Context: an optimization exercise on an open-source flow, tuned for small area. The choices shown serve that exercise and are no tape-out recipe.
Where RTL was checked, it was by simulation tests only, not by an equivalence proof against the original.
The series may have gaps, and a smaller design here may also do less where the tests do not look.
Only the layout flow was run in runs 3 and 4; the RTL was not checked for function there.
Power is estimated from default activity; no workload was simulated.

==> design/flow/design.v <==
module vlt_IQ (
    input important_i
  , input [8:0] opcode_i
  , input [9:0] start_ts_i
  , input [9:0] end_ts_i
  , output reg [3:0] shift1_o
  , output reg [3:0] shift2_o
  , output reg shift1_v_o
  , output reg shift2_v_o
  , output reg [9:0] duration_o
  );
always @(*)
begin
  shift1_o = 0;
  shift1_v_o = 0;
  shift2_o = 0;
  shift2_v_o = 0;
  duration_o = end_ts_i - start_ts_i;
  case (opcode_i)
    46: begin
      if (important_i) begin  
        shift1_o = 5;
        shift1_v_o = 1;
        shift2_o = 4;
        shift2_v_o = 1;
      end
      else begin  
        shift1_o = 5;
        shift1_v_o = 1;
        shift2_o = 1;
        shift2_v_o = 1;
      end
    end
    98: begin
      if (important_i) begin  
        shift1_o = 7;
        shift1_v_o = 1;
        shift2_o = 5;
        shift2_v_o = 1;
      end
      else begin  
        shift1_o = 5;
        shift1_v_o = 1;
        shift2_o = 0;
        shift2_v_o = 0;
      end
    end
    137: begin
      if (important_i) begin  
        shift1_o = 6;
        shift1_v_o = 1;
        shift2_o = 0;
        shift2_v_o = 0;
      end
      else begin  
        shift1_o = 5;
        shift1_v_o = 1;
        shift2_o = 0;
        shift2_v_o = 1;
      end
    end
    67: begin
      if (important_i) begin  
        shift1_o = 5;
        shift1_v_o = 1;
        shift2_o = 4;
        shift2_v_o = 1;
      end
      else begin  
        shift1_o = 5;
        shift1_v_o = 1;
        shift2_o = 1;
        shift2_v_o = 1;
      end
    end
    139: begin
      if (important_i) begin  
        shift1_o = 6;
        shift1_v_o = 1;
        shift2_o = 0;
        shift2_v_o = 0;
      end
      else begin  
        shift1_o = 5;
        shift1_v_o = 1;
        shift2_o = 0;
        shift2_v_o = 1;
      end
    end
    47: begin
      if (important_i) begin  
        shift1_o = 5;
        shift1_v_o = 1;
        shift2_o = 4;
        shift2_v_o = 1;
      end
      else begin  
        shift1_o = 5;
        shift1_v_o = 1;
        shift2_o = 1;
        shift2_v_o = 1;
      end
    end
    115: begin
      if (important_i) begin  
        shift1_o = 7;
        shift1_v_o = 1;
        shift2_o = 6;
        shift2_v_o = 1;
      end
      else begin  
        shift1_o = 5;
        shift1_v_o = 1;
        shift2_o = 0;
        shift2_v_o = 0;
      end
    end
    81: begin
      if (important_i) begin  
        shift1_o = 5;
        shift1_v_o = 1;
        shift2_o = 3;
        shift2_v_o = 1;
      end
      else begin  
        shift1_o = 4;
        shift1_v_o = 1;
        shift2_o = 3;
        shift2_v_o = 1;
      end
    end
    1: begin
      if (important_i) begin  
        shift1_o = 6;
        shift1_v_o = 1;
        shift2_o = 0;
        shift2_v_o = 1;
      end
      else begin  
        shift1_o = 5;
        shift1_v_o = 1;
        shift2_o = 3;
        shift2_v_o = 1;
      end
    end
    14: begin
      if (important_i) begin  
        shift1_o = 6;
        shift1_v_o = 1;
        shift2_o = 3;
        shift2_v_o = 1;
      end
      else begin  
        shift1_o = 5;
        shift1_v_o = 1;
        shift2_o = 3;
        shift2_v_o = 1;
      end
    end
    119: begin
      if (important_i) begin  
        shift1_o = 4;
        shift1_v_o = 1;
        shift2_o = 3;
        shift2_v_o = 1;
      end
      else begin  
        shift1_o = 4;
        shift1_v_o = 1;
        shift2_o = 3;
        shift2_v_o = 1;
      end
    end
    89: begin
      if (important_i) begin  
        shift1_o = 5;
        shift1_v_o = 1;
        shift2_o = 4;
        shift2_v_o = 1;
      end
      else begin  
        shift1_o = 5;
        shift1_v_o = 1;
        shift2_o = 1;
        shift2_v_o = 1;
      end
    end
    92: begin
      if (important_i) begin  
        shift1_o = 5;
        shift1_v_o = 1;
        shift2_o = 4;
        shift2_v_o = 1;
      end
      else begin  
        shift1_o = 5;
        shift1_v_o = 1;
        shift2_o = 1;
        shift2_v_o = 1;
      end
    end
    86: begin
      if (important_i) begin  
        shift1_o = 5;
        shift1_v_o = 1;
        shift2_o = 4;
        shift2_v_o = 1;
      end
      else begin  
        shift1_o = 5;
        shift1_v_o = 1;
        shift2_o = 1;
        shift2_v_o = 1;
      end
    end
    73: begin
      if (important_i) begin  
        shift1_o = 5;
        shift1_v_o = 1;
        shift2_o = 4;
        shift2_v_o = 1;
      end
      else begin  
        shift1_o = 5;
        shift1_v_o = 1;
        shift2_o = 1;
        shift2_v_o = 1;
      end
    end
    122: begin
      if (important_i) begin  
        shift1_o = 5;
        shift1_v_o = 1;
        shift2_o = 3;
        shift2_v_o = 1;
      end
      else begin  
        shift1_o = 4;
        shift1_v_o = 1;
        shift2_o = 3;
        shift2_v_o = 1;
      end
    end
    133: begin
      if (important_i) begin  
        shift1_o = 6;
        shift1_v_o = 1;
        shift2_o = 1;
        shift2_v_o = 1;
      end
      else begin  
        shift1_o = 5;
        shift1_v_o = 1;
        shift2_o = 1;
        shift2_v_o = 1;
      end
    end
    127: begin
      if (important_i) begin  
        shift1_o = 5;
        shift1_v_o = 1;
        shift2_o = 4;
        shift2_v_o = 1;
      end
      else begin  
        shift1_o = 4;
        shift1_v_o = 1;
        shift2_o = 3;
        shift2_v_o = 1;
      end
    end
    3: begin
      if (important_i) begin  
        shift1_o = 6;
        shift1_v_o = 1;
        shift2_o = 0;
        shift2_v_o = 1;
      end
      else begin  
        shift1_o = 5;
        shift1_v_o = 1;
        shift2_o = 3;
        shift2_v_o = 1;
      end
    end
    136: begin
      if (important_i) begin  
        shift1_o = 4;
        shift1_v_o = 1;
        shift2_o = 3;
        shift2_v_o = 1;
      end
      else begin  
        shift1_o = 4;
        shift1_v_o = 1;
        shift2_o = 3;
        shift2_v_o = 1;
      end
    end
    68: begin
      if (important_i) begin  
        shift1_o = 5;
        shift1_v_o = 1;
        shift2_o = 4;
        shift2_v_o = 1;
      end
      else begin  
        shift1_o = 5;
        shift1_v_o = 1;
        shift2_o = 1;
        shift2_v_o = 1;
      end
    end
    71: begin
      if (important_i) begin  
        shift1_o = 5;
        shift1_v_o = 1;
        shift2_o = 4;
        shift2_v_o = 1;
      end
      else begin  
        shift1_o = 5;
        shift1_v_o = 1;
        shift2_o = 1;
        shift2_v_o = 1;
      end
    end
    101: begin
      if (important_i) begin  
        shift1_o = 7;
        shift1_v_o = 1;
        shift2_o = 6;
        shift2_v_o = 1;
      end
      else begin  
        shift1_o = 5;
        shift1_v_o = 1;
        shift2_o = 0;
        shift2_v_o = 0;
      end
    end
    36: begin
      if (important_i) begin  
        shift1_o = 5;
        shift1_v_o = 1;
        shift2_o = 4;
        shift2_v_o = 1;
      end
      else begin  
        shift1_o = 5;
        shift1_v_o = 1;
        shift2_o = 1;
        shift2_v_o = 1;
      end
    end
    126: begin
      if (important_i) begin  
        shift1_o = 5;
        shift1_v_o = 1;
        shift2_o = 4;
        shift2_v_o = 1;
      end
      else begin  
        shift1_o = 4;
        shift1_v_o = 1;
        shift2_o = 3;
        shift2_v_o = 1;
      end
    end
    62: begin
      if (important_i) begin  
        shift1_o = 6;
        shift1_v_o = 1;
        shift2_o = 0;
        shift2_v_o = 0;
      end
      else begin  
        shift1_o = 5;
        shift1_v_o = 1;
        shift2_o = 0;
        shift2_v_o = 1;
      end
    end
    22: begin
      if (important_i) begin  
        shift1_o = 5;
        shift1_v_o = 1;
        shift2_o = 3;
        shift2_v_o = 1;
      end
      else begin  
        shift1_o = 5;
        shift1_v_o = 1;
        shift2_o = 0;
        shift2_v_o = 1;
      end
    end
    21: begin
      if (important_i) begin  
        shift1_o = 6;
        shift1_v_o = 1;
        shift2_o = 1;
        shift2_v_o = 1;
      end
      else begin  
        shift1_o = 5;
        shift1_v_o = 1;
        shift2_o = 1;
        shift2_v_o = 1;
      end
    end
    65: begin
      if (important_i) begin  
        shift1_o = 6;
        shift1_v_o = 1;
        shift2_o = 0;
        shift2_v_o = 0;
      end
      else begin  
        shift1_o = 5;
        shift1_v_o = 1;
        shift2_o = 0;
        shift2_v_o = 1;
      end
    end
    54: begin
      if (important_i) begin  
        shift1_o = 5;
        shift1_v_o = 1;
        shift2_o = 4;
        shift2_v_o = 1;
      end
      else begin  
        shift1_o = 5;
        shift1_v_o = 1;
        shift2_o = 1;
        shift2_v_o = 1;
      end
    end
    30: begin
      if (important_i) begin  
        shift1_o = 6;
        shift1_v_o = 1;
        shift2_o = 0;
        shift2_v_o = 0;
      end
      else begin  
        shift1_o = 5;
        shift1_v_o = 1;
        shift2_o = 0;
        shift2_v_o = 1;
      end
    end
    128: begin
      if (important_i) begin  
        shift1_o = 5;
        shift1_v_o = 1;
        shift2_o = 4;
        shift2_v_o = 1;
      end
      else begin  
        shift1_o = 4;
        shift1_v_o = 1;
        shift2_o = 3;
        shift2_v_o = 1;
      end
    end
    41: begin
      if (important_i) begin  
        shift1_o = 5;
        shift1_v_o = 1;
        shift2_o = 4;
        shift2_v_o = 1;
      end
      else begin  
        shift1_o = 5;
        shift1_v_o = 1;
        shift2_o = 1;
        shift2_v_o = 1;
      end
    end
    131: begin
      if (important_i) begin  
        shift1_o = 5;
        shift1_v_o = 1;
        shift2_o = 4;
        shift2_v_o = 1;
      end
      else begin  
        shift1_o = 4;
        shift1_v_o = 1;
        shift2_o = 3;
        shift2_v_o = 1;
      end
    end
    39: begin
      if (important_i) begin  
        shift1_o = 5;
        shift1_v_o = 1;
        shift2_o = 4;
        shift2_v_o = 1;
      end
      else begin  
        shift1_o = 5;
        shift1_v_o = 1;
        shift2_o = 1;
        shift2_v_o = 1;
      end
    end
    25: begin
      if (important_i) begin  
        shift1_o = 6;
        shift1_v_o = 1;
        shift2_o = 0;
        shift2_v_o = 0;
      end
      else begin  
        shift1_o = 5;
        shift1_v_o = 1;
        shift2_o = 0;
        shift2_v_o = 1;
      end
    end
    106: begin
      if (important_i) begin  
        shift1_o = 7;
        shift1_v_o = 1;
        shift2_o = 6;
        shift2_v_o = 1;
      end
      else begin  
        shift1_o = 5;
        shift1_v_o = 1;
        shift2_o = 0;
        shift2_v_o = 0;
      end
    end
    129: begin
      if (important_i) begin  
        shift1_o = 5;
        shift1_v_o = 1;
        shift2_o = 4;
        shift2_v_o = 1;
      end
      else begin  
        shift1_o = 4;
        shift1_v_o = 1;
        shift2_o = 3;
        shift2_v_o = 1;
      end
    end
    78: begin
      if (important_i) begin  
        shift1_o = 5;
        shift1_v_o = 1;
        shift2_o = 3;
        shift2_v_o = 1;
      end
      else begin  
        shift1_o = 5;
        shift1_v_o = 1;
        shift2_o = 0;
        shift2_v_o = 1;
      end
    end
    116: begin
      if (important_i) begin  
        shift1_o = 4;
        shift1_v_o = 1;
        shift2_o = 3;
        shift2_v_o = 1;
      end
      else begin  
        shift1_o = 4;
        shift1_v_o = 1;
        shift2_o = 3;
        shift2_v_o = 1;
      end
    end
    361: begin
      if (important_i) begin  
        shift1_o = 5;
        shift1_v_o = 1;
        shift2_o = 4;
        shift2_v_o = 1;
      end
      else begin  
        shift1_o = 5;
        shift1_v_o = 1;
        shift2_o = 1;
        shift2_v_o = 1;
      end
    end
    360: begin
      if (important_i) begin  
        shift1_o = 5;
        shift1_v_o = 1;
        shift2_o = 4;
        shift2_v_o = 1;
      end
      else begin  
        shift1_o = 5;
        shift1_v_o = 1;
        shift2_o = 1;
        shift2_v_o = 1;
      end
    end
    111: begin
      if (important_i) begin  
        shift1_o = 7;
        shift1_v_o = 1;
        shift2_o = 6;
        shift2_v_o = 1;
      end
      else begin  
        shift1_o = 5;
        shift1_v_o = 1;
        shift2_o = 0;
        shift2_v_o = 0;
      end
    end
    23: begin
      if (important_i) begin  
        shift1_o = 6;
        shift1_v_o = 1;
        shift2_o = 1;
        shift2_v_o = 1;
      end
      else begin  
        shift1_o = 5;
        shift1_v_o = 1;
        shift2_o = 1;
        shift2_v_o = 1;
      end
    end
    24: begin
      if (important_i) begin  
        shift1_o = 5;
        shift1_v_o = 1;
        shift2_o = 3;
        shift2_v_o = 1;
      end
      else begin  
        shift1_o = 5;
        shift1_v_o = 1;
        shift2_o = 0;
        shift2_v_o = 1;
      end
    end
    63: begin
      if (important_i) begin  
        shift1_o = 6;
        shift1_v_o = 1;
        shift2_o = 0;
        shift2_v_o = 0;
      end
      else begin  
        shift1_o = 5;
        shift1_v_o = 1;
        shift2_o = 0;
        shift2_v_o = 1;
      end
    end
    74: begin
      if (important_i) begin  
        shift1_o = 5;
        shift1_v_o = 1;
        shift2_o = 4;
        shift2_v_o = 1;
      end
      else begin  
        shift1_o = 5;
        shift1_v_o = 1;
        shift2_o = 1;
        shift2_v_o = 1;
      end
    end
    100: begin
      if (important_i) begin  
        shift1_o = 7;
        shift1_v_o = 1;
        shift2_o = 6;
        shift2_v_o = 1;
      end
      else begin  
        shift1_o = 5;
        shift1_v_o = 1;
        shift2_o = 0;
        shift2_v_o = 0;
      end
    end
    80: begin
      if (important_i) begin  
        shift1_o = 5;
        shift1_v_o = 1;
        shift2_o = 3;
        shift2_v_o = 1;
      end
      else begin  
        shift1_o = 4;
        shift1_v_o = 1;
        shift2_o = 3;
        shift2_v_o = 1;
      end
    end
    48: begin
      if (important_i) begin  
        shift1_o = 5;
        shift1_v_o = 1;
        shift2_o = 4;
        shift2_v_o = 1;
      end
      else begin  
        shift1_o = 5;
        shift1_v_o = 1;
        shift2_o = 1;
        shift2_v_o = 1;
      end
    end
    130: begin
      if (important_i) begin  
        shift1_o = 5;
        shift1_v_o = 1;
        shift2_o = 4;
        shift2_v_o = 1;
      end
      else begin  
        shift1_o = 4;
        shift1_v_o = 1;
        shift2_o = 3;
        shift2_v_o = 1;
      end
    end
    76: begin
      if (important_i) begin  
        shift1_o = 5;
        shift1_v_o = 1;
        shift2_o = 3;
        shift2_v_o = 1;
      end
      else begin  
        shift1_o = 4;
        shift1_v_o = 1;
        shift2_o = 3;
        shift2_v_o = 1;
      end
    end
    88: begin
      if (important_i) begin  
        shift1_o = 5;
        shift1_v_o = 1;
        shift2_o = 4;
        shift2_v_o = 1;
      end
      else begin  
        shift1_o = 5;
        shift1_v_o = 1;
        shift2_o = 1;
        shift2_v_o = 1;
      end
    end
    40: begin
      if (important_i) begin  
        shift1_o = 5;
        shift1_v_o = 1;
        shift2_o = 4;
        shift2_v_o = 1;
      end
      else begin  
        shift1_o = 5;
        shift1_v_o = 1;
        shift2_o = 1;
        shift2_v_o = 1;
      end
    end
    13: begin
      if (important_i) begin  
        shift1_o = 6;
        shift1_v_o = 1;
        shift2_o = 3;
        shift2_v_o = 1;
      end
      else begin  
        shift1_o = 5;
        shift1_v_o = 1;
        shift2_o = 3;
        shift2_v_o = 1;
      end
    end
    97: begin
      if (important_i) begin  
        shift1_o = 7;
        shift1_v_o = 1;
        shift2_o = 5;
        shift2_v_o = 1;
      end
      else begin  
        shift1_o = 5;
        shift1_v_o = 1;
        shift2_o = 3;
        shift2_v_o = 1;
      end
    end
    52: begin
      if (important_i) begin  
        shift1_o = 5;
        shift1_v_o = 1;
        shift2_o = 4;
        shift2_v_o = 1;
      end
      else begin  
        shift1_o = 5;
        shift1_v_o = 1;
        shift2_o = 1;
        shift2_v_o = 1;
      end
    end
    20: begin
      if (important_i) begin  
        shift1_o = 6;
        shift1_v_o = 1;
        shift2_o = 0;
        shift2_v_o = 1;
      end
      else begin  
        shift1_o = 5;
        shift1_v_o = 1;
        shift2_o = 3;
        shift2_v_o = 1;
      end
    end
    43: begin
      if (important_i) begin  
        shift1_o = 5;
        shift1_v_o = 1;
        shift2_o = 4;
        shift2_v_o = 1;
      end
      else begin  
        shift1_o = 5;
        shift1_v_o = 1;
        shift2_o = 1;
        shift2_v_o = 1;
      end
    end
    114: begin
      if (important_i) begin  
        shift1_o = 7;
        shift1_v_o = 1;
        shift2_o = 6;
        shift2_v_o = 1;
      end
      else begin  
        shift1_o = 5;
        shift1_v_o = 1;
        shift2_o = 0;
        shift2_v_o = 0;
      end
    end
    113: begin
      if (important_i) begin  
        shift1_o = 7;
        shift1_v_o = 1;
        shift2_o = 6;
        shift2_v_o = 1;
      end
      else begin  
        shift1_o = 5;
        shift1_v_o = 1;
        shift2_o = 3;
        shift2_v_o = 1;
      end
    end
    147: begin
      if (important_i) begin  
        shift1_o = 5;
        shift1_v_o = 1;
        shift2_o = 3;
        shift2_v_o = 1;
      end
      else begin  
        shift1_o = 5;
        shift1_v_o = 1;
        shift2_o = 0;
        shift2_v_o = 1;
      end
    end
    37: begin
      if (important_i) begin  
        shift1_o = 5;
        shift1_v_o = 1;
        shift2_o = 4;
        shift2_v_o = 1;
      end
      else begin  
        shift1_o = 5;
        shift1_v_o = 1;
        shift2_o = 1;
        shift2_v_o = 1;
      end
    end
    53: begin
      if (important_i) begin  
        shift1_o = 6;
        shift1_v_o = 1;
        shift2_o = 0;
        shift2_v_o = 0;
      end
      else begin  
        shift1_o = 5;
        shift1_v_o = 1;
        shift2_o = 0;
        shift2_v_o = 1;
      end
    end
    99: begin
      if (important_i) begin  
        shift1_o = 7;
        shift1_v_o = 1;
        shift2_o = 5;
        shift2_v_o = 1;
      end
      else begin  
        shift1_o = 5;
        shift1_v_o = 1;
        shift2_o = 0;
        shift2_v_o = 0;
      end
    end
    61: begin
      if (important_i) begin  
        shift1_o = 5;
        shift1_v_o = 1;
        shift2_o = 4;
        shift2_v_o = 1;
      end
      else begin  
        shift1_o = 5;
        shift1_v_o = 1;
        shift2_o = 1;
        shift2_v_o = 1;
      end
    end
    138: begin
      if (important_i) begin  
        shift1_o = 6;
        shift1_v_o = 1;
        shift2_o = 1;
        shift2_v_o = 1;
      end
      else begin  
        shift1_o = 5;
        shift1_v_o = 1;
        shift2_o = 1;
        shift2_v_o = 1;
      end
    end
    153: begin
      if (important_i) begin  
        shift1_o = 5;
        shift1_v_o = 1;
        shift2_o = 4;
        shift2_v_o = 1;
      end
      else begin  
        shift1_o = 5;
        shift1_v_o = 1;
        shift2_o = 0;
        shift2_v_o = 0;
      end
    end
    83: begin
      if (important_i) begin  
        shift1_o = 5;
        shift1_v_o = 1;
        shift2_o = 3;
        shift2_v_o = 1;
      end
      else begin  
        shift1_o = 5;
        shift1_v_o = 1;
        shift2_o = 0;
        shift2_v_o = 1;
      end
    end
    59: begin
      if (important_i) begin  
        shift1_o = 6;
        shift1_v_o = 1;
        shift2_o = 0;
        shift2_v_o = 0;
      end
      else begin  
        shift1_o = 5;
        shift1_v_o = 1;
        shift2_o = 0;
        shift2_v_o = 1;
      end
    end
    134: begin
      if (important_i) begin  
        shift1_o = 4;
        shift1_v_o = 1;
        shift2_o = 3;
        shift2_v_o = 1;
      end
      else begin  
        shift1_o = 4;
        shift1_v_o = 1;
        shift2_o = 3;
        shift2_v_o = 1;
      end
    end
    38: begin
      if (important_i) begin  
        shift1_o = 5;
        shift1_v_o = 1;
        shift2_o = 4;
        shift2_v_o = 1;
      end
      else begin  
        shift1_o = 5;
        shift1_v_o = 1;
        shift2_o = 1;
        shift2_v_o = 1;
      end
    end
    42: begin
      if (important_i) begin  
        shift1_o = 5;
        shift1_v_o = 1;
        shift2_o = 4;
        shift2_v_o = 1;
      end
      else begin  
        shift1_o = 5;
        shift1_v_o = 1;
        shift2_o = 1;
        shift2_v_o = 1;
      end
    end
    105: begin
      if (important_i) begin  
        shift1_o = 7;
        shift1_v_o = 1;
        shift2_o = 6;
        shift2_v_o = 1;
      end
      else begin  
        shift1_o = 5;
        shift1_v_o = 1;
        shift2_o = 0;
        shift2_v_o = 0;
      end
    end
    110: begin
      if (important_i) begin  
        shift1_o = 7;
        shift1_v_o = 1;
        shift2_o = 6;
        shift2_v_o = 1;
      end
      else begin  
        shift1_o = 5;
        shift1_v_o = 1;
        shift2_o = 0;
        shift2_v_o = 0;
      end
    end
    84: begin
      if (important_i) begin  
        shift1_o = 5;
        shift1_v_o = 1;
        shift2_o = 4;
        shift2_v_o = 1;
      end
      else begin  
        shift1_o = 5;
        shift1_v_o = 1;
        shift2_o = 1;
        shift2_v_o = 1;
      end
    end
    60: begin
      if (important_i) begin  
        shift1_o = 6;
        shift1_v_o = 1;
        shift2_o = 0;
        shift2_v_o = 0;
      end
      else begin  
        shift1_o = 5;
        shift1_v_o = 1;
        shift2_o = 0;
        shift2_v_o = 1;
      end
    end
    77: begin
      if (important_i) begin  
        shift1_o = 5;
        shift1_v_o = 1;
        shift2_o = 3;
        shift2_v_o = 1;
      end
      else begin  
        shift1_o = 4;
        shift1_v_o = 1;
        shift2_o = 3;
        shift2_v_o = 1;
      end
    end
    27: begin
      if (important_i) begin  
        shift1_o = 6;
        shift1_v_o = 1;
        shift2_o = 0;
        shift2_v_o = 0;
      end
      else begin  
        shift1_o = 5;
        shift1_v_o = 1;
        shift2_o = 0;
        shift2_v_o = 1;
      end
    end
    91: begin
      if (important_i) begin  
        shift1_o = 5;
        shift1_v_o = 1;
        shift2_o = 4;
        shift2_v_o = 1;
      end
      else begin  
        shift1_o = 5;
        shift1_v_o = 1;
        shift2_o = 1;
        shift2_v_o = 1;
      end
    end
    64: begin
      if (important_i) begin  
        shift1_o = 5;
        shift1_v_o = 1;
        shift2_o = 4;
        shift2_v_o = 1;
      end
      else begin  
        shift1_o = 5;
        shift1_v_o = 1;
        shift2_o = 1;
        shift2_v_o = 1;
      end
    end
    90: begin
      if (important_i) begin  
        shift1_o = 5;
        shift1_v_o = 1;
        shift2_o = 4;
        shift2_v_o = 1;
      end
      else begin  
        shift1_o = 5;
        shift1_v_o = 1;
        shift2_o = 1;
        shift2_v_o = 1;
      end
    end
    85: begin
      if (important_i) begin  
        shift1_o = 5;
        shift1_v_o = 1;
        shift2_o = 4;
        shift2_v_o = 1;
      end
      else begin  
        shift1_o = 5;
        shift1_v_o = 1;
        shift2_o = 1;
        shift2_v_o = 1;
      end
    end
    120: begin
      if (important_i) begin  
        shift1_o = 5;
        shift1_v_o = 1;
        shift2_o = 3;
        shift2_v_o = 1;
      end
      else begin  
        shift1_o = 4;
        shift1_v_o = 1;
        shift2_o = 3;
        shift2_v_o = 1;
      end
    end
    368: begin
      if (important_i) begin  
        shift1_o = 5;
        shift1_v_o = 1;
        shift2_o = 4;
        shift2_v_o = 1;
      end
      else begin  
        shift1_o = 5;
        shift1_v_o = 1;
        shift2_o = 1;
        shift2_v_o = 1;
      end
    end
    367: begin
      if (important_i) begin  
        shift1_o = 5;
        shift1_v_o = 1;
        shift2_o = 4;
        shift2_v_o = 1;
      end
      else begin  
        shift1_o = 5;
        shift1_v_o = 1;
        shift2_o = 1;
        shift2_v_o = 1;
      end
    end
    145: begin
      if (important_i) begin  
        shift1_o = 5;
        shift1_v_o = 1;
        shift2_o = 3;
        shift2_v_o = 1;
      end
      else begin  
        shift1_o = 5;
        shift1_v_o = 1;
        shift2_o = 0;
        shift2_v_o = 1;
      end
    end
    70: begin
      if (important_i) begin  
        shift1_o = 5;
        shift1_v_o = 1;
        shift2_o = 4;
        shift2_v_o = 1;
      end
      else begin  
        shift1_o = 5;
        shift1_v_o = 1;
        shift2_o = 1;
        shift2_v_o = 1;
      end
    end
    55: begin
      if (important_i) begin  
        shift1_o = 6;
        shift1_v_o = 1;
        shift2_o = 0;
        shift2_v_o = 0;
      end
      else begin  
        shift1_o = 5;
        shift1_v_o = 1;
        shift2_o = 0;
        shift2_v_o = 1;
      end
    end
    123: begin
      if (important_i) begin  
        shift1_o = 5;
        shift1_v_o = 1;
        shift2_o = 3;
        shift2_v_o = 1;
      end
      else begin  
        shift1_o = 4;
        shift1_v_o = 1;
        shift2_o = 3;
        shift2_v_o = 1;
      end
    end
    33: begin
      if (important_i) begin  
        shift1_o = 6;
        shift1_v_o = 1;
        shift2_o = 0;
        shift2_v_o = 0;
      end
      else begin  
        shift1_o = 5;
        shift1_v_o = 1;
        shift2_o = 0;
        shift2_v_o = 1;
      end
    end
    57: begin
      if (important_i) begin  
        shift1_o = 6;
        shift1_v_o = 1;
        shift2_o = 0;
        shift2_v_o = 0;
      end
      else begin  
        shift1_o = 5;
        shift1_v_o = 1;
        shift2_o = 0;
        shift2_v_o = 1;
      end
    end
    35: begin
      if (important_i) begin  
        shift1_o = 5;
        shift1_v_o = 1;
        shift2_o = 4;
        shift2_v_o = 1;
      end
      else begin  
        shift1_o = 5;
        shift1_v_o = 1;
        shift2_o = 1;
        shift2_v_o = 1;
      end
    end
    69: begin
      if (important_i) begin  
        shift1_o = 5;
        shift1_v_o = 1;
        shift2_o = 4;
        shift2_v_o = 1;
      end
      else begin  
        shift1_o = 5;
        shift1_v_o = 1;
        shift2_o = 1;
        shift2_v_o = 1;
      end
    end
    50: begin
      if (important_i) begin  
        shift1_o = 5;
        shift1_v_o = 1;
        shift2_o = 3;
        shift2_v_o = 1;
      end
      else begin  
        shift1_o = 5;
        shift1_v_o = 1;
        shift2_o = 0;
        shift2_v_o = 1;
      end
    end
    34: begin
      if (important_i) begin  
        shift1_o = 6;
        shift1_v_o = 1;
        shift2_o = 0;
        shift2_v_o = 0;
      end
      else begin  
        shift1_o = 5;
        shift1_v_o = 1;
        shift2_o = 0;
        shift2_v_o = 1;
      end
    end
    32: begin
      if (important_i) begin  
        shift1_o = 6;
        shift1_v_o = 1;
        shift2_o = 0;
        shift2_v_o = 0;
      end
      else begin  
        shift1_o = 5;
        shift1_v_o = 1;
        shift2_o = 0;
        shift2_v_o = 1;
      end
    end
    72: begin
      if (important_i) begin  
        shift1_o = 5;
        shift1_v_o = 1;
        shift2_o = 4;
        shift2_v_o = 1;
      end
      else begin  
        shift1_o = 5;
        shift1_v_o = 1;
        shift2_o = 1;
        shift2_v_o = 1;
      end
    end
    109: begin
      if (important_i) begin  
        shift1_o = 7;
        shift1_v_o = 1;
        shift2_o = 6;
        shift2_v_o = 1;
      end
      else begin  
        shift1_o = 5;
        shift1_v_o = 1;
        shift2_o = 3;
        shift2_v_o = 1;
      end
    end
    96: begin
      if (important_i) begin  
        shift1_o = 7;
        shift1_v_o = 1;
        shift2_o = 5;
        shift2_v_o = 1;
      end
      else begin  
        shift1_o = 5;
        shift1_v_o = 1;
        shift2_o = 3;
        shift2_v_o = 1;
      end
    end
    31: begin
      if (important_i) begin  
        shift1_o = 6;
        shift1_v_o = 1;
        shift2_o = 0;
        shift2_v_o = 0;
      end
      else begin  
        shift1_o = 5;
        shift1_v_o = 1;
        shift2_o = 0;
        shift2_v_o = 1;
      end
    end
    132: begin
      if (important_i) begin  
        shift1_o = 6;
        shift1_v_o = 1;
        shift2_o = 1;
        shift2_v_o = 1;
      end
      else begin  
        shift1_o = 5;
        shift1_v_o = 1;
        shift2_o = 1;
        shift2_v_o = 1;
      end
    end
    8: begin
      if (important_i) begin  
        shift1_o = 6;
        shift1_v_o = 1;
        shift2_o = 1;
        shift2_v_o = 1;
      end
      else begin  
        shift1_o = 5;
        shift1_v_o = 1;
        shift2_o = 1;
        shift2_v_o = 1;
      end
    end
    95: begin
      if (important_i) begin  
        shift1_o = 6;
        shift1_v_o = 1;
        shift2_o = 5;
        shift2_v_o = 1;
      end
      else begin  
        shift1_o = 5;
        shift1_v_o = 1;
        shift2_o = 2;
        shift2_v_o = 1;
      end
    end
    118: begin
      if (important_i) begin  
        shift1_o = 4;
        shift1_v_o = 1;
        shift2_o = 3;
        shift2_v_o = 1;
      end
      else begin  
        shift1_o = 4;
        shift1_v_o = 1;
        shift2_o = 3;
        shift2_v_o = 1;
      end
    end
    7: begin
      if (important_i) begin  
        shift1_o = 6;
        shift1_v_o = 1;
        shift2_o = 1;
        shift2_v_o = 1;
      end
      else begin  
        shift1_o = 5;
        shift1_v_o = 1;
        shift2_o = 1;
        shift2_v_o = 1;
      end
    end
    58: begin
      if (important_i) begin  
        shift1_o = 5;
        shift1_v_o = 1;
        shift2_o = 4;
        shift2_v_o = 1;
      end
      else begin  
        shift1_o = 5;
        shift1_v_o = 1;
        shift2_o = 1;
        shift2_v_o = 1;
      end
    end
    29: begin
      if (important_i) begin  
        shift1_o = 6;
        shift1_v_o = 1;
        shift2_o = 0;
        shift2_v_o = 0;
      end
      else begin  
        shift1_o = 5;
        shift1_v_o = 1;
        shift2_o = 0;
        shift2_v_o = 1;
      end
    end
    6: begin
      if (important_i) begin  
        shift1_o = 6;
        shift1_v_o = 1;
        shift2_o = 1;
        shift2_v_o = 1;
      end
      else begin  
        shift1_o = 5;
        shift1_v_o = 1;
        shift2_o = 1;
        shift2_v_o = 1;
      end
    end
    146: begin
      if (important_i) begin  
        shift1_o = 5;
        shift1_v_o = 1;
        shift2_o = 3;
        shift2_v_o = 1;
      end
      else begin  
        shift1_o = 5;
        shift1_v_o = 1;
        shift2_o = 0;
        shift2_v_o = 1;
      end
    end
    10: begin
      if (important_i) begin  
        shift1_o = 6;
        shift1_v_o = 1;
        shift2_o = 1;
        shift2_v_o = 1;
      end
      else begin  
        shift1_o = 5;
        shift1_v_o = 1;
        shift2_o = 1;
        shift2_v_o = 1;
      end
    end
    108: begin
      if (important_i) begin  
        shift1_o = 7;
        shift1_v_o = 1;
        shift2_o = 6;
        shift2_v_o = 1;
      end
      else begin  
        shift1_o = 5;
        shift1_v_o = 1;
        shift2_o = 0;
        shift2_v_o = 0;
      end
    end
    15: begin
      if (important_i) begin  
        shift1_o = 6;
        shift1_v_o = 1;
        shift2_o = 1;
        shift2_v_o = 1;
      end
      else begin  
        shift1_o = 5;
        shift1_v_o = 1;
        shift2_o = 1;
        shift2_v_o = 1;
      end
    end
    79: begin
      if (important_i) begin  
        shift1_o = 5;
        shift1_v_o = 1;
        shift2_o = 3;
        shift2_v_o = 1;
      end
      else begin  
        shift1_o = 5;
        shift1_v_o = 1;
        shift2_o = 0;
        shift2_v_o = 1;
      end
    end
    12: begin
      if (important_i) begin  
        shift1_o = 6;
        shift1_v_o = 1;
        shift2_o = 3;
        shift2_v_o = 1;
      end
      else begin  
        shift1_o = 5;
        shift1_v_o = 1;
        shift2_o = 3;
        shift2_v_o = 1;
      end
    end
    28: begin
      if (important_i) begin  
        shift1_o = 5;
        shift1_v_o = 1;
        shift2_o = 4;
        shift2_v_o = 1;
      end
      else begin  
        shift1_o = 5;
        shift1_v_o = 1;
        shift2_o = 0;
        shift2_v_o = 0;
      end
    end
    5: begin
      if (important_i) begin  
        shift1_o = 6;
        shift1_v_o = 1;
        shift2_o = 0;
        shift2_v_o = 1;
      end
      else begin  
        shift1_o = 5;
        shift1_v_o = 1;
        shift2_o = 3;
        shift2_v_o = 1;
      end
    end
    75: begin
      if (important_i) begin  
        shift1_o = 5;
        shift1_v_o = 1;
        shift2_o = 4;
        shift2_v_o = 1;
      end
      else begin  
        shift1_o = 5;
        shift1_v_o = 1;
        shift2_o = 1;
        shift2_v_o = 1;
      end
    end
    56: begin
      if (important_i) begin  
        shift1_o = 5;
        shift1_v_o = 1;
        shift2_o = 4;
        shift2_v_o = 1;
      end
      else begin  
        shift1_o = 5;
        shift1_v_o = 1;
        shift2_o = 1;
        shift2_v_o = 1;
      end
    end
    49: begin
      if (important_i) begin  
        shift1_o = 5;
        shift1_v_o = 1;
        shift2_o = 3;
        shift2_v_o = 1;
      end
      else begin  
        shift1_o = 5;
        shift1_v_o = 1;
        shift2_o = 0;
        shift2_v_o = 1;
      end
    end
    11: begin
      if (important_i) begin  
        shift1_o = 6;
        shift1_v_o = 1;
        shift2_o = 3;
        shift2_v_o = 1;
      end
      else begin  
        shift1_o = 5;
        shift1_v_o = 1;
        shift2_o = 3;
        shift2_v_o = 1;
      end
    end
    117: begin
      if (important_i) begin  
        shift1_o = 5;
        shift1_v_o = 1;
        shift2_o = 4;
        shift2_v_o = 1;
      end
      else begin  
        shift1_o = 4;
        shift1_v_o = 1;
        shift2_o = 3;
        shift2_v_o = 1;
      end
    end
    16: begin
      if (important_i) begin  
        shift1_o = 6;
        shift1_v_o = 1;
        shift2_o = 1;
        shift2_v_o = 1;
      end
      else begin  
        shift1_o = 5;
        shift1_v_o = 1;
        shift2_o = 1;
        shift2_v_o = 1;
      end
    end
    9: begin
      if (important_i) begin  
        shift1_o = 6;
        shift1_v_o = 1;
        shift2_o = 0;
        shift2_v_o = 1;
      end
      else begin  
        shift1_o = 5;
        shift1_v_o = 1;
        shift2_o = 3;
        shift2_v_o = 1;
      end
    end
    0: begin
      if (important_i) begin  
        shift1_o = 6;
        shift1_v_o = 1;
        shift2_o = 0;
        shift2_v_o = 1;
      end
      else begin  
        shift1_o = 5;
        shift1_v_o = 1;
        shift2_o = 3;
        shift2_v_o = 1;
      end
    end
    112: begin
      if (important_i) begin  
        shift1_o = 7;
        shift1_v_o = 1;
        shift2_o = 6;
        shift2_v_o = 1;
      end
      else begin  
        shift1_o = 5;
        shift1_v_o = 1;
        shift2_o = 0;
        shift2_v_o = 0;
      end
    end
    19: begin
      if (important_i) begin  
        shift1_o = 6;
        shift1_v_o = 1;
        shift2_o = 0;
        shift2_v_o = 1;
      end
      else begin  
        shift1_o = 5;
        shift1_v_o = 1;
        shift2_o = 3;
        shift2_v_o = 1;
      end
    end
    51: begin
      if (important_i) begin  
        shift1_o = 6;
        shift1_v_o = 1;
        shift2_o = 0;
        shift2_v_o = 0;
      end
      else begin  
        shift1_o = 5;
        shift1_v_o = 1;
        shift2_o = 0;
        shift2_v_o = 1;
      end
    end
    66: begin
      if (important_i) begin  
        shift1_o = 6;
        shift1_v_o = 1;
        shift2_o = 0;
        shift2_v_o = 0;
      end
      else begin  
        shift1_o = 5;
        shift1_v_o = 1;
        shift2_o = 0;
        shift2_v_o = 1;
      end
    end
    2: begin
      if (important_i) begin  
        shift1_o = 6;
        shift1_v_o = 1;
        shift2_o = 0;
        shift2_v_o = 1;
      end
      else begin  
        shift1_o = 5;
        shift1_v_o = 1;
        shift2_o = 3;
        shift2_v_o = 1;
      end
    end
    124: begin
      if (important_i) begin  
        shift1_o = 5;
        shift1_v_o = 1;
        shift2_o = 3;
        shift2_v_o = 1;
      end
      else begin  
        shift1_o = 4;
        shift1_v_o = 1;
        shift2_o = 3;
        shift2_v_o = 1;
      end
    end
    4: begin
      if (important_i) begin  
        shift1_o = 6;
        shift1_v_o = 1;
        shift2_o = 0;
        shift2_v_o = 1;
      end
      else begin  
        shift1_o = 5;
        shift1_v_o = 1;
        shift2_o = 3;
        shift2_v_o = 1;
      end
    end
    142: begin
      if (important_i) begin  
        shift1_o = 6;
        shift1_v_o = 1;
        shift2_o = 1;
        shift2_v_o = 1;
      end
      else begin  
        shift1_o = 5;
        shift1_v_o = 1;
        shift2_o = 1;
        shift2_v_o = 1;
      end
    end
    87: begin
      if (important_i) begin  
        shift1_o = 5;
        shift1_v_o = 1;
        shift2_o = 4;
        shift2_v_o = 1;
      end
      else begin  
        shift1_o = 5;
        shift1_v_o = 1;
        shift2_o = 1;
        shift2_v_o = 1;
      end
    end
    121: begin
      if (important_i) begin  
        shift1_o = 5;
        shift1_v_o = 1;
        shift2_o = 3;
        shift2_v_o = 1;
      end
      else begin  
        shift1_o = 4;
        shift1_v_o = 1;
        shift2_o = 3;
        shift2_v_o = 1;
      end
    end
    26: begin
      if (important_i) begin  
        shift1_o = 6;
        shift1_v_o = 1;
        shift2_o = 0;
        shift2_v_o = 0;
      end
      else begin  
        shift1_o = 5;
        shift1_v_o = 1;
        shift2_o = 0;
        shift2_v_o = 1;
      end
    end
    103: begin
      if (important_i) begin  
        shift1_o = 7;
        shift1_v_o = 1;
        shift2_o = 6;
        shift2_v_o = 1;
      end
      else begin  
        shift1_o = 5;
        shift1_v_o = 1;
        shift2_o = 3;
        shift2_v_o = 1;
      end
    end
    93: begin
      if (important_i) begin  
        shift1_o = 6;
        shift1_v_o = 1;
        shift2_o = 5;
        shift2_v_o = 1;
      end
      else begin  
        shift1_o = 5;
        shift1_v_o = 1;
        shift2_o = 0;
        shift2_v_o = 0;
      end
    end
    44: begin
      if (important_i) begin  
        shift1_o = 5;
        shift1_v_o = 1;
        shift2_o = 4;
        shift2_v_o = 1;
      end
      else begin  
        shift1_o = 5;
        shift1_v_o = 1;
        shift2_o = 1;
        shift2_v_o = 1;
      end
    end
    141: begin
      if (important_i) begin  
        shift1_o = 6;
        shift1_v_o = 1;
        shift2_o = 0;
        shift2_v_o = 0;
      end
      else begin  
        shift1_o = 5;
        shift1_v_o = 1;
        shift2_o = 0;
        shift2_v_o = 1;
      end
    end
    135: begin
      if (important_i) begin  
        shift1_o = 4;
        shift1_v_o = 1;
        shift2_o = 3;
        shift2_v_o = 1;
      end
      else begin  
        shift1_o = 4;
        shift1_v_o = 1;
        shift2_o = 3;
        shift2_v_o = 1;
      end
    end
    102: begin
      if (important_i) begin  
        shift1_o = 7;
        shift1_v_o = 1;
        shift2_o = 6;
        shift2_v_o = 1;
      end
      else begin  
        shift1_o = 5;
        shift1_v_o = 1;
        shift2_o = 0;
        shift2_v_o = 0;
      end
    end
    125: begin
      if (important_i) begin  
        shift1_o = 5;
        shift1_v_o = 1;
        shift2_o = 3;
        shift2_v_o = 1;
      end
      else begin  
        shift1_o = 4;
        shift1_v_o = 1;
        shift2_o = 3;
        shift2_v_o = 1;
      end
    end
    17: begin
      if (important_i) begin  
        shift1_o = 6;
        shift1_v_o = 1;
        shift2_o = 1;
        shift2_v_o = 1;
      end
      else begin  
        shift1_o = 5;
        shift1_v_o = 1;
        shift2_o = 1;
        shift2_v_o = 1;
      end
    end
    140: begin
      if (important_i) begin  
        shift1_o = 6;
        shift1_v_o = 1;
        shift2_o = 0;
        shift2_v_o = 0;
      end
      else begin  
        shift1_o = 5;
        shift1_v_o = 1;
        shift2_o = 0;
        shift2_v_o = 1;
      end
    end
    144: begin
      if (important_i) begin  
        shift1_o = 6;
        shift1_v_o = 1;
        shift2_o = 1;
        shift2_v_o = 1;
      end
      else begin  
        shift1_o = 5;
        shift1_v_o = 1;
        shift2_o = 1;
        shift2_v_o = 1;
      end
    end
    18: begin
      if (important_i) begin  
        shift1_o = 6;
        shift1_v_o = 1;
        shift2_o = 1;
        shift2_v_o = 1;
      end
      else begin  
        shift1_o = 5;
        shift1_v_o = 1;
        shift2_o = 1;
        shift2_v_o = 1;
      end
    end
    45: begin
      if (important_i) begin  
        shift1_o = 5;
        shift1_v_o = 1;
        shift2_o = 4;
        shift2_v_o = 1;
      end
      else begin  
        shift1_o = 5;
        shift1_v_o = 1;
        shift2_o = 1;
        shift2_v_o = 1;
      end
    end
    94: begin
      if (important_i) begin  
        shift1_o = 6;
        shift1_v_o = 1;
        shift2_o = 5;
        shift2_v_o = 1;
      end
      else begin  
        shift1_o = 5;
        shift1_v_o = 1;
        shift2_o = 2;
        shift2_v_o = 1;
      end
    end
    104: begin
      if (important_i) begin  
        shift1_o = 7;
        shift1_v_o = 1;
        shift2_o = 6;
        shift2_v_o = 1;
      end
      else begin  
        shift1_o = 5;
        shift1_v_o = 1;
        shift2_o = 0;
        shift2_v_o = 0;
      end
    end
    143: begin
      if (important_i) begin  
        shift1_o = 6;
        shift1_v_o = 1;
        shift2_o = 1;
        shift2_v_o = 1;
      end
      else begin  
        shift1_o = 5;
        shift1_v_o = 1;
        shift2_o = 1;
        shift2_v_o = 1;
      end
    end
    107: begin
      if (important_i) begin  
        shift1_o = 7;
        shift1_v_o = 1;
        shift2_o = 6;
        shift2_v_o = 1;
      end
      else begin  
        shift1_o = 5;
        shift1_v_o = 1;
        shift2_o = 3;
        shift2_v_o = 1;
      end
    end
    82: begin
      if (important_i) begin  
        shift1_o = 5;
        shift1_v_o = 1;
        shift2_o = 3;
        shift2_v_o = 1;
      end
      else begin  
        shift1_o = 5;
        shift1_v_o = 1;
        shift2_o = 0;
        shift2_v_o = 1;
      end
    end
  endcase
end
endmodule
module vlt_ROB (
    input important_i
  , input [8:0] opcode_i
  , input [9:0] start_ts_i
  , input [9:0] end_ts_i
  , output reg [3:0] shift1_o
  , output reg [3:0] shift2_o
  , output reg shift1_v_o
  , output reg shift2_v_o
  , output reg [9:0] duration_o
  );
always @(*)
begin
  shift1_o = 0;
  shift1_v_o = 0;
  shift2_o = 0;
  shift2_v_o = 0;
  duration_o = end_ts_i - start_ts_i;
  case (opcode_i)
    46: begin
      if (important_i) begin  
        shift1_o = 5;
        shift1_v_o = 1;
        shift2_o = 0;
        shift2_v_o = 0;
      end
      else begin  
        shift1_o = 5;
        shift1_v_o = 1;
        shift2_o = 0;
        shift2_v_o = 0;
      end
    end
    98: begin
      if (important_i) begin  
        shift1_o = 6;
        shift1_v_o = 1;
        shift2_o = 4;
        shift2_v_o = 1;
      end
      else begin  
        shift1_o = 6;
        shift1_v_o = 1;
        shift2_o = 4;
        shift2_v_o = 1;
      end
    end
    137: begin
      if (important_i) begin  
        shift1_o = 5;
        shift1_v_o = 1;
        shift2_o = 0;
        shift2_v_o = 0;
      end
      else begin  
        shift1_o = 5;
        shift1_v_o = 1;
        shift2_o = 0;
        shift2_v_o = 0;
      end
    end
    67: begin
      if (important_i) begin  
        shift1_o = 5;
        shift1_v_o = 1;
        shift2_o = 0;
        shift2_v_o = 0;
      end
      else begin  
        shift1_o = 5;
        shift1_v_o = 1;
        shift2_o = 0;
        shift2_v_o = 0;
      end
    end
    139: begin
      if (important_i) begin  
        shift1_o = 5;
        shift1_v_o = 1;
        shift2_o = 0;
        shift2_v_o = 0;
      end
      else begin  
        shift1_o = 5;
        shift1_v_o = 1;
        shift2_o = 0;
        shift2_v_o = 0;
      end
    end
    47: begin
      if (important_i) begin  
        shift1_o = 5;
        shift1_v_o = 1;
        shift2_o = 0;
        shift2_v_o = 0;
      end
      else begin  
        shift1_o = 5;
        shift1_v_o = 1;
        shift2_o = 0;
        shift2_v_o = 0;
      end
    end
    115: begin
      if (important_i) begin  
        shift1_o = 6;
        shift1_v_o = 1;
        shift2_o = 4;
        shift2_v_o = 1;
      end
      else begin  
        shift1_o = 6;
        shift1_v_o = 1;
        shift2_o = 4;
        shift2_v_o = 1;
      end
    end
    81: begin
      if (important_i) begin  
        shift1_o = 4;
        shift1_v_o = 1;
        shift2_o = 0;
        shift2_v_o = 0;
      end
      else begin  
        shift1_o = 4;
        shift1_v_o = 1;
        shift2_o = 0;
        shift2_v_o = 0;
      end
    end
    1: begin
      if (important_i) begin  
        shift1_o = 6;
        shift1_v_o = 1;
        shift2_o = 5;
        shift2_v_o = 1;
      end
      else begin  
        shift1_o = 6;
        shift1_v_o = 1;
        shift2_o = 5;
        shift2_v_o = 1;
      end
    end
    14: begin
      if (important_i) begin  
        shift1_o = 6;
        shift1_v_o = 1;
        shift2_o = 5;
        shift2_v_o = 1;
      end
      else begin  
        shift1_o = 6;
        shift1_v_o = 1;
        shift2_o = 5;
        shift2_v_o = 1;
      end
    end
    119: begin
      if (important_i) begin  
        shift1_o = 6;
        shift1_v_o = 1;
        shift2_o = 4;
        shift2_v_o = 1;
      end
      else begin  
        shift1_o = 6;
        shift1_v_o = 1;
        shift2_o = 4;
        shift2_v_o = 1;
      end
    end
    89: begin
      if (important_i) begin  
        shift1_o = 5;
        shift1_v_o = 1;
        shift2_o = 0;
        shift2_v_o = 0;
      end
      else begin  
        shift1_o = 5;
        shift1_v_o = 1;
        shift2_o = 0;
        shift2_v_o = 0;
      end
    end
    92: begin
      if (important_i) begin  
        shift1_o = 5;
        shift1_v_o = 1;
        shift2_o = 0;
        shift2_v_o = 0;
      end
      else begin  
        shift1_o = 5;
        shift1_v_o = 1;
        shift2_o = 0;
        shift2_v_o = 0;
      end
    end
    86: begin
      if (important_i) begin  
        shift1_o = 5;
        shift1_v_o = 1;
        shift2_o = 0;
        shift2_v_o = 0;
      end
      else begin  
        shift1_o = 5;
        shift1_v_o = 1;
        shift2_o = 0;
        shift2_v_o = 0;
      end
    end
    73: begin
      if (important_i) begin  
        shift1_o = 5;
        shift1_v_o = 1;
        shift2_o = 0;
        shift2_v_o = 0;
      end
      else begin  
        shift1_o = 5;
        shift1_v_o = 1;
        shift2_o = 0;
        shift2_v_o = 0;
      end
    end
    122: begin
      if (important_i) begin  
        shift1_o = 6;
        shift1_v_o = 1;
        shift2_o = 4;
        shift2_v_o = 1;
      end
      else begin  
        shift1_o = 6;
        shift1_v_o = 1;
        shift2_o = 4;
        shift2_v_o = 1;
      end
    end
    133: begin
      if (important_i) begin  
        shift1_o = 4;
        shift1_v_o = 1;
        shift2_o = 0;
        shift2_v_o = 0;
      end
      else begin  
        shift1_o = 4;
        shift1_v_o = 1;
        shift2_o = 0;
        shift2_v_o = 0;
      end
    end
    127: begin
      if (important_i) begin  
        shift1_o = 6;
        shift1_v_o = 1;
        shift2_o = 4;
        shift2_v_o = 1;
      end
      else begin  
        shift1_o = 6;
        shift1_v_o = 1;
        shift2_o = 4;
        shift2_v_o = 1;
      end
    end
    3: begin
      if (important_i) begin  
        shift1_o = 6;
        shift1_v_o = 1;
        shift2_o = 5;
        shift2_v_o = 1;
      end
      else begin  
        shift1_o = 6;
        shift1_v_o = 1;
        shift2_o = 5;
        shift2_v_o = 1;
      end
    end
    136: begin
      if (important_i) begin  
        shift1_o = 5;
        shift1_v_o = 1;
        shift2_o = 0;
        shift2_v_o = 0;
      end
      else begin  
        shift1_o = 5;
        shift1_v_o = 1;
        shift2_o = 0;
        shift2_v_o = 0;
      end
    end
    68: begin
      if (important_i) begin  
        shift1_o = 5;
        shift1_v_o = 1;
        shift2_o = 0;
        shift2_v_o = 0;
      end
      else begin  
        shift1_o = 5;
        shift1_v_o = 1;
        shift2_o = 0;
        shift2_v_o = 0;
      end
    end
    71: begin
      if (important_i) begin  
        shift1_o = 5;
        shift1_v_o = 1;
        shift2_o = 0;
        shift2_v_o = 0;
      end
      else begin  
        shift1_o = 5;
        shift1_v_o = 1;
        shift2_o = 0;
        shift2_v_o = 0;
      end
    end
    101: begin
      if (important_i) begin  
        shift1_o = 6;
        shift1_v_o = 1;
        shift2_o = 4;
        shift2_v_o = 1;
      end
      else begin  
        shift1_o = 6;
        shift1_v_o = 1;
        shift2_o = 4;
        shift2_v_o = 1;
      end
    end
    36: begin
      if (important_i) begin  
        shift1_o = 5;
        shift1_v_o = 1;
        shift2_o = 0;
        shift2_v_o = 0;
      end
      else begin  
        shift1_o = 5;
        shift1_v_o = 1;
        shift2_o = 0;
        shift2_v_o = 0;
      end
    end
    126: begin
      if (important_i) begin  
        shift1_o = 6;
        shift1_v_o = 1;
        shift2_o = 4;
        shift2_v_o = 1;
      end
      else begin  
        shift1_o = 6;
        shift1_v_o = 1;
        shift2_o = 4;
        shift2_v_o = 1;
      end
    end
    62: begin
      if (important_i) begin  
        shift1_o = 5;
        shift1_v_o = 1;
        shift2_o = 0;
        shift2_v_o = 0;
      end
      else begin  
        shift1_o = 5;
        shift1_v_o = 1;
        shift2_o = 0;
        shift2_v_o = 0;
      end
    end
    22: begin
      if (important_i) begin  
        shift1_o = 6;
        shift1_v_o = 1;
        shift2_o = 5;
        shift2_v_o = 1;
      end
      else begin  
        shift1_o = 6;
        shift1_v_o = 1;
        shift2_o = 5;
        shift2_v_o = 1;
      end
    end
    21: begin
      if (important_i) begin  
        shift1_o = 6;
        shift1_v_o = 1;
        shift2_o = 4;
        shift2_v_o = 1;
      end
      else begin  
        shift1_o = 6;
        shift1_v_o = 1;
        shift2_o = 4;
        shift2_v_o = 1;
      end
    end
    65: begin
      if (important_i) begin  
        shift1_o = 5;
        shift1_v_o = 1;
        shift2_o = 0;
        shift2_v_o = 0;
      end
      else begin  
        shift1_o = 5;
        shift1_v_o = 1;
        shift2_o = 0;
        shift2_v_o = 0;
      end
    end
    54: begin
      if (important_i) begin  
        shift1_o = 5;
        shift1_v_o = 1;
        shift2_o = 0;
        shift2_v_o = 0;
      end
      else begin  
        shift1_o = 5;
        shift1_v_o = 1;
        shift2_o = 0;
        shift2_v_o = 0;
      end
    end
    30: begin
      if (important_i) begin  
        shift1_o = 5;
        shift1_v_o = 1;
        shift2_o = 0;
        shift2_v_o = 0;
      end
      else begin  
        shift1_o = 5;
        shift1_v_o = 1;
        shift2_o = 0;
        shift2_v_o = 0;
      end
    end
    128: begin
      if (important_i) begin  
        shift1_o = 6;
        shift1_v_o = 1;
        shift2_o = 4;
        shift2_v_o = 1;
      end
      else begin  
        shift1_o = 6;
        shift1_v_o = 1;
        shift2_o = 4;
        shift2_v_o = 1;
      end
    end
    41: begin
      if (important_i) begin  
        shift1_o = 5;
        shift1_v_o = 1;
        shift2_o = 0;
        shift2_v_o = 0;
      end
      else begin  
        shift1_o = 5;
        shift1_v_o = 1;
        shift2_o = 0;
        shift2_v_o = 0;
      end
    end
    131: begin
      if (important_i) begin  
        shift1_o = 6;
        shift1_v_o = 1;
        shift2_o = 4;
        shift2_v_o = 1;
      end
      else begin  
        shift1_o = 6;
        shift1_v_o = 1;
        shift2_o = 4;
        shift2_v_o = 1;
      end
    end
    39: begin
      if (important_i) begin  
        shift1_o = 5;
        shift1_v_o = 1;
        shift2_o = 0;
        shift2_v_o = 0;
      end
      else begin  
        shift1_o = 5;
        shift1_v_o = 1;
        shift2_o = 0;
        shift2_v_o = 0;
      end
    end
    25: begin
      if (important_i) begin  
        shift1_o = 6;
        shift1_v_o = 1;
        shift2_o = 5;
        shift2_v_o = 1;
      end
      else begin  
        shift1_o = 6;
        shift1_v_o = 1;
        shift2_o = 5;
        shift2_v_o = 1;
      end
    end
    106: begin
      if (important_i) begin  
        shift1_o = 6;
        shift1_v_o = 1;
        shift2_o = 4;
        shift2_v_o = 1;
      end
      else begin  
        shift1_o = 6;
        shift1_v_o = 1;
        shift2_o = 4;
        shift2_v_o = 1;
      end
    end
    129: begin
      if (important_i) begin  
        shift1_o = 6;
        shift1_v_o = 1;
        shift2_o = 4;
        shift2_v_o = 1;
      end
      else begin  
        shift1_o = 6;
        shift1_v_o = 1;
        shift2_o = 4;
        shift2_v_o = 1;
      end
    end
    78: begin
      if (important_i) begin  
        shift1_o = 5;
        shift1_v_o = 1;
        shift2_o = 0;
        shift2_v_o = 0;
      end
      else begin  
        shift1_o = 5;
        shift1_v_o = 1;
        shift2_o = 0;
        shift2_v_o = 0;
      end
    end
    116: begin
      if (important_i) begin  
        shift1_o = 4;
        shift1_v_o = 1;
        shift2_o = 0;
        shift2_v_o = 0;
      end
      else begin  
        shift1_o = 4;
        shift1_v_o = 1;
        shift2_o = 0;
        shift2_v_o = 0;
      end
    end
    361: begin
      if (important_i) begin  
        shift1_o = 5;
        shift1_v_o = 1;
        shift2_o = 0;
        shift2_v_o = 0;
      end
      else begin  
        shift1_o = 5;
        shift1_v_o = 1;
        shift2_o = 0;
        shift2_v_o = 0;
      end
    end
    360: begin
      if (important_i) begin  
        shift1_o = 5;
        shift1_v_o = 1;
        shift2_o = 0;
        shift2_v_o = 0;
      end
      else begin  
        shift1_o = 5;
        shift1_v_o = 1;
        shift2_o = 0;
        shift2_v_o = 0;
      end
    end
    111: begin
      if (important_i) begin  
        shift1_o = 6;
        shift1_v_o = 1;
        shift2_o = 4;
        shift2_v_o = 1;
      end
      else begin  
        shift1_o = 6;
        shift1_v_o = 1;
        shift2_o = 4;
        shift2_v_o = 1;
      end
    end
    23: begin
      if (important_i) begin  
        shift1_o = 6;
        shift1_v_o = 1;
        shift2_o = 4;
        shift2_v_o = 1;
      end
      else begin  
        shift1_o = 6;
        shift1_v_o = 1;
        shift2_o = 4;
        shift2_v_o = 1;
      end
    end
    24: begin
      if (important_i) begin  
        shift1_o = 6;
        shift1_v_o = 1;
        shift2_o = 5;
        shift2_v_o = 1;
      end
      else begin  
        shift1_o = 6;
        shift1_v_o = 1;
        shift2_o = 5;
        shift2_v_o = 1;
      end
    end
    63: begin
      if (important_i) begin  
        shift1_o = 5;
        shift1_v_o = 1;
        shift2_o = 0;
        shift2_v_o = 0;
      end
      else begin  
        shift1_o = 5;
        shift1_v_o = 1;
        shift2_o = 0;
        shift2_v_o = 0;
      end
    end
    74: begin
      if (important_i) begin  
        shift1_o = 5;
        shift1_v_o = 1;
        shift2_o = 0;
        shift2_v_o = 0;
      end
      else begin  
        shift1_o = 5;
        shift1_v_o = 1;
        shift2_o = 0;
        shift2_v_o = 0;
      end
    end
    100: begin
      if (important_i) begin  
        shift1_o = 6;
        shift1_v_o = 1;
        shift2_o = 4;
        shift2_v_o = 1;
      end
      else begin  
        shift1_o = 6;
        shift1_v_o = 1;
        shift2_o = 4;
        shift2_v_o = 1;
      end
    end
    80: begin
      if (important_i) begin  
        shift1_o = 4;
        shift1_v_o = 1;
        shift2_o = 0;
        shift2_v_o = 0;
      end
      else begin  
        shift1_o = 4;
        shift1_v_o = 1;
        shift2_o = 0;
        shift2_v_o = 0;
      end
    end
    48: begin
      if (important_i) begin  
        shift1_o = 5;
        shift1_v_o = 1;
        shift2_o = 0;
        shift2_v_o = 0;
      end
      else begin  
        shift1_o = 5;
        shift1_v_o = 1;
        shift2_o = 0;
        shift2_v_o = 0;
      end
    end
    130: begin
      if (important_i) begin  
        shift1_o = 6;
        shift1_v_o = 1;
        shift2_o = 4;
        shift2_v_o = 1;
      end
      else begin  
        shift1_o = 6;
        shift1_v_o = 1;
        shift2_o = 4;
        shift2_v_o = 1;
      end
    end
    76: begin
      if (important_i) begin  
        shift1_o = 4;
        shift1_v_o = 1;
        shift2_o = 0;
        shift2_v_o = 0;
      end
      else begin  
        shift1_o = 4;
        shift1_v_o = 1;
        shift2_o = 0;
        shift2_v_o = 0;
      end
    end
    88: begin
      if (important_i) begin  
        shift1_o = 5;
        shift1_v_o = 1;
        shift2_o = 0;
        shift2_v_o = 0;
      end
      else begin  
        shift1_o = 5;
        shift1_v_o = 1;
        shift2_o = 0;
        shift2_v_o = 0;
      end
    end
    40: begin
      if (important_i) begin  
        shift1_o = 5;
        shift1_v_o = 1;
        shift2_o = 0;
        shift2_v_o = 0;
      end
      else begin  
        shift1_o = 5;
        shift1_v_o = 1;
        shift2_o = 0;
        shift2_v_o = 0;
      end
    end
    13: begin
      if (important_i) begin  
        shift1_o = 6;
        shift1_v_o = 1;
        shift2_o = 5;
        shift2_v_o = 1;
      end
      else begin  
        shift1_o = 6;
        shift1_v_o = 1;
        shift2_o = 5;
        shift2_v_o = 1;
      end
    end
    97: begin
      if (important_i) begin  
        shift1_o = 6;
        shift1_v_o = 1;
        shift2_o = 5;
        shift2_v_o = 1;
      end
      else begin  
        shift1_o = 6;
        shift1_v_o = 1;
        shift2_o = 5;
        shift2_v_o = 1;
      end
    end
    52: begin
      if (important_i) begin  
        shift1_o = 5;
        shift1_v_o = 1;
        shift2_o = 0;
        shift2_v_o = 0;
      end
      else begin  
        shift1_o = 5;
        shift1_v_o = 1;
        shift2_o = 0;
        shift2_v_o = 0;
      end
    end
    20: begin
      if (important_i) begin  
        shift1_o = 6;
        shift1_v_o = 1;
        shift2_o = 5;
        shift2_v_o = 1;
      end
      else begin  
        shift1_o = 6;
        shift1_v_o = 1;
        shift2_o = 5;
        shift2_v_o = 1;
      end
    end
    43: begin
      if (important_i) begin  
        shift1_o = 5;
        shift1_v_o = 1;
        shift2_o = 0;
        shift2_v_o = 0;
      end
      else begin  
        shift1_o = 5;
        shift1_v_o = 1;
        shift2_o = 0;
        shift2_v_o = 0;
      end
    end
    114: begin
      if (important_i) begin  
        shift1_o = 6;
        shift1_v_o = 1;
        shift2_o = 4;
        shift2_v_o = 1;
      end
      else begin  
        shift1_o = 6;
        shift1_v_o = 1;
        shift2_o = 4;
        shift2_v_o = 1;
      end
    end
    113: begin
      if (important_i) begin  
        shift1_o = 6;
        shift1_v_o = 1;
        shift2_o = 5;
        shift2_v_o = 1;
      end
      else begin  
        shift1_o = 6;
        shift1_v_o = 1;
        shift2_o = 5;
        shift2_v_o = 1;
      end
    end
    147: begin
      if (important_i) begin  
        shift1_o = 5;
        shift1_v_o = 1;
        shift2_o = 0;
        shift2_v_o = 0;
      end
      else begin  
        shift1_o = 5;
        shift1_v_o = 1;
        shift2_o = 0;
        shift2_v_o = 0;
      end
    end
    37: begin
      if (important_i) begin  
        shift1_o = 5;
        shift1_v_o = 1;
        shift2_o = 0;
        shift2_v_o = 0;
      end
      else begin  
        shift1_o = 5;
        shift1_v_o = 1;
        shift2_o = 0;
        shift2_v_o = 0;
      end
    end
    53: begin
      if (important_i) begin  
        shift1_o = 5;
        shift1_v_o = 1;
        shift2_o = 0;
        shift2_v_o = 0;
      end
      else begin  
        shift1_o = 5;
        shift1_v_o = 1;
        shift2_o = 0;
        shift2_v_o = 0;
      end
    end
    99: begin
      if (important_i) begin  
        shift1_o = 6;
        shift1_v_o = 1;
        shift2_o = 4;
        shift2_v_o = 1;
      end
      else begin  
        shift1_o = 6;
        shift1_v_o = 1;
        shift2_o = 4;
        shift2_v_o = 1;
      end
    end
    61: begin
      if (important_i) begin  
        shift1_o = 5;
        shift1_v_o = 1;
        shift2_o = 0;
        shift2_v_o = 0;
      end
      else begin  
        shift1_o = 5;
        shift1_v_o = 1;
        shift2_o = 0;
        shift2_v_o = 0;
      end
    end
    138: begin
      if (important_i) begin  
        shift1_o = 5;
        shift1_v_o = 1;
        shift2_o = 0;
        shift2_v_o = 0;
      end
      else begin  
        shift1_o = 5;
        shift1_v_o = 1;
        shift2_o = 0;
        shift2_v_o = 0;
      end
    end
    153: begin
      if (important_i) begin  
        shift1_o = 5;
        shift1_v_o = 1;
        shift2_o = 0;
        shift2_v_o = 0;
      end
      else begin  
        shift1_o = 5;
        shift1_v_o = 1;
        shift2_o = 0;
        shift2_v_o = 0;
      end
    end
    83: begin
      if (important_i) begin  
        shift1_o = 5;
        shift1_v_o = 1;
        shift2_o = 0;
        shift2_v_o = 0;
      end
      else begin  
        shift1_o = 5;
        shift1_v_o = 1;
        shift2_o = 0;
        shift2_v_o = 0;
      end
    end
    59: begin
      if (important_i) begin  
        shift1_o = 5;
        shift1_v_o = 1;
        shift2_o = 0;
        shift2_v_o = 0;
      end
      else begin  
        shift1_o = 5;
        shift1_v_o = 1;
        shift2_o = 0;
        shift2_v_o = 0;
      end
    end
    134: begin
      if (important_i) begin  
        shift1_o = 4;
        shift1_v_o = 1;
        shift2_o = 0;
        shift2_v_o = 0;
      end
      else begin  
        shift1_o = 4;
        shift1_v_o = 1;
        shift2_o = 0;
        shift2_v_o = 0;
      end
    end
    38: begin
      if (important_i) begin  
        shift1_o = 5;
        shift1_v_o = 1;
        shift2_o = 0;
        shift2_v_o = 0;
      end
      else begin  
        shift1_o = 5;
        shift1_v_o = 1;
        shift2_o = 0;
        shift2_v_o = 0;
      end
    end
    42: begin
      if (important_i) begin  
        shift1_o = 6;
        shift1_v_o = 1;
        shift2_o = 5;
        shift2_v_o = 1;
      end
      else begin  
        shift1_o = 6;
        shift1_v_o = 1;
        shift2_o = 5;
        shift2_v_o = 1;
      end
    end
    105: begin
      if (important_i) begin  
        shift1_o = 6;
        shift1_v_o = 1;
        shift2_o = 4;
        shift2_v_o = 1;
      end
      else begin  
        shift1_o = 6;
        shift1_v_o = 1;
        shift2_o = 4;
        shift2_v_o = 1;
      end
    end
    110: begin
      if (important_i) begin  
        shift1_o = 6;
        shift1_v_o = 1;
        shift2_o = 4;
        shift2_v_o = 1;
      end
      else begin  
        shift1_o = 6;
        shift1_v_o = 1;
        shift2_o = 4;
        shift2_v_o = 1;
      end
    end
    84: begin
      if (important_i) begin  
        shift1_o = 5;
        shift1_v_o = 1;
        shift2_o = 0;
        shift2_v_o = 0;
      end
      else begin  
        shift1_o = 5;
        shift1_v_o = 1;
        shift2_o = 0;
        shift2_v_o = 0;
      end
    end
    60: begin
      if (important_i) begin  
        shift1_o = 5;
        shift1_v_o = 1;
        shift2_o = 0;
        shift2_v_o = 0;
      end
      else begin  
        shift1_o = 5;
        shift1_v_o = 1;
        shift2_o = 0;
        shift2_v_o = 0;
      end
    end
    77: begin
      if (important_i) begin  
        shift1_o = 4;
        shift1_v_o = 1;
        shift2_o = 0;
        shift2_v_o = 0;
      end
      else begin  
        shift1_o = 4;
        shift1_v_o = 1;
        shift2_o = 0;
        shift2_v_o = 0;
      end
    end
    27: begin
      if (important_i) begin  
        shift1_o = 5;
        shift1_v_o = 1;
        shift2_o = 0;
        shift2_v_o = 0;
      end
      else begin  
        shift1_o = 5;
        shift1_v_o = 1;
        shift2_o = 0;
        shift2_v_o = 0;
      end
    end
    91: begin
      if (important_i) begin  
        shift1_o = 5;
        shift1_v_o = 1;
        shift2_o = 0;
        shift2_v_o = 0;
      end
      else begin  
        shift1_o = 5;
        shift1_v_o = 1;
        shift2_o = 0;
        shift2_v_o = 0;
      end
    end
    64: begin
      if (important_i) begin  
        shift1_o = 5;
        shift1_v_o = 1;
        shift2_o = 0;
        shift2_v_o = 0;
      end
      else begin  
        shift1_o = 5;
        shift1_v_o = 1;
        shift2_o = 0;
        shift2_v_o = 0;
      end
    end
    90: begin
      if (important_i) begin  
        shift1_o = 5;
        shift1_v_o = 1;
        shift2_o = 0;
        shift2_v_o = 0;
      end
      else begin  
        shift1_o = 5;
        shift1_v_o = 1;
        shift2_o = 0;
        shift2_v_o = 0;
      end
    end
    85: begin
      if (important_i) begin  
        shift1_o = 5;
        shift1_v_o = 1;
        shift2_o = 0;
        shift2_v_o = 0;
      end
      else begin  
        shift1_o = 5;
        shift1_v_o = 1;
        shift2_o = 0;
        shift2_v_o = 0;
      end
    end
    120: begin
      if (important_i) begin  
        shift1_o = 6;
        shift1_v_o = 1;
        shift2_o = 4;
        shift2_v_o = 1;
      end
      else begin  
        shift1_o = 6;
        shift1_v_o = 1;
        shift2_o = 4;
        shift2_v_o = 1;
      end
    end
    368: begin
      if (important_i) begin  
        shift1_o = 5;
        shift1_v_o = 1;
        shift2_o = 0;
        shift2_v_o = 0;
      end
      else begin  
        shift1_o = 5;
        shift1_v_o = 1;
        shift2_o = 0;
        shift2_v_o = 0;
      end
    end
    367: begin
      if (important_i) begin  
        shift1_o = 5;
        shift1_v_o = 1;
        shift2_o = 0;
        shift2_v_o = 0;
      end
      else begin  
        shift1_o = 5;
        shift1_v_o = 1;
        shift2_o = 0;
        shift2_v_o = 0;
      end
    end
    145: begin
      if (important_i) begin  
        shift1_o = 5;
        shift1_v_o = 1;
        shift2_o = 0;
        shift2_v_o = 0;
      end
      else begin  
        shift1_o = 5;
        shift1_v_o = 1;
        shift2_o = 0;
        shift2_v_o = 0;
      end
    end
    70: begin
      if (important_i) begin  
        shift1_o = 5;
        shift1_v_o = 1;
        shift2_o = 0;
        shift2_v_o = 0;
      end
      else begin  
        shift1_o = 5;
        shift1_v_o = 1;
        shift2_o = 0;
        shift2_v_o = 0;
      end
    end
    55: begin
      if (important_i) begin  
        shift1_o = 5;
        shift1_v_o = 1;
        shift2_o = 0;
        shift2_v_o = 0;
      end
      else begin  
        shift1_o = 5;
        shift1_v_o = 1;
        shift2_o = 0;
        shift2_v_o = 0;
      end
    end
    123: begin
      if (important_i) begin  
        shift1_o = 6;
        shift1_v_o = 1;
        shift2_o = 4;
        shift2_v_o = 1;
      end
      else begin  
        shift1_o = 6;
        shift1_v_o = 1;
        shift2_o = 4;
        shift2_v_o = 1;
      end
    end
    33: begin
      if (important_i) begin  
        shift1_o = 6;
        shift1_v_o = 1;
        shift2_o = 5;
        shift2_v_o = 1;
      end
      else begin  
        shift1_o = 6;
        shift1_v_o = 1;
        shift2_o = 5;
        shift2_v_o = 1;
      end
    end
    57: begin
      if (important_i) begin  
        shift1_o = 5;
        shift1_v_o = 1;
        shift2_o = 0;
        shift2_v_o = 0;
      end
      else begin  
        shift1_o = 5;
        shift1_v_o = 1;
        shift2_o = 0;
        shift2_v_o = 0;
      end
    end
    35: begin
      if (important_i) begin  
        shift1_o = 6;
        shift1_v_o = 1;
        shift2_o = 5;
        shift2_v_o = 1;
      end
      else begin  
        shift1_o = 6;
        shift1_v_o = 1;
        shift2_o = 5;
        shift2_v_o = 1;
      end
    end
    69: begin
      if (important_i) begin  
        shift1_o = 5;
        shift1_v_o = 1;
        shift2_o = 0;
        shift2_v_o = 0;
      end
      else begin  
        shift1_o = 5;
        shift1_v_o = 1;
        shift2_o = 0;
        shift2_v_o = 0;
      end
    end
    50: begin
      if (important_i) begin  
        shift1_o = 5;
        shift1_v_o = 1;
        shift2_o = 0;
        shift2_v_o = 0;
      end
      else begin  
        shift1_o = 5;
        shift1_v_o = 1;
        shift2_o = 0;
        shift2_v_o = 0;
      end
    end
    34: begin
      if (important_i) begin  
        shift1_o = 5;
        shift1_v_o = 1;
        shift2_o = 0;
        shift2_v_o = 0;
      end
      else begin  
        shift1_o = 5;
        shift1_v_o = 1;
        shift2_o = 0;
        shift2_v_o = 0;
      end
    end
    32: begin
      if (important_i) begin  
        shift1_o = 5;
        shift1_v_o = 1;
        shift2_o = 0;
        shift2_v_o = 0;
      end
      else begin  
        shift1_o = 5;
        shift1_v_o = 1;
        shift2_o = 0;
        shift2_v_o = 0;
      end
    end
    72: begin
      if (important_i) begin  
        shift1_o = 5;
        shift1_v_o = 1;
        shift2_o = 0;
        shift2_v_o = 0;
      end
      else begin  
        shift1_o = 5;
        shift1_v_o = 1;
        shift2_o = 0;
        shift2_v_o = 0;
      end
    end
    109: begin
      if (important_i) begin  
        shift1_o = 6;
        shift1_v_o = 1;
        shift2_o = 5;
        shift2_v_o = 1;
      end
      else begin  
        shift1_o = 6;
        shift1_v_o = 1;
        shift2_o = 5;
        shift2_v_o = 1;
      end
    end
    96: begin
      if (important_i) begin  
        shift1_o = 6;
        shift1_v_o = 1;
        shift2_o = 5;
        shift2_v_o = 1;
      end
      else begin  
        shift1_o = 6;
        shift1_v_o = 1;
        shift2_o = 5;
        shift2_v_o = 1;
      end
    end
    31: begin
      if (important_i) begin  
        shift1_o = 5;
        shift1_v_o = 1;
        shift2_o = 0;
        shift2_v_o = 0;
      end
      else begin  
        shift1_o = 5;
        shift1_v_o = 1;
        shift2_o = 0;
        shift2_v_o = 0;
      end
    end
    132: begin
      if (important_i) begin  
        shift1_o = 4;
        shift1_v_o = 1;
        shift2_o = 0;
        shift2_v_o = 0;
      end
      else begin  
        shift1_o = 4;
        shift1_v_o = 1;
        shift2_o = 0;
        shift2_v_o = 0;
      end
    end
    8: begin
      if (important_i) begin  
        shift1_o = 6;
        shift1_v_o = 1;
        shift2_o = 4;
        shift2_v_o = 1;
      end
      else begin  
        shift1_o = 6;
        shift1_v_o = 1;
        shift2_o = 4;
        shift2_v_o = 1;
      end
    end
    95: begin
      if (important_i) begin  
        shift1_o = 5;
        shift1_v_o = 1;
        shift2_o = 0;
        shift2_v_o = 0;
      end
      else begin  
        shift1_o = 5;
        shift1_v_o = 1;
        shift2_o = 0;
        shift2_v_o = 0;
      end
    end
    118: begin
      if (important_i) begin  
        shift1_o = 6;
        shift1_v_o = 1;
        shift2_o = 4;
        shift2_v_o = 1;
      end
      else begin  
        shift1_o = 6;
        shift1_v_o = 1;
        shift2_o = 4;
        shift2_v_o = 1;
      end
    end
    7: begin
      if (important_i) begin  
        shift1_o = 6;
        shift1_v_o = 1;
        shift2_o = 4;
        shift2_v_o = 1;
      end
      else begin  
        shift1_o = 6;
        shift1_v_o = 1;
        shift2_o = 4;
        shift2_v_o = 1;
      end
    end
    58: begin
      if (important_i) begin  
        shift1_o = 5;
        shift1_v_o = 1;
        shift2_o = 0;
        shift2_v_o = 0;
      end
      else begin  
        shift1_o = 5;
        shift1_v_o = 1;
        shift2_o = 0;
        shift2_v_o = 0;
      end
    end
    29: begin
      if (important_i) begin  
        shift1_o = 5;
        shift1_v_o = 1;
        shift2_o = 0;
        shift2_v_o = 0;
      end
      else begin  
        shift1_o = 5;
        shift1_v_o = 1;
        shift2_o = 0;
        shift2_v_o = 0;
      end
    end
    6: begin
      if (important_i) begin  
        shift1_o = 6;
        shift1_v_o = 1;
        shift2_o = 4;
        shift2_v_o = 1;
      end
      else begin  
        shift1_o = 6;
        shift1_v_o = 1;
        shift2_o = 4;
        shift2_v_o = 1;
      end
    end
    146: begin
      if (important_i) begin  
        shift1_o = 5;
        shift1_v_o = 1;
        shift2_o = 0;
        shift2_v_o = 0;
      end
      else begin  
        shift1_o = 5;
        shift1_v_o = 1;
        shift2_o = 0;
        shift2_v_o = 0;
      end
    end
    10: begin
      if (important_i) begin  
        shift1_o = 6;
        shift1_v_o = 1;
        shift2_o = 4;
        shift2_v_o = 1;
      end
      else begin  
        shift1_o = 6;
        shift1_v_o = 1;
        shift2_o = 4;
        shift2_v_o = 1;
      end
    end
    108: begin
      if (important_i) begin  
        shift1_o = 6;
        shift1_v_o = 1;
        shift2_o = 4;
        shift2_v_o = 1;
      end
      else begin  
        shift1_o = 6;
        shift1_v_o = 1;
        shift2_o = 4;
        shift2_v_o = 1;
      end
    end
    15: begin
      if (important_i) begin  
        shift1_o = 6;
        shift1_v_o = 1;
        shift2_o = 4;
        shift2_v_o = 1;
      end
      else begin  
        shift1_o = 6;
        shift1_v_o = 1;
        shift2_o = 4;
        shift2_v_o = 1;
      end
    end
    79: begin
      if (important_i) begin  
        shift1_o = 5;
        shift1_v_o = 1;
        shift2_o = 0;
        shift2_v_o = 0;
      end
      else begin  
        shift1_o = 5;
        shift1_v_o = 1;
        shift2_o = 0;
        shift2_v_o = 0;
      end
    end
    12: begin
      if (important_i) begin  
        shift1_o = 6;
        shift1_v_o = 1;
        shift2_o = 5;
        shift2_v_o = 1;
      end
      else begin  
        shift1_o = 6;
        shift1_v_o = 1;
        shift2_o = 5;
        shift2_v_o = 1;
      end
    end
    28: begin
      if (important_i) begin  
        shift1_o = 5;
        shift1_v_o = 1;
        shift2_o = 0;
        shift2_v_o = 0;
      end
      else begin  
        shift1_o = 5;
        shift1_v_o = 1;
        shift2_o = 0;
        shift2_v_o = 0;
      end
    end
    5: begin
      if (important_i) begin  
        shift1_o = 6;
        shift1_v_o = 1;
        shift2_o = 5;
        shift2_v_o = 1;
      end
      else begin  
        shift1_o = 6;
        shift1_v_o = 1;
        shift2_o = 5;
        shift2_v_o = 1;
      end
    end
    75: begin
      if (important_i) begin  
        shift1_o = 5;
        shift1_v_o = 1;
        shift2_o = 0;
        shift2_v_o = 0;
      end
      else begin  
        shift1_o = 5;
        shift1_v_o = 1;
        shift2_o = 0;
        shift2_v_o = 0;
      end
    end
    56: begin
      if (important_i) begin  
        shift1_o = 5;
        shift1_v_o = 1;
        shift2_o = 0;
        shift2_v_o = 0;
      end
      else begin  
        shift1_o = 5;
        shift1_v_o = 1;
        shift2_o = 0;
        shift2_v_o = 0;
      end
    end
    49: begin
      if (important_i) begin  
        shift1_o = 5;
        shift1_v_o = 1;
        shift2_o = 0;
        shift2_v_o = 0;
      end
      else begin  
        shift1_o = 5;
        shift1_v_o = 1;
        shift2_o = 0;
        shift2_v_o = 0;
      end
    end
    11: begin
      if (important_i) begin  
        shift1_o = 6;
        shift1_v_o = 1;
        shift2_o = 5;
        shift2_v_o = 1;
      end
      else begin  
        shift1_o = 6;
        shift1_v_o = 1;
        shift2_o = 5;
        shift2_v_o = 1;
      end
    end
    117: begin
      if (important_i) begin  
        shift1_o = 4;
        shift1_v_o = 1;
        shift2_o = 0;
        shift2_v_o = 0;
      end
      else begin  
        shift1_o = 4;
        shift1_v_o = 1;
        shift2_o = 0;
        shift2_v_o = 0;
      end
    end
    16: begin
      if (important_i) begin  
        shift1_o = 6;
        shift1_v_o = 1;
        shift2_o = 4;
        shift2_v_o = 1;
      end
      else begin  
        shift1_o = 6;
        shift1_v_o = 1;
        shift2_o = 4;
        shift2_v_o = 1;
      end
    end
    9: begin
      if (important_i) begin  
        shift1_o = 6;
        shift1_v_o = 1;
        shift2_o = 5;
        shift2_v_o = 1;
      end
      else begin  
        shift1_o = 6;
        shift1_v_o = 1;
        shift2_o = 5;
        shift2_v_o = 1;
      end
    end
    0: begin
      if (important_i) begin  
        shift1_o = 6;
        shift1_v_o = 1;
        shift2_o = 5;
        shift2_v_o = 1;
      end
      else begin  
        shift1_o = 6;
        shift1_v_o = 1;
        shift2_o = 5;
        shift2_v_o = 1;
      end
    end
    112: begin
      if (important_i) begin  
        shift1_o = 6;
        shift1_v_o = 1;
        shift2_o = 4;
        shift2_v_o = 1;
      end
      else begin  
        shift1_o = 6;
        shift1_v_o = 1;
        shift2_o = 4;
        shift2_v_o = 1;
      end
    end
    19: begin
      if (important_i) begin  
        shift1_o = 6;
        shift1_v_o = 1;
        shift2_o = 5;
        shift2_v_o = 1;
      end
      else begin  
        shift1_o = 6;
        shift1_v_o = 1;
        shift2_o = 5;
        shift2_v_o = 1;
      end
    end
    51: begin
      if (important_i) begin  
        shift1_o = 5;
        shift1_v_o = 1;
        shift2_o = 0;
        shift2_v_o = 0;
      end
      else begin  
        shift1_o = 5;
        shift1_v_o = 1;
        shift2_o = 0;
        shift2_v_o = 0;
      end
    end
    66: begin
      if (important_i) begin  
        shift1_o = 5;
        shift1_v_o = 1;
        shift2_o = 0;
        shift2_v_o = 0;
      end
      else begin  
        shift1_o = 5;
        shift1_v_o = 1;
        shift2_o = 0;
        shift2_v_o = 0;
      end
    end
    2: begin
      if (important_i) begin  
        shift1_o = 6;
        shift1_v_o = 1;
        shift2_o = 5;
        shift2_v_o = 1;
      end
      else begin  
        shift1_o = 6;
        shift1_v_o = 1;
        shift2_o = 5;
        shift2_v_o = 1;
      end
    end
    124: begin
      if (important_i) begin  
        shift1_o = 6;
        shift1_v_o = 1;
        shift2_o = 4;
        shift2_v_o = 1;
      end
      else begin  
        shift1_o = 6;
        shift1_v_o = 1;
        shift2_o = 4;
        shift2_v_o = 1;
      end
    end
    4: begin
      if (important_i) begin  
        shift1_o = 6;
        shift1_v_o = 1;
        shift2_o = 5;
        shift2_v_o = 1;
      end
      else begin  
        shift1_o = 6;
        shift1_v_o = 1;
        shift2_o = 5;
        shift2_v_o = 1;
      end
    end
    142: begin
      if (important_i) begin  
        shift1_o = 5;
        shift1_v_o = 1;
        shift2_o = 0;
        shift2_v_o = 0;
      end
      else begin  
        shift1_o = 5;
        shift1_v_o = 1;
        shift2_o = 0;
        shift2_v_o = 0;
      end
    end
    87: begin
      if (important_i) begin  
        shift1_o = 5;
        shift1_v_o = 1;
        shift2_o = 0;
        shift2_v_o = 0;
      end
      else begin  
        shift1_o = 5;
        shift1_v_o = 1;
        shift2_o = 0;
        shift2_v_o = 0;
      end
    end
    121: begin
      if (important_i) begin  
        shift1_o = 6;
        shift1_v_o = 1;
        shift2_o = 4;
        shift2_v_o = 1;
      end
      else begin  
        shift1_o = 6;
        shift1_v_o = 1;
        shift2_o = 4;
        shift2_v_o = 1;
      end
    end
    26: begin
      if (important_i) begin  
        shift1_o = 5;
        shift1_v_o = 1;
        shift2_o = 0;
        shift2_v_o = 0;
      end
      else begin  
        shift1_o = 5;
        shift1_v_o = 1;
        shift2_o = 0;
        shift2_v_o = 0;
      end
    end
    103: begin
      if (important_i) begin  
        shift1_o = 6;
        shift1_v_o = 1;
        shift2_o = 5;
        shift2_v_o = 1;
      end
      else begin  
        shift1_o = 6;
        shift1_v_o = 1;
        shift2_o = 5;
        shift2_v_o = 1;
      end
    end
    93: begin
      if (important_i) begin  
        shift1_o = 4;
        shift1_v_o = 1;
        shift2_o = 0;
        shift2_v_o = 0;
      end
      else begin  
        shift1_o = 4;
        shift1_v_o = 1;
        shift2_o = 0;
        shift2_v_o = 0;
      end
    end
    44: begin
      if (important_i) begin  
        shift1_o = 5;
        shift1_v_o = 1;
        shift2_o = 0;
        shift2_v_o = 0;
      end
      else begin  
        shift1_o = 5;
        shift1_v_o = 1;
        shift2_o = 0;
        shift2_v_o = 0;
      end
    end
    141: begin
      if (important_i) begin  
        shift1_o = 5;
        shift1_v_o = 1;
        shift2_o = 0;
        shift2_v_o = 0;
      end
      else begin  
        shift1_o = 5;
        shift1_v_o = 1;
        shift2_o = 0;
        shift2_v_o = 0;
      end
    end
    135: begin
      if (important_i) begin  
        shift1_o = 4;
        shift1_v_o = 1;
        shift2_o = 0;
        shift2_v_o = 0;
      end
      else begin  
        shift1_o = 4;
        shift1_v_o = 1;
        shift2_o = 0;
        shift2_v_o = 0;
      end
    end
    102: begin
      if (important_i) begin  
        shift1_o = 6;
        shift1_v_o = 1;
        shift2_o = 4;
        shift2_v_o = 1;
      end
      else begin  
        shift1_o = 6;
        shift1_v_o = 1;
        shift2_o = 4;
        shift2_v_o = 1;
      end
    end
    125: begin
      if (important_i) begin  
        shift1_o = 6;
        shift1_v_o = 1;
        shift2_o = 4;
        shift2_v_o = 1;
      end
      else begin  
        shift1_o = 6;
        shift1_v_o = 1;
        shift2_o = 4;
        shift2_v_o = 1;
      end
    end
    17: begin
      if (important_i) begin  
        shift1_o = 6;
        shift1_v_o = 1;
        shift2_o = 4;
        shift2_v_o = 1;
      end
      else begin  
        shift1_o = 6;
        shift1_v_o = 1;
        shift2_o = 4;
        shift2_v_o = 1;
      end
    end
    140: begin
      if (important_i) begin  
        shift1_o = 5;
        shift1_v_o = 1;
        shift2_o = 0;
        shift2_v_o = 0;
      end
      else begin  
        shift1_o = 5;
        shift1_v_o = 1;
        shift2_o = 0;
        shift2_v_o = 0;
      end
    end
    144: begin
      if (important_i) begin  
        shift1_o = 5;
        shift1_v_o = 1;
        shift2_o = 0;
        shift2_v_o = 0;
      end
      else begin  
        shift1_o = 5;
        shift1_v_o = 1;
        shift2_o = 0;
        shift2_v_o = 0;
      end
    end
    18: begin
      if (important_i) begin  
        shift1_o = 6;
        shift1_v_o = 1;
        shift2_o = 4;
        shift2_v_o = 1;
      end
      else begin  
        shift1_o = 6;
        shift1_v_o = 1;
        shift2_o = 4;
        shift2_v_o = 1;
      end
    end
    45: begin
      if (important_i) begin  
        shift1_o = 5;
        shift1_v_o = 1;
        shift2_o = 0;
        shift2_v_o = 0;
      end
      else begin  
        shift1_o = 5;
        shift1_v_o = 1;
        shift2_o = 0;
        shift2_v_o = 0;
      end
    end
    94: begin
      if (important_i) begin  
        shift1_o = 5;
        shift1_v_o = 1;
        shift2_o = 0;
        shift2_v_o = 0;
      end
      else begin  
        shift1_o = 5;
        shift1_v_o = 1;
        shift2_o = 0;
        shift2_v_o = 0;
      end
    end
    104: begin
      if (important_i) begin  
        shift1_o = 6;
        shift1_v_o = 1;
        shift2_o = 4;
        shift2_v_o = 1;
      end
      else begin  
        shift1_o = 6;
        shift1_v_o = 1;
        shift2_o = 4;
        shift2_v_o = 1;
      end
    end
    143: begin
      if (important_i) begin  
        shift1_o = 5;
        shift1_v_o = 1;
        shift2_o = 0;
        shift2_v_o = 0;
      end
      else begin  
        shift1_o = 5;
        shift1_v_o = 1;
        shift2_o = 0;
        shift2_v_o = 0;
      end
    end
    107: begin
      if (important_i) begin  
        shift1_o = 6;
        shift1_v_o = 1;
        shift2_o = 5;
        shift2_v_o = 1;
      end
      else begin  
        shift1_o = 6;
        shift1_v_o = 1;
        shift2_o = 5;
        shift2_v_o = 1;
      end
    end
    82: begin
      if (important_i) begin  
        shift1_o = 5;
        shift1_v_o = 1;
        shift2_o = 0;
        shift2_v_o = 0;
      end
      else begin  
        shift1_o = 5;
        shift1_v_o = 1;
        shift2_o = 0;
        shift2_v_o = 0;
      end
    end
  endcase
end
endmodule
module vlt_LQ (
    input important_i
  , input [8:0] opcode_i
  , input [9:0] start_ts_i
  , input [9:0] end_ts_i
  , output reg [3:0] shift1_o
  , output reg [3:0] shift2_o
  , output reg shift1_v_o
  , output reg shift2_v_o
  , output reg [9:0] duration_o
  );
always @(*)
begin
  shift1_o = 0;
  shift1_v_o = 0;
  shift2_o = 0;
  shift2_v_o = 0;
  duration_o = end_ts_i - start_ts_i;
  case (opcode_i)
    9: begin
      if (important_i) begin  
        shift1_o = 6;
        shift1_v_o = 1;
        shift2_o = 5;
        shift2_v_o = 1;
      end
      else begin  
        shift1_o = 6;
        shift1_v_o = 1;
        shift2_o = 5;
        shift2_v_o = 1;
      end
    end
    1: begin
      if (important_i) begin  
        shift1_o = 6;
        shift1_v_o = 1;
        shift2_o = 5;
        shift2_v_o = 1;
      end
      else begin  
        shift1_o = 6;
        shift1_v_o = 1;
        shift2_o = 5;
        shift2_v_o = 1;
      end
    end
    4: begin
      if (important_i) begin  
        shift1_o = 6;
        shift1_v_o = 1;
        shift2_o = 5;
        shift2_v_o = 1;
      end
      else begin  
        shift1_o = 6;
        shift1_v_o = 1;
        shift2_o = 5;
        shift2_v_o = 1;
      end
    end
    12: begin
      if (important_i) begin  
        shift1_o = 7;
        shift1_v_o = 1;
        shift2_o = 5;
        shift2_v_o = 1;
      end
      else begin  
        shift1_o = 6;
        shift1_v_o = 1;
        shift2_o = 5;
        shift2_v_o = 1;
      end
    end
    19: begin
      if (important_i) begin  
        shift1_o = 6;
        shift1_v_o = 1;
        shift2_o = 5;
        shift2_v_o = 1;
      end
      else begin  
        shift1_o = 6;
        shift1_v_o = 1;
        shift2_o = 5;
        shift2_v_o = 1;
      end
    end
    132: begin
      if (important_i) begin  
        shift1_o = 4;
        shift1_v_o = 1;
        shift2_o = 2;
        shift2_v_o = 1;
      end
      else begin  
        shift1_o = 4;
        shift1_v_o = 1;
        shift2_o = 2;
        shift2_v_o = 1;
      end
    end
    2: begin
      if (important_i) begin  
        shift1_o = 6;
        shift1_v_o = 1;
        shift2_o = 5;
        shift2_v_o = 1;
      end
      else begin  
        shift1_o = 6;
        shift1_v_o = 1;
        shift2_o = 5;
        shift2_v_o = 1;
      end
    end
    5: begin
      if (important_i) begin  
        shift1_o = 6;
        shift1_v_o = 1;
        shift2_o = 5;
        shift2_v_o = 1;
      end
      else begin  
        shift1_o = 6;
        shift1_v_o = 1;
        shift2_o = 5;
        shift2_v_o = 1;
      end
    end
    133: begin
      if (important_i) begin  
        shift1_o = 4;
        shift1_v_o = 1;
        shift2_o = 2;
        shift2_v_o = 1;
      end
      else begin  
        shift1_o = 4;
        shift1_v_o = 1;
        shift2_o = 2;
        shift2_v_o = 1;
      end
    end
    14: begin
      if (important_i) begin  
        shift1_o = 7;
        shift1_v_o = 1;
        shift2_o = 5;
        shift2_v_o = 1;
      end
      else begin  
        shift1_o = 6;
        shift1_v_o = 1;
        shift2_o = 5;
        shift2_v_o = 1;
      end
    end
    3: begin
      if (important_i) begin  
        shift1_o = 6;
        shift1_v_o = 1;
        shift2_o = 5;
        shift2_v_o = 1;
      end
      else begin  
        shift1_o = 6;
        shift1_v_o = 1;
        shift2_o = 5;
        shift2_v_o = 1;
      end
    end
    11: begin
      if (important_i) begin  
        shift1_o = 7;
        shift1_v_o = 1;
        shift2_o = 5;
        shift2_v_o = 1;
      end
      else begin  
        shift1_o = 6;
        shift1_v_o = 1;
        shift2_o = 5;
        shift2_v_o = 1;
      end
    end
    0: begin
      if (important_i) begin  
        shift1_o = 6;
        shift1_v_o = 1;
        shift2_o = 5;
        shift2_v_o = 1;
      end
      else begin  
        shift1_o = 6;
        shift1_v_o = 1;
        shift2_o = 5;
        shift2_v_o = 1;
      end
    end
    13: begin
      if (important_i) begin  
        shift1_o = 7;
        shift1_v_o = 1;
        shift2_o = 5;
        shift2_v_o = 1;
      end
      else begin  
        shift1_o = 6;
        shift1_v_o = 1;
        shift2_o = 5;
        shift2_v_o = 1;
      end
    end
    20: begin
      if (important_i) begin  
        shift1_o = 6;
        shift1_v_o = 1;
        shift2_o = 5;
        shift2_v_o = 1;
      end
      else begin  
        shift1_o = 6;
        shift1_v_o = 1;
        shift2_o = 5;
        shift2_v_o = 1;
      end
    end
  endcase
end
endmodule
module vlt_SQ (
    input important_i
  , input [8:0] opcode_i
  , input [9:0] start_ts_i
  , input [9:0] end_ts_i
  , output reg [3:0] shift1_o
  , output reg [3:0] shift2_o
  , output reg shift1_v_o
  , output reg shift2_v_o
  , output reg [9:0] duration_o
  );
always @(*)
begin
  shift1_o = 0;
  shift1_v_o = 0;
  shift2_o = 0;
  shift2_v_o = 0;
  duration_o = end_ts_i - start_ts_i;
  case (opcode_i)
    15: begin
      if (important_i) begin  
        shift1_o = 6;
        shift1_v_o = 1;
        shift2_o = 5;
        shift2_v_o = 1;
      end
      else begin  
        shift1_o = 6;
        shift1_v_o = 1;
        shift2_o = 3;
        shift2_v_o = 1;
      end
    end
    18: begin
      if (important_i) begin  
        shift1_o = 7;
        shift1_v_o = 1;
        shift2_o = 4;
        shift2_v_o = 1;
      end
      else begin  
        shift1_o = 6;
        shift1_v_o = 1;
        shift2_o = 3;
        shift2_v_o = 1;
      end
    end
    21: begin
      if (important_i) begin  
        shift1_o = 7;
        shift1_v_o = 1;
        shift2_o = 4;
        shift2_v_o = 1;
      end
      else begin  
        shift1_o = 6;
        shift1_v_o = 1;
        shift2_o = 3;
        shift2_v_o = 1;
      end
    end
    8: begin
      if (important_i) begin  
        shift1_o = 6;
        shift1_v_o = 1;
        shift2_o = 5;
        shift2_v_o = 1;
      end
      else begin  
        shift1_o = 6;
        shift1_v_o = 1;
        shift2_o = 3;
        shift2_v_o = 1;
      end
    end
    7: begin
      if (important_i) begin  
        shift1_o = 6;
        shift1_v_o = 1;
        shift2_o = 5;
        shift2_v_o = 1;
      end
      else begin  
        shift1_o = 6;
        shift1_v_o = 1;
        shift2_o = 3;
        shift2_v_o = 1;
      end
    end
    23: begin
      if (important_i) begin  
        shift1_o = 7;
        shift1_v_o = 1;
        shift2_o = 4;
        shift2_v_o = 1;
      end
      else begin  
        shift1_o = 6;
        shift1_v_o = 1;
        shift2_o = 3;
        shift2_v_o = 1;
      end
    end
    17: begin
      if (important_i) begin  
        shift1_o = 7;
        shift1_v_o = 1;
        shift2_o = 4;
        shift2_v_o = 1;
      end
      else begin  
        shift1_o = 6;
        shift1_v_o = 1;
        shift2_o = 3;
        shift2_v_o = 1;
      end
    end
    6: begin
      if (important_i) begin  
        shift1_o = 6;
        shift1_v_o = 1;
        shift2_o = 4;
        shift2_v_o = 1;
      end
      else begin  
        shift1_o = 6;
        shift1_v_o = 1;
        shift2_o = 3;
        shift2_v_o = 1;
      end
    end
    16: begin
      if (important_i) begin  
        shift1_o = 6;
        shift1_v_o = 1;
        shift2_o = 5;
        shift2_v_o = 1;
      end
      else begin  
        shift1_o = 6;
        shift1_v_o = 1;
        shift2_o = 3;
        shift2_v_o = 1;
      end
    end
    10: begin
      if (important_i) begin  
        shift1_o = 7;
        shift1_v_o = 1;
        shift2_o = 4;
        shift2_v_o = 1;
      end
      else begin  
        shift1_o = 6;
        shift1_v_o = 1;
        shift2_o = 3;
        shift2_v_o = 1;
      end
    end
  endcase
end
endmodule
module vlt_InstBuff (
    input important_i
  , input [8:0] opcode_i
  , input [9:0] start_ts_i
  , input [9:0] end_ts_i
  , output reg [3:0] shift1_o
  , output reg [3:0] shift2_o
  , output reg shift1_v_o
  , output reg shift2_v_o
  , output reg [9:0] duration_o
  );
always @(*)
begin
  shift1_o = 0;
  shift1_v_o = 0;
  shift2_o = 0;
  shift2_v_o = 0;
  duration_o = end_ts_i - start_ts_i;
  case (opcode_i)
    46: begin
      if (important_i) begin  
        shift1_o = 5;
        shift1_v_o = 1;
        shift2_o = 3;
        shift2_v_o = 1;
      end
      else begin  
        shift1_o = 4;
        shift1_v_o = 1;
        shift2_o = 3;
        shift2_v_o = 1;
      end
    end
    98: begin
      if (important_i) begin  
        shift1_o = 6;
        shift1_v_o = 1;
        shift2_o = 5;
        shift2_v_o = 1;
      end
      else begin  
        shift1_o = 4;
        shift1_v_o = 1;
        shift2_o = 3;
        shift2_v_o = 1;
      end
    end
    137: begin
      if (important_i) begin  
        shift1_o = 5;
        shift1_v_o = 1;
        shift2_o = 4;
        shift2_v_o = 1;
      end
      else begin  
        shift1_o = 4;
        shift1_v_o = 1;
        shift2_o = 3;
        shift2_v_o = 1;
      end
    end
    67: begin
      if (important_i) begin  
        shift1_o = 5;
        shift1_v_o = 1;
        shift2_o = 3;
        shift2_v_o = 1;
      end
      else begin  
        shift1_o = 4;
        shift1_v_o = 1;
        shift2_o = 3;
        shift2_v_o = 1;
      end
    end
    139: begin
      if (important_i) begin  
        shift1_o = 5;
        shift1_v_o = 1;
        shift2_o = 4;
        shift2_v_o = 1;
      end
      else begin  
        shift1_o = 4;
        shift1_v_o = 1;
        shift2_o = 3;
        shift2_v_o = 1;
      end
    end
    47: begin
      if (important_i) begin  
        shift1_o = 5;
        shift1_v_o = 1;
        shift2_o = 3;
        shift2_v_o = 1;
      end
      else begin  
        shift1_o = 4;
        shift1_v_o = 1;
        shift2_o = 3;
        shift2_v_o = 1;
      end
    end
    115: begin
      if (important_i) begin  
        shift1_o = 7;
        shift1_v_o = 1;
        shift2_o = 0;
        shift2_v_o = 0;
      end
      else begin  
        shift1_o = 4;
        shift1_v_o = 1;
        shift2_o = 3;
        shift2_v_o = 1;
      end
    end
    81: begin
      if (important_i) begin  
        shift1_o = 5;
        shift1_v_o = 1;
        shift2_o = 0;
        shift2_v_o = 1;
      end
      else begin  
        shift1_o = 4;
        shift1_v_o = 1;
        shift2_o = 2;
        shift2_v_o = 1;
      end
    end
    1: begin
      if (important_i) begin  
        shift1_o = 7;
        shift1_v_o = 1;
        shift2_o = 0;
        shift2_v_o = 0;
      end
      else begin  
        shift1_o = 4;
        shift1_v_o = 1;
        shift2_o = 3;
        shift2_v_o = 1;
      end
    end
    14: begin
      if (important_i) begin  
        shift1_o = 7;
        shift1_v_o = 1;
        shift2_o = 0;
        shift2_v_o = 0;
      end
      else begin  
        shift1_o = 4;
        shift1_v_o = 1;
        shift2_o = 3;
        shift2_v_o = 1;
      end
    end
    119: begin
      if (important_i) begin  
        shift1_o = 6;
        shift1_v_o = 1;
        shift2_o = 4;
        shift2_v_o = 1;
      end
      else begin  
        shift1_o = 4;
        shift1_v_o = 1;
        shift2_o = 2;
        shift2_v_o = 1;
      end
    end
    89: begin
      if (important_i) begin  
        shift1_o = 5;
        shift1_v_o = 1;
        shift2_o = 3;
        shift2_v_o = 1;
      end
      else begin  
        shift1_o = 4;
        shift1_v_o = 1;
        shift2_o = 3;
        shift2_v_o = 1;
      end
    end
    92: begin
      if (important_i) begin  
        shift1_o = 5;
        shift1_v_o = 1;
        shift2_o = 3;
        shift2_v_o = 1;
      end
      else begin  
        shift1_o = 4;
        shift1_v_o = 1;
        shift2_o = 3;
        shift2_v_o = 1;
      end
    end
    86: begin
      if (important_i) begin  
        shift1_o = 5;
        shift1_v_o = 1;
        shift2_o = 3;
        shift2_v_o = 1;
      end
      else begin  
        shift1_o = 4;
        shift1_v_o = 1;
        shift2_o = 3;
        shift2_v_o = 1;
      end
    end
    73: begin
      if (important_i) begin  
        shift1_o = 5;
        shift1_v_o = 1;
        shift2_o = 3;
        shift2_v_o = 1;
      end
      else begin  
        shift1_o = 4;
        shift1_v_o = 1;
        shift2_o = 3;
        shift2_v_o = 1;
      end
    end
    122: begin
      if (important_i) begin  
        shift1_o = 6;
        shift1_v_o = 1;
        shift2_o = 5;
        shift2_v_o = 1;
      end
      else begin  
        shift1_o = 4;
        shift1_v_o = 1;
        shift2_o = 2;
        shift2_v_o = 1;
      end
    end
    133: begin
      if (important_i) begin  
        shift1_o = 5;
        shift1_v_o = 1;
        shift2_o = 4;
        shift2_v_o = 1;
      end
      else begin  
        shift1_o = 4;
        shift1_v_o = 1;
        shift2_o = 2;
        shift2_v_o = 1;
      end
    end
    127: begin
      if (important_i) begin  
        shift1_o = 6;
        shift1_v_o = 1;
        shift2_o = 5;
        shift2_v_o = 1;
      end
      else begin  
        shift1_o = 4;
        shift1_v_o = 1;
        shift2_o = 2;
        shift2_v_o = 1;
      end
    end
    3: begin
      if (important_i) begin  
        shift1_o = 7;
        shift1_v_o = 1;
        shift2_o = 0;
        shift2_v_o = 0;
      end
      else begin  
        shift1_o = 4;
        shift1_v_o = 1;
        shift2_o = 3;
        shift2_v_o = 1;
      end
    end
    136: begin
      if (important_i) begin  
        shift1_o = 4;
        shift1_v_o = 1;
        shift2_o = 2;
        shift2_v_o = 1;
      end
      else begin  
        shift1_o = 4;
        shift1_v_o = 1;
        shift2_o = 2;
        shift2_v_o = 1;
      end
    end
    68: begin
      if (important_i) begin  
        shift1_o = 5;
        shift1_v_o = 1;
        shift2_o = 3;
        shift2_v_o = 1;
      end
      else begin  
        shift1_o = 4;
        shift1_v_o = 1;
        shift2_o = 3;
        shift2_v_o = 1;
      end
    end
    71: begin
      if (important_i) begin  
        shift1_o = 5;
        shift1_v_o = 1;
        shift2_o = 3;
        shift2_v_o = 1;
      end
      else begin  
        shift1_o = 4;
        shift1_v_o = 1;
        shift2_o = 3;
        shift2_v_o = 1;
      end
    end
    101: begin
      if (important_i) begin  
        shift1_o = 7;
        shift1_v_o = 1;
        shift2_o = 0;
        shift2_v_o = 0;
      end
      else begin  
        shift1_o = 4;
        shift1_v_o = 1;
        shift2_o = 3;
        shift2_v_o = 1;
      end
    end
    36: begin
      if (important_i) begin  
        shift1_o = 5;
        shift1_v_o = 1;
        shift2_o = 3;
        shift2_v_o = 1;
      end
      else begin  
        shift1_o = 4;
        shift1_v_o = 1;
        shift2_o = 3;
        shift2_v_o = 1;
      end
    end
    126: begin
      if (important_i) begin  
        shift1_o = 6;
        shift1_v_o = 1;
        shift2_o = 5;
        shift2_v_o = 1;
      end
      else begin  
        shift1_o = 4;
        shift1_v_o = 1;
        shift2_o = 2;
        shift2_v_o = 1;
      end
    end
    62: begin
      if (important_i) begin  
        shift1_o = 5;
        shift1_v_o = 1;
        shift2_o = 4;
        shift2_v_o = 1;
      end
      else begin  
        shift1_o = 4;
        shift1_v_o = 1;
        shift2_o = 3;
        shift2_v_o = 1;
      end
    end
    22: begin
      if (important_i) begin  
        shift1_o = 6;
        shift1_v_o = 1;
        shift2_o = 5;
        shift2_v_o = 1;
      end
      else begin  
        shift1_o = 4;
        shift1_v_o = 1;
        shift2_o = 3;
        shift2_v_o = 1;
      end
    end
    21: begin
      if (important_i) begin  
        shift1_o = 7;
        shift1_v_o = 1;
        shift2_o = 0;
        shift2_v_o = 0;
      end
      else begin  
        shift1_o = 4;
        shift1_v_o = 1;
        shift2_o = 2;
        shift2_v_o = 1;
      end
    end
    65: begin
      if (important_i) begin  
        shift1_o = 5;
        shift1_v_o = 1;
        shift2_o = 4;
        shift2_v_o = 1;
      end
      else begin  
        shift1_o = 4;
        shift1_v_o = 1;
        shift2_o = 3;
        shift2_v_o = 1;
      end
    end
    54: begin
      if (important_i) begin  
        shift1_o = 5;
        shift1_v_o = 1;
        shift2_o = 3;
        shift2_v_o = 1;
      end
      else begin  
        shift1_o = 4;
        shift1_v_o = 1;
        shift2_o = 3;
        shift2_v_o = 1;
      end
    end
    30: begin
      if (important_i) begin  
        shift1_o = 5;
        shift1_v_o = 1;
        shift2_o = 4;
        shift2_v_o = 1;
      end
      else begin  
        shift1_o = 4;
        shift1_v_o = 1;
        shift2_o = 3;
        shift2_v_o = 1;
      end
    end
    128: begin
      if (important_i) begin  
        shift1_o = 6;
        shift1_v_o = 1;
        shift2_o = 5;
        shift2_v_o = 1;
      end
      else begin  
        shift1_o = 4;
        shift1_v_o = 1;
        shift2_o = 2;
        shift2_v_o = 1;
      end
    end
    41: begin
      if (important_i) begin  
        shift1_o = 5;
        shift1_v_o = 1;
        shift2_o = 3;
        shift2_v_o = 1;
      end
      else begin  
        shift1_o = 4;
        shift1_v_o = 1;
        shift2_o = 3;
        shift2_v_o = 1;
      end
    end
    131: begin
      if (important_i) begin  
        shift1_o = 6;
        shift1_v_o = 1;
        shift2_o = 5;
        shift2_v_o = 1;
      end
      else begin  
        shift1_o = 4;
        shift1_v_o = 1;
        shift2_o = 2;
        shift2_v_o = 1;
      end
    end
    39: begin
      if (important_i) begin  
        shift1_o = 5;
        shift1_v_o = 1;
        shift2_o = 3;
        shift2_v_o = 1;
      end
      else begin  
        shift1_o = 4;
        shift1_v_o = 1;
        shift2_o = 3;
        shift2_v_o = 1;
      end
    end
    25: begin
      if (important_i) begin  
        shift1_o = 7;
        shift1_v_o = 1;
        shift2_o = 0;
        shift2_v_o = 0;
      end
      else begin  
        shift1_o = 4;
        shift1_v_o = 1;
        shift2_o = 3;
        shift2_v_o = 1;
      end
    end
    106: begin
      if (important_i) begin  
        shift1_o = 7;
        shift1_v_o = 1;
        shift2_o = 0;
        shift2_v_o = 0;
      end
      else begin  
        shift1_o = 4;
        shift1_v_o = 1;
        shift2_o = 3;
        shift2_v_o = 1;
      end
    end
    129: begin
      if (important_i) begin  
        shift1_o = 6;
        shift1_v_o = 1;
        shift2_o = 5;
        shift2_v_o = 1;
      end
      else begin  
        shift1_o = 4;
        shift1_v_o = 1;
        shift2_o = 2;
        shift2_v_o = 1;
      end
    end
    78: begin
      if (important_i) begin  
        shift1_o = 5;
        shift1_v_o = 1;
        shift2_o = 0;
        shift2_v_o = 1;
      end
      else begin  
        shift1_o = 4;
        shift1_v_o = 1;
        shift2_o = 3;
        shift2_v_o = 1;
      end
    end
    116: begin
      if (important_i) begin  
        shift1_o = 4;
        shift1_v_o = 1;
        shift2_o = 2;
        shift2_v_o = 1;
      end
      else begin  
        shift1_o = 4;
        shift1_v_o = 1;
        shift2_o = 2;
        shift2_v_o = 1;
      end
    end
    361: begin
      if (important_i) begin  
        shift1_o = 5;
        shift1_v_o = 1;
        shift2_o = 3;
        shift2_v_o = 1;
      end
      else begin  
        shift1_o = 4;
        shift1_v_o = 1;
        shift2_o = 3;
        shift2_v_o = 1;
      end
    end
    360: begin
      if (important_i) begin  
        shift1_o = 5;
        shift1_v_o = 1;
        shift2_o = 3;
        shift2_v_o = 1;
      end
      else begin  
        shift1_o = 4;
        shift1_v_o = 1;
        shift2_o = 3;
        shift2_v_o = 1;
      end
    end
    111: begin
      if (important_i) begin  
        shift1_o = 7;
        shift1_v_o = 1;
        shift2_o = 0;
        shift2_v_o = 0;
      end
      else begin  
        shift1_o = 4;
        shift1_v_o = 1;
        shift2_o = 3;
        shift2_v_o = 1;
      end
    end
    23: begin
      if (important_i) begin  
        shift1_o = 7;
        shift1_v_o = 1;
        shift2_o = 0;
        shift2_v_o = 0;
      end
      else begin  
        shift1_o = 4;
        shift1_v_o = 1;
        shift2_o = 2;
        shift2_v_o = 1;
      end
    end
    24: begin
      if (important_i) begin  
        shift1_o = 6;
        shift1_v_o = 1;
        shift2_o = 5;
        shift2_v_o = 1;
      end
      else begin  
        shift1_o = 4;
        shift1_v_o = 1;
        shift2_o = 3;
        shift2_v_o = 1;
      end
    end
    63: begin
      if (important_i) begin  
        shift1_o = 5;
        shift1_v_o = 1;
        shift2_o = 4;
        shift2_v_o = 1;
      end
      else begin  
        shift1_o = 4;
        shift1_v_o = 1;
        shift2_o = 3;
        shift2_v_o = 1;
      end
    end
    74: begin
      if (important_i) begin  
        shift1_o = 5;
        shift1_v_o = 1;
        shift2_o = 3;
        shift2_v_o = 1;
      end
      else begin  
        shift1_o = 4;
        shift1_v_o = 1;
        shift2_o = 3;
        shift2_v_o = 1;
      end
    end
    100: begin
      if (important_i) begin  
        shift1_o = 7;
        shift1_v_o = 1;
        shift2_o = 0;
        shift2_v_o = 0;
      end
      else begin  
        shift1_o = 4;
        shift1_v_o = 1;
        shift2_o = 3;
        shift2_v_o = 1;
      end
    end
    80: begin
      if (important_i) begin  
        shift1_o = 5;
        shift1_v_o = 1;
        shift2_o = 0;
        shift2_v_o = 1;
      end
      else begin  
        shift1_o = 4;
        shift1_v_o = 1;
        shift2_o = 2;
        shift2_v_o = 1;
      end
    end
    48: begin
      if (important_i) begin  
        shift1_o = 5;
        shift1_v_o = 1;
        shift2_o = 3;
        shift2_v_o = 1;
      end
      else begin  
        shift1_o = 4;
        shift1_v_o = 1;
        shift2_o = 3;
        shift2_v_o = 1;
      end
    end
    130: begin
      if (important_i) begin  
        shift1_o = 6;
        shift1_v_o = 1;
        shift2_o = 5;
        shift2_v_o = 1;
      end
      else begin  
        shift1_o = 4;
        shift1_v_o = 1;
        shift2_o = 2;
        shift2_v_o = 1;
      end
    end
    76: begin
      if (important_i) begin  
        shift1_o = 5;
        shift1_v_o = 1;
        shift2_o = 0;
        shift2_v_o = 1;
      end
      else begin  
        shift1_o = 4;
        shift1_v_o = 1;
        shift2_o = 2;
        shift2_v_o = 1;
      end
    end
    88: begin
      if (important_i) begin  
        shift1_o = 5;
        shift1_v_o = 1;
        shift2_o = 3;
        shift2_v_o = 1;
      end
      else begin  
        shift1_o = 4;
        shift1_v_o = 1;
        shift2_o = 3;
        shift2_v_o = 1;
      end
    end
    40: begin
      if (important_i) begin  
        shift1_o = 5;
        shift1_v_o = 1;
        shift2_o = 3;
        shift2_v_o = 1;
      end
      else begin  
        shift1_o = 4;
        shift1_v_o = 1;
        shift2_o = 3;
        shift2_v_o = 1;
      end
    end
    13: begin
      if (important_i) begin  
        shift1_o = 7;
        shift1_v_o = 1;
        shift2_o = 0;
        shift2_v_o = 0;
      end
      else begin  
        shift1_o = 4;
        shift1_v_o = 1;
        shift2_o = 3;
        shift2_v_o = 1;
      end
    end
    97: begin
      if (important_i) begin  
        shift1_o = 6;
        shift1_v_o = 1;
        shift2_o = 5;
        shift2_v_o = 1;
      end
      else begin  
        shift1_o = 5;
        shift1_v_o = 1;
        shift2_o = 0;
        shift2_v_o = 1;
      end
    end
    52: begin
      if (important_i) begin  
        shift1_o = 5;
        shift1_v_o = 1;
        shift2_o = 3;
        shift2_v_o = 1;
      end
      else begin  
        shift1_o = 4;
        shift1_v_o = 1;
        shift2_o = 3;
        shift2_v_o = 1;
      end
    end
    20: begin
      if (important_i) begin  
        shift1_o = 7;
        shift1_v_o = 1;
        shift2_o = 0;
        shift2_v_o = 0;
      end
      else begin  
        shift1_o = 4;
        shift1_v_o = 1;
        shift2_o = 3;
        shift2_v_o = 1;
      end
    end
    43: begin
      if (important_i) begin  
        shift1_o = 5;
        shift1_v_o = 1;
        shift2_o = 3;
        shift2_v_o = 1;
      end
      else begin  
        shift1_o = 4;
        shift1_v_o = 1;
        shift2_o = 3;
        shift2_v_o = 1;
      end
    end
    114: begin
      if (important_i) begin  
        shift1_o = 7;
        shift1_v_o = 1;
        shift2_o = 0;
        shift2_v_o = 0;
      end
      else begin  
        shift1_o = 4;
        shift1_v_o = 1;
        shift2_o = 3;
        shift2_v_o = 1;
      end
    end
    113: begin
      if (important_i) begin  
        shift1_o = 7;
        shift1_v_o = 1;
        shift2_o = 0;
        shift2_v_o = 0;
      end
      else begin  
        shift1_o = 5;
        shift1_v_o = 1;
        shift2_o = 0;
        shift2_v_o = 1;
      end
    end
    147: begin
      if (important_i) begin  
        shift1_o = 5;
        shift1_v_o = 1;
        shift2_o = 0;
        shift2_v_o = 1;
      end
      else begin  
        shift1_o = 4;
        shift1_v_o = 1;
        shift2_o = 3;
        shift2_v_o = 1;
      end
    end
    37: begin
      if (important_i) begin  
        shift1_o = 5;
        shift1_v_o = 1;
        shift2_o = 3;
        shift2_v_o = 1;
      end
      else begin  
        shift1_o = 4;
        shift1_v_o = 1;
        shift2_o = 3;
        shift2_v_o = 1;
      end
    end
    53: begin
      if (important_i) begin  
        shift1_o = 5;
        shift1_v_o = 1;
        shift2_o = 4;
        shift2_v_o = 1;
      end
      else begin  
        shift1_o = 4;
        shift1_v_o = 1;
        shift2_o = 3;
        shift2_v_o = 1;
      end
    end
    99: begin
      if (important_i) begin  
        shift1_o = 6;
        shift1_v_o = 1;
        shift2_o = 5;
        shift2_v_o = 1;
      end
      else begin  
        shift1_o = 4;
        shift1_v_o = 1;
        shift2_o = 3;
        shift2_v_o = 1;
      end
    end
    61: begin
      if (important_i) begin  
        shift1_o = 5;
        shift1_v_o = 1;
        shift2_o = 3;
        shift2_v_o = 1;
      end
      else begin  
        shift1_o = 4;
        shift1_v_o = 1;
        shift2_o = 3;
        shift2_v_o = 1;
      end
    end
    138: begin
      if (important_i) begin  
        shift1_o = 5;
        shift1_v_o = 1;
        shift2_o = 4;
        shift2_v_o = 1;
      end
      else begin  
        shift1_o = 4;
        shift1_v_o = 1;
        shift2_o = 3;
        shift2_v_o = 1;
      end
    end
    153: begin
      if (important_i) begin  
        shift1_o = 5;
        shift1_v_o = 1;
        shift2_o = 3;
        shift2_v_o = 1;
      end
      else begin  
        shift1_o = 4;
        shift1_v_o = 1;
        shift2_o = 3;
        shift2_v_o = 1;
      end
    end
    83: begin
      if (important_i) begin  
        shift1_o = 5;
        shift1_v_o = 1;
        shift2_o = 0;
        shift2_v_o = 1;
      end
      else begin  
        shift1_o = 4;
        shift1_v_o = 1;
        shift2_o = 3;
        shift2_v_o = 1;
      end
    end
    59: begin
      if (important_i) begin  
        shift1_o = 5;
        shift1_v_o = 1;
        shift2_o = 4;
        shift2_v_o = 1;
      end
      else begin  
        shift1_o = 4;
        shift1_v_o = 1;
        shift2_o = 3;
        shift2_v_o = 1;
      end
    end
    134: begin
      if (important_i) begin  
        shift1_o = 4;
        shift1_v_o = 1;
        shift2_o = 2;
        shift2_v_o = 1;
      end
      else begin  
        shift1_o = 4;
        shift1_v_o = 1;
        shift2_o = 2;
        shift2_v_o = 1;
      end
    end
    38: begin
      if (important_i) begin  
        shift1_o = 5;
        shift1_v_o = 1;
        shift2_o = 3;
        shift2_v_o = 1;
      end
      else begin  
        shift1_o = 4;
        shift1_v_o = 1;
        shift2_o = 3;
        shift2_v_o = 1;
      end
    end
    42: begin
      if (important_i) begin  
        shift1_o = 6;
        shift1_v_o = 1;
        shift2_o = 5;
        shift2_v_o = 1;
      end
      else begin  
        shift1_o = 4;
        shift1_v_o = 1;
        shift2_o = 3;
        shift2_v_o = 1;
      end
    end
    105: begin
      if (important_i) begin  
        shift1_o = 7;
        shift1_v_o = 1;
        shift2_o = 0;
        shift2_v_o = 0;
      end
      else begin  
        shift1_o = 4;
        shift1_v_o = 1;
        shift2_o = 3;
        shift2_v_o = 1;
      end
    end
    110: begin
      if (important_i) begin  
        shift1_o = 7;
        shift1_v_o = 1;
        shift2_o = 0;
        shift2_v_o = 0;
      end
      else begin  
        shift1_o = 4;
        shift1_v_o = 1;
        shift2_o = 3;
        shift2_v_o = 1;
      end
    end
    84: begin
      if (important_i) begin  
        shift1_o = 5;
        shift1_v_o = 1;
        shift2_o = 3;
        shift2_v_o = 1;
      end
      else begin  
        shift1_o = 4;
        shift1_v_o = 1;
        shift2_o = 3;
        shift2_v_o = 1;
      end
    end
    60: begin
      if (important_i) begin  
        shift1_o = 5;
        shift1_v_o = 1;
        shift2_o = 4;
        shift2_v_o = 1;
      end
      else begin  
        shift1_o = 4;
        shift1_v_o = 1;
        shift2_o = 3;
        shift2_v_o = 1;
      end
    end
    77: begin
      if (important_i) begin  
        shift1_o = 5;
        shift1_v_o = 1;
        shift2_o = 0;
        shift2_v_o = 1;
      end
      else begin  
        shift1_o = 4;
        shift1_v_o = 1;
        shift2_o = 2;
        shift2_v_o = 1;
      end
    end
    27: begin
      if (important_i) begin  
        shift1_o = 5;
        shift1_v_o = 1;
        shift2_o = 4;
        shift2_v_o = 1;
      end
      else begin  
        shift1_o = 4;
        shift1_v_o = 1;
        shift2_o = 3;
        shift2_v_o = 1;
      end
    end
    91: begin
      if (important_i) begin  
        shift1_o = 5;
        shift1_v_o = 1;
        shift2_o = 3;
        shift2_v_o = 1;
      end
      else begin  
        shift1_o = 4;
        shift1_v_o = 1;
        shift2_o = 3;
        shift2_v_o = 1;
      end
    end
    64: begin
      if (important_i) begin  
        shift1_o = 5;
        shift1_v_o = 1;
        shift2_o = 3;
        shift2_v_o = 1;
      end
      else begin  
        shift1_o = 4;
        shift1_v_o = 1;
        shift2_o = 3;
        shift2_v_o = 1;
      end
    end
    90: begin
      if (important_i) begin  
        shift1_o = 5;
        shift1_v_o = 1;
        shift2_o = 3;
        shift2_v_o = 1;
      end
      else begin  
        shift1_o = 4;
        shift1_v_o = 1;
        shift2_o = 3;
        shift2_v_o = 1;
      end
    end
    85: begin
      if (important_i) begin  
        shift1_o = 5;
        shift1_v_o = 1;
        shift2_o = 3;
        shift2_v_o = 1;
      end
      else begin  
        shift1_o = 4;
        shift1_v_o = 1;
        shift2_o = 3;
        shift2_v_o = 1;
      end
    end
    120: begin
      if (important_i) begin  
        shift1_o = 6;
        shift1_v_o = 1;
        shift2_o = 5;
        shift2_v_o = 1;
      end
      else begin  
        shift1_o = 4;
        shift1_v_o = 1;
        shift2_o = 2;
        shift2_v_o = 1;
      end
    end
    368: begin
      if (important_i) begin  
        shift1_o = 5;
        shift1_v_o = 1;
        shift2_o = 3;
        shift2_v_o = 1;
      end
      else begin  
        shift1_o = 4;
        shift1_v_o = 1;
        shift2_o = 3;
        shift2_v_o = 1;
      end
    end
    367: begin
      if (important_i) begin  
        shift1_o = 5;
        shift1_v_o = 1;
        shift2_o = 3;
        shift2_v_o = 1;
      end
      else begin  
        shift1_o = 4;
        shift1_v_o = 1;
        shift2_o = 3;
        shift2_v_o = 1;
      end
    end
    145: begin
      if (important_i) begin  
        shift1_o = 5;
        shift1_v_o = 1;
        shift2_o = 0;
        shift2_v_o = 1;
      end
      else begin  
        shift1_o = 4;
        shift1_v_o = 1;
        shift2_o = 3;
        shift2_v_o = 1;
      end
    end
    70: begin
      if (important_i) begin  
        shift1_o = 5;
        shift1_v_o = 1;
        shift2_o = 3;
        shift2_v_o = 1;
      end
      else begin  
        shift1_o = 4;
        shift1_v_o = 1;
        shift2_o = 3;
        shift2_v_o = 1;
      end
    end
    55: begin
      if (important_i) begin  
        shift1_o = 5;
        shift1_v_o = 1;
        shift2_o = 4;
        shift2_v_o = 1;
      end
      else begin  
        shift1_o = 4;
        shift1_v_o = 1;
        shift2_o = 3;
        shift2_v_o = 1;
      end
    end
    123: begin
      if (important_i) begin  
        shift1_o = 6;
        shift1_v_o = 1;
        shift2_o = 5;
        shift2_v_o = 1;
      end
      else begin  
        shift1_o = 4;
        shift1_v_o = 1;
        shift2_o = 2;
        shift2_v_o = 1;
      end
    end
    33: begin
      if (important_i) begin  
        shift1_o = 7;
        shift1_v_o = 1;
        shift2_o = 0;
        shift2_v_o = 0;
      end
      else begin  
        shift1_o = 4;
        shift1_v_o = 1;
        shift2_o = 3;
        shift2_v_o = 1;
      end
    end
    57: begin
      if (important_i) begin  
        shift1_o = 5;
        shift1_v_o = 1;
        shift2_o = 4;
        shift2_v_o = 1;
      end
      else begin  
        shift1_o = 4;
        shift1_v_o = 1;
        shift2_o = 3;
        shift2_v_o = 1;
      end
    end
    35: begin
      if (important_i) begin  
        shift1_o = 6;
        shift1_v_o = 1;
        shift2_o = 5;
        shift2_v_o = 1;
      end
      else begin  
        shift1_o = 4;
        shift1_v_o = 1;
        shift2_o = 3;
        shift2_v_o = 1;
      end
    end
    69: begin
      if (important_i) begin  
        shift1_o = 5;
        shift1_v_o = 1;
        shift2_o = 3;
        shift2_v_o = 1;
      end
      else begin  
        shift1_o = 4;
        shift1_v_o = 1;
        shift2_o = 3;
        shift2_v_o = 1;
      end
    end
    50: begin
      if (important_i) begin  
        shift1_o = 5;
        shift1_v_o = 1;
        shift2_o = 0;
        shift2_v_o = 1;
      end
      else begin  
        shift1_o = 4;
        shift1_v_o = 1;
        shift2_o = 3;
        shift2_v_o = 1;
      end
    end
    34: begin
      if (important_i) begin  
        shift1_o = 5;
        shift1_v_o = 1;
        shift2_o = 4;
        shift2_v_o = 1;
      end
      else begin  
        shift1_o = 4;
        shift1_v_o = 1;
        shift2_o = 3;
        shift2_v_o = 1;
      end
    end
    32: begin
      if (important_i) begin  
        shift1_o = 5;
        shift1_v_o = 1;
        shift2_o = 4;
        shift2_v_o = 1;
      end
      else begin  
        shift1_o = 4;
        shift1_v_o = 1;
        shift2_o = 3;
        shift2_v_o = 1;
      end
    end
    72: begin
      if (important_i) begin  
        shift1_o = 5;
        shift1_v_o = 1;
        shift2_o = 3;
        shift2_v_o = 1;
      end
      else begin  
        shift1_o = 4;
        shift1_v_o = 1;
        shift2_o = 3;
        shift2_v_o = 1;
      end
    end
    109: begin
      if (important_i) begin  
        shift1_o = 7;
        shift1_v_o = 1;
        shift2_o = 0;
        shift2_v_o = 0;
      end
      else begin  
        shift1_o = 5;
        shift1_v_o = 1;
        shift2_o = 0;
        shift2_v_o = 1;
      end
    end
    96: begin
      if (important_i) begin  
        shift1_o = 6;
        shift1_v_o = 1;
        shift2_o = 5;
        shift2_v_o = 1;
      end
      else begin  
        shift1_o = 5;
        shift1_v_o = 1;
        shift2_o = 0;
        shift2_v_o = 1;
      end
    end
    31: begin
      if (important_i) begin  
        shift1_o = 5;
        shift1_v_o = 1;
        shift2_o = 4;
        shift2_v_o = 1;
      end
      else begin  
        shift1_o = 4;
        shift1_v_o = 1;
        shift2_o = 3;
        shift2_v_o = 1;
      end
    end
    132: begin
      if (important_i) begin  
        shift1_o = 5;
        shift1_v_o = 1;
        shift2_o = 4;
        shift2_v_o = 1;
      end
      else begin  
        shift1_o = 4;
        shift1_v_o = 1;
        shift2_o = 2;
        shift2_v_o = 1;
      end
    end
    8: begin
      if (important_i) begin  
        shift1_o = 7;
        shift1_v_o = 1;
        shift2_o = 0;
        shift2_v_o = 0;
      end
      else begin  
        shift1_o = 4;
        shift1_v_o = 1;
        shift2_o = 2;
        shift2_v_o = 1;
      end
    end
    95: begin
      if (important_i) begin  
        shift1_o = 5;
        shift1_v_o = 1;
        shift2_o = 0;
        shift2_v_o = 1;
      end
      else begin  
        shift1_o = 5;
        shift1_v_o = 1;
        shift2_o = 0;
        shift2_v_o = 1;
      end
    end
    118: begin
      if (important_i) begin  
        shift1_o = 6;
        shift1_v_o = 1;
        shift2_o = 4;
        shift2_v_o = 1;
      end
      else begin  
        shift1_o = 4;
        shift1_v_o = 1;
        shift2_o = 2;
        shift2_v_o = 1;
      end
    end
    7: begin
      if (important_i) begin  
        shift1_o = 7;
        shift1_v_o = 1;
        shift2_o = 0;
        shift2_v_o = 0;
      end
      else begin  
        shift1_o = 4;
        shift1_v_o = 1;
        shift2_o = 2;
        shift2_v_o = 1;
      end
    end
    58: begin
      if (important_i) begin  
        shift1_o = 5;
        shift1_v_o = 1;
        shift2_o = 3;
        shift2_v_o = 1;
      end
      else begin  
        shift1_o = 4;
        shift1_v_o = 1;
        shift2_o = 3;
        shift2_v_o = 1;
      end
    end
    29: begin
      if (important_i) begin  
        shift1_o = 5;
        shift1_v_o = 1;
        shift2_o = 4;
        shift2_v_o = 1;
      end
      else begin  
        shift1_o = 4;
        shift1_v_o = 1;
        shift2_o = 3;
        shift2_v_o = 1;
      end
    end
    6: begin
      if (important_i) begin  
        shift1_o = 7;
        shift1_v_o = 1;
        shift2_o = 0;
        shift2_v_o = 0;
      end
      else begin  
        shift1_o = 4;
        shift1_v_o = 1;
        shift2_o = 2;
        shift2_v_o = 1;
      end
    end
    146: begin
      if (important_i) begin  
        shift1_o = 5;
        shift1_v_o = 1;
        shift2_o = 0;
        shift2_v_o = 1;
      end
      else begin  
        shift1_o = 4;
        shift1_v_o = 1;
        shift2_o = 3;
        shift2_v_o = 1;
      end
    end
    10: begin
      if (important_i) begin  
        shift1_o = 7;
        shift1_v_o = 1;
        shift2_o = 0;
        shift2_v_o = 0;
      end
      else begin  
        shift1_o = 4;
        shift1_v_o = 1;
        shift2_o = 2;
        shift2_v_o = 1;
      end
    end
    108: begin
      if (important_i) begin  
        shift1_o = 7;
        shift1_v_o = 1;
        shift2_o = 0;
        shift2_v_o = 0;
      end
      else begin  
        shift1_o = 4;
        shift1_v_o = 1;
        shift2_o = 3;
        shift2_v_o = 1;
      end
    end
    15: begin
      if (important_i) begin  
        shift1_o = 7;
        shift1_v_o = 1;
        shift2_o = 0;
        shift2_v_o = 0;
      end
      else begin  
        shift1_o = 4;
        shift1_v_o = 1;
        shift2_o = 2;
        shift2_v_o = 1;
      end
    end
    79: begin
      if (important_i) begin  
        shift1_o = 5;
        shift1_v_o = 1;
        shift2_o = 0;
        shift2_v_o = 1;
      end
      else begin  
        shift1_o = 4;
        shift1_v_o = 1;
        shift2_o = 3;
        shift2_v_o = 1;
      end
    end
    12: begin
      if (important_i) begin  
        shift1_o = 7;
        shift1_v_o = 1;
        shift2_o = 0;
        shift2_v_o = 0;
      end
      else begin  
        shift1_o = 4;
        shift1_v_o = 1;
        shift2_o = 3;
        shift2_v_o = 1;
      end
    end
    28: begin
      if (important_i) begin  
        shift1_o = 5;
        shift1_v_o = 1;
        shift2_o = 3;
        shift2_v_o = 1;
      end
      else begin  
        shift1_o = 4;
        shift1_v_o = 1;
        shift2_o = 3;
        shift2_v_o = 1;
      end
    end
    5: begin
      if (important_i) begin  
        shift1_o = 7;
        shift1_v_o = 1;
        shift2_o = 0;
        shift2_v_o = 0;
      end
      else begin  
        shift1_o = 4;
        shift1_v_o = 1;
        shift2_o = 3;
        shift2_v_o = 1;
      end
    end
    75: begin
      if (important_i) begin  
        shift1_o = 5;
        shift1_v_o = 1;
        shift2_o = 3;
        shift2_v_o = 1;
      end
      else begin  
        shift1_o = 4;
        shift1_v_o = 1;
        shift2_o = 3;
        shift2_v_o = 1;
      end
    end
    56: begin
      if (important_i) begin  
        shift1_o = 5;
        shift1_v_o = 1;
        shift2_o = 3;
        shift2_v_o = 1;
      end
      else begin  
        shift1_o = 4;
        shift1_v_o = 1;
        shift2_o = 3;
        shift2_v_o = 1;
      end
    end
    49: begin
      if (important_i) begin  
        shift1_o = 5;
        shift1_v_o = 1;
        shift2_o = 0;
        shift2_v_o = 1;
      end
      else begin  
        shift1_o = 4;
        shift1_v_o = 1;
        shift2_o = 3;
        shift2_v_o = 1;
      end
    end
    11: begin
      if (important_i) begin  
        shift1_o = 7;
        shift1_v_o = 1;
        shift2_o = 0;
        shift2_v_o = 0;
      end
      else begin  
        shift1_o = 4;
        shift1_v_o = 1;
        shift2_o = 3;
        shift2_v_o = 1;
      end
    end
    117: begin
      if (important_i) begin  
        shift1_o = 5;
        shift1_v_o = 1;
        shift2_o = 3;
        shift2_v_o = 1;
      end
      else begin  
        shift1_o = 4;
        shift1_v_o = 1;
        shift2_o = 2;
        shift2_v_o = 1;
      end
    end
    16: begin
      if (important_i) begin  
        shift1_o = 7;
        shift1_v_o = 1;
        shift2_o = 0;
        shift2_v_o = 0;
      end
      else begin  
        shift1_o = 4;
        shift1_v_o = 1;
        shift2_o = 2;
        shift2_v_o = 1;
      end
    end
    9: begin
      if (important_i) begin  
        shift1_o = 7;
        shift1_v_o = 1;
        shift2_o = 0;
        shift2_v_o = 0;
      end
      else begin  
        shift1_o = 4;
        shift1_v_o = 1;
        shift2_o = 3;
        shift2_v_o = 1;
      end
    end
    0: begin
      if (important_i) begin  
        shift1_o = 7;
        shift1_v_o = 1;
        shift2_o = 0;
        shift2_v_o = 0;
      end
      else begin  
        shift1_o = 4;
        shift1_v_o = 1;
        shift2_o = 3;
        shift2_v_o = 1;
      end
    end
    112: begin
      if (important_i) begin  
        shift1_o = 7;
        shift1_v_o = 1;
        shift2_o = 0;
        shift2_v_o = 0;
      end
      else begin  
        shift1_o = 4;
        shift1_v_o = 1;
        shift2_o = 3;
        shift2_v_o = 1;
      end
    end
    19: begin
      if (important_i) begin  
        shift1_o = 7;
        shift1_v_o = 1;
        shift2_o = 0;
        shift2_v_o = 0;
      end
      else begin  
        shift1_o = 4;
        shift1_v_o = 1;
        shift2_o = 3;
        shift2_v_o = 1;
      end
    end
    51: begin
      if (important_i) begin  
        shift1_o = 5;
        shift1_v_o = 1;
        shift2_o = 4;
        shift2_v_o = 1;
      end
      else begin  
        shift1_o = 4;
        shift1_v_o = 1;
        shift2_o = 3;
        shift2_v_o = 1;
      end
    end
    66: begin
      if (important_i) begin  
        shift1_o = 5;
        shift1_v_o = 1;
        shift2_o = 4;
        shift2_v_o = 1;
      end
      else begin  
        shift1_o = 4;
        shift1_v_o = 1;
        shift2_o = 3;
        shift2_v_o = 1;
      end
    end
    2: begin
      if (important_i) begin  
        shift1_o = 7;
        shift1_v_o = 1;
        shift2_o = 0;
        shift2_v_o = 0;
      end
      else begin  
        shift1_o = 4;
        shift1_v_o = 1;
        shift2_o = 3;
        shift2_v_o = 1;
      end
    end
    124: begin
      if (important_i) begin  
        shift1_o = 6;
        shift1_v_o = 1;
        shift2_o = 5;
        shift2_v_o = 1;
      end
      else begin  
        shift1_o = 4;
        shift1_v_o = 1;
        shift2_o = 2;
        shift2_v_o = 1;
      end
    end
    4: begin
      if (important_i) begin  
        shift1_o = 7;
        shift1_v_o = 1;
        shift2_o = 0;
        shift2_v_o = 0;
      end
      else begin  
        shift1_o = 4;
        shift1_v_o = 1;
        shift2_o = 3;
        shift2_v_o = 1;
      end
    end
    142: begin
      if (important_i) begin  
        shift1_o = 5;
        shift1_v_o = 1;
        shift2_o = 4;
        shift2_v_o = 1;
      end
      else begin  
        shift1_o = 4;
        shift1_v_o = 1;
        shift2_o = 3;
        shift2_v_o = 1;
      end
    end
    87: begin
      if (important_i) begin  
        shift1_o = 5;
        shift1_v_o = 1;
        shift2_o = 3;
        shift2_v_o = 1;
      end
      else begin  
        shift1_o = 4;
        shift1_v_o = 1;
        shift2_o = 3;
        shift2_v_o = 1;
      end
    end
    121: begin
      if (important_i) begin  
        shift1_o = 6;
        shift1_v_o = 1;
        shift2_o = 5;
        shift2_v_o = 1;
      end
      else begin  
        shift1_o = 4;
        shift1_v_o = 1;
        shift2_o = 2;
        shift2_v_o = 1;
      end
    end
    26: begin
      if (important_i) begin  
        shift1_o = 5;
        shift1_v_o = 1;
        shift2_o = 4;
        shift2_v_o = 1;
      end
      else begin  
        shift1_o = 4;
        shift1_v_o = 1;
        shift2_o = 3;
        shift2_v_o = 1;
      end
    end
    103: begin
      if (important_i) begin  
        shift1_o = 7;
        shift1_v_o = 1;
        shift2_o = 0;
        shift2_v_o = 0;
      end
      else begin  
        shift1_o = 5;
        shift1_v_o = 1;
        shift2_o = 0;
        shift2_v_o = 1;
      end
    end
    93: begin
      if (important_i) begin  
        shift1_o = 4;
        shift1_v_o = 1;
        shift2_o = 3;
        shift2_v_o = 1;
      end
      else begin  
        shift1_o = 4;
        shift1_v_o = 1;
        shift2_o = 3;
        shift2_v_o = 1;
      end
    end
    44: begin
      if (important_i) begin  
        shift1_o = 5;
        shift1_v_o = 1;
        shift2_o = 3;
        shift2_v_o = 1;
      end
      else begin  
        shift1_o = 4;
        shift1_v_o = 1;
        shift2_o = 3;
        shift2_v_o = 1;
      end
    end
    141: begin
      if (important_i) begin  
        shift1_o = 5;
        shift1_v_o = 1;
        shift2_o = 4;
        shift2_v_o = 1;
      end
      else begin  
        shift1_o = 4;
        shift1_v_o = 1;
        shift2_o = 3;
        shift2_v_o = 1;
      end
    end
    135: begin
      if (important_i) begin  
        shift1_o = 4;
        shift1_v_o = 1;
        shift2_o = 2;
        shift2_v_o = 1;
      end
      else begin  
        shift1_o = 4;
        shift1_v_o = 1;
        shift2_o = 2;
        shift2_v_o = 1;
      end
    end
    102: begin
      if (important_i) begin  
        shift1_o = 7;
        shift1_v_o = 1;
        shift2_o = 0;
        shift2_v_o = 0;
      end
      else begin  
        shift1_o = 4;
        shift1_v_o = 1;
        shift2_o = 3;
        shift2_v_o = 1;
      end
    end
    125: begin
      if (important_i) begin  
        shift1_o = 6;
        shift1_v_o = 1;
        shift2_o = 5;
        shift2_v_o = 1;
      end
      else begin  
        shift1_o = 4;
        shift1_v_o = 1;
        shift2_o = 2;
        shift2_v_o = 1;
      end
    end
    17: begin
      if (important_i) begin  
        shift1_o = 7;
        shift1_v_o = 1;
        shift2_o = 0;
        shift2_v_o = 0;
      end
      else begin  
        shift1_o = 4;
        shift1_v_o = 1;
        shift2_o = 2;
        shift2_v_o = 1;
      end
    end
    140: begin
      if (important_i) begin  
        shift1_o = 5;
        shift1_v_o = 1;
        shift2_o = 4;
        shift2_v_o = 1;
      end
      else begin  
        shift1_o = 4;
        shift1_v_o = 1;
        shift2_o = 3;
        shift2_v_o = 1;
      end
    end
    144: begin
      if (important_i) begin  
        shift1_o = 5;
        shift1_v_o = 1;
        shift2_o = 4;
        shift2_v_o = 1;
      end
      else begin  
        shift1_o = 4;
        shift1_v_o = 1;
        shift2_o = 3;
        shift2_v_o = 1;
      end
    end
    18: begin
      if (important_i) begin  
        shift1_o = 7;
        shift1_v_o = 1;
        shift2_o = 0;
        shift2_v_o = 0;
      end
      else begin  
        shift1_o = 4;
        shift1_v_o = 1;
        shift2_o = 2;
        shift2_v_o = 1;
      end
    end
    45: begin
      if (important_i) begin  
        shift1_o = 5;
        shift1_v_o = 1;
        shift2_o = 3;
        shift2_v_o = 1;
      end
      else begin  
        shift1_o = 4;
        shift1_v_o = 1;
        shift2_o = 3;
        shift2_v_o = 1;
      end
    end
    94: begin
      if (important_i) begin  
        shift1_o = 5;
        shift1_v_o = 1;
        shift2_o = 0;
        shift2_v_o = 1;
      end
      else begin  
        shift1_o = 5;
        shift1_v_o = 1;
        shift2_o = 0;
        shift2_v_o = 1;
      end
    end
    104: begin
      if (important_i) begin  
        shift1_o = 7;
        shift1_v_o = 1;
        shift2_o = 0;
        shift2_v_o = 0;
      end
      else begin  
        shift1_o = 4;
        shift1_v_o = 1;
        shift2_o = 3;
        shift2_v_o = 1;
      end
    end
    143: begin
      if (important_i) begin  
        shift1_o = 5;
        shift1_v_o = 1;
        shift2_o = 4;
        shift2_v_o = 1;
      end
      else begin  
        shift1_o = 4;
        shift1_v_o = 1;
        shift2_o = 3;
        shift2_v_o = 1;
      end
    end
    107: begin
      if (important_i) begin  
        shift1_o = 7;
        shift1_v_o = 1;
        shift2_o = 0;
        shift2_v_o = 0;
      end
      else begin  
        shift1_o = 5;
        shift1_v_o = 1;
        shift2_o = 0;
        shift2_v_o = 1;
      end
    end
    82: begin
      if (important_i) begin  
        shift1_o = 5;
        shift1_v_o = 1;
        shift2_o = 0;
        shift2_v_o = 1;
      end
      else begin  
        shift1_o = 4;
        shift1_v_o = 1;
        shift2_o = 3;
        shift2_v_o = 1;
      end
    end
  endcase
end
endmodule
module addshift8x10 (
    input                                clk,
    input                                reset,
    input [11:0]                         in12_i,
    input  [9:0]                         in10_i,
    input  [3:0]                         shift1_i,
    input                                shift1_v_i,
    input  [3:0]                         shift2_i,
    input                                shift2_v_i,
    output reg [17:0]                    mul_o
    );
always @(posedge clk) begin
    if (reset)
        mul_o <= 0;
    else
        mul_o <= (shift1_v_i ? (in10_i << shift1_i) : 0) +
                 (shift2_v_i ? (in10_i << shift2_i) : 0) + in12_i;
end
endmodule
module counter10 (
    input clk,
    input reset,
    output reg [9:0] counter
    );
always @(posedge clk) begin
    if (reset)
        counter <= 0;
    else
        counter <= counter + 1;
end
endmodule  
module spu (
    input               clk,
    input               reset,
    input [11:0]        total_qvbits0_i,
    input [11:0]        total_qvbits1_i,
    input [11:0]        total_qvbits2_i,
    input [11:0]        total_qvbits3_i,
    input [9:0]         rf_vbits_adj_i,
    input               rf_vbits_adj_mode_i,
    input [11:0]        total_sq_vbits_i,
    input [31:0]        rf_live_vector_i,
    input [31:0]        rf_kill_vector_i,
    output reg [19:0]   total_svf_o
);
reg [31:0] reg_live_vector;
reg [12:0] reg_vbits;
always @(posedge clk) begin
    if (reset) begin
        total_svf_o <= 0;
    end
    else begin
        total_svf_o <= total_svf_o + total_qvbits0_i + total_qvbits1_i +
                       total_qvbits2_i + total_qvbits3_i + reg_vbits +
                       (rf_vbits_adj_mode_i ? rf_vbits_adj_i : (-rf_vbits_adj_i)) +
                       total_sq_vbits_i;
    end
end
always @(posedge clk) begin
    if (reset) begin
        reg_live_vector <= 31'h00000000;
    end
    else begin
        reg_live_vector <= (reg_live_vector & (~rf_kill_vector_i)) | rf_live_vector_i;
    end
end
always @(*) begin: REG_VBITS
    integer n;
    reg_vbits = 0;
    for (n=0; n<32; n=n+1) begin
        reg_vbits = reg_vbits + reg_live_vector[n];
    end
    reg_vbits = reg_vbits << 6;
end
endmodule
module vlt (
    input clock
  , input reset
  , input important
  , input [8:0] opcode
  , input [9:0] start_ts
  , input [9:0] end_ts
  , input [11:0] prev_vbits
  , output [3:0] iq_shift1
  , output [3:0] iq_shift2
  , output iq_shift1_v
  , output iq_shift2_v
  , output [17:0] iq_vbits
  , output [3:0] rob_shift1
  , output [3:0] rob_shift2
  , output rob_shift1_v
  , output rob_shift2_v
  , output [17:0] rob_vbits
  , output [3:0] lq_shift1
  , output [3:0] lq_shift2
  , output lq_shift1_v
  , output lq_shift2_v
  , output [17:0] lq_vbits
  , output [3:0] sq_shift1
  , output [3:0] sq_shift2
  , output sq_shift1_v
  , output sq_shift2_v
  , output [17:0] sq_vbits
  , output [3:0] instbuff_shift1
  , output [3:0] instbuff_shift2
  , output instbuff_shift1_v
  , output instbuff_shift2_v
  , output [17:0] instbuff_vbits
  , input [11:0] total_qvbits0
  , input [11:0] total_qvbits1
  , input [11:0] total_qvbits2
  , input [11:0] total_qvbits3
  , input [9:0] rf_vbits_adj
  , input rf_vbits_adj_mode
  , input [11:0] total_sq_vbits
  , input [31:0] rf_live_vector
  , input [31:0] rf_kill_vector
  , output [19:0] total_svf
  , output [9:0] counter_iq
  , output [9:0] counter_rob
  , output [9:0] counter_lq
  , output [9:0] counter_sq
  , output [9:0] counter_instbuff
  );
wire [9:0] iq_duration;
vlt_IQ u_vlt_iq (
  .important_i  (important),
  .opcode_i     (opcode),
  .start_ts_i   (start_ts),
  .end_ts_i     (end_ts),
  .shift1_o     (iq_shift1),
  .shift2_o     (iq_shift2),
  .shift1_v_o   (iq_shift1_v),
  .shift2_v_o   (iq_shift2_v),
  .duration_o   (iq_duration)
);
addshift8x10 u_mul_iq (
    .clk        (clock),
    .reset      (reset),
    .in12_i     (prev_vbits),
    .in10_i     (iq_duration),
    .shift1_i   (iq_shift1),
    .shift1_v_i (iq_shift1_v),
    .shift2_i   (iq_shift2),
    .shift2_v_i (iq_shift2_v),
    .mul_o      (iq_vbits)
);
counter10 u_ctr_iq (
  .clk    (clock),
  .reset  (reset),
  .counter(counter_iq)
);
wire [9:0] rob_duration;
vlt_ROB u_vlt_rob (
  .important_i  (important),
  .opcode_i     (opcode),
  .start_ts_i   (start_ts),
  .end_ts_i     (end_ts),
  .shift1_o     (rob_shift1),
  .shift2_o     (rob_shift2),
  .shift1_v_o   (rob_shift1_v),
  .shift2_v_o   (rob_shift2_v),
  .duration_o   (rob_duration)
);
addshift8x10 u_mul_rob (
    .clk        (clock),
    .reset      (reset),
    .in12_i     (prev_vbits),
    .in10_i     (rob_duration),
    .shift1_i   (rob_shift1),
    .shift1_v_i (rob_shift1_v),
    .shift2_i   (rob_shift2),
    .shift2_v_i (rob_shift2_v),
    .mul_o      (rob_vbits)
);
counter10 u_ctr_rob (
  .clk    (clock),
  .reset  (reset),
  .counter(counter_rob)
);
wire [9:0] lq_duration;
vlt_LQ u_vlt_lq (
  .important_i  (important),
  .opcode_i     (opcode),
  .start_ts_i   (start_ts),
  .end_ts_i     (end_ts),
  .shift1_o     (lq_shift1),
  .shift2_o     (lq_shift2),
  .shift1_v_o   (lq_shift1_v),
  .shift2_v_o   (lq_shift2_v),
  .duration_o   (lq_duration)
);
addshift8x10 u_mul_lq (
    .clk        (clock),
    .reset      (reset),
    .in12_i     (prev_vbits),
    .in10_i     (lq_duration),
    .shift1_i   (lq_shift1),
    .shift1_v_i (lq_shift1_v),
    .shift2_i   (lq_shift2),
    .shift2_v_i (lq_shift2_v),
    .mul_o      (lq_vbits)
);
counter10 u_ctr_lq (
  .clk    (clock),
  .reset  (reset),
  .counter(counter_lq)
);
wire [9:0] sq_duration;
vlt_SQ u_vlt_sq (
  .important_i  (important),
  .opcode_i     (opcode),
  .start_ts_i   (start_ts),
  .end_ts_i     (end_ts),
  .shift1_o     (sq_shift1),
  .shift2_o     (sq_shift2),
  .shift1_v_o   (sq_shift1_v),
  .shift2_v_o   (sq_shift2_v),
  .duration_o   (sq_duration)
);
addshift8x10 u_mul_sq (
    .clk        (clock),
    .reset      (reset),
    .in12_i     (prev_vbits),
    .in10_i     (sq_duration),
    .shift1_i   (sq_shift1),
    .shift1_v_i (sq_shift1_v),
    .shift2_i   (sq_shift2),
    .shift2_v_i (sq_shift2_v),
    .mul_o      (sq_vbits)
);
counter10 u_ctr_sq (
  .clk    (clock),
  .reset  (reset),
  .counter(counter_sq)
);
wire [9:0] instbuff_duration;
vlt_InstBuff u_vlt_instbuff (
  .important_i  (important),
  .opcode_i     (opcode),
  .start_ts_i   (start_ts),
  .end_ts_i     (end_ts),
  .shift1_o     (instbuff_shift1),
  .shift2_o     (instbuff_shift2),
  .shift1_v_o   (instbuff_shift1_v),
  .shift2_v_o   (instbuff_shift2_v),
  .duration_o   (instbuff_duration)
);
addshift8x10 u_mul_instbuff (
    .clk        (clock),
    .reset      (reset),
    .in12_i     (12'b0),
    .in10_i     (instbuff_duration),
    .shift1_i   (instbuff_shift1),
    .shift1_v_i (instbuff_shift1_v),
    .shift2_i   (instbuff_shift2),
    .shift2_v_i (instbuff_shift2_v),
    .mul_o      (instbuff_vbits)
);
counter10 u_ctr_instbuff (
  .clk    (clock),
  .reset  (reset),
  .counter(counter_instbuff)
);
spu u_spu (
    .clk                   (clock),
    .reset                 (reset),
    .total_qvbits0_i       (total_qvbits0),
    .total_qvbits1_i       (total_qvbits1),
    .total_qvbits2_i       (total_qvbits2),
    .total_qvbits3_i       (total_qvbits3),
    .rf_vbits_adj_i        (rf_vbits_adj),
    .rf_vbits_adj_mode_i   (rf_vbits_adj_mode),
    .total_sq_vbits_i      (total_sq_vbits),
    .rf_live_vector_i      (rf_live_vector),
    .rf_kill_vector_i      (rf_kill_vector),
    .total_svf_o           (total_svf)
);
endmodule
==> design/flow/run.sh <==
#!/bin/bash
# synth_recipe.tcl (not shown) runs the flow's synth.tcl, then flattens the netlist and writes it again
# the make line also repeats each setting of config.mk as NAME=value (left out here)
make -C /OpenROAD-flow-scripts/flow DESIGN_CONFIG=/design/flow/config.mk WORK_HOME=/design/flow/orfs CLKGATE_MAP_FILE= SYNTH_SCRIPT=/design/flow/synth_recipe.tcl finish
==> design/flow/config.mk <==
export PLATFORM = sky130hd
export DESIGN_NAME = vlt
export DESIGN_NICKNAME = vlt
export VERILOG_FILES = /design/flow/design.v
export SDC_FILE = /design/flow/constraint.sdc
export NUM_CORES = 4
export LEC_CHECK = 0
export CAP_MARGIN = 20
export CORE_MARGIN = 2
export CORE_UTILIZATION = 40
export PLACE_DENSITY = 0.6
export SLEW_MARGIN = 20
==> design/flow/constraint.sdc <==
create_clock -name core_clock -period 9.0 [get_ports {clock}]
set_input_delay 1.8000 -clock core_clock [delete_from_list [all_inputs] [get_ports {clock}]]
set_output_delay 1.8000 -clock core_clock [all_outputs]
set_load 0.01 [all_outputs]
### Selected gate families, run 1

Bar = 50 um.
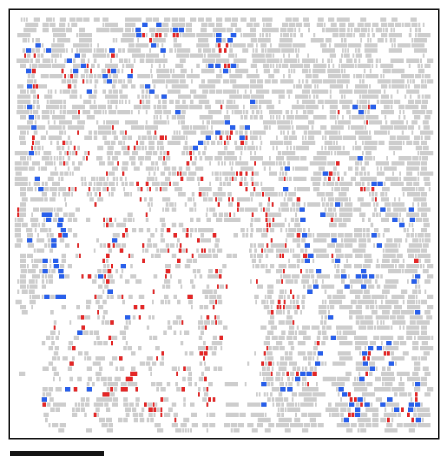
[xor and xnor cells] blue | cells: 150 | most used: xnor2_1 | where: all over the die
[nand cells] red | cells: 279 | most used: nand2_1
multi-input gate share of total cell area: 55.6%
Non-Filler Instances: 3608
commonest non-fill, non-tap cell in the layout: clkdlybuf4s50_1

### Clock wiring as the flow saved it, run 1

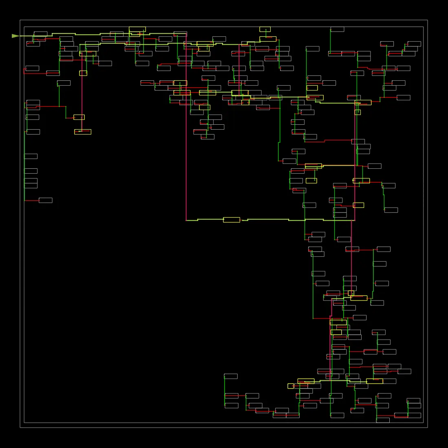
TritonCTS Sinks: 192
total CTS buffers: 17
Worst-Skew Late Latency: 0.48 ns

### Pin placement, run 1

Pins as bars across the die edge, other pins in grey.
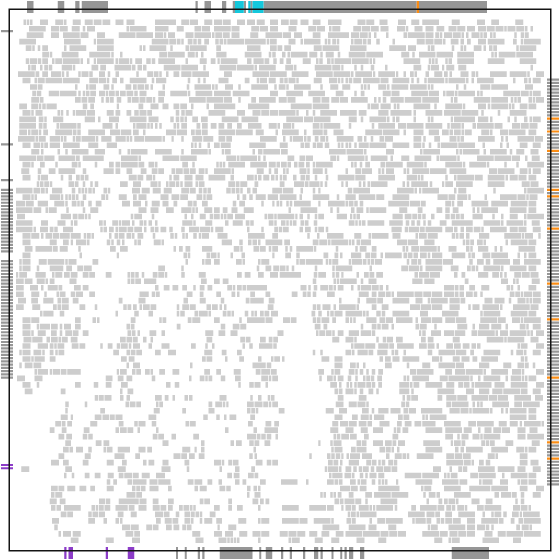
[`counter_instbuff`] cyan | pins: 10 | direction: output | edge: north
[`total_qvbits3`] orange | pins: 12 | direction: input | edge: 11 east, 1 north
[`opcode`] purple | pins: 9 | direction: input | edge: 7 south, 2 west
all pins by edge: 141 north, 126 east, 62 west, 60 south
Die Width: 227 um
Port Buf Inserts: 377
chip height: 227 um

==> impl_metrics.yaml, run 1 <==
sta:
  grt_setup_unrepaired: "no"
  skew_ns: 0.0118
  setup-tns-final_ns: 0
  max_freq_ghz: 0.118
  slew_headroom_pct: 23.5
  hold_violations: 0
  maxSlewViolCount: 0
min_path:
  min_to: "u_ctr_iq.counter[0]"
  min_from: "u_ctr_iq.counter[0]"
  hold_depth: 1
worst_setup_path:
  crit_fanout: 4
  cp_slowest_stage_delay_ns: 0.59
  crit_cells: 27
  cp.arrival_ns: 8.79
  crit_top_cell: "fa_1"
  critPathLaunchType: "flip-flop"
  critical-path-top-delay-family: "adder cells"
  r2r_cells: 27
  worstReg2RegStart: "u_spu.reg_live_vector[0]"
  cp-startpoint: "u_spu.reg_live_vector[0]"
clocking:
  cts_buffer_depth: 2
  postCtsSetupBuffers: 0
  clk_pin_slew_worst_paths_ns: 0.09
  cts_max_level: 4
  cts_resized: 0
synth:
  synth_area_sq_mm: 0.0199
  synth_ff_type: "dfxtp_1"
  synth_warnings: 8
  post_synth_fa_ha_maj_area_fraction_pct: 25.3
  synth_top_area_share_pct: 19.4
  synth.most_common_cell: "inv_1"
  synthMuxAreaShare_pct: 2.71
  synth_edf_count: 0
  ys_seq_area_share_pct: 19.4
  synth-compound-area-share_pct: 15.9
  postSynthAreaPerCell_sq_um: 8.00
  synth_area_leader_cell: "dfxtp_1"
floorplan:
  coreArea_sq_mm: 0.0490
global_route:
  grt_pass1_wl_mm: 110
  grt_max_degree: 128
  antenna_found_initial: 0
power_and_ir_drop:
  power.leakage_nw: 11.9
  p_sw_mw: 3.78
  p_seq_share_pct: 13.7
  p_int_mw: 4.07
status:
  outcome: "complete, no violations"
finish:
  multi_input_area_sq_mm: 0.0143
  diodes: 0
  largest_reg_flops: 32
  regArea_sq_mm: 0.00384
detailed_routing:
  vias: 19300
  drt_first_pass_iters: 6
flow_run:
  cap_violations: 0
run 1: per-layer routing:
layer,vias to the layer above,wire length [um],GRT usage [%]
met1,9217,30000,34.5
met3,149,5310,6.53
li1,9230,-,-
met2,675,34600,47.7
met5,-,0,0
met4,0,2580,10.3
run 1: per-stage QoR:
stage | cell area (sq um) | std cells | setup slack [ns] | hold slack [ns] | total power, mW
after global routing | 25700 | 3608 | 0.108 | 0.490 | 8.78
after detailed placement | 25100 | 3576 | 0.279 | 0.450 | 7.01
after global placement | 25100 | 3576 | 0.275 | 0.440 | 6.95
final | 25700 | 3608 | 0.542 | 0.466 | 7.86
after floorplan | 20000 | 2531 | 1.24 | 0.451 | 5.48
after CTS | 25700 | 3608 | 0.367 | 0.473 | 7.92
run 1: power by group through the flow:
stage	Combinational, mW	Sequential, mW	Clock, mW
finish	5.97	1.08	0.814
global route	6.82	1.09	0.876
CTS	6.00	1.08	0.842
detailed placement	5.92	1.10	0
global placement	5.86	1.09	0
floorplan	4.33	1.14	0
run 1: worst reg2reg max path, cell delays in order (launching register included):
cell	delay [ns]
dfxtp_1	0.32
ha_1	0.27
inv_1	0.05
fa_1	0.52
fa_1	0.52
fa_1	0.52
fa_1	0.52
fa_1	0.52
fa_1	0.59
fa_1	0.19
inv_1	0.06
fa_1	0.41
xnor2_1	0.26
fa_1	0.47
fa_1	0.49
fa_1	0.55
inv_1	0.04
ha_1	0.33
a21o_1	0.21
nor3_1	0.06
o21ai_0	0.15
nand2_1	0.09
o21ai_1	0.26
nor4_1	0.11
o31ai_1	0.43
o22ai_1	0.14
xnor2_1	0.17
nor2_1	0.05
run 1: cell families (layout without fill, tap and decap cells):
| family | count (synthesis) | in the layout |
|---|---|---|
| simple gates | 803 | 803 |
| compound gates | 497 | 497 |
| buf+inv | 470 | 883 |
| fa+ha+maj | 315 | 315 |
| flops | 192 | 192 |
| xor+xnor | 150 | 150 |
| mux | 53 | 53 |
| other cells | 2 | 51 |
run 1: area by class of cell:
| cell class | count | share of cell area [%] |
|---|---|---|
| Sequential cell | 192 | 15.0 |
| Multi-Input combinational cell | 1869 | 55.6 |
| Clock buffer | 17 | 1.66 |
| Timing Repair Buffer | 520 | 18.9 |
| Tap cell | 664 | 3.23 |
| Clock inverter | 15 | 0.837 |
| Inverter | 331 | 4.83 |
### Metal layers overlaid, run 1

Only two layers are drawn.
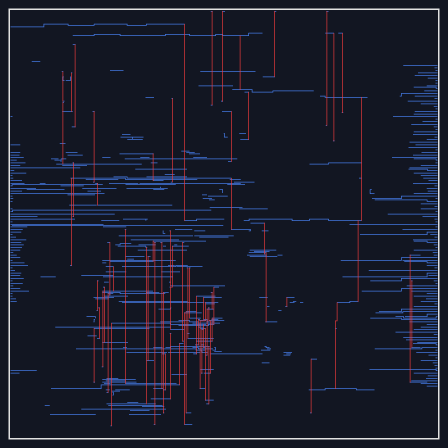

## Run 2: files that changed since run 1, shown whole
==> design/flow/design.v <==
module vlt_tab ( 
    x0, x1, x2, x3, x4, x5, x6, x7, x8, x9,
    f0, f1, f2, f3, f4, f5, f6, f7, f8, f9, f10, f11, f12, f13, f14, f15,
    f16, f17, f18, f19, f20, f21, f22, f23, f24, c_iq0, c_iq1, c_iq2,
    c_iq3, c_rob0, c_rob1, c_rob2, c_lq0, c_lq1, c_sq0, c_sq1, c_sq2,
    c_instbuff0, c_instbuff1, c_instbuff2, c_instbuff3  );
  input  x0, x1, x2, x3, x4, x5, x6, x7, x8, x9;
  output f0, f1, f2, f3, f4, f5, f6, f7, f8, f9, f10, f11, f12, f13, f14, f15,
    f16, f17, f18, f19, f20, f21, f22, f23, f24, c_iq0, c_iq1, c_iq2,
    c_iq3, c_rob0, c_rob1, c_rob2, c_lq0, c_lq1, c_sq0, c_sq1, c_sq2,
    c_instbuff0, c_instbuff1, c_instbuff2, c_instbuff3;
  wire new_n52, new_n53, new_n54, new_n55, new_n56, new_n57, new_n58,
    new_n59, new_n60, new_n61, new_n62, new_n63, new_n64, new_n65, new_n66,
    new_n67, new_n68, new_n69, new_n70, new_n71, new_n72, new_n73, new_n74,
    new_n75, new_n76, new_n77, new_n78, new_n79, new_n80, new_n81, new_n82,
    new_n83, new_n84, new_n85, new_n86, new_n87, new_n88, new_n89, new_n90,
    new_n91, new_n92, new_n93, new_n94, new_n95, new_n96, new_n97, new_n98,
    new_n99, new_n100, new_n101, new_n102, new_n103, new_n104, new_n105,
    new_n106, new_n107, new_n108, new_n109, new_n110, new_n111, new_n112,
    new_n113, new_n114, new_n115, new_n116, new_n117, new_n118, new_n119,
    new_n120, new_n122, new_n123, new_n125, new_n126, new_n127, new_n128,
    new_n129, new_n130, new_n132, new_n133, new_n134, new_n135, new_n136,
    new_n137, new_n138, new_n139, new_n140, new_n141, new_n142, new_n143,
    new_n144, new_n145, new_n146, new_n147, new_n148, new_n149, new_n150,
    new_n151, new_n152, new_n153, new_n154, new_n155, new_n156, new_n157,
    new_n158, new_n159, new_n160, new_n161, new_n162, new_n163, new_n164,
    new_n165, new_n166, new_n167, new_n168, new_n169, new_n170, new_n171,
    new_n172, new_n173, new_n174, new_n175, new_n176, new_n177, new_n178,
    new_n179, new_n180, new_n181, new_n182, new_n183, new_n184, new_n185,
    new_n186, new_n187, new_n188, new_n189, new_n190, new_n191, new_n192,
    new_n194, new_n195, new_n196, new_n197, new_n198, new_n199, new_n200,
    new_n201, new_n202, new_n203, new_n204, new_n205, new_n206, new_n207,
    new_n208, new_n209, new_n210, new_n211, new_n212, new_n214, new_n215,
    new_n216, new_n217, new_n218, new_n220, new_n221, new_n222, new_n223,
    new_n224, new_n226, new_n227, new_n228, new_n232, new_n233, new_n234,
    new_n235, new_n236, new_n237, new_n238, new_n239, new_n240, new_n241,
    new_n242, new_n243, new_n244, new_n245, new_n246, new_n247, new_n248,
    new_n249, new_n250, new_n251, new_n252, new_n253, new_n254, new_n255,
    new_n256, new_n257, new_n259, new_n261, new_n262, new_n263, new_n264,
    new_n265, new_n266, new_n267, new_n268, new_n269, new_n270, new_n271,
    new_n272, new_n273, new_n274, new_n275, new_n276, new_n277, new_n278,
    new_n279, new_n280, new_n281, new_n282, new_n284, new_n285, new_n286,
    new_n287, new_n288, new_n289, new_n290, new_n292, new_n294, new_n296,
    new_n297, new_n298, new_n299, new_n300, new_n306, new_n309, new_n310,
    new_n311, new_n312, new_n313, new_n314, new_n316, new_n317, new_n318,
    new_n319, new_n320, new_n322, new_n323, new_n324, new_n326, new_n327,
    new_n330, new_n331, new_n332, new_n333, new_n335, new_n336, new_n337,
    new_n338, new_n343, new_n345, new_n346, new_n347, new_n349, new_n351,
    new_n352, new_n353, new_n354;
  assign new_n52 = ~x3 & ~x4;
  assign new_n53 = ~x1 & new_n52;
  assign new_n54 = ~x7 & x9;
  assign new_n55 = ~x8 & new_n54;
  assign new_n56 = ~x8 & ~x9;
  assign new_n57 = ~x5 & ~new_n56;
  assign new_n58 = ~new_n55 & ~new_n57;
  assign new_n59 = x6 & ~new_n58;
  assign new_n60 = x7 & ~x8;
  assign new_n61 = ~x5 & new_n60;
  assign new_n62 = ~x6 & ~x7;
  assign new_n63 = x5 & new_n62;
  assign new_n64 = ~new_n61 & ~new_n63;
  assign new_n65 = ~new_n59 & new_n64;
  assign new_n66 = new_n53 & ~new_n65;
  assign new_n67 = ~x1 & ~x2;
  assign new_n68 = ~x3 & new_n67;
  assign new_n69 = x4 & ~x9;
  assign new_n70 = ~x7 & new_n69;
  assign new_n71 = new_n59 & new_n70;
  assign new_n72 = ~x5 & x9;
  assign new_n73 = new_n62 & new_n72;
  assign new_n74 = x7 & x8;
  assign new_n75 = x5 & ~x6;
  assign new_n76 = new_n74 & new_n75;
  assign new_n77 = x5 & x6;
  assign new_n78 = ~x8 & new_n77;
  assign new_n79 = ~new_n76 & ~new_n78;
  assign new_n80 = ~x4 & ~new_n79;
  assign new_n81 = x8 & x9;
  assign new_n82 = ~new_n60 & ~new_n81;
  assign new_n83 = new_n80 & new_n82;
  assign new_n84 = ~new_n73 & ~new_n83;
  assign new_n85 = ~new_n71 & new_n84;
  assign new_n86 = new_n68 & ~new_n85;
  assign new_n87 = new_n52 & new_n67;
  assign new_n88 = ~new_n77 & new_n87;
  assign new_n89 = ~new_n86 & ~new_n88;
  assign new_n90 = x5 & ~x8;
  assign new_n91 = x3 & new_n67;
  assign new_n92 = new_n90 & new_n91;
  assign new_n93 = x7 & new_n92;
  assign new_n94 = ~x6 & new_n93;
  assign new_n95 = x3 & x4;
  assign new_n96 = ~x2 & new_n95;
  assign new_n97 = ~x1 & new_n96;
  assign new_n98 = ~new_n94 & new_n97;
  assign new_n99 = new_n89 & ~new_n98;
  assign new_n100 = x6 & x7;
  assign new_n101 = ~new_n62 & ~new_n100;
  assign new_n102 = new_n81 & new_n101;
  assign new_n103 = x7 & ~x9;
  assign new_n104 = ~x8 & ~new_n103;
  assign new_n105 = ~new_n101 & new_n104;
  assign new_n106 = ~new_n102 & ~new_n105;
  assign new_n107 = new_n92 & ~new_n106;
  assign new_n108 = x6 & new_n61;
  assign new_n109 = ~x4 & ~new_n108;
  assign new_n110 = x5 & ~new_n62;
  assign new_n111 = x4 & ~new_n110;
  assign new_n112 = new_n91 & ~new_n111;
  assign new_n113 = ~new_n109 & new_n112;
  assign new_n114 = ~new_n107 & ~new_n113;
  assign new_n115 = new_n99 & ~new_n114;
  assign new_n116 = ~x4 & x6;
  assign new_n117 = x2 & ~x5;
  assign new_n118 = new_n53 & new_n117;
  assign new_n119 = ~new_n116 & new_n118;
  assign new_n120 = x7 & new_n119;
  assign c_rob2 = new_n115 | new_n120;
  assign new_n122 = ~x5 & new_n62;
  assign new_n123 = new_n53 & new_n122;
  assign f8 = ~new_n99 | new_n123;
  assign new_n125 = new_n67 & ~f8;
  assign new_n126 = ~c_rob2 & new_n125;
  assign new_n127 = ~new_n66 & ~new_n126;
  assign new_n128 = ~x0 & ~new_n127;
  assign new_n129 = ~x9 & new_n80;
  assign new_n130 = new_n67 & new_n129;
  assign f20 = x0 & f8;
  assign new_n132 = ~x6 & ~new_n56;
  assign new_n133 = new_n113 & ~new_n132;
  assign new_n134 = ~new_n119 & ~new_n133;
  assign new_n135 = f20 & ~new_n134;
  assign new_n136 = ~new_n130 & ~new_n135;
  assign new_n137 = ~x0 & new_n67;
  assign new_n138 = x4 & ~new_n56;
  assign new_n139 = new_n67 & ~new_n81;
  assign new_n140 = new_n138 & new_n139;
  assign new_n141 = new_n60 & ~new_n75;
  assign new_n142 = new_n140 & new_n141;
  assign new_n143 = ~new_n137 & ~new_n142;
  assign new_n144 = new_n97 & ~new_n110;
  assign new_n145 = ~new_n88 & ~new_n144;
  assign new_n146 = ~new_n129 & ~new_n145;
  assign new_n147 = new_n107 & new_n116;
  assign new_n148 = ~new_n146 & ~new_n147;
  assign new_n149 = x3 & new_n148;
  assign new_n150 = ~new_n143 & ~new_n149;
  assign new_n151 = x2 & x5;
  assign new_n152 = new_n66 & new_n151;
  assign new_n153 = ~new_n56 & new_n152;
  assign new_n154 = ~x3 & ~new_n69;
  assign new_n155 = new_n67 & ~new_n95;
  assign new_n156 = new_n101 & new_n155;
  assign new_n157 = ~new_n154 & new_n156;
  assign new_n158 = new_n63 & new_n140;
  assign new_n159 = x0 & new_n91;
  assign new_n160 = ~new_n110 & ~new_n122;
  assign new_n161 = new_n159 & new_n160;
  assign new_n162 = ~new_n158 & ~new_n161;
  assign new_n163 = ~new_n157 & new_n162;
  assign new_n164 = ~new_n153 & new_n163;
  assign new_n165 = ~new_n150 & new_n164;
  assign new_n166 = new_n136 & new_n165;
  assign new_n167 = ~new_n128 & new_n166;
  assign new_n168 = ~x6 & ~new_n81;
  assign new_n169 = ~x5 & ~new_n168;
  assign new_n170 = x4 & ~new_n75;
  assign new_n171 = new_n56 & ~new_n170;
  assign new_n172 = ~new_n169 & ~new_n171;
  assign new_n173 = x3 & x5;
  assign new_n174 = ~new_n116 & ~new_n173;
  assign new_n175 = new_n155 & new_n174;
  assign new_n176 = ~new_n172 & new_n175;
  assign new_n177 = ~new_n52 & new_n176;
  assign new_n178 = ~x5 & x7;
  assign new_n179 = ~new_n56 & ~new_n178;
  assign new_n180 = new_n60 & new_n179;
  assign new_n181 = ~new_n122 & ~new_n180;
  assign new_n182 = x0 & new_n97;
  assign new_n183 = ~new_n181 & new_n182;
  assign new_n184 = ~new_n177 & ~new_n183;
  assign new_n185 = new_n167 & new_n184;
  assign new_n186 = ~x6 & ~new_n90;
  assign new_n187 = ~new_n110 & ~new_n186;
  assign new_n188 = ~new_n74 & ~new_n82;
  assign new_n189 = ~new_n56 & ~new_n72;
  assign new_n190 = ~new_n188 & ~new_n189;
  assign new_n191 = new_n187 & new_n190;
  assign new_n192 = new_n96 & new_n191;
  assign f0 = ~new_n185 | new_n192;
  assign new_n194 = x0 & ~new_n166;
  assign new_n195 = ~new_n113 & ~new_n194;
  assign new_n196 = new_n74 & new_n77;
  assign new_n197 = ~new_n111 & ~new_n196;
  assign new_n198 = new_n91 & ~new_n197;
  assign new_n199 = x2 & x6;
  assign new_n200 = ~new_n167 & new_n199;
  assign new_n201 = new_n136 & new_n184;
  assign new_n202 = ~new_n93 & ~new_n142;
  assign new_n203 = ~new_n157 & new_n202;
  assign new_n204 = ~new_n192 & new_n203;
  assign new_n205 = ~new_n97 & ~new_n204;
  assign new_n206 = new_n201 & ~new_n205;
  assign new_n207 = ~new_n200 & new_n206;
  assign new_n208 = ~f8 & ~new_n207;
  assign new_n209 = ~new_n198 & ~new_n208;
  assign new_n210 = x0 & ~new_n209;
  assign new_n211 = x0 & ~x5;
  assign new_n212 = ~new_n201 & new_n211;
  assign f5 = new_n210 | new_n212;
  assign new_n214 = ~new_n195 & ~f5;
  assign new_n215 = x6 & new_n118;
  assign new_n216 = x1 & new_n192;
  assign new_n217 = ~new_n152 & ~new_n216;
  assign new_n218 = ~new_n126 & new_n217;
  assign f7 = new_n215 | ~new_n218;
  assign new_n220 = new_n103 & ~new_n132;
  assign new_n221 = ~new_n54 & ~new_n60;
  assign new_n222 = ~new_n122 & new_n221;
  assign new_n223 = ~new_n90 & ~new_n222;
  assign new_n224 = ~new_n220 & ~new_n223;
  assign f11 = new_n88 & ~new_n224;
  assign new_n226 = ~new_n106 & new_n144;
  assign new_n227 = ~new_n191 & new_n226;
  assign new_n228 = ~f11 & ~new_n227;
  assign f9 = new_n86 | ~new_n228;
  assign c_rob0 = f7 | f9;
  assign f15 = new_n68 & ~c_rob0;
  assign new_n232 = ~x7 & new_n115;
  assign new_n233 = new_n74 & new_n116;
  assign new_n234 = new_n159 & new_n233;
  assign new_n235 = ~new_n123 & ~f11;
  assign new_n236 = ~x4 & new_n198;
  assign new_n237 = ~new_n227 & ~new_n236;
  assign new_n238 = new_n235 & new_n237;
  assign new_n239 = ~x0 & ~new_n238;
  assign new_n240 = x4 & new_n239;
  assign new_n241 = ~new_n234 & ~new_n240;
  assign new_n242 = ~new_n232 & new_n241;
  assign new_n243 = ~new_n176 & new_n235;
  assign new_n244 = ~new_n205 & new_n243;
  assign new_n245 = ~x0 & ~new_n244;
  assign new_n246 = ~new_n183 & ~new_n245;
  assign new_n247 = new_n115 & new_n246;
  assign new_n248 = ~new_n115 & ~new_n246;
  assign new_n249 = x2 & ~new_n221;
  assign new_n250 = new_n53 & ~new_n55;
  assign new_n251 = ~new_n249 & new_n250;
  assign new_n252 = new_n187 & new_n251;
  assign new_n253 = ~new_n120 & ~new_n252;
  assign new_n254 = ~new_n248 & new_n253;
  assign new_n255 = ~new_n247 & new_n254;
  assign new_n256 = new_n242 & new_n255;
  assign new_n257 = ~f15 & new_n256;
  assign f3 = new_n214 | ~new_n257;
  assign new_n259 = x0 & f11;
  assign f10 = f3 & new_n259;
  assign new_n261 = x7 & ~new_n172;
  assign new_n262 = ~new_n187 & ~new_n261;
  assign new_n263 = new_n251 & ~new_n262;
  assign new_n264 = x6 & ~new_n151;
  assign new_n265 = ~x6 & new_n151;
  assign new_n266 = ~new_n264 & ~new_n265;
  assign new_n267 = new_n66 & new_n266;
  assign new_n268 = ~new_n263 & ~new_n267;
  assign new_n269 = new_n66 & ~new_n268;
  assign new_n270 = new_n67 & ~new_n146;
  assign new_n271 = ~new_n118 & ~new_n270;
  assign new_n272 = ~new_n269 & ~new_n271;
  assign new_n273 = ~new_n253 & new_n272;
  assign new_n274 = new_n161 & ~new_n205;
  assign new_n275 = ~new_n273 & ~new_n274;
  assign new_n276 = ~new_n214 & new_n275;
  assign new_n277 = ~f10 & new_n276;
  assign new_n278 = ~new_n107 & ~new_n234;
  assign new_n279 = new_n277 & new_n278;
  assign new_n280 = ~new_n97 & new_n268;
  assign new_n281 = ~f3 & new_n280;
  assign new_n282 = ~x0 & ~new_n281;
  assign c_iq0 = ~new_n279 | new_n282;
  assign new_n284 = ~f0 & new_n272;
  assign new_n285 = ~c_iq0 & new_n284;
  assign new_n286 = ~new_n54 & new_n269;
  assign new_n287 = new_n148 & ~new_n286;
  assign new_n288 = x0 & ~new_n287;
  assign new_n289 = ~new_n285 & ~new_n288;
  assign new_n290 = ~f0 & new_n210;
  assign f1 = ~new_n289 | new_n290;
  assign new_n292 = ~new_n118 & new_n218;
  assign f2 = new_n67 | ~new_n292;
  assign new_n294 = ~new_n232 & ~new_n239;
  assign f4 = ~new_n277 | ~new_n294;
  assign new_n296 = new_n89 & ~f0;
  assign new_n297 = ~c_iq0 & ~new_n296;
  assign new_n298 = ~f3 & ~new_n297;
  assign new_n299 = ~new_n285 & ~new_n298;
  assign new_n300 = x0 & ~new_n279;
  assign f6 = new_n299 | new_n300;
  assign f13 = new_n60 & new_n119;
  assign f12 = f11 | f13;
  assign f18 = x0 & f15;
  assign f14 = new_n179 & f18;
  assign new_n306 = x0 & new_n189;
  assign f16 = f15 & ~new_n306;
  assign f17 = ~x0 & f15;
  assign new_n309 = ~x0 & new_n237;
  assign new_n310 = ~new_n99 & ~new_n183;
  assign new_n311 = f1 & new_n310;
  assign new_n312 = ~f20 & f0;
  assign new_n313 = new_n127 & ~new_n312;
  assign new_n314 = ~new_n311 & new_n313;
  assign f19 = ~new_n309 & ~new_n314;
  assign new_n316 = ~c_rob0 & new_n299;
  assign new_n317 = new_n67 & new_n237;
  assign new_n318 = ~new_n316 & new_n317;
  assign new_n319 = ~new_n152 & ~new_n318;
  assign new_n320 = ~x0 & ~new_n319;
  assign f21 = ~new_n207 | new_n320;
  assign new_n322 = f2 & new_n309;
  assign new_n323 = ~new_n94 & ~new_n273;
  assign new_n324 = ~new_n322 & new_n323;
  assign f22 = new_n208 | ~new_n324;
  assign new_n326 = f20 & ~new_n311;
  assign new_n327 = ~new_n289 & ~new_n292;
  assign f23 = new_n326 | new_n327;
  assign f24 = f2 & ~new_n311;
  assign new_n330 = f2 & ~f6;
  assign new_n331 = ~new_n288 & ~new_n309;
  assign new_n332 = f0 & new_n331;
  assign new_n333 = ~f11 & ~new_n332;
  assign c_iq1 = new_n330 | ~new_n333;
  assign new_n335 = f0 & ~f3;
  assign new_n336 = f5 & new_n335;
  assign new_n337 = ~f5 & ~new_n284;
  assign new_n338 = ~new_n335 & new_n337;
  assign c_iq2 = ~new_n336 & ~new_n338;
  assign c_iq3 = new_n236 | new_n288;
  assign c_lq1 = f10 | f13;
  assign c_sq1 = ~new_n103 & f18;
  assign new_n343 = new_n103 & new_n185;
  assign c_sq2 = f15 & new_n343;
  assign new_n345 = ~x0 & f21;
  assign new_n346 = ~new_n201 & new_n326;
  assign new_n347 = new_n289 & ~new_n346;
  assign c_instbuff0 = new_n345 | ~new_n347;
  assign new_n349 = x0 & ~new_n296;
  assign c_instbuff1 = ~new_n237 | new_n349;
  assign new_n351 = ~new_n137 & ~f7;
  assign new_n352 = ~f21 & ~new_n351;
  assign new_n353 = new_n134 & new_n242;
  assign new_n354 = ~new_n346 & new_n353;
  assign c_instbuff2 = new_n352 | ~new_n354;
  assign c_instbuff3 = new_n76 & new_n182;
  assign c_rob1 = f8;
  assign c_lq0 = f11;
  assign c_sq0 = f16;
endmodule
module vlt (
    input clock
  , input reset
  , input important
  , input [8:0] opcode
  , input [9:0] start_ts
  , input [9:0] end_ts
  , input [11:0] prev_vbits
  , output [3:0] iq_shift1
  , output [3:0] iq_shift2
  , output iq_shift1_v
  , output iq_shift2_v
  , output [17:0] iq_vbits
  , output [3:0] rob_shift1
  , output [3:0] rob_shift2
  , output rob_shift1_v
  , output rob_shift2_v
  , output [17:0] rob_vbits
  , output [3:0] lq_shift1
  , output [3:0] lq_shift2
  , output lq_shift1_v
  , output lq_shift2_v
  , output [17:0] lq_vbits
  , output [3:0] sq_shift1
  , output [3:0] sq_shift2
  , output sq_shift1_v
  , output sq_shift2_v
  , output [17:0] sq_vbits
  , output [3:0] instbuff_shift1
  , output [3:0] instbuff_shift2
  , output instbuff_shift1_v
  , output instbuff_shift2_v
  , output [17:0] instbuff_vbits
  , input [11:0] total_qvbits0
  , input [11:0] total_qvbits1
  , input [11:0] total_qvbits2
  , input [11:0] total_qvbits3
  , input [9:0] rf_vbits_adj
  , input rf_vbits_adj_mode
  , input [11:0] total_sq_vbits
  , input [31:0] rf_live_vector
  , input [31:0] rf_kill_vector
  , output [19:0] total_svf
  , output [9:0] counter_iq
  , output [9:0] counter_rob
  , output [9:0] counter_lq
  , output [9:0] counter_sq
  , output [9:0] counter_instbuff
  );
wire [40:0] t;
vlt_tab u_tab (.x0(important), .x1(opcode[8]), .x2(opcode[7]), .x3(opcode[6]), .x4(opcode[5]), .x5(opcode[4]), .x6(opcode[3]), .x7(opcode[2]), .x8(opcode[1]), .x9(opcode[0]), .f0(t[0]), .f1(t[1]), .f2(t[2]), .f3(t[3]), .f4(t[4]), .f5(t[5]), .f6(t[6]), .f7(t[7]), .f8(t[8]), .f9(t[9]), .f10(t[10]), .f11(t[11]), .f12(t[12]), .f13(t[13]), .f14(t[14]), .f15(t[15]), .f16(t[16]), .f17(t[17]), .f18(t[18]), .f19(t[19]), .f20(t[20]), .f21(t[21]), .f22(t[22]), .f23(t[23]), .f24(t[24]), .c_iq0(t[25]), .c_iq1(t[26]), .c_iq2(t[27]), .c_iq3(t[28]), .c_rob0(t[29]), .c_rob1(t[30]), .c_rob2(t[31]), .c_lq0(t[32]), .c_lq1(t[33]), .c_sq0(t[34]), .c_sq1(t[35]), .c_sq2(t[36]), .c_instbuff0(t[37]), .c_instbuff1(t[38]), .c_instbuff2(t[39]), .c_instbuff3(t[40]));
assign iq_shift1 = {1'b0, t[2], t[1], t[0]};
assign iq_shift2 = {1'b0, t[5], t[4], t[3]};
assign iq_shift1_v = t[2];
assign iq_shift2_v = t[6];
assign rob_shift1 = {1'b0, t[2], t[8], t[7]};
assign rob_shift2 = {1'b0, t[8], 1'b0, t[9]};
assign rob_shift1_v = t[2];
assign rob_shift2_v = t[8];
assign lq_shift1 = {1'b0, t[12], t[11], t[10]};
assign lq_shift2 = {1'b0, t[11], t[13], t[11]};
assign lq_shift1_v = t[12];
assign lq_shift2_v = t[12];
assign sq_shift1 = {1'b0, t[15], t[15], t[14]};
assign sq_shift2 = {1'b0, t[18], t[17], t[16]};
assign sq_shift1_v = t[15];
assign sq_shift2_v = t[15];
assign instbuff_shift1 = {1'b0, t[2], t[20], t[19]};
assign instbuff_shift2 = {1'b0, t[23], t[22], t[21]};
assign instbuff_shift1_v = t[2];
assign instbuff_shift2_v = t[24];
wire [3:0] iq_c = t[28:25];
reg [3:0] iq_cr;
wire [2:0] rob_c = t[31:29];
reg [2:0] rob_cr;
wire [1:0] lq_c = t[33:32];
reg [1:0] lq_cr;
wire [2:0] sq_c = t[36:34];
reg [2:0] sq_cr;
wire [3:0] instbuff_c = t[40:37];
reg [3:0] instbuff_cr;
reg [9:0] dur_r; reg [11:0] prev_r; reg [9:0] cnt;
always @(posedge clock) begin
  if (reset) begin
    dur_r <= 10'd0; prev_r <= 12'd0; cnt <= 10'd0;
    iq_cr <= 4'd0;
    rob_cr <= 3'd0;
    lq_cr <= 2'd0;
    sq_cr <= 3'd0;
    instbuff_cr <= 4'd0;
  end else begin
    dur_r <= end_ts - start_ts; prev_r <= prev_vbits; cnt <= cnt + 10'd1;
    iq_cr <= iq_c;
    rob_cr <= rob_c;
    lq_cr <= lq_c;
    sq_cr <= sq_c;
    instbuff_cr <= instbuff_c;
  end
end
assign counter_iq = cnt;
assign counter_rob = cnt;
assign counter_lq = cnt;
assign counter_sq = cnt;
assign counter_instbuff = cnt;
wire iq_a16 = (iq_cr == 4'd5) | (iq_cr == 4'd7);
wire iq_a32 = (iq_cr == 4'd1) | (iq_cr == 4'd2) | (iq_cr == 4'd3) | (iq_cr == 4'd4) | (iq_cr == 4'd6) | (iq_cr == 4'd14);
wire iq_a64 = (iq_cr == 4'd8) | (iq_cr == 4'd10) | (iq_cr == 4'd11) | (iq_cr == 4'd13);
wire iq_a128 = (iq_cr == 4'd9) | (iq_cr == 4'd12);
wire iq_b1 = (iq_cr == 4'd4) | (iq_cr == 4'd10);
wire iq_b2 = (iq_cr == 4'd1) | (iq_cr == 4'd8);
wire iq_b4 = (iq_cr == 4'd14);
wire iq_b8 = (iq_cr == 4'd3) | (iq_cr == 4'd5) | (iq_cr == 4'd11);
wire iq_b16 = (iq_cr == 4'd2) | (iq_cr == 4'd7);
wire iq_b32 = (iq_cr == 4'd6) | (iq_cr == 4'd12) | (iq_cr == 4'd13);
wire iq_b64 = (iq_cr == 4'd9);
wire [17:0] iq_ta = ({18{iq_a16}} & ({8'd0, dur_r} << 4)) | ({18{iq_a32}} & ({8'd0, dur_r} << 5)) | ({18{iq_a64}} & ({8'd0, dur_r} << 6)) | ({18{iq_a128}} & ({8'd0, dur_r} << 7));
wire [17:0] iq_tb = ({18{iq_b1}} & ({8'd0, dur_r} << 0)) | ({18{iq_b2}} & ({8'd0, dur_r} << 1)) | ({18{iq_b4}} & ({8'd0, dur_r} << 2)) | ({18{iq_b8}} & ({8'd0, dur_r} << 3)) | ({18{iq_b16}} & ({8'd0, dur_r} << 4)) | ({18{iq_b32}} & ({8'd0, dur_r} << 5)) | ({18{iq_b64}} & ({8'd0, dur_r} << 6));
assign iq_vbits = iq_ta + iq_tb + {6'd0, prev_r};
wire rob_a16 = (rob_cr == 3'd1) | (rob_cr == 3'd4);
wire rob_a64 = (rob_cr == 3'd2) | (rob_cr == 3'd3);
wire rob_b16 = (rob_cr == 3'd1) | (rob_cr == 3'd2);
wire rob_b32 = (rob_cr == 3'd3);
wire [17:0] rob_ta = ({18{rob_a16}} & ({8'd0, dur_r} << 4)) | ({18{rob_a64}} & ({8'd0, dur_r} << 6));
wire [17:0] rob_tb = ({18{rob_b16}} & ({8'd0, dur_r} << 4)) | ({18{rob_b32}} & ({8'd0, dur_r} << 5));
assign rob_vbits = rob_ta + rob_tb + {6'd0, prev_r};
wire lq_a16 = (lq_cr == 2'd2);
wire lq_a64 = (lq_cr == 2'd1);
wire lq_a128 = (lq_cr == 2'd3);
wire lq_b4 = (lq_cr == 2'd2);
wire lq_b32 = (lq_cr == 2'd1) | (lq_cr == 2'd3);
wire [17:0] lq_ta = ({18{lq_a16}} & ({8'd0, dur_r} << 4)) | ({18{lq_a64}} & ({8'd0, dur_r} << 6)) | ({18{lq_a128}} & ({8'd0, dur_r} << 7));
wire [17:0] lq_tb = ({18{lq_b4}} & ({8'd0, dur_r} << 2)) | ({18{lq_b32}} & ({8'd0, dur_r} << 5));
assign lq_vbits = lq_ta + lq_tb + {6'd0, prev_r};
wire sq_a64 = (sq_cr == 3'd1) | (sq_cr == 3'd3) | (sq_cr == 3'd4);
wire sq_a128 = (sq_cr == 3'd2);
wire sq_b8 = (sq_cr == 3'd1);
wire sq_b16 = (sq_cr == 3'd2) | (sq_cr == 3'd4);
wire sq_b32 = (sq_cr == 3'd3);
wire [17:0] sq_ta = ({18{sq_a64}} & ({8'd0, dur_r} << 6)) | ({18{sq_a128}} & ({8'd0, dur_r} << 7));
wire [17:0] sq_tb = ({18{sq_b8}} & ({8'd0, dur_r} << 3)) | ({18{sq_b16}} & ({8'd0, dur_r} << 4)) | ({18{sq_b32}} & ({8'd0, dur_r} << 5));
assign sq_vbits = sq_ta + sq_tb + {6'd0, prev_r};
wire instbuff_a16 = (instbuff_cr == 4'd1) | (instbuff_cr == 4'd4);
wire instbuff_a32 = (instbuff_cr == 4'd2) | (instbuff_cr == 4'd5) | (instbuff_cr == 4'd6);
wire instbuff_a64 = (instbuff_cr == 4'd3) | (instbuff_cr == 4'd7) | (instbuff_cr == 4'd8);
wire instbuff_b1 = (instbuff_cr == 4'd6);
wire instbuff_b4 = (instbuff_cr == 4'd4);
wire instbuff_b8 = (instbuff_cr == 4'd1) | (instbuff_cr == 4'd2);
wire instbuff_b16 = (instbuff_cr == 4'd5) | (instbuff_cr == 4'd8);
wire instbuff_b32 = (instbuff_cr == 4'd7);
wire instbuff_b64 = (instbuff_cr == 4'd3);
wire [17:0] instbuff_ta = ({18{instbuff_a16}} & ({8'd0, dur_r} << 4)) | ({18{instbuff_a32}} & ({8'd0, dur_r} << 5)) | ({18{instbuff_a64}} & ({8'd0, dur_r} << 6));
wire [17:0] instbuff_tb = ({18{instbuff_b1}} & ({8'd0, dur_r} << 0)) | ({18{instbuff_b4}} & ({8'd0, dur_r} << 2)) | ({18{instbuff_b8}} & ({8'd0, dur_r} << 3)) | ({18{instbuff_b16}} & ({8'd0, dur_r} << 4)) | ({18{instbuff_b32}} & ({8'd0, dur_r} << 5)) | ({18{instbuff_b64}} & ({8'd0, dur_r} << 6));
assign instbuff_vbits = instbuff_ta + instbuff_tb;
reg [31:0] live; reg [19:0] svf;
wire [1:0] p1 [0:15]; wire [2:0] p2 [0:7]; wire [3:0] p3 [0:3]; wire [4:0] p4 [0:1]; wire [5:0] pop;
genvar gi;
generate for (gi=0; gi<16; gi=gi+1) begin : g1 assign p1[gi] = live[2*gi] + live[2*gi+1]; end endgenerate
generate for (gi=0; gi<8; gi=gi+1) begin : g2 assign p2[gi] = p1[2*gi] + p1[2*gi+1]; end endgenerate
generate for (gi=0; gi<4; gi=gi+1) begin : g3 assign p3[gi] = p2[2*gi] + p2[2*gi+1]; end endgenerate
generate for (gi=0; gi<2; gi=gi+1) begin : g4 assign p4[gi] = p3[2*gi] + p3[2*gi+1]; end endgenerate
assign pop = p4[0] + p4[1];
always @(posedge clock) begin
  if (reset) begin live <= 32'd0; svf <= 20'd0; end
  else begin
    live <= (live & ~rf_kill_vector) | rf_live_vector;
    svf <= svf + total_qvbits0 + total_qvbits1 + total_qvbits2 + total_qvbits3 + total_sq_vbits + {pop, 6'd0} + (rf_vbits_adj_mode ? {10'd0, rf_vbits_adj} : -{10'd0, rf_vbits_adj});
  end
end
assign total_svf = svf;
endmodule
==> design/flow/config.mk <==
export PLATFORM = sky130hd
export DESIGN_NAME = vlt
export DESIGN_NICKNAME = vlt
export VERILOG_FILES = /design/flow/design.v
export SDC_FILE = /design/flow/constraint.sdc
export NUM_CORES = 4
export LEC_CHECK = 0
export ABC_AREA = 1
export CAP_MARGIN = 20
export CORE_MARGIN = 2
export CORE_UTILIZATION = 40
export PLACE_DENSITY = 0.6
export SLEW_MARGIN = 20
### Metal layers overlaid, run 2

Only two layers are drawn.
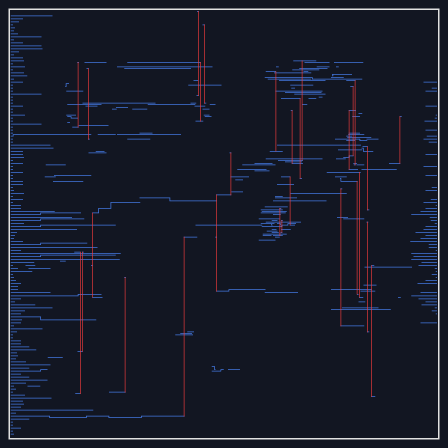
[M4] red | wire length: 1110 um
[M3] blue | wire length: 3030 um
GRT Util Overall: 25.0%
overall routed net length: 46.9 mm
vias: 13700
per-cell routed wire length: 17.5 um

### Clock wiring as the flow saved it, run 2

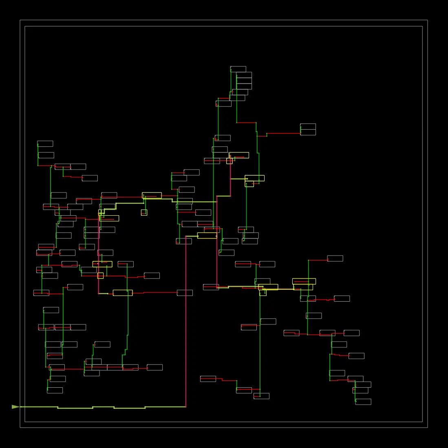
sequential cells: 100
TritonCTS Sinks: 100
total CTS buffers: 9

==> run 2 against run 1 <==
  * Still clean on timing, DRC and antenna
  * Register-to-register slack better by 0.29 ns
  * Clock-buffer cell count is 7 lower
  * Sequential share of layout area is 3.9 points lower
  * Critical path depth is 15 higher
  * Maximum frequency is 3.5% higher
  * Cell count is 26% lower
  * Utilization is 1.2 points lower
  * Worst setup slack better by 0.29 ns
  * Hold slack better by 0.057 ns
  * Sequential power is 43% lower
  * Cell area is 29% lower
  * Die area is 27% lower
  * Critical path type unchanged
  * Critical endpoint is now svf[19]
==> impl_metrics.yaml, run 2 <==
clocking:
  clk_pin_slew_worst_paths_ns: 0.08
  cts_resized: 0
  cts_buffer_depth: 2
synth:
  synth_area_sq_mm: 0.0143
  postSynthAreaPerCell_sq_um: 7.34
  synth.most_common_cell: "inv_1"
  synth_ff_type: "dfxtp_1"
sta:
  grt_setup_unrepaired: "no"
  skew_ns: 0.0132
  max_freq_ghz: 0.122
worst_setup_path:
  crit_fanout: 5
  cp.arrival_ns: 8.42
  worstReg2RegStart: "live[17]"
place:
  io_buffers: 375
floorplan:
  dieWidth_um: 193
min_path:
  min_from: "live[31]"
  hold_depth: 2
  min_to: "live[31]"
status:
  outcome: "complete, no violations"
global_route:
  grt_max_degree: 60
  grtUsageMet2_pct: 45.2
  met1_usage_pct: 30.5
finish:
  diodes: 0
detailed_routing:
  drt_first_pass_iters: 6
power_and_ir_drop:
  power.leakage_nw: 8.91
### CTS result over the die, run 2

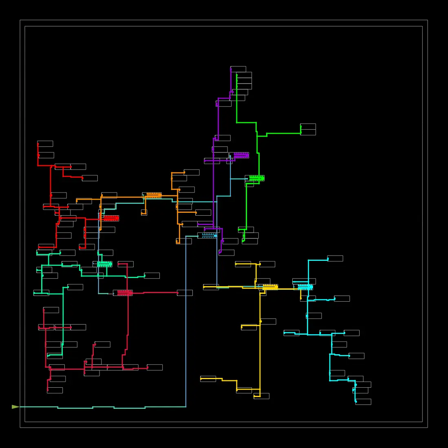
H-tree depth: 3
root buf cell: clkbuf_16

### Selected gate families, run 2

Bar = 50 um.
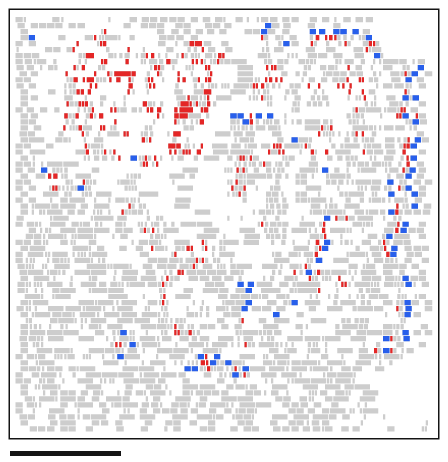
Non-Filler Instances: 2683
commonest non-fill, non-tap cell in the layout: inv_1
multi-input gate share of total cell area: 54.5%

## run 2: cell count changes in the layout (fill, tap and decap cells not counted), moves of 34 or more
cell     delta
buf_4     -132
nand2_1    +41
mux2i_1    -50
o22ai_1    +62
nor2_1     -44
dfxtp_1    -92
nor3_1     -34
inv_1      +72
xnor2_1    -56
nor2b_1    -40
conb_1     -38
and3_1     -39
nand3_1    -39
## run 2: cell families (layout without fill, tap and decap cells)
kind of cell	count (synthesis)	in the layout	share of synthesized area [%]
and+or+nand+nor	525	525	15.8
DFF	100	100	14.0
AOI/OAI and AO/OA	409	409	17.1
xor gates and xnor gates	76	76	4.64
buffers and inverters	561	816	17.3
other	1	13	0.0261
adders and majority gates	283	283	31.2
## run 2: area by class of cell
type / instances / area [sq um]
fillers: 3527 / 17200
well taps: 461 / 577
clock inverters: 6 / 72.6
repair buffers: 385 / 3820
multi-input cells: 1306 / 9910
clock buffers: 10 / 229
inverters: 415 / 1560
flip-flops and latches: 100 / 2000
## run 2: worst max-delay path: cells and delay by family (launching register included)
| kind | cells | cell delay [ns] |
|---|---|---|
| fa+ha+maj | 12 | 5.27 |
| buf+inv | 10 | 0.52 |
| compound gates | 6 | 0.79 |
| flops | 1 | 0.34 |
| xor+xnor | 1 | 0.16 |
| simple gates | 13 | 0.98 |
## run 2: worst max-delay path by stage
stage / start / cells after the start / to
global route: live[23] / 42 / svf[19]
CTS: live[23] / 42 / svf[19]
floorplan: live[17] / 42 / svf[19]
global placement: live[23] / 42 / svf[19]
detailed placement: live[23] / 42 / svf[19]
finish: live[17] / 42 / svf[19]
## run 2: power breakdown
part,switching (mW),total (mW),internal (mW)
clock network,0.193,0.412,0.219
logic,2.78,4.71,1.93
registers,0.0751,0.617,0.542
## run 2: stage by stage
step	std cells	setup WS (ns)	util [%]	instance area (sq um)	power [mW]
after floorplan	1967	1.33	-	14400	4.06
after detailed placement	2667	0.870	50.5	17900	5.29
after global placement	2667	1.01	50.5	17900	5.23
final	2683	0.830	51.3	18200	5.74
after CTS	2683	0.869	51.3	18200	5.74
after global routing	2683	0.209	51.3	18200	6.59
## run 2: metal layers
metal | vias up | wire, um
met4 | 0 | 1110
met5 | - | 0
li1 | 6722 | -
met1 | 6385 | 19600
met3 | 66 | 3030
met2 | 542 | 23200
### The metal 3 layer, run 2

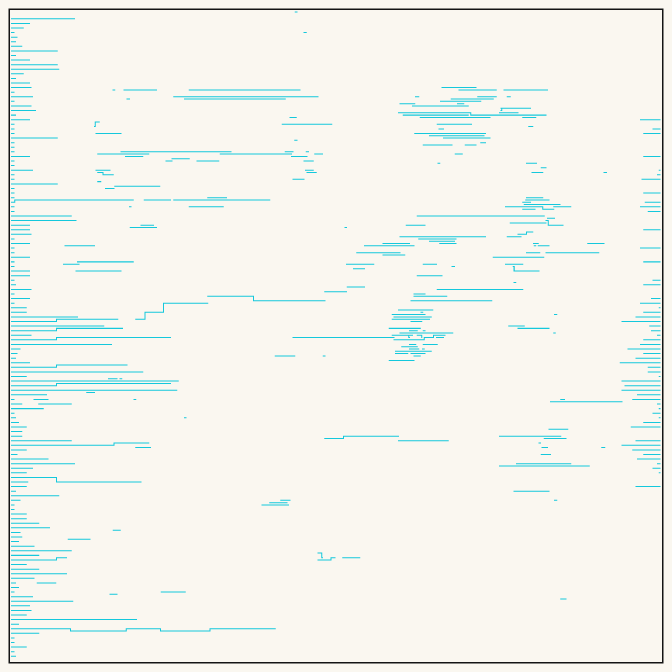

--- run 3: outline of the changes from run 2 ---
design/flow/design.v: 528 -> 902 lines; modules unchanged: 1
  vlt: edited, 170 -> 542 lines
  vfa: new, 1 lines
  vha: new, 1 lines
==> module vfa as of run 3 <==
module vfa(input a, input b, input c, output s, output co); assign {co, s} = a + b + c; endmodule
==> module vha as of run 3 <==
module vha(input a, input b, output s, output co); assign {co, s} = a + b; endmodule
==> design/flow/flow/run.sh (new file) <==
#!/bin/bash
# Own layout flow: the standard synthesis (standard.sh, unchanged), then the
# combinational cells between the standard synthesis's registers and adder cells are
# re-mapped by ABC for area (remap.tcl), then the standard layout steps.
# Port buffers use sky130_fd_sc_hd__buf_1.
# Logs: synth.log (standard synthesis), remap.log (yosys/ABC re-map), standard.log (the
# layout steps); each ORFS step also keeps its own log under orfs/logs/.
set -euo pipefail
HERE=$(pwd)
R=$HERE/orfs/results/sky130hd/vlt/base
export BUFFER_PORTS_ARGS="-buffer_cell sky130_fd_sc_hd__buf_1"
bash standard.sh $R/1_2_yosys.v > synth.log 2>&1
cp $R/1_2_yosys.v std_1_2_yosys.v
YOSYS=$FLOW_HOME/../tools/install/yosys/bin/yosys
[ -x "$YOSYS" ] || YOSYS=yosys
LIB=$FLOW_HOME/platforms/sky130hd/lib/sky130_fd_sc_hd__tt_025C_1v80.lib
DU=$(grep -o -- "-dont_use [^ ]*" $HERE/orfs/logs/sky130hd/vlt/base/1_2_yosys.log | sort -u | tr '\n' ' ')
printf 'strash\ndch -f\nmap -a\namap\ntopo\n' > area.abc
cat > remap.ys <<Y
read_liberty -ignore_miss_func $LIB
read_verilog std_1_2_yosys.v
hierarchy -top $FLOW_TOP
select -module $FLOW_TOP -list
Y
KEEP=$(grep -o "sky130_fd_sc_hd__[a-z0-9_]*" std_1_2_yosys.v | sort -u | grep -E "__(fa|ha|df|sdf|edf|dl|conb)" | tr '\n' ' ')
cat > remap.ys <<Y
read_liberty -ignore_miss_func $LIB
read_verilog std_1_2_yosys.v
hierarchy -top $FLOW_TOP
setattr -mod -set keep_hierarchy 1 $KEEP
flatten
blackbox $KEEP
delete t:\$scopeinfo
opt_clean -purge
tee -o remap_before.txt stat -liberty $LIB
abc -script area.abc -liberty $LIB $DU
opt_clean -purge
splitnets
opt_clean -purge
hilomap -singleton -hicell sky130_fd_sc_hd__conb_1 HI -locell sky130_fd_sc_hd__conb_1 LO
insbuf -buf sky130_fd_sc_hd__buf_4 A X
opt_clean -purge
tee -o remap_after.txt stat -liberty $LIB
write_verilog -noattr -nohex -nodec -noexpr remap_1_2_yosys.v
Y
$YOSYS -l remap.log -q remap.ys > /dev/null 2>&1
grep -q "^module $FLOW_TOP" remap_1_2_yosys.v
cp remap_1_2_yosys.v $R/1_2_yosys.v
touch $R/1_2_yosys.v
bash standard.sh > standard.log 2>&1
==> design/flow/standard.sh (new file) <==
#!/bin/bash
# synth_recipe.tcl (not shown) runs the flow's synth.tcl, then flattens the netlist and writes it again
# the make line also repeats each setting of config.mk as NAME=value (left out here)
make -C /OpenROAD-flow-scripts/flow DESIGN_CONFIG=/design/flow/config.mk WORK_HOME=/design/flow/orfs CLKGATE_MAP_FILE= SYNTH_SCRIPT=/design/flow/synth_recipe.tcl "${@:-finish}"
--- a/design/flow/config.mk
+++ b/design/flow/config.mk
@@ -12,2 +12,4 @@
 export PLACE_DENSITY = 0.6
 export SLEW_MARGIN = 20
+export SYNTH_HIERARCHICAL = 1
+export SYNTH_MINIMUM_KEEP_SIZE = 0
removed: design/flow/run.sh
### The metal 3 layer, run 3

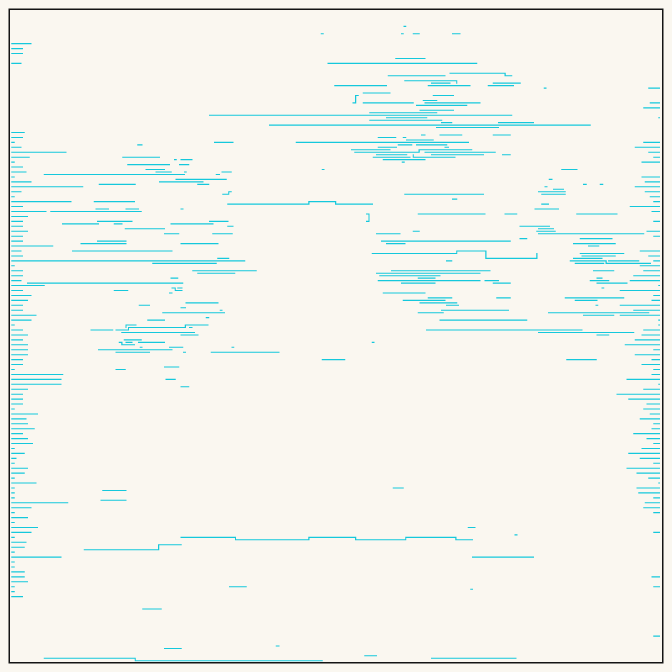
nets with wire on the layer: 318
main direction: horizontal
wire length on this layer: 3070 um
longest straight run: 88.3 um
vias: 11000
overall routed net length: 39.7 mm

### Selected gate families, run 3

Bar = 50 um.
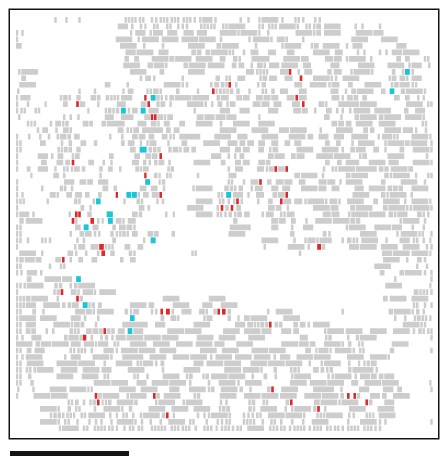
[nand cells] red | cells: 51 | most used: nand2_1
[and/or cells] cyan | cells: 19 | most used: or2_0
multi-input gate share of total cell area: 60.5%
commonest non-fill, non-tap cell in the layout: buf_1
Non-Filler Instances: 2047

### Pin placement, run 3

Pins as bars across the die edge, other pins in grey.
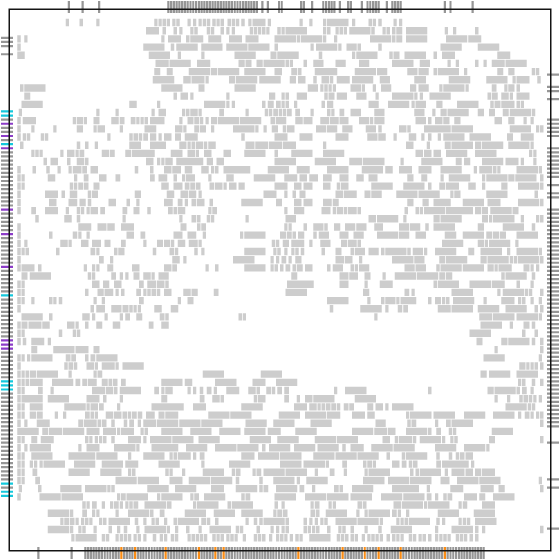
Die Width: 180 um
Port Buf Inserts: 375

### Metal layers overlaid, run 3

Only two layers are drawn.
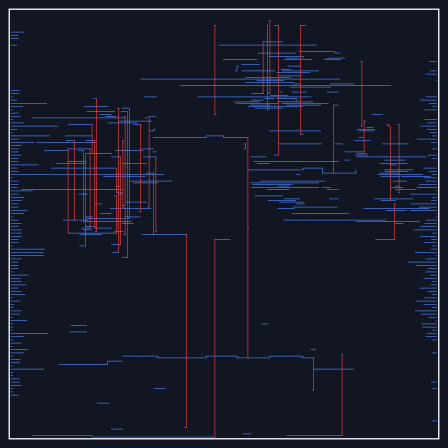
[M3] blue | wire length: 3070 um
[M4] red | wire length: 1390 um
GRT Util Overall: 24.7%
per-cell routed wire length: 19.4 um

==> run 3 against run 2 <==
  * Die area shrank 14%
  * Clock-buffer cell count shrank 1
  * Via count shrank 20%
  * Flip-flop and latch count is the same
  * Highest routed layer unchanged
  * Utilization shrank 5.7 points
  * First-iteration DRC count grew 39%
  * Combinational power shrank 44%
==> impl_metrics.yaml, run 3 <==
power_and_ir_drop:
  power.leakage_nw: 5.75
detailed_routing:
  drt_first_pass_iters: 10
  antenna_left: 0
global_route:
  grt_pass1_wl_mm: 62.2
  grt_max_degree: 65
  grt.overflow.total: 0
worst_setup_path:
  cp.arrival_ns: 6.98
  critical-path-top-delay-family: "adder cells"
  cp.buffers_inverters: 2
  crit_fanout: 10
  cp_slowest_stage_delay_ns: 0.48
sta:
  tightest_slew_ns: 1.04
  max_freq_ghz: 0.114
  skew_ns: 0.0185
  setup_viol: 0
clocking:
  numCtsBuffers: 9
  cts_sinks: 100
  cts_tree: "yes"
  cts_buffer_depth: 2
  cts_max_level: 3
  clk_pin_slew_worst_paths_ns: 0.09
  ctsRootBufferMaster: "clkbuf_16"
floorplan:
  fp-row-count: 64
  ioPinCount: 389
  initial_utilization_pct: 40.4
place:
  dpl.hpwl_mm: 32.8
  placed_cells: 2030
finish:
  nFillCells: 3084
  diodes: 0
  synthToLayoutAreaGrowth_pct: 12.8
synth:
  synth_area_sq_mm: 0.0123
  postSynthAreaPerCell_sq_um: 9.12
status:
  outcome: "complete, no violations"
run 3: worst register-to-register path, cell delays in order, from the launching register on:
cell	delay (ns)
dfxtp_1	0.36
fa_1	0.51
fa_1	0.40
fa_1	0.39
fa_1	0.47
fa_1	0.43
fa_1	0.55
fa_1	0.43
ha_1	0.34
nand3_1	0.10
nand2_1	0.07
and2_0	0.18
o32ai_1	0.32
nor2_1	0.10
o21a_1	0.18
nor2_1	0.15
nor2_1	0.09
nor2_1	0.09
o21bai_1	0.09
and2_0	0.18
o21a_1	0.17
nor2_1	0.11
o21ai_0	0.10
a21oi_1	0.12
run 3: worst paths after layout:
path,endpoint,cells after the start,from,slack [ns]
worst max-delay path,rob_vbits[15],17,rob_cr[0],0.22
worst min-delay path,live[23],2,live[23],0.50
worst max register to register,svf[19],23,svf[6],3.00
worst min register to register,live[23],2,live[23],0.50
run 3: where the power goes:
group          internal, mW  total (mW)  switching (mW)
sequential            0.528       0.607          0.0794
clock                 0.224       0.442           0.219
combinational          1.09        2.63            1.54
run 3: routing by layer:
metal	routed length (um)	share of wire, %	GRT usage, %
met5	0	0	0
met3	3070	7.7	5.06
met4	1390	3.5	8.88
met1	16500	41	32.5
met2	18800	47	40.5
run 3: final cells by class:
type	instances	area (sq um)	area share [%]
clock inverter	7	92.6	0.666
multi-input combinational	892	8420	60.5
inverter	199	749	5.39
tap	396	495	3.56
timing repair buffer	444	1930	13.9
clock buffer	9	225	1.62
sequential	100	2000	14.4
run 3: repair_timing:
item | 4_1_cts | 5_1_grt
endpoints found under the setup margin | 2 | 13
pin swaps | 0 | 1
buffers inserted | 0 | 1
gates resized for setup | 2 | 26
hold buffers | 0 | 0
gates cloned | 0 | 0
run 3: per-stage QoR:
step / TNS, ns / total power, mW / cell area, sq um / util [%] / setup WS (ns)
after floorplan: 0 / 2.66 / 12400 / - / 0.712
after global placement: 0 / 3.18 / 13500 / 44.2 / 0.254
after detailed placement: 0 / 3.22 / 13500 / 44.2 / 0.0562
after CTS: 0 / 3.69 / 13800 / 45.3 / 0.0338
after global routing: -0.0247 / 4.10 / 13900 / 45.6 / -0.0247
final: 0 / 3.68 / 13900 / 45.6 / 0.219
### Clock wiring as the flow saved it, run 3

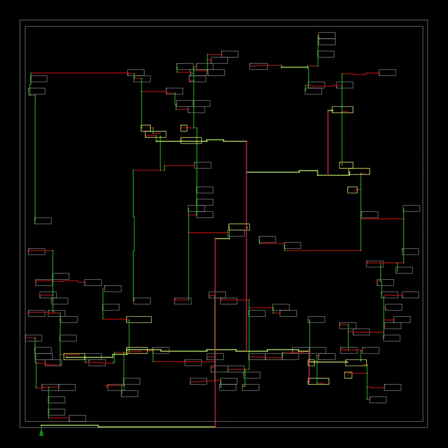

==> run 4: too many edits to list; what changed since run 3 <==
design/flow/design.v: 902 -> 930 lines; modules unchanged: 3
  vlt: edited, 542 -> 570 lines
### Clock wiring as the flow saved it, run 4

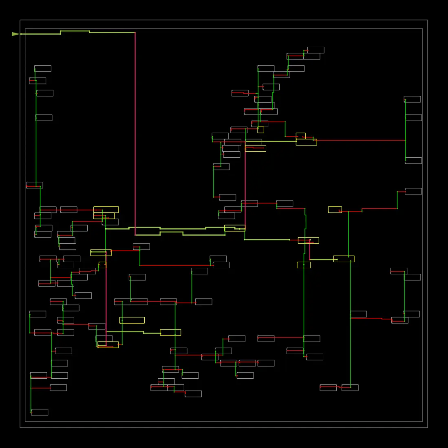
clk_skew: 0.00947 ns
final-layout clock buffer total: 9
Clk power: 0.459 mW

### Pin placement, run 4

Pins as bars across the die edge, other pins in grey.
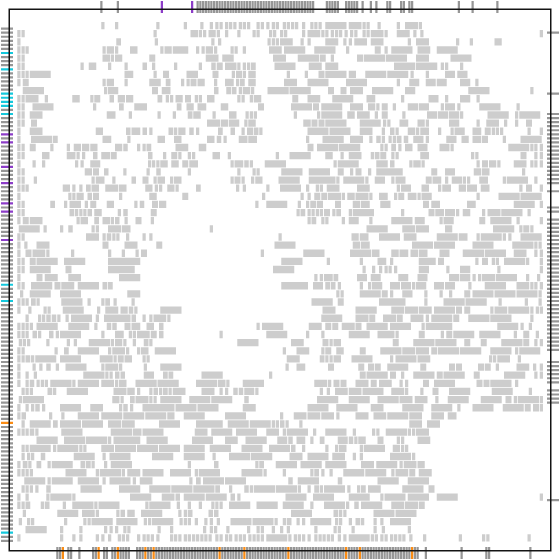
[`total_qvbits3`] orange | pins: 12 | direction: input | edge: 11 south, 1 west
[`opcode`] purple | pins: 9 | direction: input | edge: 7 west, 2 north
[`counter_instbuff`] cyan | pins: 10 | direction: output | edge: west
Die Width: 181 um
Port Buf Inserts: 377
chip height: 181 um

### The metal 3 layer, run 4

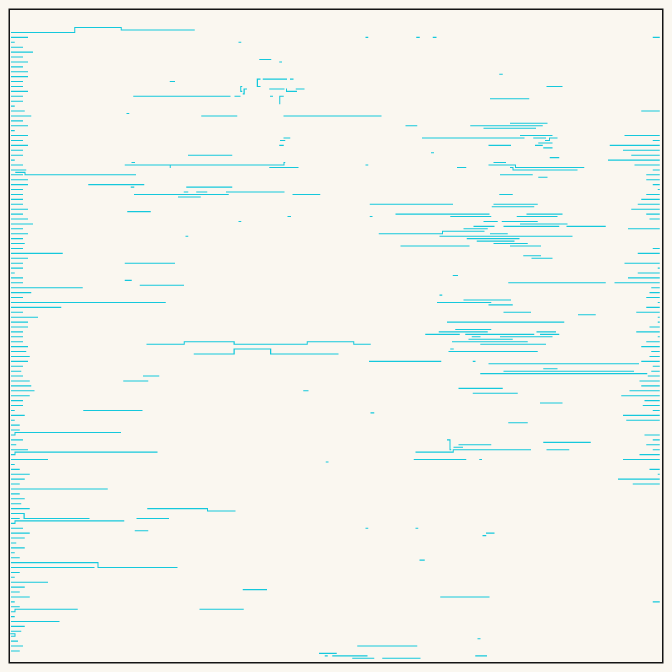
main direction: horizontal
wire length on this layer: 2690 um
share of all routed wire: 7.0%
nets with wire on the layer: 301
overall routed net length: 38.2 mm
met3 Use GR: 4.93%

### Selected gate families, run 4

Bar = 50 um.
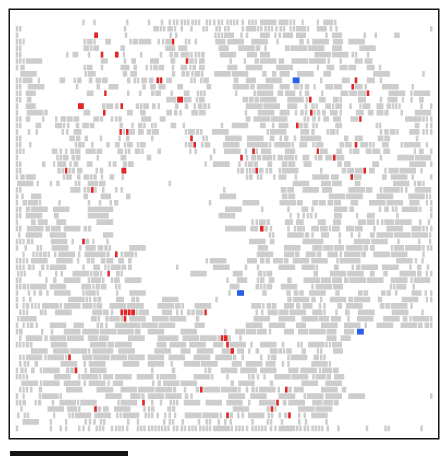
[nand cells] red | cells: 58 | most used: nand2_1 | where: all over the die
[xor and xnor cells] blue | cells: 3 | most used: xor2_1
Non-Filler Instances: 2075
multi-input gate share of total cell area: 61.3%

==> run 4 against run 3 <==
  * Via count up 0.34%
  * Largest power group unchanged
  * Critical path depth increased by 5
  * Clock power increased by 4%
  * Critical path type unchanged
  * Clock skew fell by 0.0090 ns
==> impl_metrics.yaml, run 4 <==
sta:
  maxSlewViolCount: 0
  setup_ws_ns: 0.365
  max_freq_ghz: 0.116
  tightest_slew_ns: 1.05
  fin_crit_ns: 8.64
  setup_viol: 0
  hold_violations: 0
  slew_headroom_pct: 29.2
synth:
  synth_area_sq_mm: 0.0125
  postSynthAreaPerCell_sq_um: 9.18
global_route:
  grt.overflow.total: 0
  grt_usage_pct: 23.5
  grt_pass1_vias: 11300
  grt_max_degree: 54
  grt_pass1_wl_mm: 60.3
place:
  dpl_worst_slack_ns: -0.0357
  place.gp.congestion: 0.917
  dpl.hpwl_mm: 31.9
clocking:
  cts_buffer_depth: 2
  cts_sinks: 100
  cts_max_level: 3
  ctsRootBufferMaster: "clkbuf_16"
  cts_tree: "yes"
  clk_pin_slew_worst_paths_ns: 0.07
  numCtsBuffers: 9
power_and_ir_drop:
  pwr_density_cell_mw_per_mm2: 257
  power.leakage_nw: 6.07
finish:
  regArea_sq_mm: 0.00200
  synthToLayoutAreaGrowth_pct: 13.9
  diodes: 0
  nFillCells: 3051
  multi_input_area_sq_mm: 0.00872
  final_common_cell: "buf_1"
worst_setup_path:
  r2r_end: "svf[19]"
  critical-path-top-delay-family: "adder cells"
  crit_top_cell: "fa_1"
  cp.arrival_ns: 6.84
  crit_cells: 22
  cp.buffers_inverters: 2
  r2r_cells: 22
  crit_end: "iq_vbits[17]"
  cp_slowest_stage_delay_ns: 0.46
  worstReg2RegStart: "live[2]"
  cp-startpoint: "iq_cr[1]"
  crit_path_top_delay_cell: "fa_1"
  r2r_slack_ns: 3.08
  crit_fanout: 6
detailed_routing:
  drt_first_pass_iters: 11
  antenna_left: 0
  vias: 11100
  wl_per_cell_um: 18.4
  drt_iter0_markers: 986
floorplan:
  initial_utilization_pct: 40.7
  ioPinCount: 389
  fp-row-count: 64
  coreArea_sq_mm: 0.0307
status:
  outcome: "complete, no violations"
-- run 4: timing repair --
action,4_1_cts,5_1_grt
setup endpoints to repair,1,7
pin swaps,1,3
gates resized for setup,1,26
hold buffers,0,0
buffers inserted,0,2
-- run 4: where the power goes --
group | internal [mW] | switching (mW) | total, mW
sequential | 0.528 | 0.0890 | 0.617
combinational | 1.06 | 1.51 | 2.57
clock | 0.252 | 0.207 | 0.459
total | 1.84 | 1.81 | 3.65
-- run 4: cell type report --
type,instances,area share (%)
Inverter,209,5.52
Clock buffer,9,1.58
Clock inverter,7,0.845
Timing Repair Buffer,437,13.2
Multi-Input combinational cell,917,61.3
Tap cell,396,3.48
Sequential cell,100,14.1
-- run 4: metrics by stage --
stage                     power [mW]  setup TNS [ns]  area [sq um]  utilization (%)  instances
after global routing            4.09          -0.165         14200             46.4       2075
after CTS                       3.68               0         14100             46.1       2073
final                           3.65               0         14200             46.4       2075
after detailed placement        3.18         -0.0357         13800             45.0       2057
after global placement          3.14               0         13800             45.0       2057
after floorplan                 2.63               0         12500                -       1369
-- run 4: layer usage --
metal / share of wire [%] / up-vias / GRT usage (%)
met5: 0 / - / 0
met3: 7.0 / 62 / 4.93
li1: - / 5214 / -
met4: 2.6 / 0 / 7.39
met1: 41 / 5293 / 29.2
met2: 49 / 487 / 40.8
-- run 4: worst min path at each step --
stage | startpoint | slack [ns] | endpoint | depth (start not counted)
6_report | cnt[0] | 0.50 | cnt[0] | 1
5_1_grt | live[23] | 0.54 | live[23] | 2
4_1_cts | cnt[0] | 0.51 | cnt[0] | 1
3_5_place_dp | cnt[0] | 0.49 | cnt[0] | 1
3_3_place_gp | cnt[0] | 0.47 | cnt[0] | 1
2_1_floorplan | cnt[0] | 0.45 | cnt[0] | 1

==> gallery <==
CTS result over the die.
Plate I
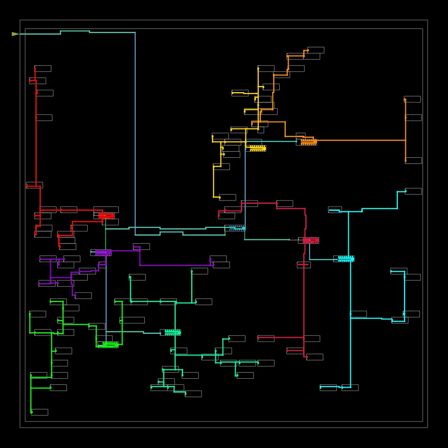
Plate II
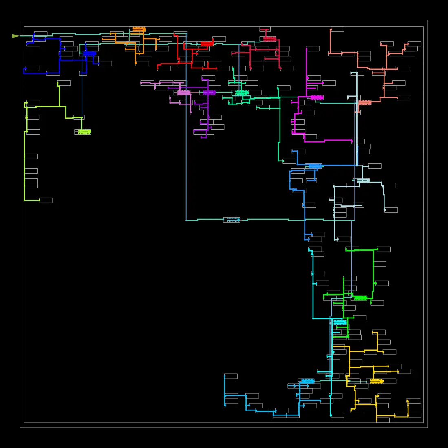
Plate III
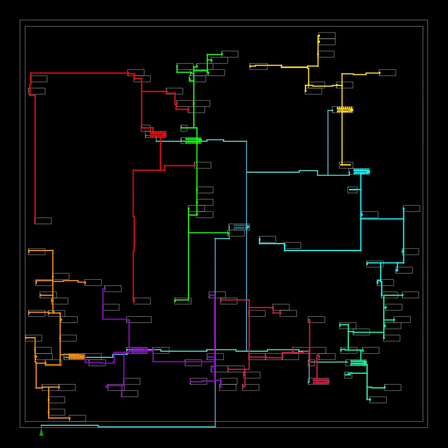
Plate I: run 4
Plate III: run 3
Plate II: run 1
- most sequential cells: Plate II

[separate check: timing with driven ports]
In the flow no input, the clock included, has a driving cell. The finished layouts below were timed again as built, in two steps. Step 1, drivers: a clkbuf_16 drives clock and a buf_2 each remaining input, both assumed. Step 2 also shifts input and output timing later by t, the mid clock arrival at the registers, as if the neighbouring blocks saw the same clock. Slacks: ideal ports / drivers / drivers and shift; pairs: ideal ports / drivers.
run	t (ns)	setup slack, ns	latest minus earliest clock arrival (ns)
run 1	0.536	0.542 / 0.542 / 0.140	0.013 / 0.013
run 2	0.407	0.830 / 0.830 / 0.830	0.013 / 0.014
run 3	0.431	0.219 / 0.169 / 0.377	0.023 / 0.023
run 4	0.411	0.365 / 0.313 / 0.431	0.010 / 0.011
After both steps every run listed still meets setup and hold. The setup slack of run 1, which loses most, moves by 0.000 ns with the drivers and by -0.402 ns with both steps.
